Background: an optimization exercise with open tools, aiming at small area. Do not read the settings as production practice.
At most, simulation tests tie the RTL to the original design; equivalence was not proved.
Some runs may be left out. An edit can pass the tests and still lose a function that they never use.
No functional check of the RTL was part of runs 4, 7 to 9, 23 and 24.
No activity file was given, so power comes from the tool's default toggle rates.

==> run_1/routed.png <==
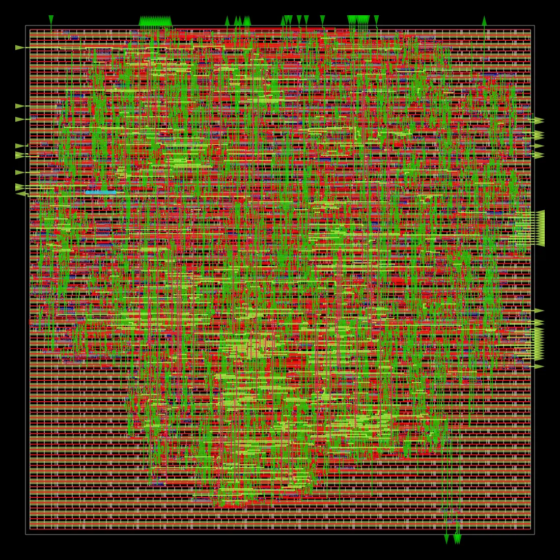
==> run_1/layers.png <==
Drawn at 2 px/micron.
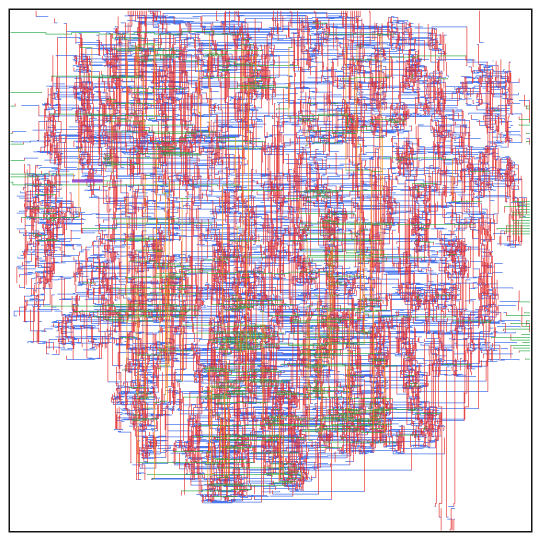
==> run_1/port_trees.png <==
Drawn at 2 px/micron.
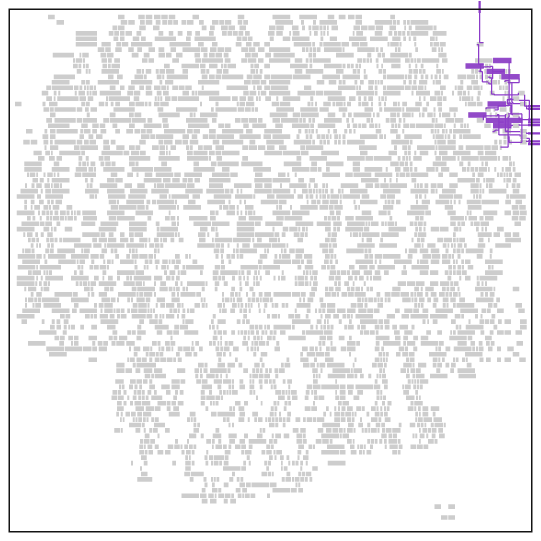
==> flow/design.v <==
module DPA (clk,reset,IM_A, IM_Q,IM_D,IM_WEN,CR_A,CR_Q);
input clk;
input reset;
output [19:0] IM_A;
input [23:0] IM_Q;
output [23:0] IM_D;
output IM_WEN;
output [8:0] CR_A;
input [12:0] CR_Q;
wire clk_200ms,clk_odd,clk_even,clk_19;
reg [19:0]IM_A;
reg [23:0]IM_D;
reg IM_WEN;
wire [19:0]IM_A_pic,IM_A_CR;
wire [23:0]init_time;
wire [19:0]FB_addr;
wire [2:0]pic_size;
wire [23:0]IM_D_CR,IM_D_256,IM_D_Scaling;
wire IM_WEN_PIC,IM_WEN_CR;
wire CR_Done,Pixel_Done;
wire [1:0]control_cs;
wire [1:0]control_ns;
wire [2:0]i_mode_start;
wire process_mode;
reg transition_mode,transition_mode_ns;
Control_v3 Control_v3(
    .clk(clk),
    .reset(reset),
    .PIC_Write_Done(Pixel_Done),
    .clk_200ms(clk_200ms),
    .clk_even(clk_even),
    .PIC_size(pic_size),
    .Control_CS(control_cs),
    .i_mode_start(i_mode_start)
);
fdiv fdiv(
    .clk(clk),  
    .reset_p(reset),
    .clk_odd_sec(clk_odd),
    .clk_even_sec(clk_even),
    .clk_even_02sec(clk_200ms),
    .clk_19(clk_19) 
    );
IM_A_module IM_A_module(
	.clk(clk),
	.Reset(reset),
	.Clk_Even02(clk_200ms),
	.Clk_Even(clk_even),
	.Clk_19(clk_19),
	.Transition_Mode(transition_mode),
	.IM_Q(IM_Q),	
	.IM_WEN(IM_WEN_PIC),
	.IM_A(IM_A_pic),
	.Init_Time(init_time),
	.FB_Addr(FB_addr),
	.pic_size(pic_size),
	.Pixel_Done(Pixel_Done)
);
assign IM_D_256=IM_Q;
Clock CR(
	.clk(clk),
	.reset(reset),
	.Pixel_Done(Pixel_Done),
	.clk_odd(clk_odd),
	.clk_even(clk_even),
	.Init_time(init_time),
	.FB_Addr(FB_addr),
	.CR_Q(CR_Q),
	.CR_A(CR_A),
	.IM_A(IM_A_CR),
	.IM_WEN(IM_WEN_CR),
	.IM_D(IM_D_CR)
);
assign process_mode=(i_mode_start[0])?1'b0:
                    (i_mode_start[2])?1'b1:1'b0;
always @(posedge clk or posedge reset) begin
    if(reset)begin
        transition_mode<=1'b0;
    end
    else begin
        transition_mode<=transition_mode_ns;
    end
end
always @(*) begin
    if(clk_200ms)begin
            transition_mode_ns=1'b1;
        end
    else if(clk_even) begin
            transition_mode_ns=1'b0;
        end
    else begin
            transition_mode_ns=transition_mode;
        end
end
scaling scaling(
    .pixel_in(IM_Q),
    .clk(clk), 
    .trantion_mode(transition_mode),  
    .process_mode(process_mode),   
    .enable(|i_mode_start),         
    .pixel_out(IM_D_Scaling),
    .clk_200ms(clk_200ms)
);
always @(*) begin
    case (control_cs)
        2'd1:IM_WEN=IM_WEN_PIC;
        2'd2:IM_WEN=IM_WEN_CR; 
        default: IM_WEN=1'd1;
    endcase
end
always @(*) begin
    case (control_cs)
        2'd1:IM_A=IM_A_pic;
        2'd2:IM_A=IM_A_CR; 
        default: IM_A=20'd0;
    endcase    
end
always @(*) begin
    case (control_cs)
        2'd1:IM_D=(pic_size==3'd2)?IM_D_256:IM_D_Scaling;
        2'd2:IM_D=IM_D_CR;
        default: IM_D=24'd0;
    endcase
end
endmodule
module Control_v3(
    clk,
    reset,
    PIC_Write_Done,
    clk_200ms,
    clk_even,
    PIC_size,
    Control_CS,
    i_mode_start
);
input clk;
input reset;
input PIC_Write_Done;
input clk_200ms;
input clk_even;
input [2:0]PIC_size;
output [2-1:0]Control_CS;
output [2:0]i_mode_start;
localparam INITIAL = 2'd0;
localparam PIC_DRAW = 2'd1;
localparam CR_DRAW = 2'd2;
reg [2-1:0]Control_CS,Control_NS;
reg [2:0]i_mode_start;
always @(posedge clk or posedge reset) begin
    if(reset)begin
        Control_CS<=INITIAL;
    end
    else begin
        Control_CS<=Control_NS;
    end
end
always @(*) begin
    case(Control_CS)
    INITIAL:begin
        Control_NS=PIC_DRAW;
    end
    PIC_DRAW:begin
        Control_NS=(PIC_Write_Done)?CR_DRAW:Control_CS;
    end
    CR_DRAW:begin
        Control_NS=(clk_even|clk_200ms)?PIC_DRAW:Control_CS;
    end
    default:begin
        Control_NS=INITIAL;
    end
    endcase
end
always @(posedge clk or posedge reset) begin
    if(reset)begin
        i_mode_start<=3'd0;
    end
    else begin
        if(Control_CS==PIC_DRAW && |PIC_size==1)begin
            i_mode_start<=PIC_size;
        end
        else begin
            i_mode_start<=3'd0;
        end
    end
end
endmodule
module IM_A_module(
	clk,
	Reset,
	Clk_Even02,
	Clk_Even,
	Clk_19,
	Transition_Mode,
	IM_Q,	
	IM_WEN,
	IM_A,
	Init_Time,
	FB_Addr,
	pic_size,
	Pixel_Done
);
parameter DATASIZE = 24;
parameter ADDRSIZE = 20;
parameter STATE = 5;
parameter COORDINATE = 10;
input clk;
input Reset;
input [DATASIZE - 1 : 0] IM_Q;
input Clk_Even02;
input Clk_Even;
input Clk_19;
input Transition_Mode;
output [ADDRSIZE - 1 : 0] IM_A;
output [DATASIZE - 1 : 0] Init_Time;
output [ADDRSIZE - 1 : 0] FB_Addr;
output [2:0] pic_size;
output IM_WEN;
output Pixel_Done;
wire [DATASIZE - 1 : 0] _Init_Time;
wire [ADDRSIZE - 1 : 0] _FB_Addr;
wire [2:0] _Photo_Num;
wire [2:0] _pic_size;
wire [ADDRSIZE - 1 : 0] _pic_addr;
wire [1:0] _Photo_Num_Cnt;
reg [ADDRSIZE - 1 : 0] FB_Addr;
reg [DATASIZE - 1 : 0] Init_Time;
reg [2:0] Photo_Num;
reg [2:0] pic_size;
reg [ADDRSIZE - 1 : 0] pic_addr;
reg [1:0] Photo_Num_Cnt;
reg IM_WEN;
reg [ADDRSIZE - 1 : 0] IM_A, _IM_A;
reg [STATE - 1 : 0] cs, ns;
reg Read_En;
reg [ADDRSIZE - 1 : 0] IM_A_Base;
wire [COORDINATE - 1 : 0] pixel_PosX, pixel_PosY;
wire Pixel_Done;					 
reg Loop_Rst;
reg _Loop_Rst;
reg [ADDRSIZE - 1 : 0] pixel_IM_A;
reg [2:0] loopi_add;
reg [2:0] loopj_add;
reg [COORDINATE - 1 : 0] pixel_UB;
reg [1:0] LBj;
reg [1:0] _LBj;
reg [9:0] UBi;
reg [9:0] UBj;
reg Write_En;
reg _Write_En;
reg Write_Set;
reg [1:0] Write_LBj;
reg [1:0] _Write_LBj;
reg [2:0] Readi_add;
wire [ADDRSIZE - 1 : 0] Write_IM_A;
wire [ADDRSIZE - 1 : 0] Read_Base;
wire [COORDINATE - 1 : 0] write_PosX, write_PosY;
assign Pixel_Done = (pic_size == 3'b001)? ((Loop_Rst == 1'd1 && cs == 5'd15)? 1'd1 : 1'd0) :
					(pic_size == 3'b010)? ((Loop_Rst == 1'd1 && cs == 5'd14)? 1'd1 : 1'd0) : 
					(pic_size == 3'b100)? ((Loop_Rst == 1'd1 && cs == 5'd14)? 1'd1 : 1'd0) : 
					1'd0;										  
assign _Photo_Num = (cs == 5'd2)? IM_Q : Photo_Num;
assign _Init_Time = (cs == 5'd4)? IM_Q : Init_Time;
assign _FB_Addr = (cs == 5'd5 && Loop_Rst == 1'd0)? IM_Q : FB_Addr;
assign _pic_size = (cs == 5'd6)? IM_Q[9:7] : ((Clk_19 == 1'd1)? 3'd0 : pic_size);
assign _pic_addr = (cs == 5'd7 && Transition_Mode == 1'd0)? IM_Q : pic_addr;
assign _Photo_Num_Cnt = (cs == 5'd3)? Photo_Num - 3'd1 : 
						((cs == 5'd6)? ((Photo_Num_Cnt == 2'd0)? Photo_Num - 3'd1 : Photo_Num_Cnt - 2'd1) : 
						Photo_Num_Cnt);
always @(posedge clk or posedge Reset)
	if(Reset == 1'd1) begin
		IM_A      <= 20'd2;
		cs        <= 5'd0;
		Init_Time <= 24'd0;
		FB_Addr   <= 20'd0;
		Photo_Num <= 3'd0;
		pic_addr  <= 20'd0;
		pic_size  <= 3'd0;
		Photo_Num_Cnt <= 2'd0;
		LBj       <= 2'd0;
		Loop_Rst  <= 1'd0;
		Write_LBj <= 2'd1;
	end
	else begin
		IM_A      <= _IM_A;
		cs        <= ns;
		Init_Time <= _Init_Time;
		FB_Addr   <= _FB_Addr;
		Photo_Num <= _Photo_Num;
		pic_addr  <= _pic_addr;
		pic_size  <= _pic_size;
		Photo_Num_Cnt <= _Photo_Num_Cnt;
		LBj       <= _LBj;
		Loop_Rst  <= _Loop_Rst;
		Write_LBj <= _Write_LBj;		
	end	
always @(*)
	case(cs)
		5'd0   : ns = 5'd1;
		5'd1    : ns =   5'd2;
		5'd2   : ns =   5'd3;
		5'd3     : ns =   5'd4;
		5'd4   : ns =   5'd5;
		5'd5    : ns =   5'd6;
		5'd6    : ns =   5'd7;
		5'd7   : ns =   5'd8;
		5'd8   : ns =   5'd9;
		5'd9  : ns =   (pic_size == 3'b010)? 5'd14 : 5'd10;
		5'd10  : ns =   5'd11;
		5'd11  : ns =   5'd12;
		5'd12  : ns =   5'd13;
		5'd13  : ns =   5'd14;
		5'd14 : ns =   (Pixel_Done == 1'd1)? 5'd16 : ((pic_size == 3'b001)?  5'd15 : 5'd9);
		5'd15 : ns =   (Pixel_Done == 1'd1)? 5'd16 : 5'd9;
		5'd16   : ns =   (Clk_Even == 1'd1)? 5'd5 : ((Clk_Even02 == 1'd1)? 5'd7 : 5'd16);
		default :ns = 5'd1;
	endcase
always @(*)
	case(cs)
		5'd1    : IM_WEN = 1'd1;
		5'd8   : IM_WEN = 1'd1;
		5'd9  : IM_WEN = 1'd1;
		5'd10  : IM_WEN = 1'd1;
		5'd11  : IM_WEN = 1'd1;
		5'd12  : IM_WEN = 1'd1;
		5'd13  : IM_WEN = 1'd1;
		5'd14 : IM_WEN = 1'd0;  
		5'd15 : IM_WEN = 1'd0;  
		default     : IM_WEN = 1'd1;
	endcase
always @(*)
	case(cs)
		5'd0	: _IM_A = IM_A;
		5'd1    : _IM_A = 20'd2;
		5'd2   : _IM_A = IM_A - 20'd2;
		5'd3   : _IM_A = IM_A + 20'd1;
		5'd4   	: _IM_A = ((Photo_Num - Photo_Num_Cnt) << 1) + 20'd2;
		5'd5    : _IM_A = IM_A - 20'd1;
		5'd6    : _IM_A = 20'd0;
		5'd8   : _IM_A = pixel_IM_A;
		5'd9  : _IM_A = (pic_size == 3'b010)? Write_IM_A : pixel_IM_A;
		5'd10  : _IM_A = pixel_IM_A;
		5'd11  : _IM_A = pixel_IM_A;
		5'd12  : _IM_A = pixel_IM_A;
		5'd13  : _IM_A = (pic_size == 3'b100 || pic_size == 3'b001)? Write_IM_A : pixel_IM_A; 
		5'd14 : _IM_A = (pic_size == 3'b001)? ((Transition_Mode == 1'd0)? Write_IM_A + 20'd255 : Write_IM_A + 20'd257) : pixel_IM_A;			 
		5'd15 : _IM_A = pixel_IM_A;
		5'd16 	: _IM_A = (Clk_Even == 1'd1)? ((Photo_Num - Photo_Num_Cnt) << 1) + 20'd2 : 20'd0;
		default     : _IM_A = IM_A;
	endcase
always @(*)
	case(pic_size)
		3'b001 : IM_A_Base = {6'b000000, pixel_PosY[6:0], pixel_PosX[6:0]};
		3'b010 : IM_A_Base = {4'b0000, pixel_PosY[7:0], pixel_PosX[7:0]};
		3'b100 : IM_A_Base = {2'b00, pixel_PosY[8:0], pixel_PosX[8:0]};
		default : IM_A_Base = 20'd0;
	endcase
always @(*)
	case(cs)
		5'd8   : pixel_IM_A = IM_A_Base + pic_addr;
		5'd9  : pixel_IM_A = (pic_size == 3'b001)? (pixel_PosY == 10'd127)?
														 IM_A_Base + pic_addr :
														 IM_A_Base + pic_addr + 20'd128 :
								   (pic_size == 3'b010)? IM_A_Base + pic_addr :
								   (pic_size == 3'b100)? IM_A_Base + pic_addr + 20'd1 :
								   20'd0;	
		5'd10  : pixel_IM_A = (pic_size == 3'b001)? (pixel_PosX == 10'd127)?
														 IM_A_Base + pic_addr:
														 IM_A_Base + pic_addr + 20'd1:
								   (pic_size == 3'b100)? IM_A_Base + pic_addr + 20'd512 : 
								   20'd0;
		5'd11  : pixel_IM_A = (pic_size == 3'b001)? (pixel_PosY == 10'd127)?
														 IM_A_Base + pic_addr + 20'd1 :
														 (pixel_PosX == 10'd127)?
														 IM_A_Base + pic_addr + 20'd128 :
														 IM_A_Base + pic_addr + 20'd129 : 
								   (pic_size == 3'b100)? IM_A_Base + pic_addr + 20'd513 : 
								   20'd0;	
		5'd14 : pixel_IM_A = (pic_size != 3'b001)? IM_A_Base + pic_addr : 20'd0;
		5'd15 : pixel_IM_A = IM_A_Base + pic_addr;		
		default     : pixel_IM_A = 20'd0;
	endcase
always @(*)
	case(pic_size)
		3'b001 : Read_En = (cs == 5'd14)? 1'd1 : 1'd0;
		3'b010 : Read_En = (cs == 5'd9)? 1'd1 : 1'd0;
		3'b100 : Read_En = (cs == 5'd13)? 1'd1 : 1'd0;
		default  : Read_En = 1'd0;
	endcase
always @(*)
	case(cs)
		5'd7   : _Loop_Rst = 1'd1;    
		5'd9  : _Loop_Rst = (pic_size == 3'b010)? (((pixel_PosX == 10'd254 && pixel_PosY == 10'd255) || (pixel_PosX == 10'd255 && pixel_PosY == 10'd255))? 1'd1 : 1'd0) : 1'd0;		
		5'd13  : _Loop_Rst = (pic_size == 3'b100)? (((pixel_PosX == 10'd510 && pixel_PosY == 10'd510) || (pixel_PosX == 10'd508 && pixel_PosY == 10'd510))? 1'd1 : 1'd0) : 1'd0;							 				 
		5'd14 : _Loop_Rst = (pic_size == 3'b001)? ((pixel_PosX == 10'd127 && pixel_PosY == 10'd127)? 1'd1 : 1'd0) : 1'd0;		
		5'd16   : _Loop_Rst = 1'd1;
		default     : _Loop_Rst = 1'd0;
	endcase
always @(*)
	case(pic_size)
		3'b001 : loopi_add = 3'd1;
		3'b010 : loopi_add = 3'd1;
		3'b100 : loopi_add = 3'd2;
		default : loopi_add = 3'd2;
	endcase
always @(*)
	case(pic_size)
		3'b001 : loopj_add = 3'd1;
		3'b010 : loopj_add = 3'd2;
		3'b100 : loopj_add = 3'd4;
		default : loopj_add = 3'd1;
	endcase		
always @(*)
	case(cs)
		5'd7   : _LBj = (Transition_Mode == 1'd0)? 
							 (pic_size == 3'b001)? 2'd0 : 
							 (pic_size == 3'b010)? 2'd1 :
							 (pic_size == 3'b100)? 2'd2 : LBj : 2'd0;						
		5'd14 : _LBj = (pic_size == 3'b010)? ((pixel_PosX[0])? 2'd0 : 2'd1) : LBj;		
		5'd13  : _LBj = (pic_size == 3'b100)? ((pixel_PosX[0] ^ pixel_PosX[1])? 2'd0 : 2'd2) : 2'd0;		
		5'd16   : _LBj = (pic_size == 3'b100)? ((Clk_Even02)? 2'd0 : LBj) : LBj;
		default     :  _LBj = LBj;
	endcase
always @(*)
	case(pic_size)
		3'b001 : UBi = 10'd127;
		3'b010 : UBi = 10'd255;
		3'b100 : UBi = 10'd510;
		default : UBi = 10'd0;
	endcase
always @(*)
	case(pic_size)
		3'b001 : UBj = 10'd127;
		3'b010 : UBj = 10'd254;
		3'b100 : UBj = 10'd508;
		default : UBj = 10'd0;
	endcase
Loop_ij Pixel(
	.clk(clk),
	.rst(Reset),
	.Reset(_Loop_Rst),
	.En(Read_En),
	.Loopi_Add(loopi_add),
	.Loopj_Add(loopj_add),
	.LBi(1'd0),
	.LBj(_LBj),
	.UBi(UBi),
	.UBj(UBj),
	.i(pixel_PosY),
	.j(pixel_PosX)
);
assign Read_Base = {4'b0000, write_PosY[7:0], write_PosX[7:0]};
assign Write_IM_A = Read_Base + FB_Addr;
always @(*)
	case(pic_size)
		3'b001 : Write_En = (cs == 5'd14)? 1'd1 : 1'd0;
		3'b010 : Write_En = (cs == 5'd14)? 1'd1 : 1'd0;
		3'b100 : Write_En = (cs == 5'd14)? 1'd1 : 1'd0;
		default  : Write_En = 1'd0;
	endcase
always @(*)
	case(cs)
		5'd7   : Write_Set = 1'd1;    
		5'd9  : Write_Set = (pic_size == 3'b010)? (((pixel_PosX == 10'd254 && pixel_PosY == 10'd255) || (pixel_PosX == 10'd255 && pixel_PosY == 10'd255))? 1'd1 : 1'd0) : 1'd0;		
		5'd13  : Write_Set = (pic_size == 3'b100)? (((pixel_PosX == 10'd510 && pixel_PosY == 10'd510) || (pixel_PosX == 10'd508 && pixel_PosY == 10'd510))? 1'd1 : 1'd0) : 1'd0;							 				 
		5'd14 : Write_Set = (pic_size == 3'b001)? ((pixel_PosX == 10'd127 && pixel_PosY == 10'd127)? 1'd1 : 1'd0) : 1'd0;		
		5'd16   : Write_Set = 1'd1;
		default     : Write_Set = 1'd0;
	endcase
always @(*)
	case(pic_size)
		3'b001 : Readi_add = 3'd2;
		default : Readi_add = 3'd1;
	endcase	
always @(*)
	case(cs)		
		5'd14 : _Write_LBj = (write_PosX[0])? 2'd0 : 2'd1;
		5'd13  : _Write_LBj = (pic_size == 3'b001)? ((Transition_Mode == 1'd0)? 2'd1 : 2'd0) : ((pic_size == 3'b100)? ((write_PosX[0])? 2'd0 : 2'd1) : Write_LBj); 
		default     :  _Write_LBj = Write_LBj;
	endcase
Loop_ij Write(
	.clk(clk),
	.rst(Reset), 
	.Reset(Write_Set),
	.En(Write_En),
	.Loopi_Add(Readi_add),
	.Loopj_Add(3'd2),
	.LBi(1'd0),
	.LBj(Write_LBj),
	.UBi(10'd255),
	.UBj(10'd254),
	.i(write_PosY),
	.j(write_PosX)
);
endmodule
module Loop_ij(
	clk, 
	rst,
	Reset,
	En,
	Loopi_Add,
	Loopj_Add,
	LBi, 
	LBj, 
	UBi, 
	UBj,
	i, 
	j 
);
input clk; 
input rst;
input Reset;
input En;
input LBi;
input [1:0] LBj;
input [9:0] UBi;
input [9:0] UBj;
input [2:0] Loopi_Add;
input [2:0] Loopj_Add;
output reg [9:0] i, j;
wire [9:0] ni, nj;
always@(posedge clk or posedge rst )
	begin
		if(rst)begin
			i <= 'd0;
			j <= 'd0;
		end
		else begin
			i <= ni;
			j <= nj;
		end
	end
assign ni = (Reset)?{9'b000000000, LBi}:(En == 1'd0)? i : ((i >= UBi)? i : (j >= UBj)? i + {7'b0000000, Loopi_Add} : i);
assign nj = (Reset)?{8'b00000000, LBj}:(En == 1'd0)? j : ((j >= UBj)? ((i >= UBi)? j : {8'b00000000, LBj}) : j + {7'b0000000, Loopj_Add});
endmodule
module Clock(
	clk,
	reset,
	Pixel_Done,
	clk_odd,
	clk_even,
	Init_time,
	FB_Addr,
	CR_Q,
	CR_A,
	IM_A,
	IM_WEN,
	IM_D
);
parameter DATASIZE = 24;
parameter ADDRSIZE = 20;
parameter CR_ADDRSIZE = 9;
parameter CR_DATASIZE = 13;
parameter TIMESIZE = 8;
parameter BCDSIZE = 4;
parameter STATE = 3;
parameter COUNT = 6;
input clk;
input reset;
input [CR_DATASIZE - 1:0] CR_Q;
input Pixel_Done;
input clk_odd;
input clk_even;
input [DATASIZE - 1 : 0] Init_time;
input [ADDRSIZE - 1 : 0] FB_Addr;
output [ADDRSIZE - 1:0] IM_A;
output IM_WEN;
output [CR_ADDRSIZE - 1:0] CR_A;
output [DATASIZE - 1:0] IM_D;
reg Complete;
reg [ADDRSIZE - 1:0] IM_A;
reg IM_WEN;
reg [CR_ADDRSIZE - 1:0] CR_A, nx_CR_A;
reg [DATASIZE - 1:0] IM_D, nx_CR_Q_Out;
reg [COUNT - 1:0] CR_Q_count, nx_IM_D;									
reg [TIMESIZE - 1:0] hours, nx_hours;				  
reg [TIMESIZE - 1:0] minutes, nx_minutes;			
reg [TIMESIZE - 1:0] seconds, nx_seconds;													
reg [COUNT - 1:0] count_num, nx_count_num;       	
reg [COUNT - 1:0] count_data, nx_count_data;    		
reg [STATE - 1:0] cs, ns;
reg [BCDSIZE - 1:0] write_num;							
reg [CR_ADDRSIZE - 1:0] Init_CR_A;	
reg [ADDRSIZE - 1:0] _IM_A;
wire [BCDSIZE - 1:0] BCD_Sec[0:1], BCD_Min[0:1], BCD_Hor[0:1]; 	  	
wire nx_Complete;
wire start;
wire CR_Done;
reg Loop_En;
wire [4:0] Row;
wire [4:0] Column;
wire [4:0] Number; 
wire [6:0] Shift;
wire [ADDRSIZE - 1 : 0] FB_Base;
wire [ADDRSIZE - 1 : 0] FB_Base_test;
wire enj;
wire eni;
always @(posedge clk or posedge reset)
	if(reset == 1'd1) begin
		CR_A <= 8'b0;
		cs <= 3'd0;
		IM_D <= 24'b0;
		hours <= 8'b0;
		minutes <= 8'b0;
		seconds <= 8'b0;
		IM_A <= 20'd0;
	end
	else begin 
		CR_A <= nx_CR_A;
		cs <= ns;
		IM_D <= nx_CR_Q_Out;
		hours <= nx_hours;
		minutes <= nx_minutes;
		seconds <= nx_seconds;
		IM_A <= _IM_A;
	end
assign CR_Done = (Number == 5'd7 && Column == 5'd23 && Row == 5'd13)? 1'd1 : 1'd0;
assign start = Pixel_Done | clk_odd;
always @(*)												
	case(cs)				
		3'd0 : ns = (start)? 3'd2 : cs;			 
		3'd1 : ns = (start)? 3'd2 : cs;		 
		3'd2 : ns = 3'd3;
		3'd3 : ns = 3'd4;
		3'd4 : ns = 3'd5;
		3'd5 : ns = (CR_Done == 1'd1)? 3'd1 : 	
						((Row == 5'd13)?  
						3'd3 : 
						cs);								
		default ns = cs;
	endcase
assign Shift = {Number,3'd0}+{Number,2'd0}+Number;   
assign FB_Base = 20'd59544 + {7'b0, Column, 3'b0, Row} + Shift;
always @(*)
	case(Row)
		5'd13 : _IM_A = IM_A;
		default : _IM_A = FB_Base + FB_Addr;
	endcase
always @(*)
	case(cs)
		3'd5 : IM_WEN = 1'd0;
		default : IM_WEN = 1'd1;
	endcase
always @(*)									
	case(cs)
		3'd2 : nx_CR_A = Init_CR_A;
		3'd3 : nx_CR_A = (Row == 5'd0 && Column == 5'd0)? Init_CR_A : CR_A + 9'd1; 
		default nx_CR_A = CR_A;
	endcase
always @(*)
	case(cs)
		3'd4 : nx_CR_Q_Out = (CR_Q[5'd12 - Row] == 1'd1)?  24'hffffff : 24'h000000; 
		3'd5 : nx_CR_Q_Out = (CR_Q[5'd12 - Row] == 1'd1)? 24'hffffff : 24'h000000; 
		default nx_CR_Q_Out = IM_D;
	endcase
always @(*)
	case(cs)
		3'd3 : Loop_En = 1'd0;
		3'd0 : Loop_En = 1'd0;
		3'd1 : Loop_En = 1'd0;
		3'd2 : Loop_En = 1'd0;
		default : Loop_En = 1'd1;
	endcase
Loop_1 loopRow(
	.clk(clk),
	.rst(reset),
	.UB(5'd13),
	.LB(5'd0),
	.en(Loop_En),
	.en_n(enj),
	.loop_out(Row)
);
Loop_1 loopCol(
	.clk(clk),
	.rst(reset),
	.UB(5'd23),
	.LB(5'd0),
	.en(enj),
	.en_n(eni),
	.loop_out(Column)
);
Loop_1 loopNum(
	.clk(clk),
	.rst(reset),
	.UB(5'd7),
	.LB(5'd0),
	.en(eni),
	.en_n(),
	.loop_out(Number)
);
always @(*)								
	case(Number)
		5'd0 : write_num = BCD_Hor[1];
		5'd1 : write_num = BCD_Hor[0];
		5'd2 : write_num = 4'd10;		 
		5'd3 : write_num = BCD_Min[1];
		5'd4 : write_num = BCD_Min[0];
		5'd5 : write_num = 4'd10;		 
		5'd6 : write_num = BCD_Sec[1];
		5'd7 : write_num = BCD_Sec[0];
		default write_num = 4'd0;
	endcase
always @(*)
	case(write_num)						
		4'd0 : Init_CR_A = 13'd0;
		4'd1 : Init_CR_A = 13'd24;
		4'd2 : Init_CR_A = 13'd48;
		4'd3 : Init_CR_A = 13'd72;
		4'd4 : Init_CR_A = 13'd96;
		4'd5 : Init_CR_A = 13'd120;
		4'd6 : Init_CR_A = 13'd144;
		4'd7 : Init_CR_A = 13'd168;
		4'd8 : Init_CR_A = 13'd192;
		4'd9 : Init_CR_A = 13'd216;
		4'd10 : Init_CR_A = 13'd240;
		default Init_CR_A = 13'd0;
	endcase	
always @(*)
	case(cs)
		3'd0 : nx_hours = Init_time[23:16];
		3'd1 : nx_hours = (clk_even || clk_odd)? ((seconds == 8'd59)? 
								((minutes == 8'd59)? 
								((hours == 8'd23)? 8'd0 
								: hours + 8'd1) : 
								hours) : hours) : 
								hours;
		default nx_hours = hours;
	endcase
always @(*)
	case(cs)
		3'd0 : nx_minutes = Init_time[15:8];
		3'd1 : nx_minutes = (clk_even || clk_odd)? ((seconds == 8'd59)? 
									((minutes == 8'd59)? 8'd0 : 
									minutes + 8'd1) : 
									minutes) : 
									minutes;
		default nx_minutes = minutes;
	endcase
always @(*)
	case(cs)
		3'd0 : nx_seconds = Init_time[7:0];
		3'd1 : nx_seconds = (clk_even || clk_odd)? ((seconds == 8'd59)? 
									8'd0 : 
									seconds + 8'd1) : 
									seconds;
		default nx_seconds = seconds;
	endcase
BtoBCD_6bit BCD1(
    .raw_num(seconds),
    .bcd_ten(BCD_Sec[1]),
    .bcd_one(BCD_Sec[0])
);
BtoBCD_6bit BCD2(
    .raw_num(minutes),
    .bcd_ten(BCD_Min[1]),
    .bcd_one(BCD_Min[0])
);
BtoBCD_6bit_hour BCD3(
    .raw_num(hours),
    .bcd_ten(BCD_Hor[1]),
    .bcd_one(BCD_Hor[0])
);
endmodule
module BtoBCD_6bit (
    input [7:0] raw_num,
    output [3:0] bcd_ten,
    output [3:0] bcd_one
);
    assign bcd_ten = (raw_num < 8'd10) ? 4'd0 :
                     (raw_num < 8'd20) ? 4'd1 :
                     (raw_num < 8'd30) ? 4'd2 :
                     (raw_num < 8'd40) ? 4'd3 :
                     (raw_num < 8'd50) ? 4'd4 :
                     (raw_num < 8'd60) ? 4'd5 : 4'd0;
    assign  bcd_one = raw_num - bcd_ten * 10 ;
endmodule
module BtoBCD_6bit_hour (
    input [7:0] raw_num,
    output [3:0] bcd_ten,
    output [3:0] bcd_one
);
    assign bcd_ten = (raw_num < 8'd10) ? 4'd0 :
                     (raw_num < 8'd20) ? 4'd1 :
                     (raw_num < 8'd30) ? 4'd2 : 4'd0;
    assign  bcd_one = raw_num - bcd_ten * 10 ;
endmodule
module Loop_1(
	clk,
	rst,
	UB,
	LB,
	en,
	en_n,
	loop_out
);
input clk, rst, en;
input [4:0] UB, LB;
output reg [4:0] loop_out;
output en_n;
reg [4:0] _loop_out;
wire cmpUB;
always @(posedge clk or posedge rst)
	if(rst)
		loop_out <= 5'd0;
	else
		loop_out <= _loop_out; 
always @(*)
	if(en_n)
		_loop_out <= LB;
	else if(en)
		_loop_out <= loop_out + 5'd1;
	else	
		_loop_out <= loop_out;
assign cmpUB = (loop_out >= UB)? 1'b1 : 1'b0;
assign en_n = cmpUB & en;
endmodule
module scaling 
(
    input [23:0] pixel_in,
    input clk, 
    input trantion_mode,  
    input process_mode,   
    input enable,
    input clk_200ms,
    output reg [23:0] pixel_out
);
    localparam INIT = 4'd0;
    localparam RECEIVE_A = 4'd1;
    localparam RECEIVE_B = 4'd2;
    localparam RECEIVE_C = 4'd3;
    localparam RECEIVE_D = 4'd4;
    localparam WB1 = 4'd5;
    localparam WB2 = 4'd6;
    localparam NOP = 4'd7;
    localparam BEFORE02SEC = 1'b0;
    localparam AFTER02SEC = 1'b1;
    localparam EXPAND = 1'b0;
    localparam COMPRESS = 1'b1;
    reg [3:0] scaling_cs, scaling_ns;
    reg  [8:0] next_pixel_sum_r, next_pixel_sum_g, next_pixel_sum_b;
    reg  [9:0] next_pixel_sum_r1, next_pixel_sum_g1, next_pixel_sum_b1;
    reg  [8:0] pixel_sum_r, pixel_sum_g, pixel_sum_b;
    reg  [9:0] pixel_sum_r1, pixel_sum_g1, pixel_sum_b1;
    reg  [9:0] pixel_addition_r, pixel_addition_g, pixel_addition_b;
    wire [9:0] pixel_addition_sum_r, pixel_addition_sum_g, pixel_addition_sum_b;
    always @(posedge clk ) begin
        if (enable == 0) begin 
            scaling_cs <= NOP;
        end
        else if(clk_200ms)begin
            scaling_cs <= WB1;
        end
        else begin 
            scaling_cs <= scaling_ns;
        end
    end
    always @(*) begin
        case (scaling_cs)
            NOP:begin
                scaling_ns = INIT;
            end
            INIT : begin 
                scaling_ns = RECEIVE_A ;
            end
            RECEIVE_A: begin 
                scaling_ns = RECEIVE_B ;
            end
            RECEIVE_B: begin 
                scaling_ns = RECEIVE_C ;
            end
            RECEIVE_C : begin 
                scaling_ns = RECEIVE_D ; 
            end
            RECEIVE_D :begin 
                scaling_ns = (process_mode == COMPRESS)?  WB2 : WB1 ;
            end
            WB1 :begin  
                scaling_ns =  WB2 ; 
            end
            WB2 : begin 
                scaling_ns = INIT ;  
            end
            default : begin 
                scaling_ns = INIT;
            end
        endcase 
    end
    always @(posedge clk) begin
        case (scaling_cs)
            INIT, NOP : begin 
                pixel_sum_r <= 9'd0;
                pixel_sum_g <= 9'd0;
                pixel_sum_b <= 9'd0;
                pixel_sum_r1 <= 10'd0;
                pixel_sum_g1 <= 10'd0;
                pixel_sum_b1 <= 10'd0;
            end
            RECEIVE_A, RECEIVE_B, RECEIVE_C, RECEIVE_D : begin  
                pixel_sum_r <= next_pixel_sum_r;
                pixel_sum_g <= next_pixel_sum_g;
                pixel_sum_b <= next_pixel_sum_b;
                pixel_sum_r1 <= next_pixel_sum_r1;
                pixel_sum_g1 <= next_pixel_sum_g1;
                pixel_sum_b1 <= next_pixel_sum_b1;
            end 
        endcase
    end
    assign pixel_addition_sum_r = pixel_addition_r + pixel_in[23:16];
    assign pixel_addition_sum_g = pixel_addition_g + pixel_in[15:8];
    assign pixel_addition_sum_b = pixel_addition_b + pixel_in[7:0];
    always @(*) begin 
        case (scaling_cs)
            RECEIVE_B : begin  
                pixel_addition_r = pixel_sum_r1;
                pixel_addition_g = pixel_sum_g1;
                pixel_addition_b = pixel_sum_b1;
            end
            RECEIVE_C : begin  
                if (process_mode == EXPAND && trantion_mode == BEFORE02SEC) begin 
                    pixel_addition_r = {1'b0,pixel_sum_r};
                    pixel_addition_g = {1'b0,pixel_sum_g};
                    pixel_addition_b = {1'b0,pixel_sum_b};
                end else begin 
                    pixel_addition_r = pixel_sum_r1;
                    pixel_addition_g = pixel_sum_g1;
                    pixel_addition_b = pixel_sum_b1;
                end
            end
            RECEIVE_D : begin 
                    pixel_addition_r = pixel_sum_r1;
                    pixel_addition_g = pixel_sum_g1;
                    pixel_addition_b = pixel_sum_b1;
            end 
            default : begin 
                pixel_addition_r = 10'd0;
                pixel_addition_g = 10'd0;
                pixel_addition_b = 10'd0;
            end
        endcase
    end
    always @(*) begin
        case(scaling_cs)
            RECEIVE_A : begin    
                    next_pixel_sum_r = pixel_in[23:16];
                    next_pixel_sum_g = pixel_in[15:8]; 
                    next_pixel_sum_b = pixel_in[7:0];
                    next_pixel_sum_r1 = pixel_in[23:16];
                    next_pixel_sum_g1 = pixel_in[15:8];
                    next_pixel_sum_b1 = pixel_in[7:0];
            end
            RECEIVE_B : begin
                        next_pixel_sum_r = pixel_sum_r;
                        next_pixel_sum_g = pixel_sum_g; 
                        next_pixel_sum_b = pixel_sum_b;
                        next_pixel_sum_r1 = pixel_addition_sum_r;
                        next_pixel_sum_g1 = pixel_addition_sum_g;
                        next_pixel_sum_b1 = pixel_addition_sum_b;
            end
            RECEIVE_C : begin
                    if (trantion_mode == BEFORE02SEC && process_mode == EXPAND)begin 
                        next_pixel_sum_r = pixel_addition_sum_r [8:0];
                        next_pixel_sum_g = pixel_addition_sum_g [8:0];
                        next_pixel_sum_b = pixel_addition_sum_b [8:0];
                        next_pixel_sum_r1 = pixel_sum_r1;
                        next_pixel_sum_g1 = pixel_sum_g1;
                        next_pixel_sum_b1 = pixel_sum_b1;
                    end else begin 
                        next_pixel_sum_r = pixel_sum_r;
                        next_pixel_sum_g = pixel_sum_g; 
                        next_pixel_sum_b = pixel_sum_b;
                        next_pixel_sum_r1 =  pixel_addition_sum_r;
                        next_pixel_sum_g1 =  pixel_addition_sum_g;
                        next_pixel_sum_b1 =  pixel_addition_sum_b;
                    end
            end
            RECEIVE_D : begin                    
                    if (trantion_mode == BEFORE02SEC && process_mode == EXPAND)begin 
                        next_pixel_sum_r = pixel_sum_r;
                        next_pixel_sum_g = pixel_sum_g; 
                        next_pixel_sum_b = pixel_sum_b;
                        next_pixel_sum_r1 = pixel_sum_r1;
                        next_pixel_sum_g1 = pixel_sum_g1;
                        next_pixel_sum_b1 = pixel_sum_b1;
                    end else begin 
                        next_pixel_sum_r = pixel_sum_r;
                        next_pixel_sum_g = pixel_sum_g; 
                        next_pixel_sum_b = pixel_sum_b;
                        next_pixel_sum_r1 =  pixel_addition_sum_r;
                        next_pixel_sum_g1 =  pixel_addition_sum_g;
                        next_pixel_sum_b1 =  pixel_addition_sum_b;
                    end
            end
            default : begin 
                next_pixel_sum_r1 = 10'd0;
                next_pixel_sum_g1 = 10'd0;
                next_pixel_sum_b1 = 10'd0;
                next_pixel_sum_r = 9'd0;
                next_pixel_sum_g = 9'd0;
                next_pixel_sum_b = 9'd0;
            end 
        endcase
    end
always @ (*) begin 
    case (scaling_cs) 
        WB1 : begin
            if(trantion_mode == BEFORE02SEC) begin  
                pixel_out = {pixel_sum_r[8:1], pixel_sum_g[8:1], pixel_sum_b[8:1]};  
            end else begin 
                pixel_out = {pixel_sum_r[7:0], pixel_sum_g[7:0], pixel_sum_b[7:0]};  
            end
        end
        WB2 : begin 
            if (trantion_mode == BEFORE02SEC && process_mode == EXPAND) begin 
                pixel_out = {pixel_sum_r1[8:1], pixel_sum_g1[8:1], pixel_sum_b1[8:1]};  
            end else begin 
                pixel_out = {pixel_sum_r1[9:2], pixel_sum_g1[9:2], pixel_sum_b1[9:2]};  
            end
        end
        default: begin 
            pixel_out = 24'd0;
        end
    endcase
end
endmodule
module fdiv (
    input clk,  
    input reset_p,
    output reg clk_odd_sec,
    output reg clk_even_sec,
    output reg clk_even_02sec,
    output reg clk_19
     );
    reg [21:0] cs; 
    wire [21:0] ns;
    always @(posedge clk or posedge reset_p ) begin
        if(reset_p == 1) begin
            cs <= 22'd0;
        end
        else begin
            cs <= ns ;
        end
    end
    assign ns = (cs >= 22'd2_200_000) ? 200_001 : cs + 1; 
    always @(posedge clk) begin
        case (cs)
            22'd 200_000 : begin  
                clk_odd_sec <= 1'b0;
                clk_even_sec <= 1'b0;
                clk_even_02sec <= 1'b1;
                clk_19 <= 1'b0;
            end
            22'd 1_000_000 :begin  
                clk_odd_sec <= 1'b1;
                clk_even_sec <= 1'b0;
                clk_even_02sec <= 1'b0;
                clk_19 <= 1'b0;
            end 
            22'd 1_999_999 : begin  
                clk_odd_sec <= 1'b0;
                clk_even_sec <= 1'b1;
                clk_even_02sec <= 1'b0;
                clk_19 <= 1'b0;
            end
            22'd 1_900_000 : begin  
                clk_odd_sec <= 1'b0;
                clk_even_sec <= 1'b0;
                clk_even_02sec <= 1'b0;
                clk_19 <= 1'b1;
            end
            22'd 2_200_000 : begin  
                clk_odd_sec <= 1'b0;
                clk_even_sec <= 1'b0;
                clk_even_02sec <= 1'b1;
                clk_19 <= 1'b0;
            end
            default : begin 
                clk_odd_sec <= 1'b0;
                clk_even_sec <= 1'b0;
                clk_even_02sec <= 1'b0;
                clk_19 <= 1'b0;
            end
        endcase    
    end
endmodule
==> flow/run.sh <==
#!/bin/bash
# synth_recipe.tcl (not shown) runs the flow's synth.tcl, then flattens the netlist and writes it again
# the make line also repeats each setting of config.mk as NAME=value (left out here)
make -C /OpenROAD-flow-scripts/flow DESIGN_CONFIG=/design/flow/config.mk WORK_HOME=/design/flow/orfs CLKGATE_MAP_FILE= SYNTH_SCRIPT=/design/flow/synth_recipe.tcl finish
==> flow/config.mk <==
export PLATFORM = sky130hd
export DESIGN_NAME = DPA
export DESIGN_NICKNAME = DPA
export VERILOG_FILES = /design/flow/design.v
export SDC_FILE = /design/flow/constraint.sdc
export NUM_CORES = 4
export LEC_CHECK = 0
export CAP_MARGIN = 20
export CORE_MARGIN = 2
export CORE_UTILIZATION = 40
export SLEW_MARGIN = 20
==> flow/constraint.sdc <==
create_clock -name core_clock -period 10.0 [get_ports {clk}]
set_input_delay 2.0000 -clock core_clock [delete_from_list [all_inputs] [get_ports {clk}]]
set_output_delay 2.0000 -clock core_clock [all_outputs]
set_load 0.01 [all_outputs]
==> out/metrics.cfg, run 1 <==
[synth]
synth_top_area_frac = 0.2272
synth-warning-count = 8
synth-async-reset-ratio = 0.7902
synth_top_area_cell = dfrtp_1
synthSimpleGateAreaFrac = 0.1780
ys_seq_elements = 305

[placed_design]
placed_cell_area_sq_um = 28060
gp_congestion = 0.9480

[setup_path]
critPathRequiredTime_ns = 10.43
crit_top_cell = nand2_1
crit_fanout = 17
reg2reg_depth = 20
slowest_stage = ha_1
cp.depth = 20
slowest_delay_ns = 0.67
worst-path-buf-inv = 3
critical_path.cell_chain = nor2b_1, nor2b_1, buf_4, clkinv_1, buf_4, nand2_1, nand2_1, nand2_1, fa_1, a211oi_4, o21ai_2, a2111oi_4, nor2_1, xor2_2, ha_1, nand3_1, a2111oi_2, a21oi_1, a211oi_1, nand3_1
critPathLaunch = IM_A_module.pic_size[2]

[finish]
multiInputGateArea_sq_um = 17480
seqCellArea_sq_um = 7886
biggestRegsByFlops = IM_A_module.Init_Time (24), fdiv.cs (22)
final_cell_area_sq_um = 29340
seq_share = 0.2688
largest_class = multi-input gates
multi_input_area_share = 0.5958
n_fill_cell = 6298

[drt]
via_per_inst = 6.203
drc = 0

[job]
drv_cap = 0

[global_route]
grt_pass1_wl_microns = 135900
use_met2 = 0.4001

[pwr]
p_sw_frac = 0.4072
largestPowerGroup = combinational logic

[status]
status = complete, no violations

[floorplan]
die_h_microns = 260.5
die_x_microns = 260.5
num_tap_cells = 864

[timing]
hold_violations = 0
slew_violations = 0

[clock_tree]
htree_levels = 2

Notes on routed.png above:
met2 routed WL: 39710 microns
Highest Signal Layer: met5
via count: 24560

Notes on layers.png above:
M1 -> blue  # wire length 38.8 mm
M3 -> green  # wire length 6350 microns
M2 -> red  # wire length 39.7 mm
M5 -> purple  # wire length 13.8 microns
M4 -> orange  # wire length 3080 microns

Notes on port_trees.png above:
`CR_A` -> purple  # bits 9, direction output, end cells 9, buffers 9, wire 336 microns
port bufs: 92
top-level I/O count: 93

## Run 2: files that changed since run 1, shown whole
==> flow/design.v <==
module DPA (clk,reset,IM_A, IM_Q,IM_D,IM_WEN,CR_A,CR_Q);
input clk;
input reset;
output [19:0] IM_A;
input [23:0] IM_Q;
output [23:0] IM_D;
output IM_WEN;
output [8:0] CR_A;
input [12:0] CR_Q;
reg [2:0] ph;
reg [18:0] hi;
reg [1:0] pno;
reg [19:0] fb, pa;
reg sz128, sz256;
reg [5:0] sec, min;
reg [4:0] hour;
reg [9:0] acc_r, acc_g, acc_b;
reg pb;
wire ph4 = (ph == 3'd4);
wire [19:0] hi_inc = {1'b0, hi} + 20'd1;
wire wrap = hi_inc[19];
wire init = (hi[18:16] == 3'd0);
wire hdr  = (hi[18:12] == 7'd30);
wire clk1 = (hi[18:12] == 7'd31);
wire clk2 = (hi[18:12] == 7'd80);
wire clkd = clk1 | clk2;
wire pass = (hi[18:15] == 4'd4) | (hi[18:15] == 4'd6);
wire first = ~hi[16];
always @(posedge clk or posedge reset)
	if (reset) begin
		ph <= 3'd0;
		hi <= 19'd0;
	end else begin
		ph <= ph4 ? 3'd0 : ph + 3'd1;
		if (ph4) hi <= (wrap | init) ? 19'd124288 : hi_inc[18:0];
	end
wire [2:0] pnext = {1'b0, pno} + 3'd1;
always @(posedge clk or posedge reset)
	if (reset) pno <= 2'd0;
	else if (wrap & ph4) pno <= (pnext == IM_Q[2:0]) ? 2'd0 : pnext[1:0];
always @(posedge clk) begin
	if (init & (ph == 3'd3)) fb <= IM_Q[19:0];
	if (hdr & (ph == 3'd2)) pa <= IM_Q[19:0];
	if (hdr & (ph == 3'd3)) begin
		sz128 <= IM_Q[7];
		sz256 <= IM_Q[8];
	end
end
wire tinc = (wrap & ph4) | (clk2 & (hi[11:0] == 12'd0) & (ph == 3'd0));
wire s59 = (sec == 6'd59);
wire m59 = (min == 6'd59);
wire h23 = (hour == 5'd23);
always @(posedge clk) begin
	if (init & (ph == 3'd2)) begin
		sec <= IM_Q[5:0];
		min <= IM_Q[13:8];
		hour <= IM_Q[20:16];
	end else if (tinc) begin
		sec <= s59 ? 6'd0 : sec + 6'd1;
		if (s59) begin
			min <= m59 ? 6'd0 : min + 6'd1;
			if (m59) hour <= h23 ? 5'd0 : hour + 5'd1;
		end
	end
end
wire [2:0] ci = hi[11:9];
wire [4:0] cr = hi[8:4];
wire [3:0] cc = hi[3:0];
reg [5:0] dv;
always @(*)
	case (ci)
		3'd0, 3'd1: dv = {1'b0, hour};
		3'd3, 3'd4: dv = min;
		default: dv = sec;
	endcase
wire [2:0] tens = (dv >= 6'd50) ? 3'd5 : (dv >= 6'd40) ? 3'd4 : (dv >= 6'd30) ? 3'd3 :
                  (dv >= 6'd20) ? 3'd2 : (dv >= 6'd10) ? 3'd1 : 3'd0;
wire [3:0] ones = dv - tens * 4'd10;
wire colon = (ci == 3'd2) | (ci == 3'd5);
wire tsel = (ci == 3'd0) | (ci == 3'd3) | (ci == 3'd6);
wire [3:0] dig = colon ? 4'd10 : tsel ? {1'b0, tens} : ones;
assign CR_A = dig * 9'd24 + cr;
wire cvalid = ~(cc[3] & cc[2] & (cc[1] | cc[0])) & ~(cr[4] & cr[3]);
wire bit12 = ((ci == 3'd0) & (cr == 5'd0)) ? CR_Q[12] : pb;
wire cbit = (cc == 4'd0) ? bit12 : CR_Q[4'd12 - cc];
always @(posedge clk)
	if (clkd & cvalid & (cc != 4'd0)) pb <= CR_Q[12];
reg [7:0] kx;
always @(*)
	case (ci)
		3'd0: kx = 8'd152;
		3'd1: kx = 8'd165;
		3'd2: kx = 8'd178;
		3'd3: kx = 8'd191;
		3'd4: kx = 8'd204;
		3'd5: kx = 8'd217;
		3'd6: kx = 8'd230;
		default: kx = 8'd243;
	endcase
wire [7:0] py = hi[14:7];
wire [6:0] pxh = hi[6:0];
wire px0 = py[0] ^ first;
wire dx = ph[0];
wire dy = ph[1];
wire inclk = (py[7] & py[6] & py[5] & (py[4] | py[3])) & (pxh[6] & (pxh[5] | pxh[4] | (pxh[3] & pxh[2])));
wire dx1 = dx & px0 & ~(pxh == 7'd127);
wire dy1 = dy & py[0] & ~(py[7:1] == 7'd127);
reg [19:0] base, off;
always @(*) begin
	base = 20'd0;
	off = 20'd0;
	if (clkd) begin
		base = fb;
		off = {4'd0, 3'b111, cr + 5'd8, kx} + cc;
	end else if (pass) begin
		if (ph4) begin
			base = fb;
			off = {4'd0, py, pxh, px0};
		end else begin
			base = pa;
			if (sz256) off = {4'd0, py, pxh, px0};
			else if (sz128) off = {6'd0, py[7:1] + dy1, pxh + dx1};
			else off = {2'd0, py, dy, pxh, px0, dx};
		end
	end else if (hdr) begin
		off = {17'd0, pno, 1'b0} + {17'd0, ph} + 20'd2;
	end else begin
		off = {17'd0, ph} - 20'd1;
	end
end
assign IM_A = base + off;
wire clr = (ph == 3'd1);
wire [9:0] s_r = (clr ? 10'd0 : acc_r) + IM_Q[23:16];
wire [9:0] s_g = (clr ? 10'd0 : acc_g) + IM_Q[15:8];
wire [9:0] s_b = (clr ? 10'd0 : acc_b) + IM_Q[7:0];
always @(posedge clk) begin
	acc_r <= s_r;
	acc_g <= s_g;
	acc_b <= s_b;
end
wire we = ph4 & ((pass & ~inclk) | (clkd & cvalid));
assign IM_WEN = ~we;
assign IM_D = clkd ? {24{cbit}} : {s_r[9:2], s_g[9:2], s_b[9:2]};
endmodule
==> flow/config.mk <==
export PLATFORM = sky130hd
export DESIGN_NAME = DPA
export DESIGN_NICKNAME = DPA
export VERILOG_FILES = /design/flow/design.v
export SDC_FILE = /design/flow/constraint.sdc
export NUM_CORES = 4
export LEC_CHECK = 0
export ABC_AREA = 1
export CAP_MARGIN = 20
export CORE_MARGIN = 2
export CORE_UTILIZATION = 40
export SLEW_MARGIN = 20
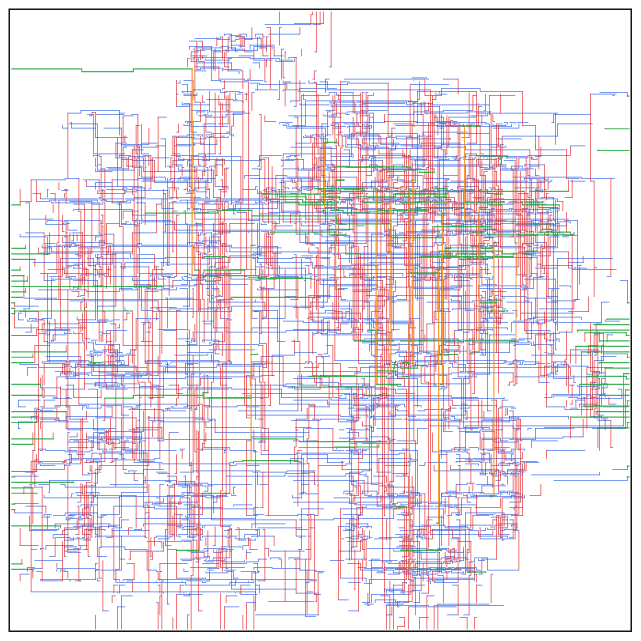
(run_2/layers.png)
Drawn at 4 px/micron.
M4 -> orange  # wire length 704 microns
M1 -> blue  # wire length 12400 microns
M2 -> red  # wire length 12100 microns
M3 -> green  # wire length 1440 microns

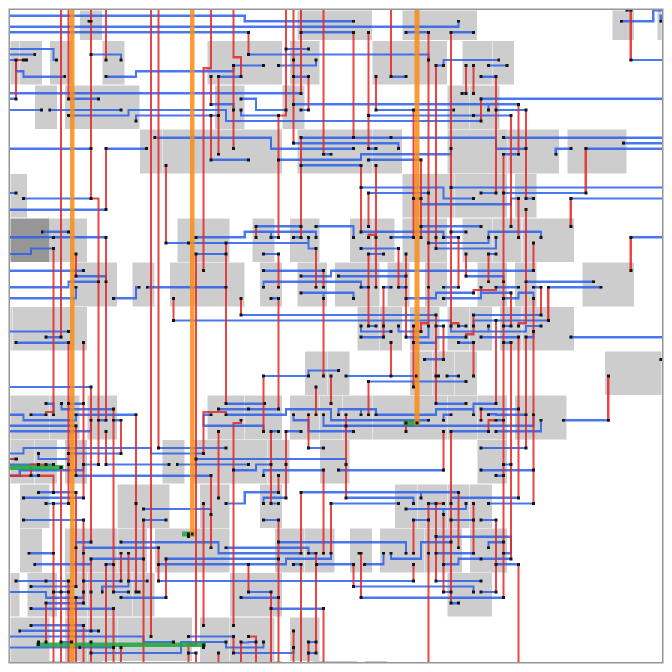
(run_2/closeup.png)
Region (96, 19) to (136, 59) microns. Cells in grey, sequential cells in the stronger grey; small squares are vias.
M1 -> blue
M2 -> red
M3 -> green
M4 -> orange
sequential cells in the window = 0
cells with their middle in the window = 114
most frequent = nand2_1 (18), a21oi_1 (17), inv_1 (16)

==> run 2 against run 1 <==
Total power is 67% lower. Clock power is 58% lower. Flip-flop and latch count is 191 lower. Cell count is 59% lower. Critical path depth is 4 higher. Fmax is 14% lower. Largest cell class unchanged.
==> out/metrics.cfg, run 2 <==
[setup_path]
crit_arrival_ns = 5.42
crit_fanout = 15  ; -2
slowest_stage = dfrtp_1
critical_path.cell_chain = inv_2, nor2_1, a21oi_1, ha_1, inv_1, nor2_1, o21ai_0, nand2_1, o21ai_0, o21ai_0, nand2_1, o21ai_0, ha_1, nand2_1, nor2_1, and3_1, nor2_1, o21ai_0, nand3_1, nand2_1, nand3_1, nand2_1, xor2_1, clkdlybuf4s50_1
reg2reg_depth = 15  ; -25%
critPathLaunch = hi[9]
endpoint = IM_A[16]
slowest_delay_ns = 0.73  ; +0.06 ns
critPathRequiredTime_ns = 8.00  ; -2.43 ns
cp.depth = 24  ; +20%

[drt]
drc = 0  ; unchanged
dr_wl_met2_microns = 12070  ; -70%
top_layer = met4
routed_wl_microns = 26640
ant_nets = 0
routed-via-count = 8518  ; -65%

[synth]
synth-warning-count = 1  ; -7
synth_top_area_frac = 0.1972  ; -0.03003
synthSimpleGateAreaFrac = 0.2441  ; +0.06607
synth_top_area_cell = edfxtp_1
ys_seq_elements = 114  ; -63%
synth-async-reset-ratio = 0.2105  ; -0.5796

[finish]
n_all_buffers = 99
seqCellArea_sq_um = 3003  ; -62%
biggestRegsByFlops = fb (20), pa (20), hi (19)
final_cell_area_sq_um = 10860  ; -63%
n_fill_cell = 2224  ; -65%
multiInputGateArea_sq_um = 5315  ; -70%
multi_input_area_share = 0.4894  ; -0.1064
largest_class = multi-input gates

[floorplan]
die_x_microns = 155.2  ; -40%
io_pins = 93  ; unchanged
die_h_microns = 155.2  ; -40%
num_tap_cells = 285  ; -67%

[pwr]
p_sw_frac = 0.3329  ; -0.07434
largestPowerGroup = combinational logic

[timing]
whs_ns = 0.5051
slew_violations = 0  ; unchanged
hold_violations = 0  ; unchanged

[global_route]
grt_pass1_wl_microns = 42430  ; -69%
grt-ovfl-total = 0
use_met2 = 0.3695  ; -0.03059

[clock_tree]
ctsResizeCount = 0
cts_hold_buf = 0
clk_latency_ns = 0.42
htree_levels = 4  ; +2

[job]
drv_cap = 0  ; unchanged

[placed_design]
gp_congestion = 0.9275  ; -2.2%
placed_cell_area_sq_um = 10290  ; -63%

[status]
status = complete, no violations

## Run 3: what changed since run 2
--- a/flow/config.mk
+++ b/flow/config.mk
@@ -5,7 +5,6 @@
 export SDC_FILE = /design/flow/constraint.sdc
 export NUM_CORES = 4
 export LEC_CHECK = 0
-export ABC_AREA = 1
 export CAP_MARGIN = 20
 export CORE_MARGIN = 2
 export CORE_UTILIZATION = 40
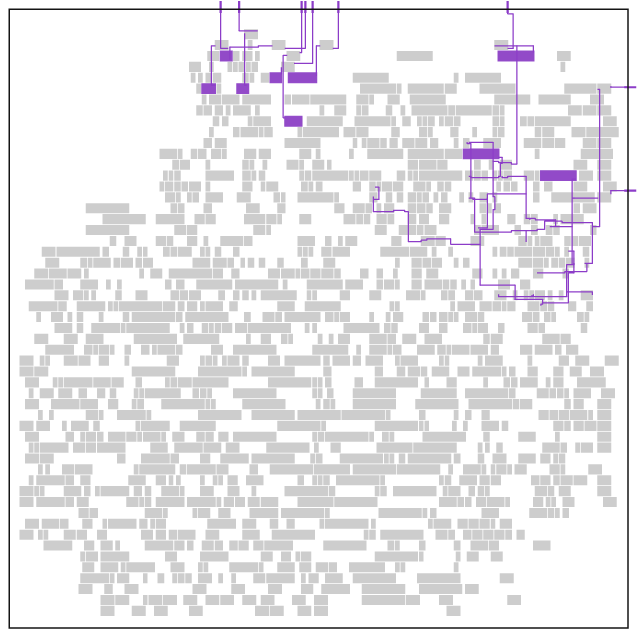
(run_3/port_trees.png)
Drawn at 4 px/micron.

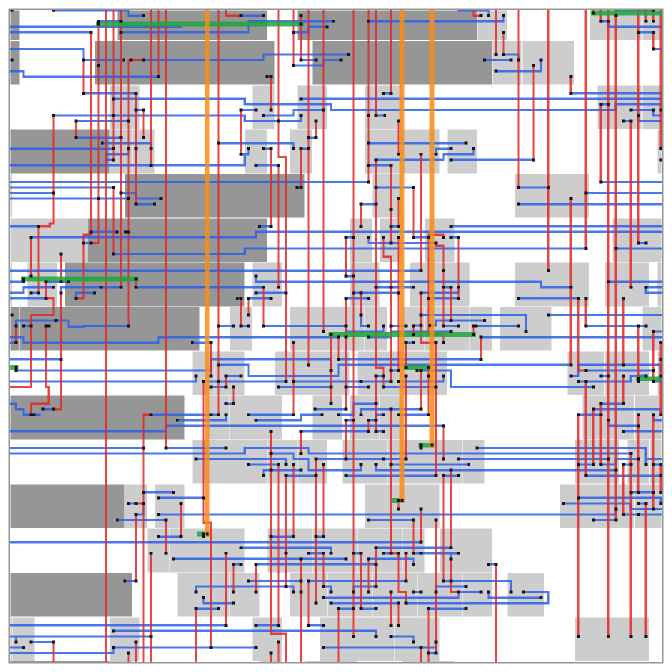
(run_3/closeup.png)
Region (96, 19) to (136, 59) microns. Cells in grey, sequential cells in the stronger grey; small squares are vias.
M4 -> orange
M3 -> green
M2 -> red
M1 -> blue
most frequent = a21oi_1 (19), nand2_1 (13), ha_1 (13)
sequential cells in the window = 12
cells with their middle in the window = 98
netlist names of flops here include = `fb` (6), `pa` (5)

==> run 3 against run 2 <==
Still clean on timing, DRC and antenna. Wire length down 4.4%. Via count down 7.2%. Clock-buffer cell count unchanged. Worst hold slack better by 0.0033 ns. Critical endpoint is now CR_A[8].
==> out/metrics.cfg, run 3 <==
[synth]
synth_top_area_cell = edfxtp_1
ys_seq_elements = 114  ; unchanged
synth_xor_area_frac = 0.08240
synth_common_cells = nand2_1 (164), a21oi_1 (84), ha_1 (76)
synthSimpleGateAreaFrac = 0.1865  ; -0.05757
synth-warning-count = 1  ; unchanged
synth_top_area_frac = 0.1994  ; +0.002266

[floorplan]
die_h_microns = 154.3  ; -0.55%
die_x_microns = 154.3  ; -0.55%
io_pins = 93  ; unchanged

[drt]
drc = 0  ; unchanged
routed-via-count = 7905  ; -7.2%
top_layer = met4
wl_per_cell_microns = 18.01
ant_nets = 0  ; unchanged
routed_wl_microns = 25460  ; -4.4%
dr_wl_met2_microns = 11200  ; -7.2%

[setup_path]
slowest_stage = dfrtp_1
crit_arrival_ns = 6.37  ; +0.95 ns
critPathCaptureType = primary output
reg2reg_depth = 7  ; -8
slowest_delay_ns = 0.84  ; +0.11 ns
endpoint = CR_A[8]
crit_fanout = 24  ; +9
critPathLaunch = hi[11]
critical_path.cell_chain = clkinv_1, a211oi_1, a211oi_4, inv_2, o21ai_0, a221oi_1, nor2_1, ha_1, fa_1, or3_1, a31oi_1, and2_1, inv_2, ha_1, nor4b_1, nand2b_1, a21oi_1, a221o_1, clkdlybuf4s50_1
cp.depth = 19  ; -21%
critPathRequiredTime_ns = 8.00  ; about the same

[global_route]
use_met2 = 0.3303  ; -0.03918
grt_pass1_wl_microns = 40760  ; -3.9%
grt-ovfl-total = 0  ; unchanged
busiest_layer = met2

[clock_tree]
cts_hold_buf = 0  ; unchanged
cts_buffers = 17
ctsResizeCount = 0  ; unchanged
tritoncts = yes

[finish]
biggestRegsByFlops = fb (20), pa (20), hi (19)
multi_input_area_share = 0.5252  ; +0.03585
n_fill_cell = 2112  ; -5.0%
n_all_buffers = 99  ; unchanged
final_cell_area_sq_um = 10660  ; -1.9%
largest_class = multi-input gates
seqCellArea_sq_um = 3003  ; unchanged
multiInputGateArea_sq_um = 5597  ; +5.3%

[pwr]
p_sw_frac = 0.2985  ; -0.03440
pwr-share-seq = 0.311
p_clk_w = 0.000560
largestPowerGroup = combinational logic

[timing]
hold_violations = 0  ; unchanged
tightest_slew_ns = 1.042
slew_violations = 0  ; unchanged

[placed_design]
placed_cell_area_sq_um = 10100  ; -1.8%
gp_congestion = 0.9123  ; -1.6%

[job]
drv_cap = 0  ; unchanged

[status]
status = complete, no violations

[hold_path]
min_from = acc_g[8]

==> run 4: a larger rewrite; changed files in full <==
==> flow/design.v <==
module DPA (clk,reset,IM_A, IM_Q,IM_D,IM_WEN,CR_A,CR_Q);
input clk;
input reset;
output [19:0] IM_A;
input [23:0] IM_Q;
output [23:0] IM_D;
output IM_WEN;
output [8:0] CR_A;
input [12:0] CR_Q;
genvar k;
reg [2:0] ph;
reg [18:0] hi;
reg [1:0] pno;
reg [19:0] fb, pa;
reg sz128, sz256;
reg [5:0] sec, min;
reg [4:0] hour;
reg [29:0] acc;
reg pb;
wire ph0 = (ph == 3'd0);
wire ph1 = (ph == 3'd1);
wire ph2 = (ph == 3'd2);
wire ph3 = (ph == 3'd3);
wire ph4 = ph[2];
wire [19:0] hc;
wire [18:0] hn;
assign hc[0] = 1'b1;
generate for (k = 0; k < 19; k = k + 1) begin : hinc
	assign hn[k] = hi[k] ^ hc[k];
	assign hc[k+1] = hi[k] & hc[k];
end endgenerate
wire wrap = hc[19];
wire init = ~(hi[18] | hi[17] | hi[16]);
wire hdr  = (hi[18:12] == 7'd30);
wire clk1 = (hi[18:12] == 7'd31);
wire clk2 = (hi[18:12] == 7'd80);
wire clkd = clk1 | clk2;
wire pass = ~hi[18] & hi[17] & ~hi[15];
wire first = ~hi[16];
wire rl = wrap | init;
wire [18:0] hload = {hn[18:17], hn[16:13] | {4{rl}}, hn[12:11], hn[10] | rl, hn[9], hn[8:7] | {2{rl}}, hn[6:0]};
always @(posedge clk or posedge reset)
	if (reset) begin
		ph <= 3'd0;
		hi <= 19'd0;
	end else begin
		ph <= {ph3, ph2 | (ph1), ph0 | ph2};
		if (ph4) hi <= hload;
	end
wire [1:0] pnext = {pno[1] ^ pno[0], ~pno[0]};
wire plast = ({pno == 2'd3, pnext} == IM_Q[2:0]);
always @(posedge clk or posedge reset)
	if (reset) pno <= 2'd0;
	else if (wrap & ph4) pno <= plast ? 2'd0 : pnext;
always @(posedge clk) begin
	if (init & ph3) fb <= IM_Q[19:0];
	if (hdr & ph2) pa <= IM_Q[19:0];
	if (hdr & ph3) begin
		sz128 <= IM_Q[7];
		sz256 <= IM_Q[8];
	end
end
wire tinc = (wrap & ph4) | (clk2 & (hi[11:0] == 12'd0) & ph0);
wire [6:0] sc, mc;
wire [5:0] sn, mn;
wire [5:0] hrc;
wire [4:0] hn5;
assign sc[0] = 1'b1;
assign mc[0] = 1'b1;
assign hrc[0] = 1'b1;
generate for (k = 0; k < 6; k = k + 1) begin : tinc6
	assign sn[k] = sec[k] ^ sc[k];
	assign sc[k+1] = sec[k] & sc[k];
	assign mn[k] = min[k] ^ mc[k];
	assign mc[k+1] = min[k] & mc[k];
end endgenerate
generate for (k = 0; k < 5; k = k + 1) begin : tinc5
	assign hn5[k] = hour[k] ^ hrc[k];
	assign hrc[k+1] = hour[k] & hrc[k];
end endgenerate
wire s59 = sec[5] & sec[4] & sec[3] & sec[1] & sec[0];
wire m59 = min[5] & min[4] & min[3] & min[1] & min[0];
wire h23 = hour[4] & hour[2] & hour[1] & hour[0];
always @(posedge clk) begin
	if (init & ph2) begin
		sec <= IM_Q[5:0];
		min <= IM_Q[13:8];
		hour <= IM_Q[20:16];
	end else if (tinc) begin
		sec <= s59 ? 6'd0 : sn;
		if (s59) begin
			min <= m59 ? 6'd0 : mn;
			if (m59) hour <= h23 ? 5'd0 : hn5;
		end
	end
end
wire [2:0] ci = hi[11:9];
wire [4:0] cr = hi[8:4];
wire [3:0] cc = hi[3:0];
reg [5:0] dv;
always @(*)
	case (ci)
		3'd0, 3'd1: dv = {1'b0, hour};
		3'd3, 3'd4: dv = min;
		default: dv = sec;
	endcase
wire [2:0] tens = (dv >= 6'd50) ? 3'd5 : (dv >= 6'd40) ? 3'd4 : (dv >= 6'd30) ? 3'd3 :
                  (dv >= 6'd20) ? 3'd2 : (dv >= 6'd10) ? 3'd1 : 3'd0;
wire [5:0] ones6 = dv - tens * 4'd10;
wire [3:0] ones = ones6[3:0];
wire colon = (ci == 3'd2) | (ci == 3'd5);
wire tsel = (ci == 3'd0) | (ci == 3'd3) | (ci == 3'd6);
wire [3:0] dig = colon ? 4'd10 : tsel ? {1'b0, tens} : ones;
wire [1:0] rh = cr[4:3] - 2'd1;
assign CR_A = {{1'b0, dig, 1'b0} + {2'b0, dig} + {4'b0, rh}, cr[2:0]};
wire cvalid = ~(cc[3] & cc[2] & (cc[1] | cc[0])) & (cr[4] | cr[3]);
wire bit12 = ((ci == 3'd0) & (cr == 5'd8)) ? CR_Q[12] : pb;
wire cbit = (cc == 4'd0) ? bit12 : CR_Q[4'd12 - cc];
always @(posedge clk)
	if (clkd & cvalid & (cc != 4'd0)) pb <= CR_Q[12];
reg [7:0] kx;
always @(*)
	case (ci)
		3'd0: kx = 8'd152;
		3'd1: kx = 8'd165;
		3'd2: kx = 8'd178;
		3'd3: kx = 8'd191;
		3'd4: kx = 8'd204;
		3'd5: kx = 8'd217;
		3'd6: kx = 8'd230;
		default: kx = 8'd243;
	endcase
wire [8:0] xc;
wire [7:0] cx;
wire [7:0] cc8 = {4'd0, cc};
assign xc[0] = 1'b0;
generate for (k = 0; k < 8; k = k + 1) begin : cxadd
	wire b = cc8[k];
	assign cx[k] = kx[k] ^ b ^ xc[k];
	assign xc[k+1] = (kx[k] & b) | (xc[k] & (kx[k] ^ b));
end endgenerate
wire [7:0] py = hi[14:7];
wire [6:0] pxh = hi[6:0];
wire px0 = py[0] ^ first;
wire dx = ph[0];
wire dy = ph[1];
wire inclk = (py[7] & py[6] & py[5] & (py[4] | py[3])) & (pxh[6] & (pxh[5] | pxh[4] | (pxh[3] & pxh[2])));
wire dx1 = dx & px0 & ~(&pxh);
wire dy1 = dy & py[0] & ~(&py[7:1]);
wire [7:0] yc;
wire [6:0] Y1;
assign yc[0] = dy1;
generate for (k = 0; k < 7; k = k + 1) begin : yinc
	assign Y1[k] = py[k+1] ^ yc[k];
	assign yc[k+1] = py[k+1] & yc[k];
end endgenerate
wire sW = clkd | (pass & ph4);
wire sP = pass & ~ph4;
wire sA = pass & (ph4 | sz256);
wire sE = pass & ~ph4 & ~sz256 & sz128;
wire sF = pass & ~ph4 & ~sz256 & ~sz128;
wire sH = ~clkd & ~pass;
reg [3:0] hs;
always @(*)
	if (hdr) hs = {1'b0, pno, 1'b1} + 4'd2 + {3'd0, ph[1]};
	else hs = {1'b0, ph} - 4'd1;
wire [19:0] base = ({20{sW}} & fb) | ({20{sP}} & pa);
wire [19:0] off = ({20{clkd}} & {4'd0, 3'b111, cr, cx}) |
                  ({20{sA}} & {4'd0, py, pxh, px0}) |
                  ({20{sE}} & {6'd0, Y1, pxh}) |
                  ({20{sF}} & {2'd0, py, dy, pxh, px0, dx}) |
                  ({20{sH}} & {16'd0, hs});
wire [20:0] ac;
assign ac[0] = sE & dx1;
generate for (k = 0; k < 20; k = k + 1) begin : aadd
	assign IM_A[k] = base[k] ^ off[k] ^ ac[k];
	assign ac[k+1] = (base[k] & off[k]) | (ac[k] & (base[k] ^ off[k]));
end endgenerate
wire [29:0] s;
generate for (k = 0; k < 3; k = k + 1) begin : ch
	wire [10:0] c;
	wire [9:0] q10 = {2'b00, IM_Q[k*8+7:k*8]};
	assign c[0] = 1'b0;
	genvar j;
	for (j = 0; j < 10; j = j + 1) begin : b
		wire a = acc[k*10+j] & ~ph1;
		wire q = q10[j];
		assign s[k*10+j] = a ^ q ^ c[j];
		assign c[j+1] = (a & q) | (c[j] & (a ^ q));
	end
	assign IM_D[k*8+7:k*8] = clkd ? {8{cbit}} : s[k*10+9:k*10+2];
end endgenerate
always @(posedge clk) acc <= s;
wire we = ph4 & ((pass & ~inclk) | (clkd & cvalid));
assign IM_WEN = ~we;
endmodule
==> flow/config.mk <==
export PLATFORM = sky130hd
export DESIGN_NAME = DPA
export DESIGN_NICKNAME = DPA
export VERILOG_FILES = /design/flow/design.v
export SDC_FILE = /design/flow/constraint.sdc
export NUM_CORES = 4
export LEC_CHECK = 0
export CAP_MARGIN = 20
export CORE_MARGIN = 2
export CORE_UTILIZATION = 40
export CTS_BUF_LIST = sky130_fd_sc_hd__clkbuf_4
export CTS_CLUSTER_SIZE = 20
export SLEW_MARGIN = 20
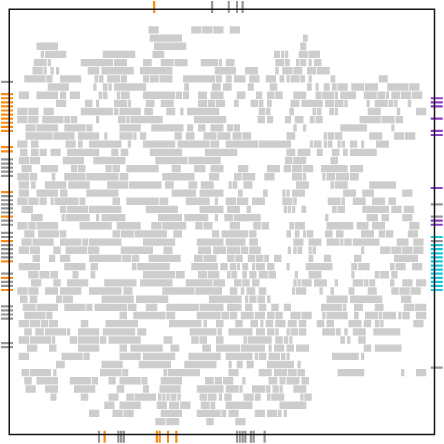
(run_4/pinout.png)
Drawn at 3 px/micron. Pins as bars across the die edge, other pins in grey.
`IM_Q` -> orange  # pins 24, direction input, edge 18 left, 5 bottom, 1 top
`CR_A` -> purple  # pins 9, direction output, edge right
`CR_Q` -> cyan  # pins 13, direction input, edge right
Die Width: 141.3 microns
die height: 141.3 microns

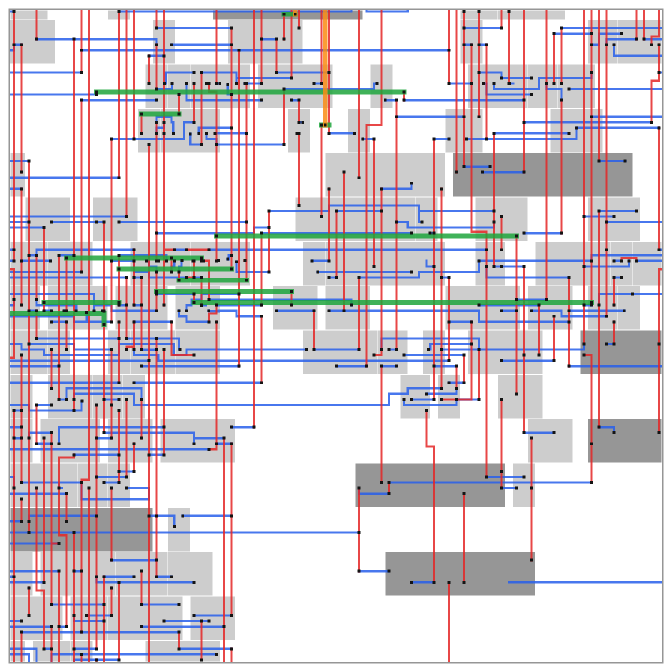
(run_4/closeup.png)
Region (86, 15) to (126, 55) microns. Cells in grey, sequential cells in the stronger grey; small squares are vias.
M4 -> orange
M3 -> green
M2 -> red
M1 -> blue
most frequent = buf_4 (14), nand2_1 (12), ha_1 (9)
sequential cells in the window = 5
netlist names of flops here include = `hi` (3)
cells with their middle in the window = 84

==> run 4 against run 3 <==
The layout now fails its checks (setup timing). Wire length down 23%. Via count shrank 29%. Utilization rose by 2.1 points. Worst setup slack worse by 2.0 ns. Highest routed layer unchanged. Critical path type unchanged. Cell count fell by 27%.
==> out/metrics.cfg, run 4 <==
[drt]
dr_wl_met2_microns = 9653  ; -14%
routed_wl_microns = 19530  ; -23%
routed-via-count = 5620  ; -29%
drc = 0  ; unchanged

[synth]
synth_common_cells = ha_1 (66), edfxtp_1 (60), nand2_1 (58)
ys_seq_elements = 114  ; unchanged
synth_top_area_frac = 0.2390  ; +0.03959
synth-warning-count = 1  ; unchanged

[status]
violations = setup timing
status = failed layout checks

[setup_path]
endpoint = IM_A[19]
critPathLaunch = hi[18]
crit_fanout = 4  ; -83%
reg2reg_depth = 24  ; +17
slowest_delay_ns = 0.45  ; -0.39 ns
slowest_stage = dfrtp_1
cp.depth = 30  ; +11
critPathCaptureType = primary output

[timing]
hold_violations = 0  ; unchanged
slew_violations = 0  ; unchanged
tightest_slew_ns = 1.012  ; -0.02987 ns
setup_slack_ns = -0.3830
setup_viol = 4

[job]
drv_cap = 0  ; unchanged

[clock_tree]
tritoncts = yes
cts_hold_buf = 0  ; unchanged

[finish]
n_all_buffers = 145  ; +46%
biggestRegsByFlops = acc (30), fb (20), pa (20)
n_fill_cell = 1653  ; -22%
largest_class = multi-input gates

[global_route]
use_met2 = 0.3373  ; +0.006907
grt-ovfl-total = 0  ; unchanged

[hold_path]
min_from = acc[19]

[pwr]
pwr-share-seq = 0.387  ; +0.076
p_sw_frac = 0.2840  ; -0.01450
largestPowerGroup = registers

## Run 5: what changed since run 4
--- a/flow/design.v
+++ b/flow/design.v
@@ -170,12 +170,13 @@
                   ({20{sE}} & {6'd0, Y1, pxh}) |
                   ({20{sF}} & {2'd0, py, dy, pxh, px0, dx}) |
                   ({20{sH}} & {16'd0, hs});
-wire [20:0] ac;
+wire [12:0] ac;
 assign ac[0] = sE & dx1;
-generate for (k = 0; k < 20; k = k + 1) begin : aadd
+generate for (k = 0; k < 12; k = k + 1) begin : aadd
 	assign IM_A[k] = base[k] ^ off[k] ^ ac[k];
 	assign ac[k+1] = (base[k] & off[k]) | (ac[k] & (base[k] ^ off[k]));
 end endgenerate
+assign IM_A[19:12] = base[19:12] + {2'b00, off[17:12]} + {7'd0, ac[12]};
 wire [29:0] s;
 generate for (k = 0; k < 3; k = k + 1) begin : ch
 	wire [10:0] c;
--- a/flow/config.mk
+++ b/flow/config.mk
@@ -9,5 +9,5 @@
 export CORE_MARGIN = 2
 export CORE_UTILIZATION = 40
 export CTS_BUF_LIST = sky130_fd_sc_hd__clkbuf_4
-export CTS_CLUSTER_SIZE = 20
+export CTS_CLUSTER_SIZE = 14
 export SLEW_MARGIN = 20
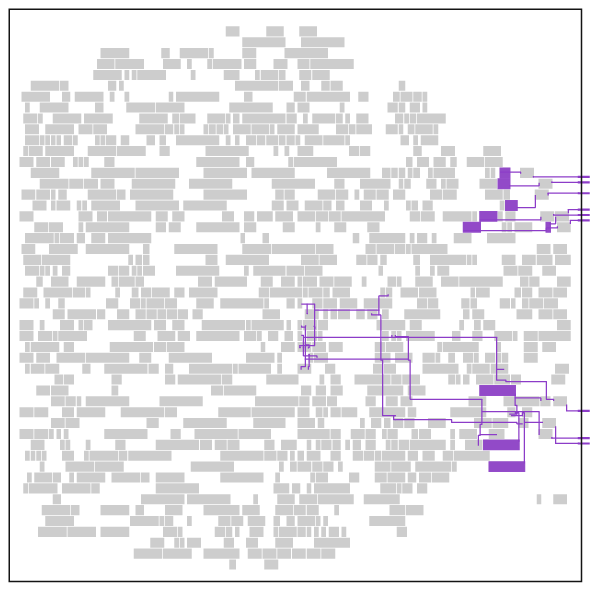
(run_5/port_trees.png)
Drawn at 4 px/micron.
`CR_A` -> purple  # bits 9, direction output, end cells 9, buffers 12, wire 489 microns

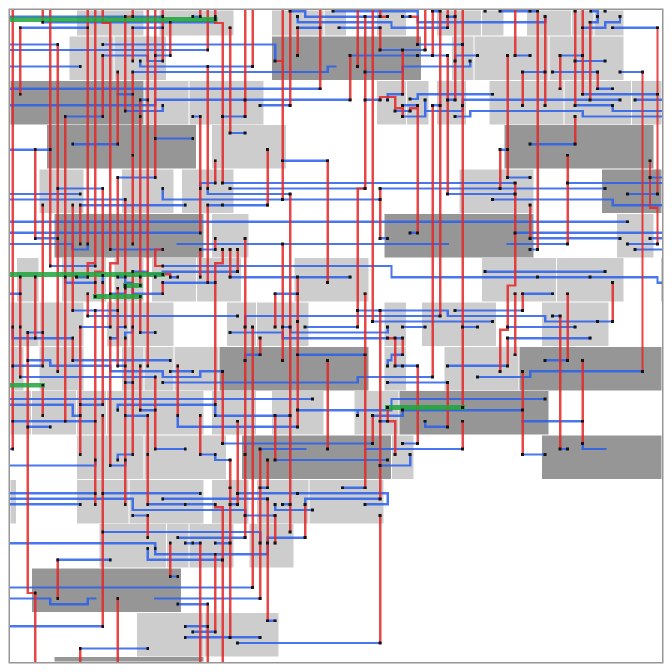
(run_5/closeup.png)
Region (87, 16) to (127, 56) microns. Cells in grey, sequential cells in the stronger grey; small squares are vias.
M1 -> blue
M3 -> green
M2 -> red
sequential cells in the window = 12
cells with their middle in the window = 84
netlist names of flops here include = `hi` (12)
most frequent = ha_1 (14), dfrtp_1 (12), buf_4 (12)

==> run 5 against run 4 <==
Now clean on timing, DRC and antenna. Fmax increased by 6.8%. Clock-buffer cell count down 1. Critical path depth is 1 higher. Total power is 1.1% lower. Register-to-register slack improved by 0.04 ns. Sequential power about the same. Die area rose by 2.0%. Sequential share of layout area up 0.073 points. Combinational power barely moved. Critical endpoint unchanged. Largest cell class unchanged.
==> out/metrics.cfg, run 5 <==
[global_route]
grt-ovfl-total = 0  ; unchanged
use_met2 = 0.3322  ; -0.005014

[drt]
drc = 0  ; unchanged
routed-via-count = 5832  ; +3.8%
dr_wl_met2_microns = 9288  ; -3.8%

[synth]
synth_top_area_frac = 0.2341  ; -0.004896
synth-warning-count = 1  ; unchanged
synth_common_cells = nand2_1 (100), ha_1 (70), edfxtp_1 (60)
ys_seq_elements = 114  ; unchanged
syn_avg_cell_area_sq_um = 10.75

[pwr]
p_sw_frac = 0.3113  ; +0.02727
largestPowerGroup = registers
pwr-share-seq = 0.392  ; +0.005

[floorplan]
die_h_microns = 142.7  ; +1.0%
die_x_microns = 142.7  ; +1.0%
initial_core_util = 0.4101

[setup_path]
endpoint = IM_A[19]
critPathLaunch = hi[17]
critPathCaptureType = primary output
slowest_stage = or3b_4
reg2reg_depth = 23  ; -4.2%

[status]
status = complete, no violations

[timing]
setup_slack_ns = 0.2736  ; +0.6566 ns
tightest_slew_ns = 0.9382  ; -0.07347 ns
setup_viol = 0  ; -4
hold_violations = 0  ; unchanged

[clock_tree]
tritoncts = yes
cts_buffers = 17
cts_hold_buf = 0  ; unchanged

[hold_path]
holdPathStages = 2
min_from = acc[19]

[finish]
n_all_buffers = 131  ; -9.7%
buf_share = 0.1289
multi_input_area_share = 0.4687
largest_class = multi-input gates
n_fill_cell = 1697  ; +2.7%
biggestRegsByFlops = acc (30), fb (20), pa (20)

[job]
drv_cap = 0  ; unchanged

## Run 6: what changed since run 5
==> flow/flow/run.sh (new file) <==
#!/bin/bash
set -euo pipefail
export BUFFER_PORTS_ARGS="-buffer_cell sky130_fd_sc_hd__buf_1"
export CTS_ARGS="-sink_clustering_enable -repair_clock_nets -buf_list sky130_fd_sc_hd__clkbuf_4 -sink_clustering_size 20 -dont_use_dummy_load"
bash standard.sh > standard_flow.log 2>&1
==> flow/standard.sh (new file) <==
#!/bin/bash
# synth_recipe.tcl (not shown) runs the flow's synth.tcl, then flattens the netlist and writes it again
# the make line also repeats each setting of config.mk as NAME=value (left out here)
make -C /OpenROAD-flow-scripts/flow DESIGN_CONFIG=/design/flow/config.mk WORK_HOME=/design/flow/orfs CLKGATE_MAP_FILE= SYNTH_SCRIPT=/design/flow/synth_recipe.tcl "${@:-finish}"
--- a/flow/config.mk
+++ b/flow/config.mk
@@ -9,5 +9,5 @@
 export CORE_MARGIN = 2
 export CORE_UTILIZATION = 40
 export CTS_BUF_LIST = sky130_fd_sc_hd__clkbuf_4
-export CTS_CLUSTER_SIZE = 14
+export CTS_CLUSTER_SIZE = 20
 export SLEW_MARGIN = 20
removed: flow/run.sh
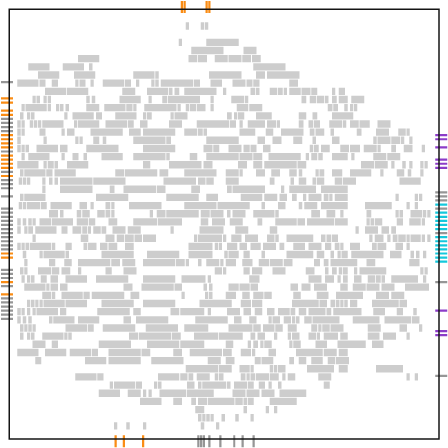
(run_6/pinout.png)
Drawn at 3 px/micron. Pins as bars across the die edge, other pins in grey.
`CR_Q` -> cyan  # pins 13, direction input, edge right
`IM_Q` -> orange  # pins 24, direction input, edge 17 left, 4 top, 3 bottom
`CR_A` -> purple  # pins 9, direction output, edge right
all pins by edge = 49 left, 29 right, 11 bottom, 4 top
Die Width: 142.7 microns
die height: 142.7 microns

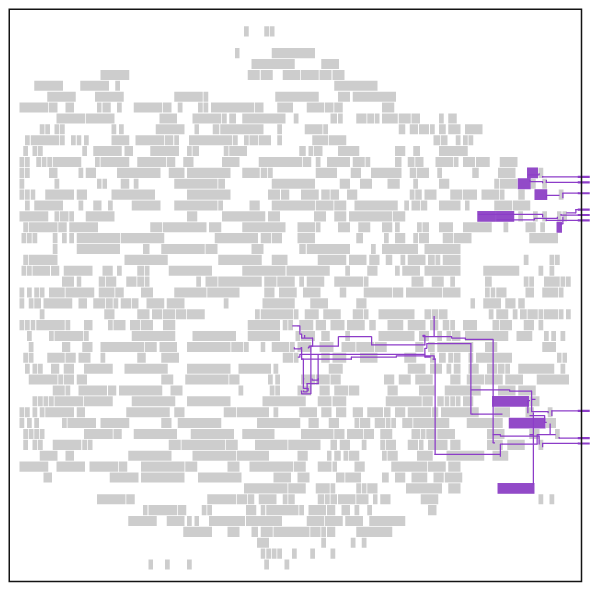
(run_6/port_trees.png)
Drawn at 4 px/micron.

==> run 6 against run 5 <==
Still clean on timing, DRC and antenna. Non-clock buffer count is 5 lower. Total power decreased by 18%. Utilization decreased by 3.8 points. Cell count is 1.9% lower. Critical path depth is 1 higher. Via count fell by 1.2%. Clock skew is 0.016 ns higher. Worst hold slack lost 0.021 ns. Highest routed layer unchanged.
==> out/metrics.cfg, run 6 <==
[hold_path]
min_from = acc[19]
holdPathStages = 2  ; unchanged

[drt]
wl_per_cell_microns = 18.29
drc = 0  ; unchanged
routed-via-count = 5760  ; -1.2%
dr_wl_met2_microns = 8498  ; -8.5%
wl_met3_microns = 1334

[clock_tree]
clock_sinks = 114
cts_buffers = 17  ; unchanged
postCtsSetupBuffers = 4
cts_hold_buf = 0  ; unchanged
tritoncts = yes

[synth]
synth_xor_area_frac = 0.02845
synth_common_cells = nand2_1 (100), ha_1 (70), edfxtp_1 (60)
syn_avg_cell_area_sq_um = 10.75  ; unchanged
ys_seq_elements = 114  ; unchanged
synth_top_area_frac = 0.2341  ; unchanged
synth-warning-count = 1  ; unchanged
synthAdderAreaFrac = 0.2205

[finish]
biggestRegsByFlops = acc (30), fb (20), pa (20)
multi_input_area_share = 0.5090  ; +0.04031
n_all_buffers = 126  ; -3.8%
n_fill_cell = 1800  ; +6.1%
largest_class = multi-input gates
buf_share = 0.07309  ; -0.05580
areaGrowthSynthToFinish_pct = 12.11

[setup_path]
critPathLaunch = hi[18]
crit_arrival_ns = 7.81
slowest_stage = dfrtp_1
critPathCaptureType = primary output
endpoint = IM_A[19]
crit_top_cell = fa_2
slowest_delay_ns = 0.42
reg2reg_depth = 23  ; unchanged

[status]
status = complete, no violations

[global_route]
grt_antenna_before_repair = 0
use_met2 = 0.2890  ; -0.04327
grt-ovfl-total = 0  ; unchanged

[pwr]
largestPowerGroup = registers
seq_cell_power_w = 0.000552
pwr-share-seq = 0.475  ; +0.083
p_sw_frac = 0.3292  ; +0.01791

[timing]
fin_crit_ns = 9.814
setup_viol = 0  ; unchanged
setup_slack_ns = 0.1865  ; -0.08716 ns
hold_violations = 0  ; unchanged
whs_ns = 0.4865

[job]
drv_cap = 0  ; unchanged

[placed_design]
port_buffers = 92

[floorplan]
initial_core_util = 0.4101  ; unchanged

## Run 7: what changed since run 6
--- a/flow/design.v
+++ b/flow/design.v
@@ -170,13 +170,24 @@
                   ({20{sE}} & {6'd0, Y1, pxh}) |
                   ({20{sF}} & {2'd0, py, dy, pxh, px0, dx}) |
                   ({20{sH}} & {16'd0, hs});
-wire [12:0] ac;
+wire [16:0] ac;
 assign ac[0] = sE & dx1;
-generate for (k = 0; k < 12; k = k + 1) begin : aadd
+generate for (k = 0; k < 16; k = k + 1) begin : aadd
 	assign IM_A[k] = base[k] ^ off[k] ^ ac[k];
 	assign ac[k+1] = (base[k] & off[k]) | (ac[k] & (base[k] ^ off[k]));
 end endgenerate
-assign IM_A[19:12] = base[19:12] + {2'b00, off[17:12]} + {7'd0, ac[12]};
+wire [4:0] c0, c1;
+wire [3:0] t0, t1;
+wire [3:0] ot = {2'b00, off[17:16]};
+assign c0[0] = 1'b0;
+assign c1[0] = 1'b1;
+generate for (k = 0; k < 4; k = k + 1) begin : asel
+	assign t0[k] = base[16+k] ^ ot[k] ^ c0[k];
+	assign c0[k+1] = (base[16+k] & ot[k]) | (c0[k] & (base[16+k] ^ ot[k]));
+	assign t1[k] = base[16+k] ^ ot[k] ^ c1[k];
+	assign c1[k+1] = (base[16+k] & ot[k]) | (c1[k] & (base[16+k] ^ ot[k]));
+end endgenerate
+assign IM_A[19:16] = ac[16] ? t1 : t0;
 wire [29:0] s;
 generate for (k = 0; k < 3; k = k + 1) begin : ch
 	wire [10:0] c;
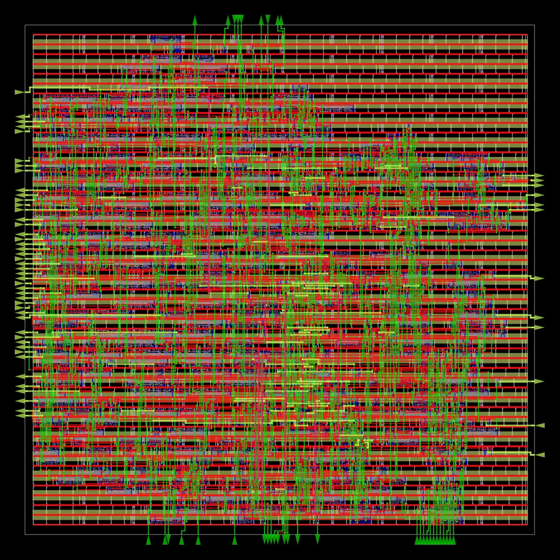
(run_7/routed.png)
met3 WL: 1028 microns
Highest Signal Layer: met4
via count: 5654
routed wire length: 19100 microns
GRT Total Usage: 0.2006

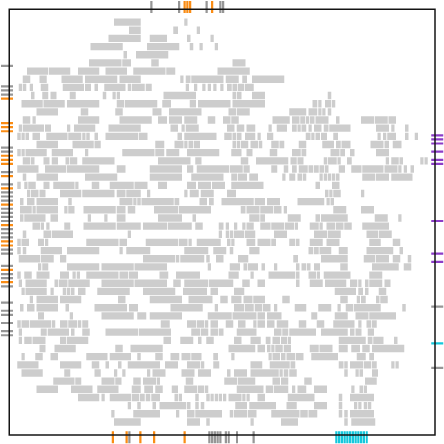
(run_7/pinout.png)
Drawn at 3 px/micron. Pins as bars across the die edge, other pins in grey.
`IM_Q` -> orange  # pins 24, direction input, edge 15 left, 5 bottom, 4 top
`CR_Q` -> cyan  # pins 13, direction input, edge 12 bottom, 1 right
`CR_A` -> purple  # pins 9, direction output, edge right

==> run 7 against run 6 <==
Now fails the layout checks on setup timing. Global-route usage rose by 0.61 points. Worst hold slack got worse by 0.0012 ns. Utilization rose by 0.14 points. Critical path depth did not move. Non-clock buffer count rose by 10. Worst setup slack got worse by 0.28 ns. Total power barely moved. Clock power fell by 2%. Synthesized area fell by 1.9%. Sequential power barely moved. First-iteration DRC count rose by 6.4%. Critical path type unchanged. Largest cell class unchanged.
==> out/metrics.cfg, run 7 <==
[status]
status = failed layout checks
violations = setup timing

[finish]
areaGrowthSynthToFinish_pct = 13.85
n_fill_cell = 1797  ; -0.17%
largest_class = multi-input gates

[drt]
dr_wl_met2_microns = 9015  ; +6.1%
drc = 0  ; unchanged

[clock_tree]
cts_hold_buf = 0  ; unchanged
tritoncts = yes
clock_sinks = 114  ; unchanged
cts_buffers = 17  ; unchanged

[synth]
syn_avg_cell_area_sq_um = 10.99  ; +2.3%
synth-warning-count = 1  ; unchanged
synth_top_area_frac = 0.2386  ; +0.004500
synthAdderAreaFrac = 0.2277  ; +0.007220
ys_seq_elements = 114  ; unchanged
synth_common_cells = ha_1 (67), nand2_1 (64), edfxtp_1 (60)

[timing]
fin_crit_ns = 10.10  ; +0.2843 ns
whs_ns = 0.4853  ; -0.001214 ns
setup_slack_ns = -0.09779  ; -0.2843 ns
setup_viol = 3  ; +3

[pwr]
pwr-share-seq = 0.477  ; +0.002
p_sw_frac = 0.3133  ; -0.01586
largestPowerGroup = registers

[setup_path]
crit_top_cell = fa_2
endpoint = IM_A[19]
slowest_stage = dfrtp_1
slowest_delay_ns = 0.40  ; -0.02 ns

[job]
drv_cap = 0  ; unchanged

[floorplan]
die_h_microns = 141.4  ; -0.92%

[global_route]
grt-ovfl-total = 0  ; unchanged

## Run 8: what changed since run 7
==> flow/run.sh (new file) <==
#!/bin/bash
# synth_recipe.tcl (not shown) runs the flow's synth.tcl, then flattens the netlist and writes it again
# the make line also repeats each setting of config.mk as NAME=value (left out here)
make -C /OpenROAD-flow-scripts/flow DESIGN_CONFIG=/design/flow/config.mk WORK_HOME=/design/flow/orfs CLKGATE_MAP_FILE= SYNTH_SCRIPT=/design/flow/synth_recipe.tcl finish
removed: flow/flow/run.sh
removed: flow/standard.sh
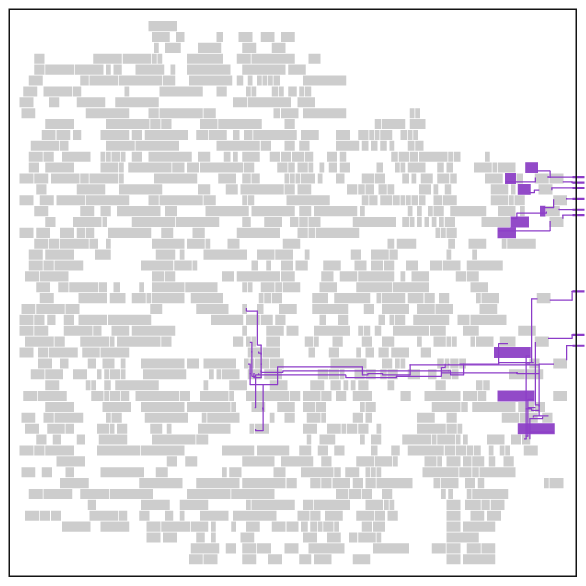
(run_8/port_trees.png)
Drawn at 4 px/micron.
`CR_A` -> purple  # bits 9, direction output, end cells 9, buffers 12, wire 507 microns

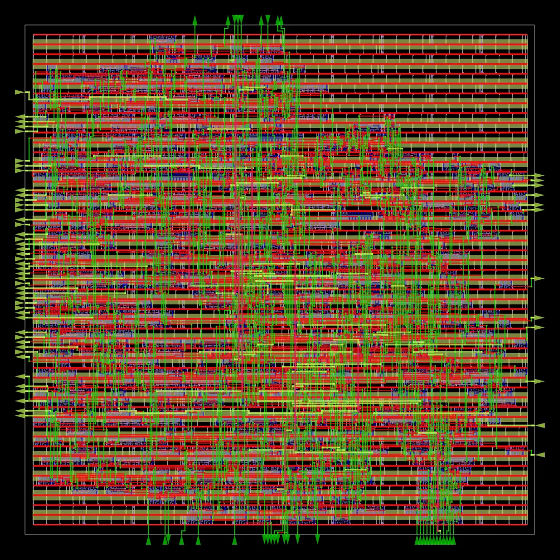
(run_8/routed.png)
met2 routed WL: 9181 microns
GRT Total Usage: 0.2028
M1 wire length: 8563 microns
routed wire length: 19290 microns
via count: 5710

==> run 8 against run 7 <==
The layout still fails its checks (setup timing). Highest routed layer unchanged. Total power grew 21%. Critical path depth decreased by 2. Worst hold slack worse by 0.0041 ns. Combinational power up about 30%. Largest power group unchanged. Largest cell class unchanged. Worst setup slack worse by 0.070 ns.
==> out/metrics.cfg, run 8 <==
[clock_tree]
tritoncts = yes
htree_levels = 4
cts_buffers = 17  ; unchanged
cts_hold_buf = 0  ; unchanged

[pwr]
p_sw_frac = 0.2819  ; -0.03142
largestPowerGroup = registers
pwr-share-seq = 0.391  ; -0.086

[synth]
synth-warning-count = 1  ; unchanged
synth_top_area_frac = 0.2386  ; unchanged
synth_area_leaders = edfxtp_1 (24%), fa_1 (12%), ha_1 (11%)
synthAdderAreaFrac = 0.2277  ; unchanged
synth_common_cells = ha_1 (67), nand2_1 (64), edfxtp_1 (60)
ys_seq_elements = 114  ; unchanged

[timing]
setup_slack_ns = -0.1677  ; -0.06990 ns
whs_ns = 0.4812  ; -0.004128 ns
fin_crit_ns = 10.17  ; +0.06990 ns
setup_viol = 3  ; unchanged

[setup_path]
critPathLaunch = hi[17]
slowest_delay_ns = 0.44  ; +0.04 ns
critPathRequiredTime_ns = 8.00

[status]
violations = setup timing
status = failed layout checks

[drt]
wl_met3_microns = 1200  ; +17%
top_layer = met4
drc = 0  ; unchanged

[floorplan]
die_h_microns = 141.4  ; unchanged
core_area_sq_um = 18640

[hold_path]
min_from = acc[9]

[finish]
largest_class = multi-input gates
largest_reg_flops = 30
layout_common_cells = clkdlybuf4s50_1 (86), ha_1 (66), nand2_1 (64)
num-nonclk-inverters = 48
final_cell_area_sq_um = 9309
areaGrowthSynthToFinish_pct = 23.28
n_fill_cell = 1707  ; -5.0%

[global_route]
grt-ovfl-total = 0  ; unchanged

[job]
drv_cap = 0  ; unchanged

## Run 9: what changed since run 8
--- a/flow/design.v
+++ b/flow/design.v
@@ -170,24 +170,15 @@
                   ({20{sE}} & {6'd0, Y1, pxh}) |
                   ({20{sF}} & {2'd0, py, dy, pxh, px0, dx}) |
                   ({20{sH}} & {16'd0, hs});
-wire [16:0] ac;
+wire [20:0] ac;
+wire [7:0] sp = (base[15:8] | off[15:8]) & ~(base[15:8] & off[15:8]);
+wire skip = &sp;
 assign ac[0] = sE & dx1;
-generate for (k = 0; k < 16; k = k + 1) begin : aadd
-	assign IM_A[k] = base[k] ^ off[k] ^ ac[k];
-	assign ac[k+1] = (base[k] & off[k]) | (ac[k] & (base[k] ^ off[k]));
+generate for (k = 0; k < 20; k = k + 1) begin : aadd
+	wire ci = (k == 16) ? (skip ? ac[8] : ac[16]) : ac[k];
+	assign IM_A[k] = base[k] ^ off[k] ^ ci;
+	assign ac[k+1] = (base[k] & off[k]) | (ci & (base[k] ^ off[k]));
 end endgenerate
-wire [4:0] c0, c1;
-wire [3:0] t0, t1;
-wire [3:0] ot = {2'b00, off[17:16]};
-assign c0[0] = 1'b0;
-assign c1[0] = 1'b1;
-generate for (k = 0; k < 4; k = k + 1) begin : asel
-	assign t0[k] = base[16+k] ^ ot[k] ^ c0[k];
-	assign c0[k+1] = (base[16+k] & ot[k]) | (c0[k] & (base[16+k] ^ ot[k]));
-	assign t1[k] = base[16+k] ^ ot[k] ^ c1[k];
-	assign c1[k+1] = (base[16+k] & ot[k]) | (c1[k] & (base[16+k] ^ ot[k]));
-end endgenerate
-assign IM_A[19:16] = ac[16] ? t1 : t0;
 wire [29:0] s;
 generate for (k = 0; k < 3; k = k + 1) begin : ch
 	wire [10:0] c;
==> flow/flow/run.sh (new file) <==
#!/bin/bash
set -euo pipefail
export BUFFER_PORTS_ARGS="-buffer_cell sky130_fd_sc_hd__buf_1"
export CTS_ARGS="-sink_clustering_enable -repair_clock_nets -buf_list sky130_fd_sc_hd__clkbuf_4 -sink_clustering_size 20 -dont_use_dummy_load"
bash standard.sh > standard_flow.log 2>&1
==> flow/standard.sh (new file) <==
#!/bin/bash
# synth_recipe.tcl (not shown) runs the flow's synth.tcl, then flattens the netlist and writes it again
# the make line also repeats each setting of config.mk as NAME=value (left out here)
make -C /OpenROAD-flow-scripts/flow DESIGN_CONFIG=/design/flow/config.mk WORK_HOME=/design/flow/orfs CLKGATE_MAP_FILE= SYNTH_SCRIPT=/design/flow/synth_recipe.tcl "${@:-finish}"
removed: flow/run.sh
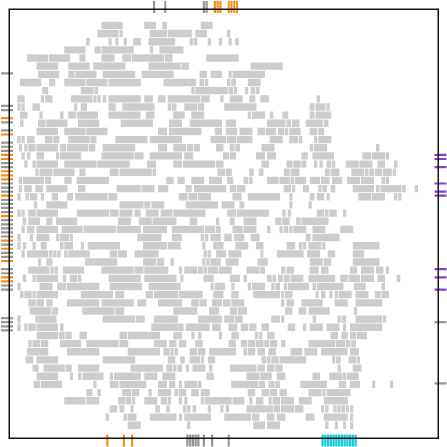
(run_9/pinout.png)
Drawn at 3 px/micron. Pins as bars across the die edge, other pins in grey.
`CR_Q` -> cyan  # pins 13, direction input, edge bottom
`IM_Q` -> orange  # pins 24, direction input, edge 14 left, 7 top, 3 bottom
`CR_A` -> purple  # pins 9, direction output, edge right

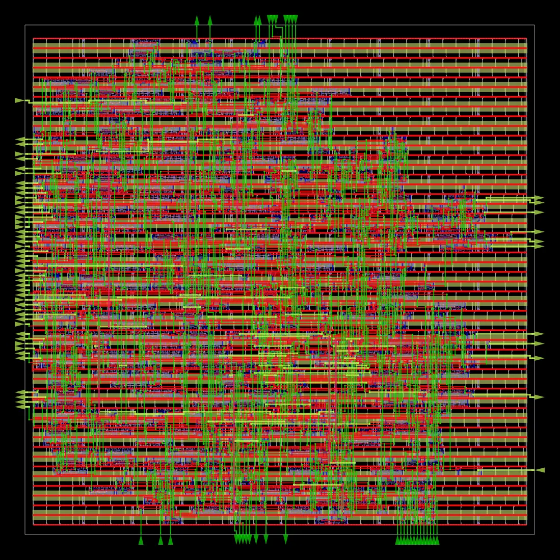
(run_9/routed.png)
routed wire length: 18560 microns
GRT Total Usage: 0.1924
met3 WL: 1061 microns

==> run 9 against run 8 <==
The layout still fails its checks (setup timing). Cell count down 2.1%. Cell area decreased by 6.5%. Total power decreased by 18%. Clock skew rose by 0.0037 ns. First-iteration DRC count is 1.4% higher. Global-route usage is 1.0 points lower. Sequential share of layout area grew 2.2 points. Wire length decreased by 3.8%. Highest routed layer unchanged.
==> out/metrics.cfg, run 9 <==
[clock_tree]
clk_latency_ns = 0.52
cts_buffers = 17  ; unchanged
postCtsSetupBuffers = 0
tritoncts = yes
htree_levels = 4  ; unchanged

[finish]
n_all_buffers = 139
n_fill_cell = 1779  ; +4.2%
num-nonclk-inverters = 42  ; -13%
largest_class = multi-input gates
largest_reg_flops = 30  ; unchanged
areaGrowthSynthToFinish_pct = 13.49
layout_common_cells = buf_1 (87), ha_1 (73), nand2_1 (60), edfxtp_1 (60), buf_4 (47)
regMostFlops = acc
final_cell_area_sq_um = 8706  ; -6.5%

[synth]
ys_seq_elements = 114  ; unchanged
synthAdderAreaFrac = 0.2396  ; +0.01193
synth_area_leaders = edfxtp_1 (23%), ha_1 (12%), fa_1 (12%)
synth_common_cells = ha_1 (74), edfxtp_1 (60), nand2_1 (60)
synth.mux.area_fraction = 0.03148
synth_top_area_frac = 0.2349  ; -0.003736
synth-warning-count = 1  ; unchanged

[status]
violations = setup timing
status = failed layout checks

[drt]
drc = 0  ; unchanged
dr_wl_met2_microns = 8675  ; -5.5%
routed-via-count = 5577  ; -2.3%
first_pass_iters = 5
top_layer = met4
wl_met1_microns = 8541  ; -0.26%

[global_route]
grt_max_degree = 31
grt-ovfl-total = 0  ; unchanged

[placed_design]
place_hpwl_microns = 14660

[pwr]
comb_power_share = 0.326
seq_cell_power_w = 0.000554
p_sw_frac = 0.3117  ; +0.02986
largestPowerGroup = registers
pwr-share-seq = 0.479  ; +0.088

[timing]
fin_crit_ns = 10.57  ; +0.3993 ns
fin_tns_setup_ns = -1.900
whs_ns = 0.4893  ; +0.008103 ns
setup_slack_ns = -0.5670  ; -0.3993 ns
setup_viol = 4  ; +1

[setup_path]
regToRegStartpoint = hi[1]
critPathRequiredTime_ns = 8.00  ; about the same
critPathLaunch = hi[18]
slowest_delay_ns = 0.37  ; -0.07 ns

[floorplan]
core_area_sq_um = 18770  ; +0.67%
die_h_microns = 142.5  ; +0.77%

[hold_path]
holdPathStages = 2
min_from = acc[29]
hold_path_class = flip-flop to flip-flop

[job]
drv_cap = 0  ; unchanged

## Run 10: what changed since run 9
--- a/flow/design.v
+++ b/flow/design.v
@@ -170,15 +170,13 @@
                   ({20{sE}} & {6'd0, Y1, pxh}) |
                   ({20{sF}} & {2'd0, py, dy, pxh, px0, dx}) |
                   ({20{sH}} & {16'd0, hs});
-wire [20:0] ac;
-wire [7:0] sp = (base[15:8] | off[15:8]) & ~(base[15:8] & off[15:8]);
-wire skip = &sp;
+wire [12:0] ac;
 assign ac[0] = sE & dx1;
-generate for (k = 0; k < 20; k = k + 1) begin : aadd
-	wire ci = (k == 16) ? (skip ? ac[8] : ac[16]) : ac[k];
-	assign IM_A[k] = base[k] ^ off[k] ^ ci;
-	assign ac[k+1] = (base[k] & off[k]) | (ci & (base[k] ^ off[k]));
+generate for (k = 0; k < 12; k = k + 1) begin : aadd
+	assign IM_A[k] = base[k] ^ off[k] ^ ac[k];
+	assign ac[k+1] = (base[k] & off[k]) | (ac[k] & (base[k] ^ off[k]));
 end endgenerate
+assign IM_A[19:12] = base[19:12] + {2'b00, off[17:12]} + {7'd0, ac[12]};
 wire [29:0] s;
 generate for (k = 0; k < 3; k = k + 1) begin : ch
 	wire [10:0] c;
==> flow/flow/run.sh (replaced) <==
#!/bin/bash
# The standard layout with three changes:
#  - the combinational part of the standard synthesis is re-mapped with a
#    stronger ABC area script (flow/remap.sh; registers untouched),
#  - ports are buffered with buf_1 instead of the default buffer,
#  - clock tree with clkbuf_4 and no dummy loads.
set -euo pipefail
W=$(pwd)
export BUFFER_PORTS_ARGS="-buffer_cell sky130_fd_sc_hd__buf_1"
export CTS_ARGS="-sink_clustering_enable -repair_clock_nets -buf_list sky130_fd_sc_hd__clkbuf_4 -sink_clustering_size 20 -dont_use_dummy_load"
bash standard.sh synth > "$W/flow_synth.log" 2>&1
R=$W/orfs/results/sky130hd/DPA/base
LIB=$FLOW_HOME/platforms/sky130hd/lib/sky130_fd_sc_hd__tt_025C_1v80.lib
if [[ -x $FLOW_HOME/../tools/install/yosys/bin/yosys ]]; then
  export YOSYS=$FLOW_HOME/../tools/install/yosys/bin/yosys
fi
cp "$R/1_2_yosys.v" "$W/synth_standard.v"
mkdir -p "$W/remap"
bash "$W/flow/remap.sh" "$W/synth_standard.v" "$W/remap/remapped.v" "$LIB" "$W/remap" > "$W/flow_remap.log" 2>&1
cp "$W/remap/remapped.v" "$R/1_2_yosys.v"
rm -f "$R/1_synth.odb" "$R/1_synth.sdc"
bash standard.sh > "$W/flow_layout.log" 2>&1
==> flow/flow/remap.sh (new file) <==
#!/bin/bash
# Re-map the combinational logic of the standard synthesis netlist with a
# stronger ABC area script.  Flip-flops, full/half adders and tie cells are
# kept as they are (same instances, same names).
# usage: remap.sh IN.v OUT.v LIB WORKDIR
set -euo pipefail
IN=$1; OUT=$2; LIB=$3; WD=$4
YOSYS=${YOSYS:-$(command -v yosys || echo /OpenROAD-flow-scripts/tools/install/yosys/bin/yosys)}
DONT="sky130_fd_sc_hd__lpflow_bleeder_1 sky130_fd_sc_hd__lpflow_clkbufkapwr_1 sky130_fd_sc_hd__lpflow_clkbufkapwr_16 sky130_fd_sc_hd__lpflow_clkbufkapwr_2 sky130_fd_sc_hd__lpflow_clkbufkapwr_4 sky130_fd_sc_hd__lpflow_clkbufkapwr_8 sky130_fd_sc_hd__lpflow_clkinvkapwr_1 sky130_fd_sc_hd__lpflow_clkinvkapwr_16 sky130_fd_sc_hd__lpflow_clkinvkapwr_2 sky130_fd_sc_hd__lpflow_clkinvkapwr_4 sky130_fd_sc_hd__lpflow_clkinvkapwr_8 sky130_fd_sc_hd__lpflow_decapkapwr_12 sky130_fd_sc_hd__lpflow_decapkapwr_3 sky130_fd_sc_hd__lpflow_decapkapwr_4 sky130_fd_sc_hd__lpflow_decapkapwr_6 sky130_fd_sc_hd__lpflow_decapkapwr_8 sky130_fd_sc_hd__lpflow_inputiso0n_1 sky130_fd_sc_hd__lpflow_inputiso0p_1 sky130_fd_sc_hd__lpflow_inputiso1n_1 sky130_fd_sc_hd__lpflow_inputiso1p_1 sky130_fd_sc_hd__lpflow_inputisolatch_1 sky130_fd_sc_hd__lpflow_isobufsrc_1 sky130_fd_sc_hd__lpflow_isobufsrc_16 sky130_fd_sc_hd__lpflow_isobufsrc_2 sky130_fd_sc_hd__lpflow_isobufsrc_4 sky130_fd_sc_hd__lpflow_isobufsrc_8 sky130_fd_sc_hd__lpflow_isobufsrckapwr_16 sky130_fd_sc_hd__lpflow_lsbuf_lh_hl_isowell_tap_1 sky130_fd_sc_hd__lpflow_lsbuf_lh_hl_isowell_tap_2 sky130_fd_sc_hd__lpflow_lsbuf_lh_hl_isowell_tap_4 sky130_fd_sc_hd__lpflow_lsbuf_lh_isowell_4 sky130_fd_sc_hd__lpflow_lsbuf_lh_isowell_tap_1 sky130_fd_sc_hd__lpflow_lsbuf_lh_isowell_tap_2 sky130_fd_sc_hd__lpflow_lsbuf_lh_isowell_tap_4 sky130_fd_sc_hd__probe_p_8 sky130_fd_sc_hd__probec_p_8 "
cells=$(grep -o "sky130_fd_sc_hd__[a-z0-9_]*" "$IN" | sort -u)
keep=""
for c in $cells; do
  case $c in
    *__df*|*__edf*|*__sdf*|*__fa_*|*__ha_*|*__conb_*) keep="$keep $c";;
  esac
done
cat > "$WD/remap.abc" <<'EOA'
strash
&get -n
&deepsyn -T 60
&dch -f
&nf -R 1000
&put
EOA
{
  echo "read_liberty -ignore_miss_func $LIB"
  for c in $keep; do echo "setattr -mod -set blackbox 1 $c"; done
  echo "read_verilog $IN"
  echo "hierarchy -top DPA"
  echo "flatten"
  echo "opt_clean -purge"
  echo "tee -o $WD/remap_before.txt stat -liberty $LIB"
  dargs=""
  for d in $DONT; do dargs="$dargs -dont_use $d"; done
  echo "abc -liberty $LIB -script $WD/remap.abc $dargs"
  echo "hilomap -singleton -hicell sky130_fd_sc_hd__conb_1 HI -locell sky130_fd_sc_hd__conb_1 LO"
  echo "opt_clean -purge"
  echo "insbuf -buf sky130_fd_sc_hd__buf_4 A X"
  echo "rename -enumerate"
  echo "tee -o $WD/remap_after.txt stat -liberty $LIB"
  echo "write_verilog -noattr -noexpr -nohex -nodec $OUT"
} > "$WD/remap.ys"
"$YOSYS" -s "$WD/remap.ys"
--- a/flow/config.mk
+++ b/flow/config.mk
@@ -7,7 +7,8 @@
 export LEC_CHECK = 0
 export CAP_MARGIN = 20
 export CORE_MARGIN = 2
-export CORE_UTILIZATION = 40
+export CORE_UTILIZATION = 55
 export CTS_BUF_LIST = sky130_fd_sc_hd__clkbuf_4
 export CTS_CLUSTER_SIZE = 20
+export GPL_TIMING_DRIVEN = 0
 export SLEW_MARGIN = 20
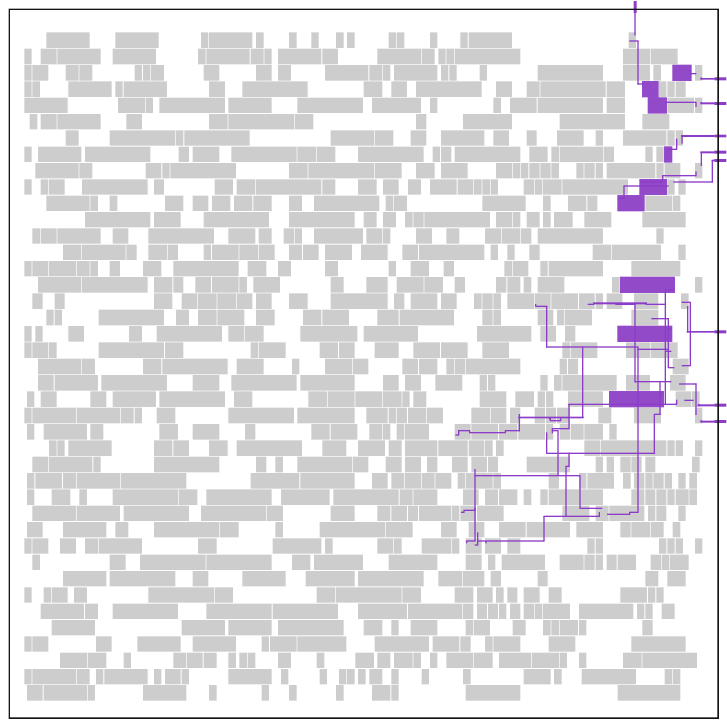
(run_10/port_trees.png)
Drawn at 6 px/micron.
`CR_A` -> purple  # bits 9, direction output, end cells 9, buffers 12, wire 429 microns

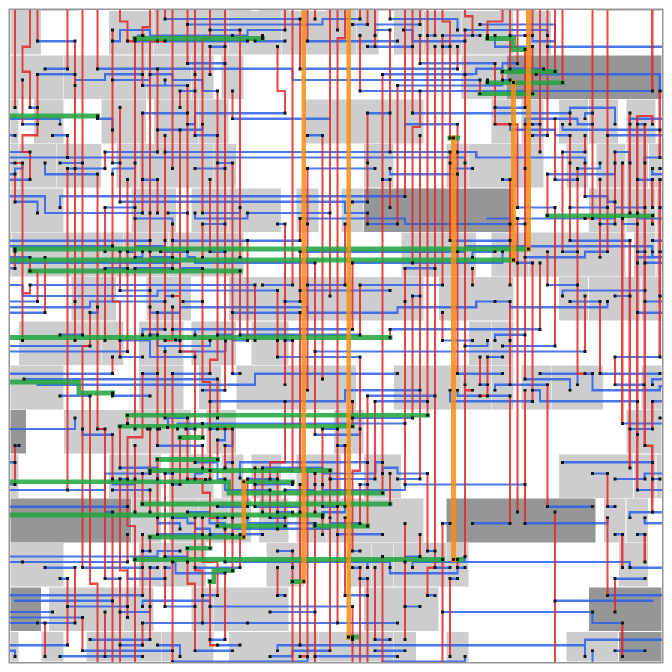
(run_10/closeup.png)
Region (68, 9) to (108, 49) microns. Cells in grey, sequential cells in the stronger grey; small squares are vias.
M3 -> green
M2 -> red
M1 -> blue
M4 -> orange
most frequent = ha_1 (16), nand2_1 (16), clkinv_1 (10)
cells with their middle in the window = 125
sequential cells in the window = 4
netlist names of flops here include = `hi` (2)

==> run 10 against run 9 <==
Still fails the layout checks on setup timing. Fmax grew 4.4%. Clock power is essentially flat. Register-to-register slack is essentially flat. Total power down 0.72%. Utilization rose by 18 points. Die area decreased by 32%. Worst setup slack improved by 0.44 ns. Largest cell class unchanged. Largest power group unchanged.
==> out/metrics.cfg, run 10 <==
[status]
status = failed layout checks
violations = setup timing

[clock_tree]
cts_buffers = 17  ; unchanged

[drt]
drc = 0  ; unchanged
dr_wl_met2_microns = 8829  ; +1.8%

[timing]
whs_ns = 0.4868  ; -0.002457 ns
setup_viol = 1  ; -3
setup_slack_ns = -0.1237  ; +0.4433 ns
fin_tns_setup_ns = -0.1237  ; +1.776 ns
fin_crit_ns = 10.12  ; -0.4433 ns

[placed_design]
place_hpwl_microns = 13110  ; -11%

[finish]
regMostFlops = acc
layout_common_cells = buf_1 (88), ha_1 (70), edfxtp_1 (60)
largest_class = multi-input gates
num-nonclk-inverters = 56  ; +33%
areaGrowthSynthToFinish_pct = 14.06
n_all_buffers = 113  ; -19%

[pwr]
largestPowerGroup = registers
seq_cell_power_w = 0.000554  ; about the same
comb_power_share = 0.320  ; -0.006
p_sw_frac = 0.3092  ; -0.002562

[floorplan]
die_h_microns = 117.9  ; -17%

[synth]
synth-warning-count = 1  ; unchanged

[setup_path]
regToRegStartpoint = ph[2]
critPathRequiredTime_ns = 8.00  ; about the same

[global_route]
grt_max_degree = 33  ; +6.5%

## Run 11: what changed since run 10
--- a/flow/config.mk
+++ b/flow/config.mk
@@ -7,8 +7,7 @@
 export LEC_CHECK = 0
 export CAP_MARGIN = 20
 export CORE_MARGIN = 2
-export CORE_UTILIZATION = 55
+export CORE_UTILIZATION = 40
 export CTS_BUF_LIST = sky130_fd_sc_hd__clkbuf_4
 export CTS_CLUSTER_SIZE = 20
-export GPL_TIMING_DRIVEN = 0
 export SLEW_MARGIN = 20
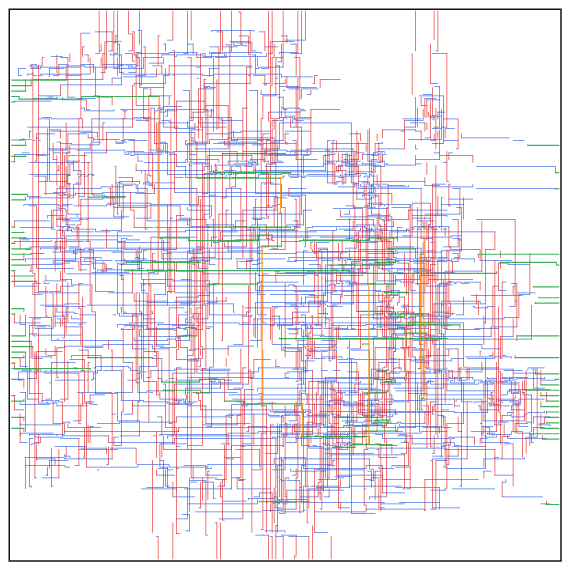
(run_11/layers.png)
Drawn at 4 px/micron.
M3 -> green  # wire length 952 microns
M2 -> red  # wire length 8510 microns
M4 -> orange  # wire length 232 microns
M1 -> blue  # wire length 8360 microns
drt wl/cell: 18.22 microns
via count: 5386
GRT Total Usage: 0.2025
routed wire length: 18050 microns

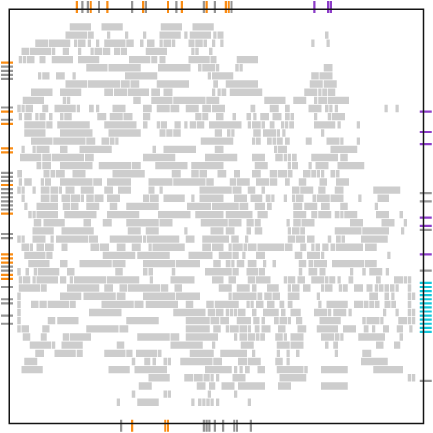
(run_11/pinout.png)
Drawn at 3 px/micron. Pins as bars across the die edge, other pins in grey.
die height: 137.6 microns
Die Width: 137.6 microns

==> run 11 against run 10 <==
The run now finishes clean. Synthesized cell count did not move. Clock-buffer cell count did not move. Critical path type unchanged. Fmax rose by 4.5%. First-iteration DRC count rose by 9.7%. Sequential power barely moved. Cell count rose by 6.3%. Wire length fell by 2.5%. Utilization fell by 17 points. Die area rose by 36%. Cell area rose by 0.77%.
==> out/metrics.cfg, run 11 <==
[status]
status = complete, no violations

[finish]
n_all_buffers = 121  ; +7.1%
largest_class = multi-input gates
layout_common_cells = buf_1 (90), ha_1 (70), edfxtp_1 (60)
areaGrowthSynthToFinish_pct = 14.94
regMostFlops = acc
layout_commonest_cell = buf_1
multi_input_cells = 458
fin_nets = 918
num-nonclk-inverters = 56  ; unchanged

[global_route]
grt_pass1_vias = 5450
use_met2 = 0.3245
grt_max_degree = 32  ; -3.0%
grt_antenna_before_repair = 0
grt-ovfl-total = 0
busiest_layer = met2

[synth]
synth.cell_area_sq_um = 7136
syn_avg_cell_area_sq_um = 11.31
synth-warning-count = 1  ; unchanged

[setup_path]
regToRegStartpoint = hi[0]
critPathRequiredTime_ns = 8.00  ; about the same
reg2reg_depth = 21
crit_fanout = 7

[placed_design]
pre_cts_slack_ns = 0.001014
place_hpwl_microns = 13750  ; +4.9%

[pwr]
seq_cell_power_w = 0.000553  ; about the same
p_leak_nw = 3.367
p_clk_w = 0.000226
pg_comb_w = 0.000369
largestPowerGroup = registers
p_sw_frac = 0.3097  ; +0.0005192
comb_power_share = 0.321  ; about the same
fin_total_pwr_w = 0.001149

[job]
drv_cap = 0

[timing]
slew_headroom = 0.4810
setup_slack_ns = 0.3154  ; +0.4392 ns
fin_tns_setup_ns = 0  ; +0.1237 ns
fin_crit_ns = 9.685  ; -0.4392 ns
whs_ns = 0.4884  ; +0.001587 ns
setup_viol = 0  ; -1
hold_violations = 0
rsz0062_at_grt = false

[floorplan]
num_tap_cells = 225
io_pins = 93
fp-row-count = 48

[drt]
via_per_inst = 5.435
drc = 0  ; unchanged
dr_wl_met2_microns = 8509  ; -3.6%
first_pass_iters = 5
wl_met1_microns = 8361

[hold_path]
min_to = acc[19]

[clock_tree]
clk_latency_ns = 0.51
cts_buffers = 17  ; unchanged
cts_max_path_buffers = 2

## Run 12: what changed since run 11
--- a/flow/config.mk
+++ b/flow/config.mk
@@ -5,9 +5,9 @@
 export SDC_FILE = /design/flow/constraint.sdc
 export NUM_CORES = 4
 export LEC_CHECK = 0
-export CAP_MARGIN = 20
+export CAP_MARGIN = 0
 export CORE_MARGIN = 2
 export CORE_UTILIZATION = 40
 export CTS_BUF_LIST = sky130_fd_sc_hd__clkbuf_4
 export CTS_CLUSTER_SIZE = 20
-export SLEW_MARGIN = 20
+export SLEW_MARGIN = 0
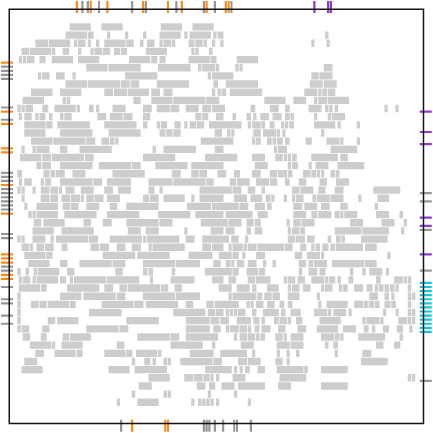
(run_12/pinout.png)
Drawn at 3 px/micron. Pins as bars across the die edge, other pins in grey.

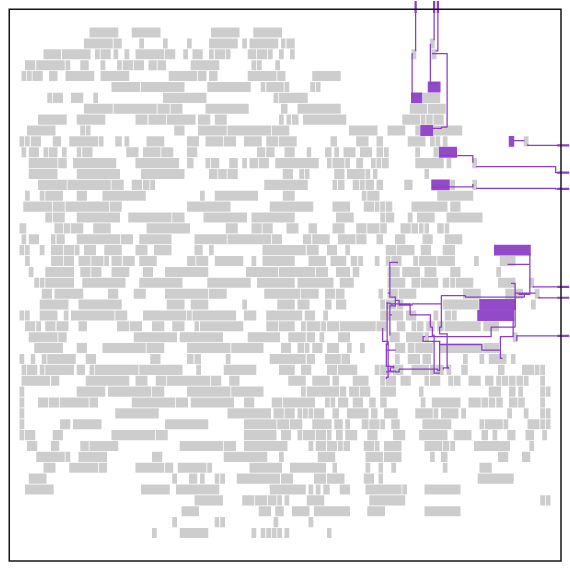
(run_12/port_trees.png)
Drawn at 4 px/micron.
`CR_A` -> purple  # bits 9, direction output, end cells 9, buffers 9, wire 440 microns

==> run 12 against run 11 <==
Worst hold slack hardly changed. Largest power group unchanged. Non-clock buffer count decreased by 1. Fmax hardly changed. Cell count decreased by 0.10%. Global-route usage unchanged. Via count grew 0.35%. Combinational power about the same. Synthesized area did not move. Worst setup slack worse by 0.0085 ns. Synthesized cell count unchanged. Register-to-register slack better by 0.02 ns. Still clean. Clock skew barely moved.
==> out/metrics.cfg, run 12 <==
[finish]
fin_nets = 917  ; -0.11%
largest_class = multi-input gates
areaGrowthSynthToFinish_pct = 14.55
n_all_buffers = 120  ; -0.83%
layout_common_cells = buf_1 (90), ha_1 (70), edfxtp_1 (60)
multi_input_cells = 458  ; unchanged

[drt]
routed_wl_microns = 18060  ; about the same
routed-via-count = 5405  ; +0.35%
wl_met1_microns = 8371  ; +0.12%
drc = 0  ; unchanged

[floorplan]
fp-row-count = 48  ; unchanged
io_pins = 93  ; unchanged
num_tap_cells = 225  ; unchanged
die_h_microns = 137.6  ; unchanged

[setup_path]
regToRegStartpoint = hi[0]
reg2reg_depth = 21  ; unchanged

[timing]
slew_headroom = 0.3645  ; -0.1165
whs_ns = 0.4884  ; +0.00002000 ns
setup_slack_ns = 0.3069  ; -0.008538 ns

[pwr]
pg_comb_w = 0.000367  ; about the same
seq_cell_power_w = 0.000553  ; about the same
fin_total_pwr_w = 0.001147  ; -0.18%
comb_power_share = 0.320  ; about the same
p_sw_frac = 0.3096  ; about the same

[clock_tree]
cts_buffers = 17  ; unchanged
cts_max_path_buffers = 2  ; unchanged

[status]
status = complete, no violations

[job]
drv_cap = 0  ; unchanged

[global_route]
track_usage = 0.2025  ; unchanged

[placed_design]
place_hpwl_microns = 13750  ; unchanged
pre_cts_slack_ns = 0.001014  ; unchanged

## Run 13: what changed since run 12
==> flow/config.mk (replaced) <==
export PLATFORM = sky130hd
export DESIGN_NAME = DPA
export DESIGN_NICKNAME = DPA
export VERILOG_FILES = /design/flow/design.v
export SDC_FILE = /design/flow/constraint.sdc
export NUM_CORES = 4
export LEC_CHECK = 0
export CAP_MARGIN = 10
export CORE_MARGIN = 2
export CORE_UTILIZATION = 50
export CTS_BUF_LIST = sky130_fd_sc_hd__clkbuf_4
export CTS_CLUSTER_SIZE = 20
export SLEW_MARGIN = 10
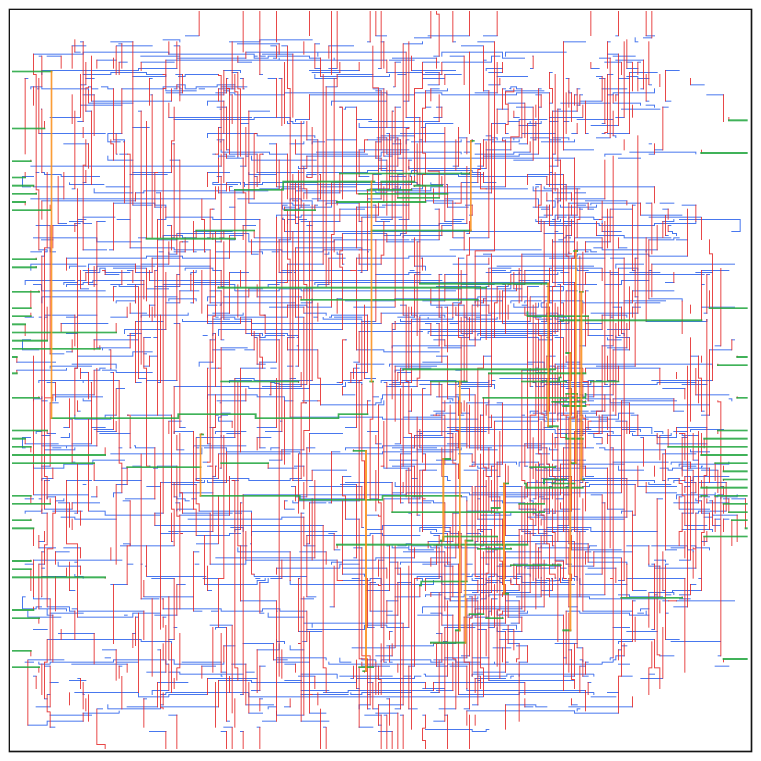
(run_13/layers.png)
Drawn at 6 px/micron.
M4 -> orange  # wire length 380 microns
M1 -> blue  # wire length 7740 microns
M3 -> green  # wire length 946 microns
M2 -> red  # wire length 8840 microns
routed wire length: 17910 microns
via count: 5405
GRT Total Usage: 0.2505
drt wl/cell: 18.83 microns

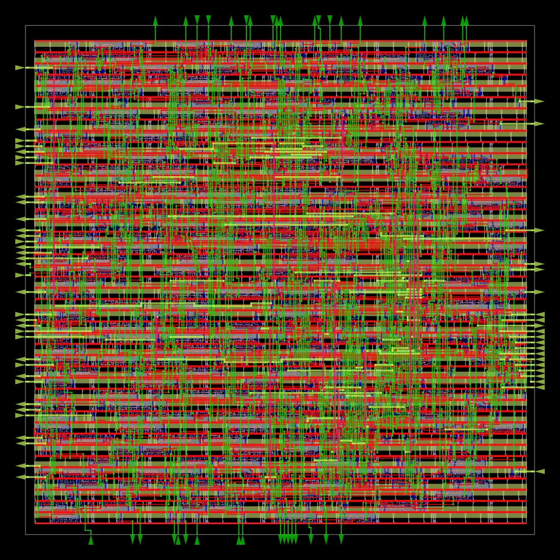
(run_13/routed.png)
met3 WL: 946 microns
met2 routed WL: 8844 microns
M1 wire length: 7739 microns

==> run 13 against run 12 <==
Still clean on timing, DRC and antenna. Register-to-register slack better by 0.02 ns. Clock skew is 0.0076 ns lower. Non-clock buffer count grew 5. Fmax is 0.77% lower. Critical path depth fell by 1. Die area down 19%. Critical path type unchanged. Critical endpoint unchanged. Highest routed layer unchanged.
==> out/metrics.cfg, run 13 <==
[global_route]
grt_max_degree = 32
grt_pass1_wl_microns = 28120

[pwr]
fin_total_pwr_w = 0.001145  ; -0.17%
pg_comb_w = 0.000361  ; -2%
seq_cell_power_w = 0.000553  ; about the same
p_sw_frac = 0.3088  ; -0.0007422
comb_power_share = 0.315  ; -0.005

[placed_design]
pre_cts_slack_ns = -0.0007594  ; -0.001774 ns
place_hpwl_microns = 13490  ; -1.9%

[floorplan]
io_pins = 93  ; unchanged
die_h_microns = 123.5  ; -10%
num_tap_cells = 180  ; -20%
fp-row-count = 43  ; -10%

[setup_path]
slowest_delay_ns = 0.44
endpoint = IM_A[18]
criticalPathCategory = flip-flop to primary output
reg2reg_depth = 21  ; unchanged
timing.rr.end = sec[1]
worst-path-buf-inv = 5
crit_fanout = 2
regToRegStartpoint = hi[0]

[hold_path]
min_to = acc[29]

[drt]
ant_nets = 0
drc = 0  ; unchanged
top_layer = met4

[timing]
setup_slack_ns = 0.2313  ; -0.07555 ns
timing.fmax_ghz = 0.1024
slew_headroom = 0.2459  ; -0.1186
whs_ns = 0.4881  ; -0.0003440 ns

[finish]
largest_class = multi-input gates
layout_common_cells = buf_1 (90), ha_1 (70), edfxtp_1 (60)
final_cells = 951
areaGrowthSynthToFinish_pct = 14.43
multi_input_cells = 458  ; unchanged
buf_share = 0.07340
n_all_buffers = 125  ; +4.2%
fin_nets = 922  ; +0.55%

[synth]
synth.cell_area_sq_um = 7136
syn_avg_cell_area_sq_um = 11.31
synth-warning-count = 1

[clock_tree]
cts_max_path_buffers = 2  ; unchanged
clk_latency_ns = 0.53
cts_buffers = 17  ; unchanged
htree_levels = 4

[job]
drv_cap = 0  ; unchanged

[status]
status = complete, no violations

## Run 14: what changed since run 13
--- a/flow/flow/run.sh
+++ b/flow/flow/run.sh
@@ -7,7 +7,7 @@
 set -euo pipefail
 W=$(pwd)
 export BUFFER_PORTS_ARGS="-buffer_cell sky130_fd_sc_hd__buf_1"
-export CTS_ARGS="-sink_clustering_enable -repair_clock_nets -buf_list sky130_fd_sc_hd__clkbuf_4 -sink_clustering_size 20 -dont_use_dummy_load"
+export CTS_ARGS="-sink_clustering_enable -repair_clock_nets -buf_list sky130_fd_sc_hd__clkbuf_8 -sink_clustering_size 40 -dont_use_dummy_load"
 bash standard.sh synth > "$W/flow_synth.log" 2>&1
 R=$W/orfs/results/sky130hd/DPA/base
 LIB=$FLOW_HOME/platforms/sky130hd/lib/sky130_fd_sc_hd__tt_025C_1v80.lib
==> flow/config.mk (replaced) <==
export PLATFORM = sky130hd
export DESIGN_NAME = DPA
export DESIGN_NICKNAME = DPA
export VERILOG_FILES = /design/flow/design.v
export SDC_FILE = /design/flow/constraint.sdc
export NUM_CORES = 4
export LEC_CHECK = 0
export CAP_MARGIN = 20
export CORE_MARGIN = 2
export CORE_UTILIZATION = 40
export CTS_BUF_LIST = sky130_fd_sc_hd__clkbuf_4
export CTS_CLUSTER_SIZE = 20
export SLEW_MARGIN = 20
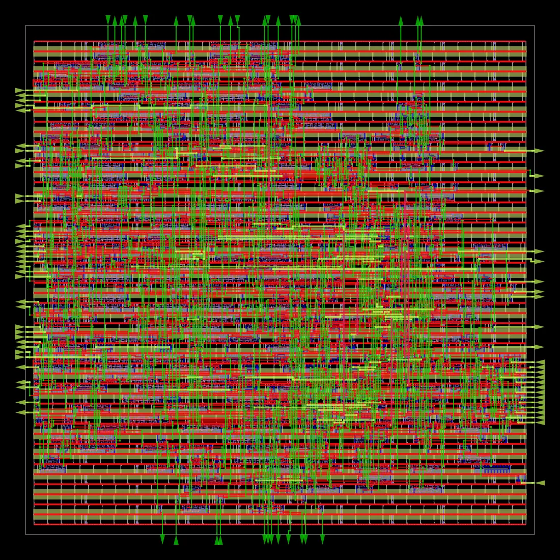
(run_14/routed.png)
drt wl/cell: 18.33 microns
GRT Total Usage: 0.2026
M1 wire length: 8357 microns

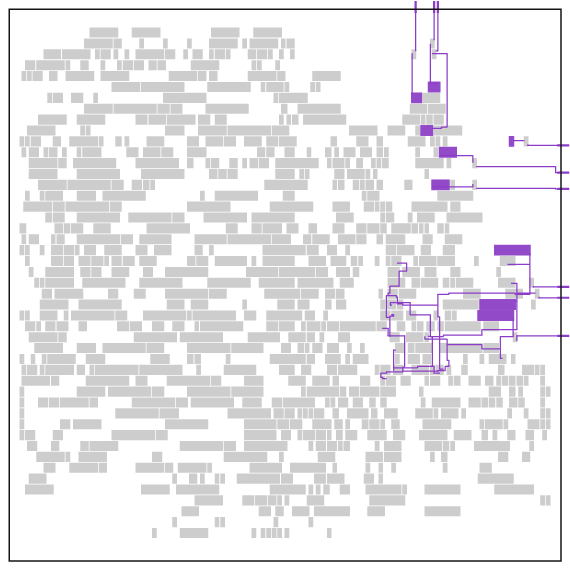
(run_14/port_trees.png)
Drawn at 4 px/micron.
`CR_A` -> purple  # bits 9, direction output, end cells 9, buffers 9, wire 444 microns

==> run 14 against run 13 <==
Largest cell class unchanged. Register-to-register slack worse by 0.04 ns. Synthesized area stayed put. Combinational power is 2% higher. Clock power is 35% higher. Wire length is 1.4% higher. Clock-buffer cell count stayed put. Worst hold slack worse by 0.0032 ns. Critical path type unchanged. Critical endpoint unchanged. Largest power group unchanged.
==> out/metrics.cfg, run 14 <==
[timing]
whs_ns = 0.4849  ; -0.003217 ns
timing.fmax_ghz = 0.1028  ; +0.42%
finalClockSkew_ns = 0.03440

[synth]
synth.cell_area_sq_um = 7136  ; unchanged
synth-warning-count = 1  ; unchanged
syn_avg_cell_area_sq_um = 11.31  ; unchanged

[finish]
areaGrowthSynthToFinish_pct = 16.41
buf_share = 0.07094  ; -0.002454
largest_reg_flops = 30
largest_class = multi-input gates
final_cells = 991  ; +4.2%
n_all_buffers = 121  ; -3.2%
layout_common_cells = buf_1 (90), ha_1 (70), edfxtp_1 (60)
fin_nets = 918  ; -0.43%
multi_input_cells = 458  ; unchanged
final_cell_area_sq_um = 8307

[clock_tree]
htree_levels = 4  ; unchanged
clockRootBuffer = clkbuf_8
cts_buffers = 17  ; unchanged
cts_max_path_buffers = 2  ; unchanged
clk_latency_ns = 0.43  ; -0.10 ns

[setup_path]
reg2reg_depth = 21  ; unchanged
timing.rr.end = sec[5]
worst-path-buf-inv = 6  ; +1
slowest_delay_ns = 0.49  ; +0.05 ns
crit_fanout = 5  ; +3
endpoint = IM_A[18]
criticalPathCategory = flip-flop to primary output
regToRegStartpoint = hi[0]

[drt]
drc = 0  ; unchanged
routed-via-count = 5427  ; +0.41%
routed_wl_microns = 18160  ; +1.4%
wl_met3_microns = 1006  ; +6.3%
dr_wl_met2_microns = 8571  ; -3.1%
top_layer = met4
via_per_inst = 5.476

[placed_design]
place_inst = 970
pre_cts_slack_ns = 0.001014  ; +0.001774 ns
gp_congestion = 0.9027
place_hpwl_microns = 13750  ; +2.0%

[status]
status = complete, no violations

[floorplan]
core_area_sq_um = 17360
io_pins = 93  ; unchanged
num_tap_cells = 225  ; +25%
die_h_microns = 137.6  ; +11%
die-area_sq_um = 18920
fp-row-count = 48  ; +12%

[hold_path]
min_to = acc[19]

[pwr]
fin_total_pwr_w = 0.001234  ; +7.8%
comb_power_share = 0.299  ; -0.016
pg_comb_w = 0.000369  ; +2%
p_leak_nw = 3.417
p_sw_frac = 0.2990  ; -0.009841

[global_route]
grt_pass1_wl_microns = 28890  ; +2.7%
grtUsageMet1 = 0.2806
grt_max_degree = 32  ; unchanged

[job]
drv_cap = 0  ; unchanged

## Run 15: what changed since run 14
--- a/flow/flow/run.sh
+++ b/flow/flow/run.sh
@@ -7,7 +7,7 @@
 set -euo pipefail
 W=$(pwd)
 export BUFFER_PORTS_ARGS="-buffer_cell sky130_fd_sc_hd__buf_1"
-export CTS_ARGS="-sink_clustering_enable -repair_clock_nets -buf_list sky130_fd_sc_hd__clkbuf_8 -sink_clustering_size 40 -dont_use_dummy_load"
+export CTS_ARGS="-sink_clustering_enable -repair_clock_nets -buf_list sky130_fd_sc_hd__clkbuf_8 -sink_clustering_size 30 -sink_clustering_max_diameter 60 -dont_use_dummy_load"
 bash standard.sh synth > "$W/flow_synth.log" 2>&1
 R=$W/orfs/results/sky130hd/DPA/base
 LIB=$FLOW_HOME/platforms/sky130hd/lib/sky130_fd_sc_hd__tt_025C_1v80.lib
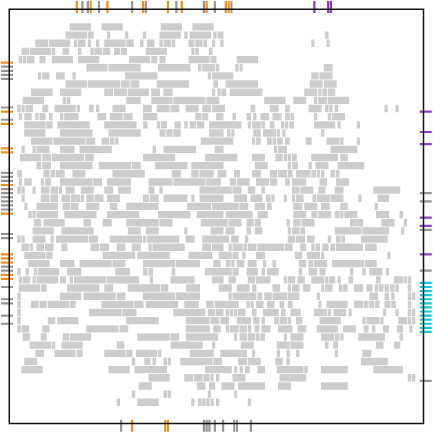
(run_15/pinout.png)
Drawn at 3 px/micron. Pins as bars across the die edge, other pins in grey.
`CR_A` -> purple  # pins 9, direction output, edge 6 right, 3 top
`CR_Q` -> cyan  # pins 13, direction input, edge right
`IM_Q` -> orange  # pins 24, direction input, edge 12 left, 9 top, 3 bottom
all pins by edge = 36 left, 24 right, 21 top, 12 bottom

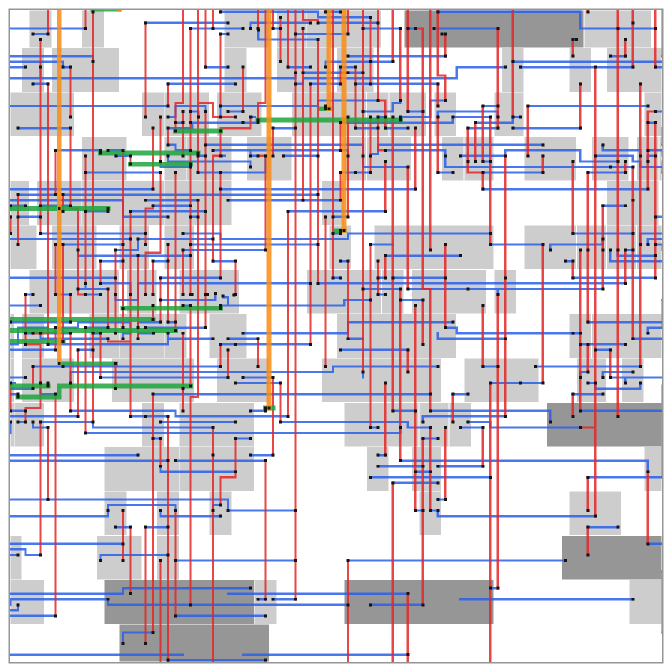
(run_15/closeup.png)
Region (83, 14) to (123, 54) microns. Cells in grey, sequential cells in the stronger grey; small squares are vias.
M2 -> red
M1 -> blue
M3 -> green
M4 -> orange
sequential cells in the window = 6
netlist names of flops here include = `hi` (3), `ph` (2)
most frequent = nand2_1 (16), ha_1 (11), clkinv_1 (10)
cells with their middle in the window = 98

==> run 15 against run 14 <==
Clock-buffer cell count unchanged. Largest power group unchanged. Cell area did not move. First-iteration DRC count is the same. Clock power about the same. Wire length stayed put.
==> out/metrics.cfg, run 15 <==
[timing]
timing.fmax_ghz = 0.1028  ; unchanged
whs_ns = 0.4849  ; unchanged

[drt]
dr_wl_met2_microns = 8571  ; unchanged
wl_per_cell_microns = 18.33  ; unchanged
routed-via-count = 5427  ; unchanged
via_per_inst = 5.476  ; unchanged
wl_met1_microns = 8357  ; unchanged
top_layer = met4
drc = 0  ; unchanged

[setup_path]
criticalPathCategory = flip-flop to primary output
worst-path-buf-inv = 6  ; unchanged
reg2reg_depth = 21  ; unchanged
crit_fanout = 5  ; unchanged
endpoint = IM_A[18]
regToRegStartpoint = hi[0]

[hold_path]
min_to = acc[19]

[global_route]
track_usage = 0.2026  ; unchanged
grtUsageMet1 = 0.2806  ; unchanged
grt_max_degree = 32  ; unchanged

[synth]
synth-warning-count = 1  ; unchanged
syn_avg_cell_area_sq_um = 11.31  ; unchanged

[finish]
multi_input_cells = 458  ; unchanged
layout_common_cells = buf_1 (90), ha_1 (70), edfxtp_1 (60)
fin_nets = 918  ; unchanged
final_cells = 991  ; unchanged
largest_class = multi-input gates
final_cell_area_sq_um = 8307  ; unchanged
areaGrowthSynthToFinish_pct = 16.41  ; unchanged
buf_share = 0.07094  ; unchanged
n_all_buffers = 121  ; unchanged

[floorplan]
num_tap_cells = 225  ; unchanged
die_h_microns = 137.6  ; unchanged

[pwr]
p_sw_frac = 0.2990  ; unchanged
fin_total_pwr_w = 0.001234  ; unchanged
p_leak_nw = 3.417  ; unchanged
pg_comb_w = 0.000369  ; about the same
comb_power_share = 0.299  ; about the same

[status]
status = complete, no violations

[clock_tree]
clk_latency_ns = 0.43  ; about the same
cts_buffers = 17  ; unchanged
cts_max_path_buffers = 2  ; unchanged

[placed_design]
place_hpwl_microns = 13750  ; unchanged

## Run 16: what changed since run 15
--- a/flow/flow/run.sh
+++ b/flow/flow/run.sh
@@ -7,7 +7,7 @@
 set -euo pipefail
 W=$(pwd)
 export BUFFER_PORTS_ARGS="-buffer_cell sky130_fd_sc_hd__buf_1"
-export CTS_ARGS="-sink_clustering_enable -repair_clock_nets -buf_list sky130_fd_sc_hd__clkbuf_8 -sink_clustering_size 30 -sink_clustering_max_diameter 60 -dont_use_dummy_load"
+export CTS_ARGS="-sink_clustering_enable -repair_clock_nets -buf_list sky130_fd_sc_hd__clkbuf_16 -sink_clustering_size 60 -dont_use_dummy_load"
 bash standard.sh synth > "$W/flow_synth.log" 2>&1
 R=$W/orfs/results/sky130hd/DPA/base
 LIB=$FLOW_HOME/platforms/sky130hd/lib/sky130_fd_sc_hd__tt_025C_1v80.lib
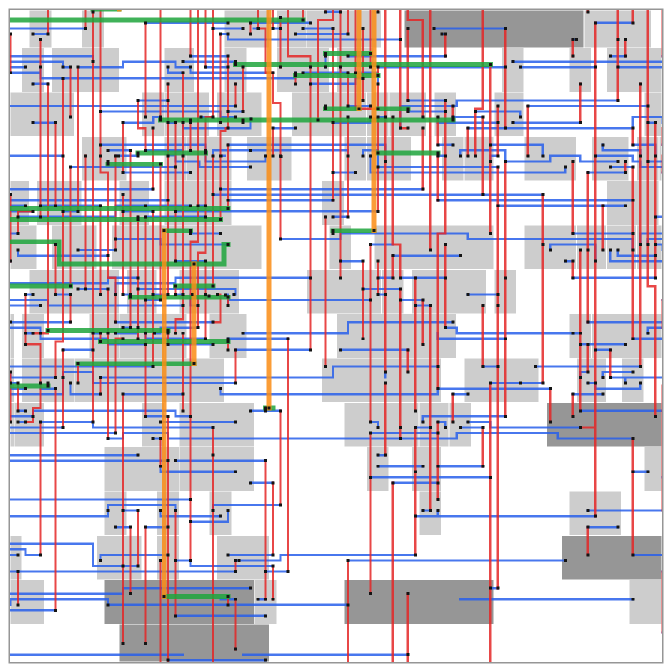
(run_16/closeup.png)
Region (83, 14) to (123, 54) microns. Cells in grey, sequential cells in the stronger grey; small squares are vias.
M2 -> red
M1 -> blue
M4 -> orange
M3 -> green
netlist names of flops here include = `hi` (3), `ph` (2)
sequential cells in the window = 6
most frequent = nand2_1 (16), ha_1 (11), clkinv_1 (10)
cells with their middle in the window = 98

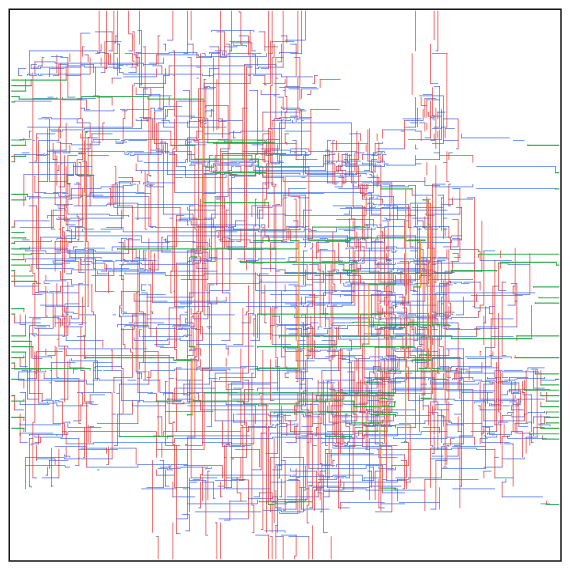
(run_16/layers.png)
Drawn at 4 px/micron.
M4 -> orange  # wire length 320 microns
M3 -> green  # wire length 1170 microns
M1 -> blue  # wire length 8220 microns
M2 -> red  # wire length 8650 microns
routed wire length: 18360 microns
via count: 5427

==> run 16 against run 15 <==
Via count unchanged. Die area did not move. Wire length increased by 1.1%. Cell count decreased by 0.10%. Utilization up 1.1 points. Combinational power is essentially flat. Fmax fell by 0.32%. Flip-flop and latch count is the same. Highest routed layer unchanged.
==> out/metrics.cfg, run 16 <==
[finish]
n_all_buffers = 120  ; -0.83%
seq_share = 0.3537
final_cells = 990  ; -0.10%
buf_share = 0.06852  ; -0.002421
areaGrowthSynthToFinish_pct = 18.99
multi_input_cells = 458  ; unchanged
final_cell_area_sq_um = 8491  ; +2.2%
largest_class = multi-input gates
layout_common_cells = buf_1 (90), ha_1 (70), edfxtp_1 (60)

[timing]
timing.fmax_ghz = 0.1025  ; -0.32%
setup_viol = 0
finalClockSkew_ns = 0.03301
whs_ns = 0.4839  ; -0.0009980 ns

[setup_path]
endpoint = IM_A[18]
slowest_stage = or4_4
criticalPathCategory = flip-flop to primary output
critPathRequiredTime_ns = 8.00
timing.rr.end = sec[5]
crit_fanout = 7  ; +2
regToRegStartpoint = hi[0]
worst-path-buf-inv = 6  ; unchanged
cp.depth = 30
reg2reg_depth = 21  ; unchanged

[floorplan]
core_area_sq_um = 17360
die_h_microns = 137.6  ; unchanged
num_tap_cells = 225  ; unchanged

[synth]
synth_nets = 781
synthCells = 631
syn_avg_cell_area_sq_um = 11.31  ; unchanged
synth.cell_area_sq_um = 7136
synth-warning-count = 1  ; unchanged

[drt]
dr_wl_met2_microns = 8653  ; +0.96%
first_pass_iters = 5
drc = 0  ; unchanged
wl_per_cell_microns = 18.55  ; +1.2%
top_layer = met4
wl_met1_microns = 8216  ; -1.7%
ant_nets = 0
via_per_inst = 5.482  ; +0.10%

[global_route]
grt_max_degree = 32  ; unchanged
grtUsageMet1 = 0.2781  ; -0.002539
track_usage = 0.2053  ; +0.002701

[pwr]
p_leak_nw = 3.494  ; +2.2%
comb_power_share = 0.263  ; -0.036
largestPowerGroup = registers
p_sw_frac = 0.2800  ; -0.01902
pg_comb_w = 0.000369  ; about the same
fin_total_pwr_w = 0.001402  ; +14%
clkPwrFrac = 0.341

[placed_design]
port_buffers = 92
place_hpwl_microns = 13750  ; unchanged
placed_cell_area_sq_um = 7949
gp_congestion = 0.9027

[clock_tree]
clk_latency_ns = 0.42  ; about the same
cts_buffers = 17  ; unchanged
postCtsSetupBuffers = 0
cts_max_path_buffers = 2  ; unchanged

[job]
drv_cap = 0

[status]
status = complete, no violations

[hold_path]
min_to = acc[19]

## Run 17: what changed since run 16
--- a/flow/design.v
+++ b/flow/design.v
@@ -60,7 +60,7 @@
 		sz256 <= IM_Q[8];
 	end
 end
-wire tinc = (wrap & ph4) | (clk2 & (hi[11:0] == 12'd0) & ph0);
+wire tinc = (wrap | ((hi[18:12] == 7'd79) & hc[12])) & ph4;
 wire [6:0] sc, mc;
 wire [5:0] sn, mn;
 wire [5:0] hrc;
@@ -176,7 +176,15 @@
 	assign IM_A[k] = base[k] ^ off[k] ^ ac[k];
 	assign ac[k+1] = (base[k] & off[k]) | (ac[k] & (base[k] ^ off[k]));
 end endgenerate
-assign IM_A[19:12] = base[19:12] + {2'b00, off[17:12]} + {7'd0, ac[12]};
+wire [7:0] u0 = base[19:12] + {2'b00, off[17:12]};
+wire [8:0] uc;
+wire [7:0] u1;
+assign uc[0] = 1'b1;
+generate for (k = 0; k < 8; k = k + 1) begin : uinc
+	assign u1[k] = u0[k] ^ uc[k];
+	assign uc[k+1] = u0[k] & uc[k];
+end endgenerate
+assign IM_A[19:12] = ac[12] ? u1 : u0;
 wire [29:0] s;
 generate for (k = 0; k < 3; k = k + 1) begin : ch
 	wire [10:0] c;
--- a/flow/flow/run.sh
+++ b/flow/flow/run.sh
@@ -7,7 +7,7 @@
 set -euo pipefail
 W=$(pwd)
 export BUFFER_PORTS_ARGS="-buffer_cell sky130_fd_sc_hd__buf_1"
-export CTS_ARGS="-sink_clustering_enable -repair_clock_nets -buf_list sky130_fd_sc_hd__clkbuf_16 -sink_clustering_size 60 -dont_use_dummy_load"
+export CTS_ARGS="-sink_clustering_enable -repair_clock_nets -buf_list sky130_fd_sc_hd__clkbuf_4 -sink_clustering_size 20 -dont_use_dummy_load"
 bash standard.sh synth > "$W/flow_synth.log" 2>&1
 R=$W/orfs/results/sky130hd/DPA/base
 LIB=$FLOW_HOME/platforms/sky130hd/lib/sky130_fd_sc_hd__tt_025C_1v80.lib
--- a/flow/config.mk
+++ b/flow/config.mk
@@ -5,9 +5,9 @@
 export SDC_FILE = /design/flow/constraint.sdc
 export NUM_CORES = 4
 export LEC_CHECK = 0
-export CAP_MARGIN = 20
+export CAP_MARGIN = 0
 export CORE_MARGIN = 2
 export CORE_UTILIZATION = 40
 export CTS_BUF_LIST = sky130_fd_sc_hd__clkbuf_4
 export CTS_CLUSTER_SIZE = 20
-export SLEW_MARGIN = 20
+export SLEW_MARGIN = 0
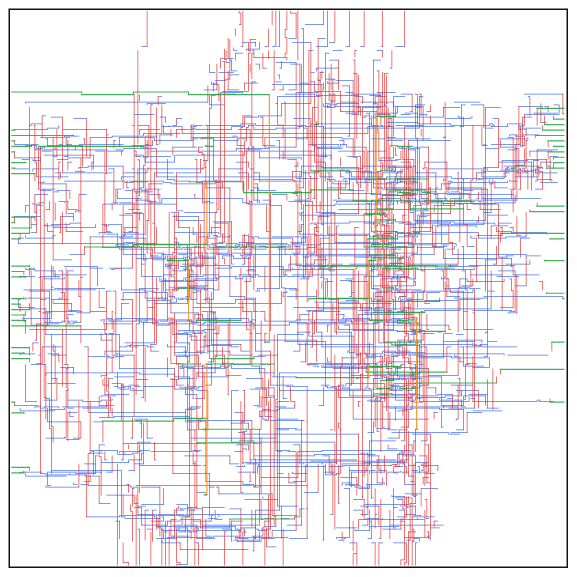
(run_17/layers.png)
Drawn at 4 px/micron.
M1 -> blue  # wire length 7730 microns
M2 -> red  # wire length 8450 microns
M3 -> green  # wire length 946 microns
M4 -> orange  # wire length 222 microns

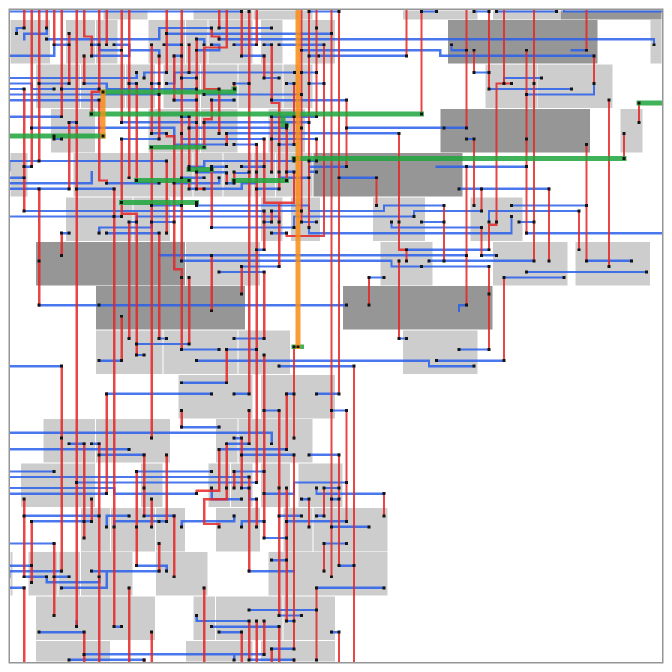
(run_17/closeup.png)
Region (84, 15) to (124, 55) microns. Cells in grey, sequential cells in the stronger grey; small squares are vias.
M2 -> red
M1 -> blue
M4 -> orange
M3 -> green
sequential cells in the window = 6
cells with their middle in the window = 74
netlist names of flops here include = `hi` (6)
most frequent = ha_1 (12), a21oi_1 (7)

==> run 17 against run 16 <==
Clock skew increased by 0.012 ns. Clock-buffer cell count is the same. Largest cell class unchanged. Total power down 19%. Flip-flop and latch count stayed put. First-iteration DRC count rose by 53%. Non-clock buffer count decreased by 16. Cell area shrank 3.9%.
==> out/metrics.cfg, run 17 <==
[finish]
final_cell_area_sq_um = 8155  ; -3.9%
buf_share = 0.05339  ; -0.01513
multi_input_cells = 465  ; +1.5%
n_all_buffers = 104  ; -13%
layout_common_cells = buf_1 (92), ha_1 (77), edfxtp_1 (60)
final_cells = 986  ; -0.40%
seq_share = 0.3682  ; +0.01454
n_fill_cell = 1695
seqCellArea_sq_um = 3003
largest_class = multi-input gates
areaGrowthSynthToFinish_pct = 11.61
largest_reg_flops = 30

[drt]
top_layer = met4
routed_wl_microns = 17340  ; -5.5%
wl_met1_microns = 7728  ; -5.9%
first_pass_iters = 5  ; unchanged
ant_nets = 0  ; unchanged
wl_per_cell_microns = 17.59  ; -5.2%
drc = 0  ; unchanged
via_per_inst = 5.500  ; +0.33%

[synth]
synth_nets = 794  ; +1.7%
syn_avg_cell_area_sq_um = 11.45  ; +1.3%
synth-warning-count = 1  ; unchanged
synthCells = 638  ; +1.1%

[clock_tree]
cts_max_path_buffers = 2  ; unchanged
cts_buffers = 17  ; unchanged
clockRootBuffer = clkbuf_4
clk_latency_ns = 0.52  ; +0.10 ns

[global_route]
grt_pass1_wl_microns = 28700
track_usage = 0.1885  ; -0.01680
grt_max_degree = 39  ; +22%
busiest_layer = met2
grtUsageMet1 = 0.2462  ; -0.03191

[hold_path]
min_to = acc[9]

[setup_path]
regToRegStartpoint = hi[0]
slowest_stage = and2_0
timing.rr.end = sec[3]
endpoint = IM_A[19]
worst-path-buf-inv = 6  ; unchanged
reg2reg_depth = 21  ; unchanged
critPathRequiredTime_ns = 8.00  ; about the same
cp.depth = 26  ; -13%
criticalPathCategory = flip-flop to primary output

[job]
drv_cap = 0  ; unchanged

[timing]
timing.fmax_ghz = 0.1084  ; +5.8%
setup_viol = 0  ; unchanged
finalClockSkew_ns = 0.04503  ; +0.01203 ns

[pwr]
pg_comb_w = 0.000365  ; -1%
pwr-share-seq = 0.484
p_sw_frac = 0.3074  ; +0.02739
fin_total_pwr_w = 0.001142  ; -19%
clkPwrFrac = 0.196  ; -0.145
largestPowerGroup = registers

[floorplan]
num_tap_cells = 229  ; +1.8%
core_area_sq_um = 17960  ; +3.5%
die_h_microns = 139.2  ; +1.2%

[placed_design]
placed_cell_area_sq_um = 8025  ; +0.96%
gp_congestion = 0.8933  ; -1.0%

[status]
status = complete, no violations

## Run 18: what changed since run 17
--- a/flow/flow/run.sh
+++ b/flow/flow/run.sh
@@ -7,7 +7,7 @@
 set -euo pipefail
 W=$(pwd)
 export BUFFER_PORTS_ARGS="-buffer_cell sky130_fd_sc_hd__buf_1"
-export CTS_ARGS="-sink_clustering_enable -repair_clock_nets -buf_list sky130_fd_sc_hd__clkbuf_4 -sink_clustering_size 20 -dont_use_dummy_load"
+export CTS_ARGS="-sink_clustering_enable -repair_clock_nets -buf_list sky130_fd_sc_hd__clkbuf_4 -sink_clustering_size 16 -dont_use_dummy_load"
 bash standard.sh synth > "$W/flow_synth.log" 2>&1
 R=$W/orfs/results/sky130hd/DPA/base
 LIB=$FLOW_HOME/platforms/sky130hd/lib/sky130_fd_sc_hd__tt_025C_1v80.lib
--- a/flow/config.mk
+++ b/flow/config.mk
@@ -9,5 +9,6 @@
 export CORE_MARGIN = 2
 export CORE_UTILIZATION = 40
 export CTS_BUF_LIST = sky130_fd_sc_hd__clkbuf_4
-export CTS_CLUSTER_SIZE = 20
+export CTS_CLUSTER_SIZE = 16
+export GPL_TIMING_DRIVEN = 0
 export SLEW_MARGIN = 0
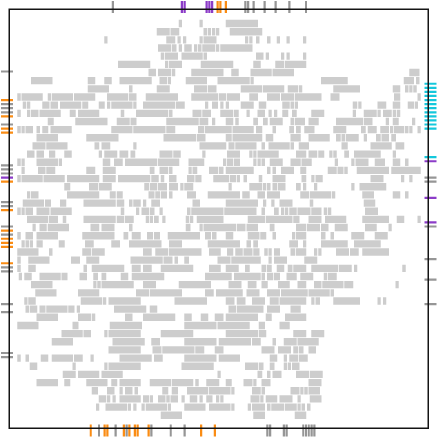
(run_18/pinout.png)
Drawn at 3 px/micron. Pins as bars across the die edge, other pins in grey.
`IM_Q` -> orange  # pins 24, direction input, edge 11 left, 10 bottom, 3 top
`CR_A` -> purple  # pins 9, direction output, edge 5 top, 3 right, 1 left
`CR_Q` -> cyan  # pins 13, direction input, edge right
all pins by edge = 30 left, 25 bottom, 22 right, 16 top

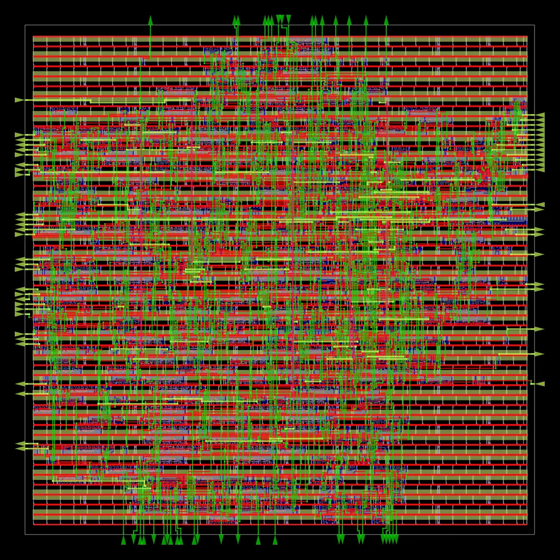
(run_18/routed.png)
via count: 5408
drt wl/cell: 17.86 microns
met3 WL: 1019 microns
M1 wire length: 7484 microns

==> run 18 against run 17 <==
Fmax down 2.4%. Flip-flop and latch count unchanged. Total power up 0.38%. Sequential share of layout area down 0.41 points. Synthesized area unchanged. Worst hold slack worse by 0.0017 ns. Clock-buffer cell count unchanged. Utilization up 0.53 points. Register-to-register slack worse by 0.05 ns. Largest cell class unchanged. Highest routed layer unchanged.
==> out/metrics.cfg, run 18 <==
[setup_path]
slowest_stage = nor2_1
criticalPathCategory = flip-flop to primary output
critPathRequiredTime_ns = 8.00  ; about the same
cp.depth = 25  ; -3.8%
reg2reg_depth = 14  ; -33%
worst-path-buf-inv = 6  ; unchanged
regToRegStartpoint = ph[2]

[finish]
seq_share = 0.3641  ; -0.004092
seqCellArea_sq_um = 3004  ; about the same
areaGrowthSynthToFinish_pct = 12.91
largest_reg_flops = 30  ; unchanged
n_fill_cell = 1684  ; -0.65%

[global_route]
grt_pass1_wl_microns = 28920  ; +0.74%
busiest_layer = met2
grt_max_degree = 40  ; +2.6%
track_usage = 0.1878  ; -0.0007305

[clock_tree]
clk_latency_ns = 0.53  ; about the same
cts_buffers = 17  ; unchanged

[floorplan]
num_tap_cells = 229  ; unchanged
die_h_microns = 139.2  ; unchanged

[synth]
synth-warning-count = 1  ; unchanged
syn_avg_cell_area_sq_um = 11.45  ; unchanged

[timing]
finalClockSkew_ns = 0.04577  ; +0.0007430 ns
timing.fmax_ghz = 0.1059  ; -2.4%
setup_viol = 0  ; unchanged

[status]
status = complete, no violations

[drt]
ant_nets = 0  ; unchanged
drc = 0  ; unchanged
via_per_inst = 5.496  ; about the same
routed_wl_microns = 17570  ; +1.3%

[placed_design]
gp_congestion = 0.8658  ; -3.1%

[pwr]
clkPwrFrac = 0.198  ; +0.002

## Run 19: what changed since run 18
--- a/flow/config.mk
+++ b/flow/config.mk
@@ -10,5 +10,4 @@
 export CORE_UTILIZATION = 40
 export CTS_BUF_LIST = sky130_fd_sc_hd__clkbuf_4
 export CTS_CLUSTER_SIZE = 16
-export GPL_TIMING_DRIVEN = 0
 export SLEW_MARGIN = 0
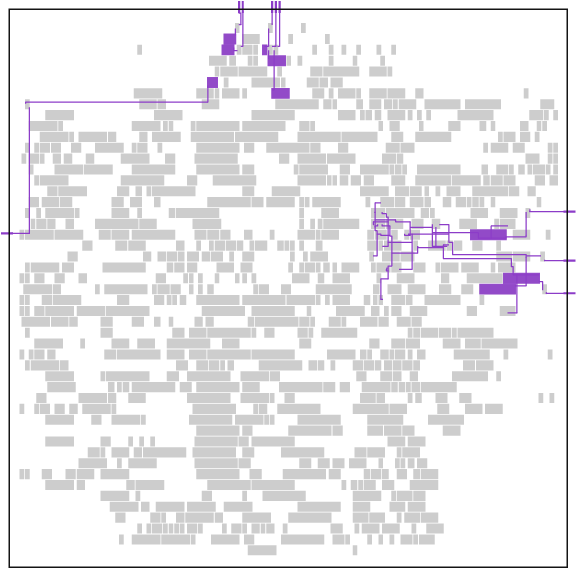
(run_19/port_trees.png)
Drawn at 4 px/micron.
`CR_A` -> purple  # bits 9, direction output, end cells 9, buffers 9, wire 431 microns

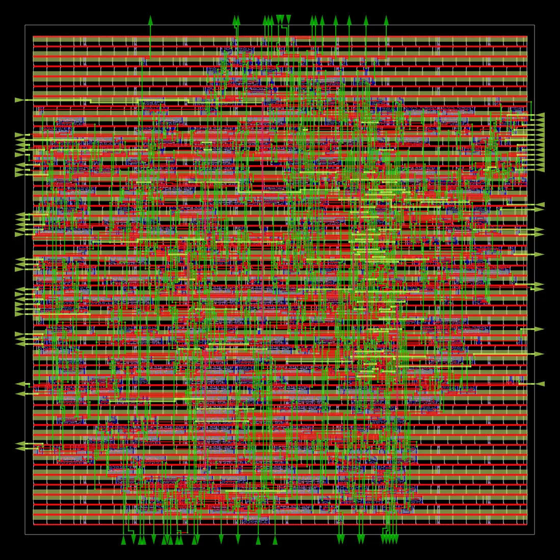
(run_19/routed.png)
routed wire length: 17340 microns
met3 WL: 945 microns
via count: 5423
drt wl/cell: 17.59 microns

==> run 19 against run 18 <==
Still clean. Wire length down 1.3%. First-iteration DRC count grew 36%. Critical path depth grew 1. Register-to-register slack better by 0.05 ns. Synthesized area unchanged. Critical path type unchanged.
==> out/metrics.cfg, run 19 <==
[drt]
via_per_inst = 5.500  ; about the same
wl_met1_microns = 7728  ; +3.3%
drc = 0  ; unchanged

[synth]
syn_avg_cell_area_sq_um = 11.45  ; unchanged
synth-warning-count = 1  ; unchanged

[timing]
slew_headroom = 0.2281
finalClockSkew_ns = 0.04503  ; -0.0007430 ns
setup_viol = 0  ; unchanged
timing.fmax_ghz = 0.1084  ; +2.4%

[finish]
seqCellArea_sq_um = 3003  ; about the same
areaGrowthSynthToFinish_pct = 11.61
n_fill_cell = 1695  ; +0.65%
seq_share = 0.3682  ; +0.004092

[pwr]
clkPwrFrac = 0.196  ; -0.002

[global_route]
grt_max_degree = 39  ; -2.5%
track_usage = 0.1885  ; +0.0007305
busiest_layer = met2
grt_pass1_wl_microns = 28700  ; -0.74%

[placed_design]
gp_congestion = 0.8933  ; +3.2%

[status]
status = complete, no violations

[setup_path]
cp.depth = 26  ; +4.0%
reg2reg_depth = 21  ; +7
critPathRequiredTime_ns = 8.00  ; about the same
worst-path-buf-inv = 6  ; unchanged

[clock_tree]
clock_sinks = 114

[floorplan]
die_h_microns = 139.2  ; unchanged

## Run 20: what changed since run 19
--- a/flow/flow/remap.sh
+++ b/flow/flow/remap.sh
@@ -1,7 +1,8 @@
 #!/bin/bash
 # Re-map the combinational logic of the standard synthesis netlist with a
-# stronger ABC area script.  Flip-flops, full/half adders and tie cells are
-# kept as they are (same instances, same names).
+# stronger ABC area script.  Flip-flops, full adders and tie cells are kept
+# as they are (same instances, same names); half adders are re-mapped with
+# the rest of the logic.
 # usage: remap.sh IN.v OUT.v LIB WORKDIR
 set -euo pipefail
 IN=$1; OUT=$2; LIB=$3; WD=$4
@@ -11,7 +12,7 @@
 keep=""
 for c in $cells; do
   case $c in
-    *__df*|*__edf*|*__sdf*|*__fa_*|*__ha_*|*__conb_*) keep="$keep $c";;
+    *__df*|*__edf*|*__sdf*|*__fa_*|*__conb_*) keep="$keep $c";;
   esac
 done
 cat > "$WD/remap.abc" <<'EOA'
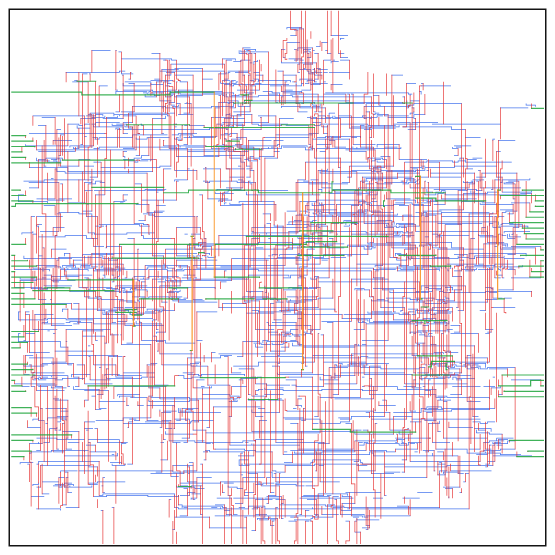
(run_20/layers.png)
Drawn at 4 px/micron.
drt wl/cell: 18.70 microns
routed wire length: 18530 microns
via count: 5528
GRT Total Usage: 0.2170

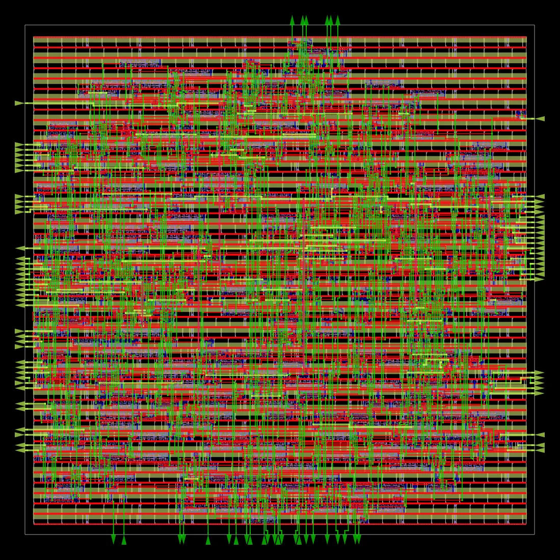
(run_20/routed.png)
met3 WL: 1035 microns
met2 routed WL: 9130 microns
M1 wire length: 8177 microns

==> run 20 against run 19 <==
Still clean on timing, DRC and antenna. Flip-flop and latch count unchanged. Cell area decreased by 5.9%. Sequential power about the same. Die area fell by 7.6%. Wire length grew 6.9%. Synthesized area fell by 7.8%. Worst setup slack worse by 0.31 ns. Via count is 1.9% higher. Utilization is 1.0 points higher. Highest routed layer unchanged.
==> out/metrics.cfg, run 20 <==
[floorplan]
die_h_microns = 133.8  ; -3.9%
initial_core_util = 0.4075
die-area_sq_um = 17890

[synth]
synthCells = 646
syn_avg_cell_area_sq_um = 10.42  ; -9.0%
synth-warning-count = 1  ; unchanged
synth.cell_area_sq_um = 6734

[status]
status = complete, no violations

[finish]
seqCellArea_sq_um = 3010  ; +0.25%
multi_input_area_share = 0.4738
seq_share = 0.3924  ; +0.02422
seq_cells = 114
n_fill_cell = 1598  ; -5.7%
largest_class = multi-input gates
multiInputGateArea_sq_um = 3635
areaGrowthSynthToFinish_pct = 13.92

[placed_design]
gp_congestion = 0.8620  ; -3.5%

[setup_path]
slowest_delay_ns = 0.48
reg2reg_depth = 14  ; -33%
worst-path-buf-inv = 8  ; +2
endpoint = IM_A[19]
cp.depth = 31  ; +19%
start_kind = flip-flop
slowest_stage = o41a_1
critPathRequiredTime_ns = 8.00  ; about the same

[global_route]
grt_max_degree = 31  ; -21%
grt_pass1_wl_microns = 30040  ; +4.6%
busiest_layer = met2

[timing]
fin_crit_ns = 9.527
finalClockSkew_ns = 0.04793  ; +0.002894 ns
timing.fmax_ghz = 0.1050  ; -3.2%
setup_viol = 0  ; unchanged
slew_headroom = 0.2131  ; -0.01506

[pwr]
clkPwrFrac = 0.195  ; about the same
p_sw_frac = 0.3113
internal_power_w = 0.0007909

[drt]
via_per_inst = 5.578  ; +1.4%
drc = 0  ; unchanged

[clock_tree]
clock_sinks = 114  ; unchanged
cts_max_path_buffers = 2
cts_hold_buf = 0

## Run 21: what changed since run 20
--- a/flow/design.v
+++ b/flow/design.v
@@ -24,7 +24,7 @@
 wire ph4 = ph[2];
 wire [19:0] hc;
 wire [18:0] hn;
-assign hc[0] = 1'b1;
+assign hc[0] = ph4;
 generate for (k = 0; k < 19; k = k + 1) begin : hinc
 	assign hn[k] = hi[k] ^ hc[k];
 	assign hc[k+1] = hi[k] & hc[k];
@@ -37,7 +37,7 @@
 wire clkd = clk1 | clk2;
 wire pass = ~hi[18] & hi[17] & ~hi[15];
 wire first = ~hi[16];
-wire rl = wrap | init;
+wire rl = wrap | (init & ph4);
 wire [18:0] hload = {hn[18:17], hn[16:13] | {4{rl}}, hn[12:11], hn[10] | rl, hn[9], hn[8:7] | {2{rl}}, hn[6:0]};
 always @(posedge clk or posedge reset)
 	if (reset) begin
@@ -45,13 +45,13 @@
 		hi <= 19'd0;
 	end else begin
 		ph <= {ph3, ph2 | (ph1), ph0 | ph2};
-		if (ph4) hi <= hload;
+		hi <= hload;
 	end
 wire [1:0] pnext = {pno[1] ^ pno[0], ~pno[0]};
 wire plast = ({pno == 2'd3, pnext} == IM_Q[2:0]);
 always @(posedge clk or posedge reset)
 	if (reset) pno <= 2'd0;
-	else if (wrap & ph4) pno <= plast ? 2'd0 : pnext;
+	else if (wrap) pno <= plast ? 2'd0 : pnext;
 always @(posedge clk) begin
 	if (init & ph3) fb <= IM_Q[19:0];
 	if (hdr & ph2) pa <= IM_Q[19:0];
@@ -60,14 +60,19 @@
 		sz256 <= IM_Q[8];
 	end
 end
-wire tinc = (wrap | ((hi[18:12] == 7'd79) & hc[12])) & ph4;
+wire tinc = wrap | ((hi[18:12] == 7'd79) & hc[12]);
+wire s59 = sec[5] & sec[4] & sec[3] & sec[1] & sec[0];
+wire m59 = min[5] & min[4] & min[3] & min[1] & min[0];
+wire h23 = hour[4] & hour[2] & hour[1] & hour[0];
+wire minc = tinc & s59;
+wire hrinc = minc & m59;
 wire [6:0] sc, mc;
 wire [5:0] sn, mn;
 wire [5:0] hrc;
 wire [4:0] hn5;
-assign sc[0] = 1'b1;
-assign mc[0] = 1'b1;
-assign hrc[0] = 1'b1;
+assign sc[0] = tinc;
+assign mc[0] = minc;
+assign hrc[0] = hrinc;
 generate for (k = 0; k < 6; k = k + 1) begin : tinc6
 	assign sn[k] = sec[k] ^ sc[k];
 	assign sc[k+1] = sec[k] & sc[k];
@@ -78,21 +83,11 @@
 	assign hn5[k] = hour[k] ^ hrc[k];
 	assign hrc[k+1] = hour[k] & hrc[k];
 end endgenerate
-wire s59 = sec[5] & sec[4] & sec[3] & sec[1] & sec[0];
-wire m59 = min[5] & min[4] & min[3] & min[1] & min[0];
-wire h23 = hour[4] & hour[2] & hour[1] & hour[0];
+wire tload = init & ph2;
 always @(posedge clk) begin
-	if (init & ph2) begin
-		sec <= IM_Q[5:0];
-		min <= IM_Q[13:8];
-		hour <= IM_Q[20:16];
-	end else if (tinc) begin
-		sec <= s59 ? 6'd0 : sn;
-		if (s59) begin
-			min <= m59 ? 6'd0 : mn;
-			if (m59) hour <= h23 ? 5'd0 : hn5;
-		end
-	end
+	sec <= tload ? IM_Q[5:0] : (minc ? 6'd0 : sn);
+	min <= tload ? IM_Q[13:8] : (hrinc ? 6'd0 : mn);
+	hour <= tload ? IM_Q[20:16] : ((hrinc & h23) ? 5'd0 : hn5);
 end
 wire [2:0] ci = hi[11:9];
 wire [4:0] cr = hi[8:4];
--- a/flow/config.mk
+++ b/flow/config.mk
@@ -10,4 +10,5 @@
 export CORE_UTILIZATION = 40
 export CTS_BUF_LIST = sky130_fd_sc_hd__clkbuf_4
 export CTS_CLUSTER_SIZE = 16
+export PLACE_DENSITY = 0.8
 export SLEW_MARGIN = 0
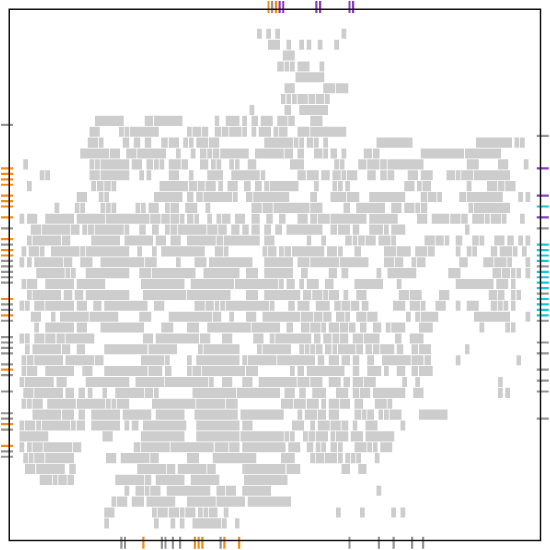
(run_21/pinout.png)
Drawn at 4 px/micron. Pins as bars across the die edge, other pins in grey.
Die Width: 132.4 microns
die height: 132.4 microns

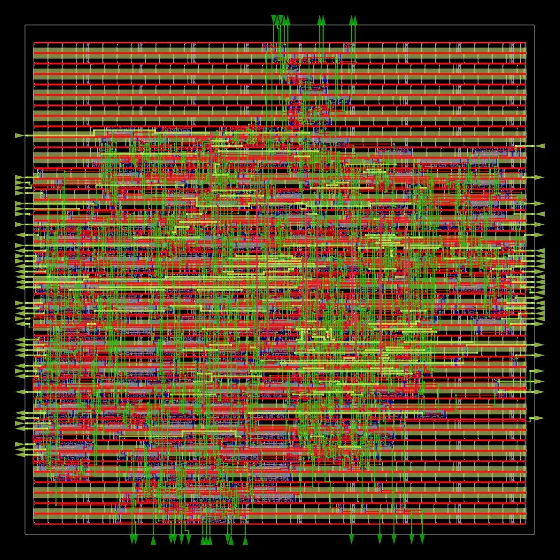
(run_21/routed.png)
routed wire length: 17540 microns
GRT Total Usage: 0.2008
via count: 5755

==> run 21 against run 20 <==
Sequential power barely moved. Cell count up 2.3%. Largest cell class unchanged. Cell area decreased by 1.0%. Critical path depth is 1 lower. Non-clock buffer count up 10. Register-to-register slack got worse by 0.19 ns. Critical path type unchanged. Fmax decreased by 0.60%. Clock skew shrank 0.0088 ns. Largest power group unchanged. Worst hold slack better by 0.0021 ns. Sequential share of layout area down 1.9 points. First-iteration DRC count is 52% higher. Still clean.
==> out/metrics.cfg, run 21 <==
[drt]
drc = 0  ; unchanged
via_per_inst = 5.676  ; +1.7%
wl_met3_microns = 1681  ; +62%
drt_iter0_markers = 512
wl_per_cell_microns = 17.30  ; -7.5%
wl_met1_microns = 7786  ; -4.8%
dr_wl_met2_microns = 7771  ; -15%

[global_route]
grt_pass1_wl_microns = 27520  ; -8.4%
busiest_layer = met2
grt_max_degree = 31  ; unchanged

[pwr]
ir_drop_mv = 0.1824
internal_power_w = 0.0007924  ; +0.19%
p_sw_frac = 0.3142  ; +0.002884

[timing]
finalClockSkew_ns = 0.03913  ; -0.008793 ns
timing.fmax_ghz = 0.1043  ; -0.60%
slew_headroom = 0.3695  ; +0.1565
fin_crit_ns = 9.584  ; +0.05709 ns
setup_viol = 0  ; unchanged

[synth]
synth-warning-count = 1  ; unchanged
synth.cell_area_sq_um = 6598  ; -2.0%
syn_avg_cell_area_sq_um = 9.966  ; -4.4%

[finish]
areaGrowthSynthToFinish_pct = 15.11
largest_class = multi-input gates
seq_cells = 114  ; unchanged
n_fill_cell = 1542  ; -3.5%
seqCellArea_sq_um = 2839  ; -5.7%
multiInputGateArea_sq_um = 3674  ; +1.1%
multi_input_area_share = 0.4837  ; +0.009868
seq_share = 0.3738  ; -0.01863

[setup_path]
criticalPathCategory = flip-flop to primary output
slowest_stage = dfrtp_1
slowest_delay_ns = 0.66  ; +0.18 ns
cp.depth = 30  ; -3.2%
critPathRequiredTime_ns = 8.00  ; about the same
reg2reg_depth = 14  ; unchanged
endpoint = IM_A[19]

[floorplan]
die-area_sq_um = 17540  ; -2.0%
io_pins = 93
initial_core_util = 0.4123  ; +0.004829

[status]
status = complete, no violations

[clock_tree]
cts_max_path_buffers = 2  ; unchanged
clock_sinks = 114  ; unchanged
postCtsSetupBuffers = 0
cts_hold_buf = 0  ; unchanged

[placed_design]
gp_congestion = 0.9368  ; +8.7%

[hold_path]
hold_path_class = flip-flop to flip-flop

## Run 22: what changed since run 21
--- a/flow/config.mk
+++ b/flow/config.mk
@@ -10,5 +10,4 @@
 export CORE_UTILIZATION = 40
 export CTS_BUF_LIST = sky130_fd_sc_hd__clkbuf_4
 export CTS_CLUSTER_SIZE = 16
-export PLACE_DENSITY = 0.8
 export SLEW_MARGIN = 0
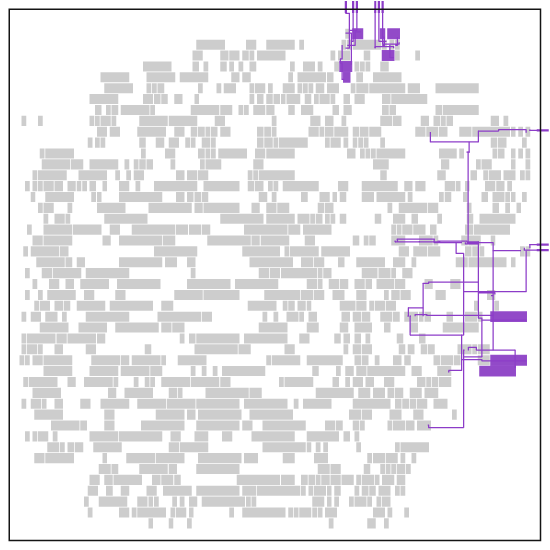
(run_22/port_trees.png)
Drawn at 4 px/micron.
`CR_A` -> purple  # bits 9, direction output, end cells 9, buffers 9, wire 489 microns

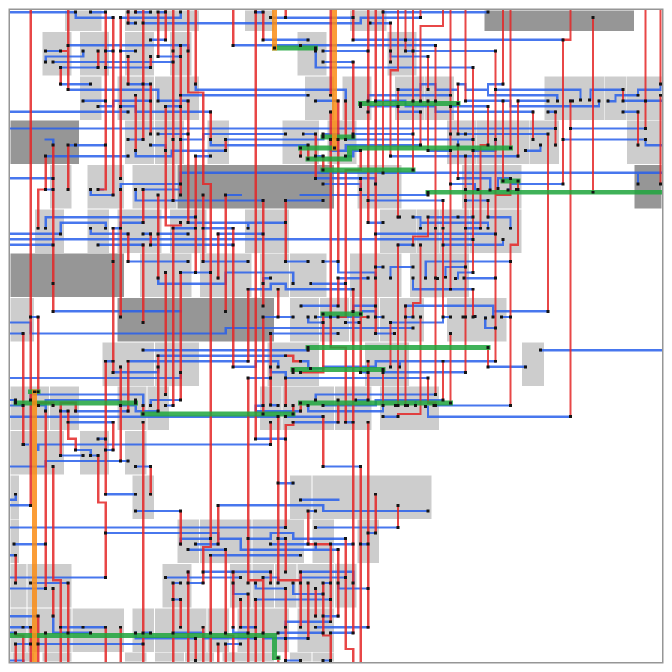
(run_22/closeup.png)
Region (79, 13) to (119, 53) microns. Cells in grey, sequential cells in the stronger grey; small squares are vias.
M4 -> orange
M1 -> blue
M2 -> red
M3 -> green
sequential cells in the window = 3
most frequent = nand2_1 (10)
netlist names of flops here include = `hi` (3)
cells with their middle in the window = 90

==> run 22 against run 21 <==
Largest cell class unchanged. Critical path type unchanged. Cell area down 0.33%. Non-clock buffer count shrank 2. Still clean. Register-to-register slack improved by 0.12 ns. Global-route usage rose by 1.7 points. Critical path depth did not move. Worst setup slack improved by 0.012 ns.
==> out/metrics.cfg, run 22 <==
[setup_path]
cp.depth = 30  ; unchanged
criticalPathCategory = flip-flop to primary output
reg2reg_depth = 14  ; unchanged
slowest_stage = dfrtp_2

[global_route]
busiest_layer = met2
track_usage = 0.2182  ; +0.01745
grt_pass1_wl_microns = 29770  ; +8.2%

[drt]
routed_wl_microns = 18490  ; +5.4%
dr_wl_met2_microns = 8535  ; +9.8%
wl_met1_microns = 8394  ; +7.8%
via_per_inst = 5.618  ; -1.0%
drt_iter0_markers = 576  ; +13%
wl_met3_microns = 859  ; -49%

[pwr]
internal_power_w = 0.0007908  ; -0.21%
ir_drop_mv = 0.1458  ; -20%
p_sw_frac = 0.3177  ; +0.003505

[timing]
setup_viol = 0  ; unchanged
fin_crit_ns = 9.572  ; -0.01159 ns
slew_headroom = 0.3529  ; -0.01668
finalClockSkew_ns = 0.05033  ; +0.01120 ns

[clock_tree]
cts_max_path_buffers = 2  ; unchanged
postCtsSetupBuffers = 0  ; unchanged
cts_hold_buf = 0  ; unchanged

[finish]
multiInputGateArea_sq_um = 3665  ; -0.24%
areaGrowthSynthToFinish_pct = 14.74
seqCellArea_sq_um = 2840  ; about the same
multi_input_area_share = 0.4841  ; about the same
n_fill_cell = 1584  ; +2.7%
seq_cells = 114  ; unchanged
seq_share = 0.3752  ; +0.001401
largest_class = multi-input gates

[status]
status = complete, no violations

[floorplan]
initial_core_util = 0.4123  ; unchanged
die-area_sq_um = 17540  ; unchanged
die_x_microns = 132.4  ; unchanged

[synth]
syn_avg_cell_area_sq_um = 9.966  ; unchanged
synth.cell_area_sq_um = 6598  ; unchanged

[placed_design]
gp_congestion = 0.9206  ; -1.7%

## Run 23: what changed since run 22
--- a/flow/design.v
+++ b/flow/design.v
@@ -31,21 +31,23 @@
 end endgenerate
 wire wrap = hc[19];
 wire init = ~(hi[18] | hi[17] | hi[16]);
-wire hdr  = (hi[18:12] == 7'd30);
-wire clk1 = (hi[18:12] == 7'd31);
-wire clk2 = (hi[18:12] == 7'd80);
-wire clkd = clk1 | clk2;
-wire pass = ~hi[18] & hi[17] & ~hi[15];
 wire first = ~hi[16];
+reg hdr, clkd, pass;
 wire rl = wrap | (init & ph4);
 wire [18:0] hload = {hn[18:17], hn[16:13] | {4{rl}}, hn[12:11], hn[10] | rl, hn[9], hn[8:7] | {2{rl}}, hn[6:0]};
 always @(posedge clk or posedge reset)
 	if (reset) begin
 		ph <= 3'd0;
 		hi <= 19'd0;
+		hdr <= 1'b0;
+		clkd <= 1'b0;
+		pass <= 1'b0;
 	end else begin
 		ph <= {ph3, ph2 | (ph1), ph0 | ph2};
 		hi <= hload;
+		hdr <= (hload[18:12] == 7'd30);
+		clkd <= (hload[18:12] == 7'd31) | (hload[18:12] == 7'd80);
+		pass <= ~hload[18] & hload[17] & ~hload[15];
 	end
 wire [1:0] pnext = {pno[1] ^ pno[0], ~pno[0]};
 wire plast = ({pno == 2'd3, pnext} == IM_Q[2:0]);
@@ -108,11 +110,12 @@
 wire [3:0] dig = colon ? 4'd10 : tsel ? {1'b0, tens} : ones;
 wire [1:0] rh = cr[4:3] - 2'd1;
 assign CR_A = {{1'b0, dig, 1'b0} + {2'b0, dig} + {4'b0, rh}, cr[2:0]};
+wire we;
 wire cvalid = ~(cc[3] & cc[2] & (cc[1] | cc[0])) & (cr[4] | cr[3]);
 wire bit12 = ((ci == 3'd0) & (cr == 5'd8)) ? CR_Q[12] : pb;
 wire cbit = (cc == 4'd0) ? bit12 : CR_Q[4'd12 - cc];
 always @(posedge clk)
-	if (clkd & cvalid & (cc != 4'd0)) pb <= CR_Q[12];
+	if (we) pb <= CR_Q[12];
 reg [7:0] kx;
 always @(*)
 	case (ci)
@@ -195,6 +198,6 @@
 	assign IM_D[k*8+7:k*8] = clkd ? {8{cbit}} : s[k*10+9:k*10+2];
 end endgenerate
 always @(posedge clk) acc <= s;
-wire we = ph4 & ((pass & ~inclk) | (clkd & cvalid));
+assign we = ph4 & ((pass & ~inclk) | (clkd & cvalid));
 assign IM_WEN = ~we;
 endmodule
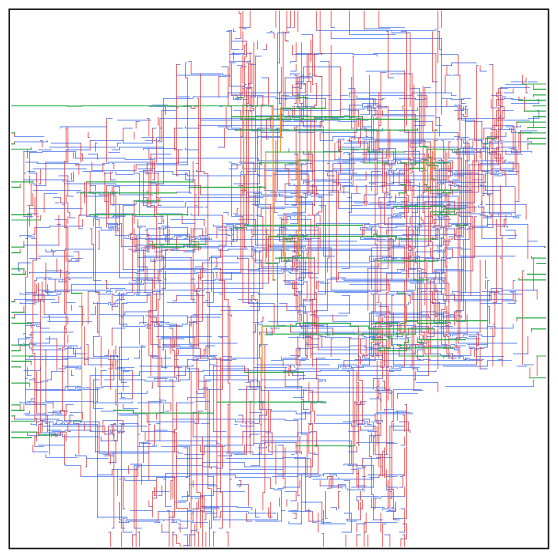
(run_23/layers.png)
Drawn at 4 px/micron.
M1 -> blue  # wire length 8150 microns
M3 -> green  # wire length 1030 microns
M4 -> orange  # wire length 232 microns
M2 -> red  # wire length 8150 microns

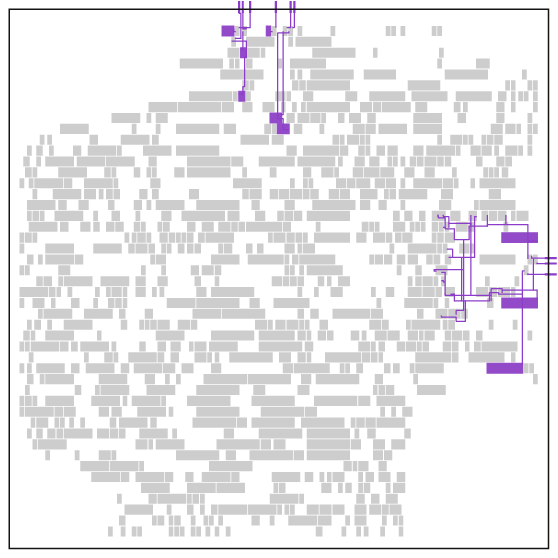
(run_23/port_trees.png)
Drawn at 4 px/micron.

==> run 23 against run 22 <==
Still clean. Synthesized area rose by 3.1%. Cell count is 4.2% higher. Clock power hardly changed. Worst hold slack got worse by 0.0049 ns. First-iteration DRC count shrank 25%. Clock skew shrank 0.0085 ns. Utilization down 1.1 points. Total power grew 1.2%. Cell area rose by 1.3%. Critical path type unchanged. Critical endpoint unchanged.
==> out/metrics.cfg, run 23 <==
[synth]
syn_avg_cell_area_sq_um = 9.571  ; -4.0%
synth.cell_area_sq_um = 6805  ; +3.1%

[floorplan]
die-area_sq_um = 18070  ; +3.1%
die_x_microns = 134.4  ; +1.5%
initial_core_util = 0.4104  ; -0.001973

[drt]
drt_iter0_markers = 431  ; -25%
dr_wl_met2_microns = 8154  ; -4.5%
via_per_inst = 5.397  ; -3.9%
routed_wl_microns = 17570  ; -5.0%
wl_met3_microns = 1033  ; +20%
wl_met1_microns = 8149  ; -2.9%

[finish]
multi_input_area_share = 0.4763  ; -0.007787
seqCellArea_sq_um = 2910  ; +2.5%
buf_share = 0.06134
multiInputGateArea_sq_um = 3654  ; -0.31%
seq_cells = 117  ; +2.6%
largest_class = multi-input gates
n_fill_cell = 1691  ; +6.8%
fin_nets = 914
seq_share = 0.3794  ; +0.004239
areaGrowthSynthToFinish_pct = 12.70

[timing]
setup_viol = 0  ; unchanged
finalClockSkew_ns = 0.04180  ; -0.008523 ns
slew_headroom = 0.3010  ; -0.05189

[pwr]
power.switching_w = 0.0003875
internal_power_w = 0.0007852  ; -0.70%
largestPowerGroup = registers
ir_drop_mv = 0.1553  ; +6.5%
p_sw_frac = 0.3304  ; +0.01273

[clock_tree]
cts_max_path_buffers = 2  ; unchanged
cts_hold_buf = 0  ; unchanged
postCtsSetupBuffers = 0  ; unchanged

[status]
status = complete, no violations

[setup_path]
reg2reg_depth = 18  ; +4
crit_top_cell = fa_1
slowest_stage = fa_1
cp.depth = 29  ; -3.3%

[global_route]
busiest_layer = met2

[placed_design]
gp_congestion = 0.8828  ; -4.1%

## Run 24: what changed since run 23
--- a/flow/flow/run.sh
+++ b/flow/flow/run.sh
@@ -7,7 +7,7 @@
 set -euo pipefail
 W=$(pwd)
 export BUFFER_PORTS_ARGS="-buffer_cell sky130_fd_sc_hd__buf_1"
-export CTS_ARGS="-sink_clustering_enable -repair_clock_nets -buf_list sky130_fd_sc_hd__clkbuf_4 -sink_clustering_size 16 -dont_use_dummy_load"
+export CTS_ARGS="-sink_clustering_enable -repair_clock_nets -buf_list sky130_fd_sc_hd__clkbuf_4 -root_buf sky130_fd_sc_hd__clkbuf_8 -sink_clustering_size 10 -dont_use_dummy_load"
 bash standard.sh synth > "$W/flow_synth.log" 2>&1
 R=$W/orfs/results/sky130hd/DPA/base
 LIB=$FLOW_HOME/platforms/sky130hd/lib/sky130_fd_sc_hd__tt_025C_1v80.lib
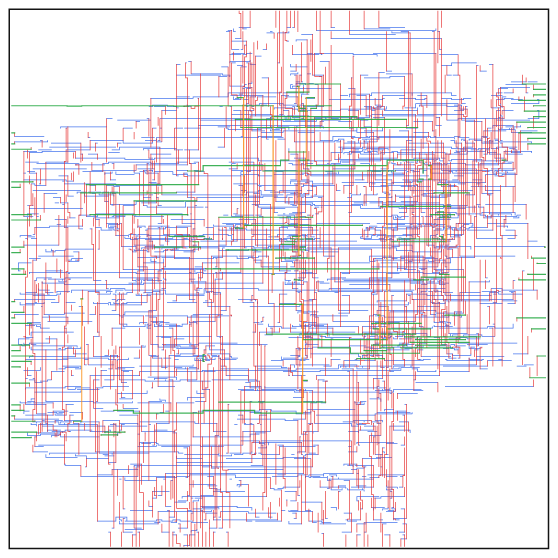
(run_24/layers.png)
Drawn at 4 px/micron.
M2 -> red  # wire length 8110 microns
M3 -> green  # wire length 1140 microns
M4 -> orange  # wire length 249 microns
M1 -> blue  # wire length 8050 microns
routed wire length: 17550 microns
drt wl/cell: 16.70 microns
GRT Total Usage: 0.2010
via count: 5686

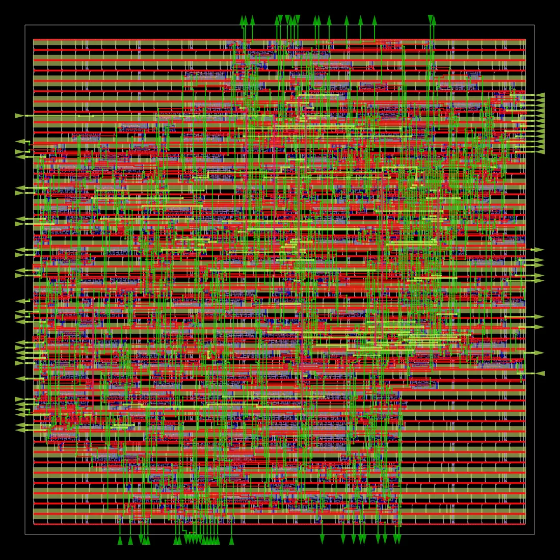
(run_24/routed.png)
met2 routed WL: 8111 microns
M1 wire length: 8052 microns
met3 WL: 1135 microns

==> run 24 against run 23 <==
Still clean. Cell area is 0.18% lower. First-iteration DRC count is 1.9% lower. Via count barely moved. Worst setup slack gained 0.0035 ns. Clock-buffer cell count unchanged. Die area unchanged. Wire length fell by 0.12%. Critical path type unchanged. Largest power group unchanged. Highest routed layer unchanged.
==> out/metrics.cfg, run 24 <==
[finish]
fin_nets = 912  ; -0.22%
seq_cells = 117  ; unchanged
seq_share = 0.3801  ; +0.0006825
buf_share = 0.05949  ; -0.001851
clockNetworkAreaShare = 0.01749
n_antenna_cell = 0
multi_input_area_share = 0.4765  ; about the same
seqCellArea_sq_um = 2910  ; unchanged
n_fill_cell = 1695  ; +0.24%
multiInputGateArea_sq_um = 3649  ; -0.14%

[pwr]
largestPowerGroup = registers
p_sw_frac = 0.3298  ; -0.0006676
power.switching_w = 0.0003891  ; +0.43%
ir_drop_mv = 0.1556  ; +0.17%
internal_power_w = 0.0007909  ; +0.73%

[timing]
setup_viol = 0  ; unchanged
finalClockSkew_ns = 0.04433  ; +0.002526 ns
slew_headroom = 0.3072  ; +0.006261

[global_route]
busiest_layer = met2
grt-ovfl-total = 0

[setup_path]
cp.depth = 28  ; -3.4%
crit_top_cell = fa_1
reg2reg_depth = 18  ; unchanged
slowest_stage = dfrtp_2
criticalPathCategory = flip-flop to primary output

[clock_tree]
cts_hold_buf = 0  ; unchanged
postCtsSetupBuffers = 0  ; unchanged

[placed_design]
place_hpwl_microns = 13040
gp_congestion = 0.8828  ; unchanged

[synth]
synth_nets = 790
syn_avg_cell_area_sq_um = 9.571  ; unchanged
synth.cell_area_sq_um = 6805  ; unchanged

[drt]
via_per_inst = 5.410  ; +0.24%
drt_iter0_markers = 423  ; -1.9%
top_layer = met4

[status]
status = complete, no violations

[floorplan]
die-area_sq_um = 18070  ; unchanged
initial_core_util = 0.4104  ; unchanged

## separate check: timing with driven ports
No port has a modelled driver above. Below, the same layouts with a new extraction and two added sets of constraints. Step 1 (the two cells are an assumption about what drives the block):
set clk [get_ports {clk}]
set_driving_cell -lib_cell sky130_fd_sc_hd__clkbuf_16 $clk
set_driving_cell -lib_cell sky130_fd_sc_hd__buf_2 [delete_from_list [all_inputs] $clk]
Step 2 adds t to the input delays and takes it off the output delays; t is the mean of the earliest and latest rising clock arrival at the registers after step 1. Input paths then give back, and output paths get back, about the clock's delay inside the block. Slacks: ideal ports / drivers / drivers and shift; pairs: ideal ports / drivers.
run	t, ns	slack for setup (ns)	worst setup path after step 2	worst slew at a driven data input, ns
run 1	0.631	3.605 / 3.605 / 3.605	register to register	0.06
run 2	0.459	2.581 / 2.535 / 2.630	input to output	0.06
run 3	0.457	1.632 / 1.586 / 2.043	register to output	0.05
run 4	0.556	-0.383 / -0.420 / 0.136	register to output	0.04
run 5	0.573	0.274 / 0.238 / 0.812	register to output	0.04
run 6	0.563	0.186 / 0.150 / 0.713	register to output	0.04
run 7	0.532	-0.098 / -0.136 / 0.396	register to output	0.04
run 8	0.555	-0.168 / -0.208 / 0.348	register to output	0.05
run 9	0.546	-0.567 / -0.604 / -0.059	register to output	0.05
run 10	0.551	-0.124 / -0.160 / 0.392	register to output	0.04
run 11	0.523	0.315 / 0.281 / 0.804	register to output	0.04
run 12	0.527	0.307 / 0.273 / 0.800	register to output	0.04
run 13	0.541	0.231 / 0.194 / 0.735	register to output	0.04
run 14	0.449	0.273 / 0.238 / 0.687	register to output	0.04
run 15	0.449	0.273 / 0.238 / 0.687	register to output	0.04
run 16	0.444	0.241 / 0.202 / 0.646	register to output	0.04
run 17	0.535	0.778 / 0.742 / 1.277	register to output	0.04
run 18	0.541	0.555 / 0.522 / 1.063	register to output	0.04
run 19	0.535	0.778 / 0.742 / 1.277	register to output	0.04
run 20	0.535	0.473 / 0.438 / 0.973	register to output	0.04
run 21	0.541	0.416 / 0.376 / 0.917	register to output	0.05
run 22	0.534	0.428 / 0.392 / 0.926	register to output	0.04
run 23	0.545	0.396 / 0.362 / 0.908	register to output	0.04
run 24	0.444	0.399 / 0.364 / 0.808	register to output	0.04
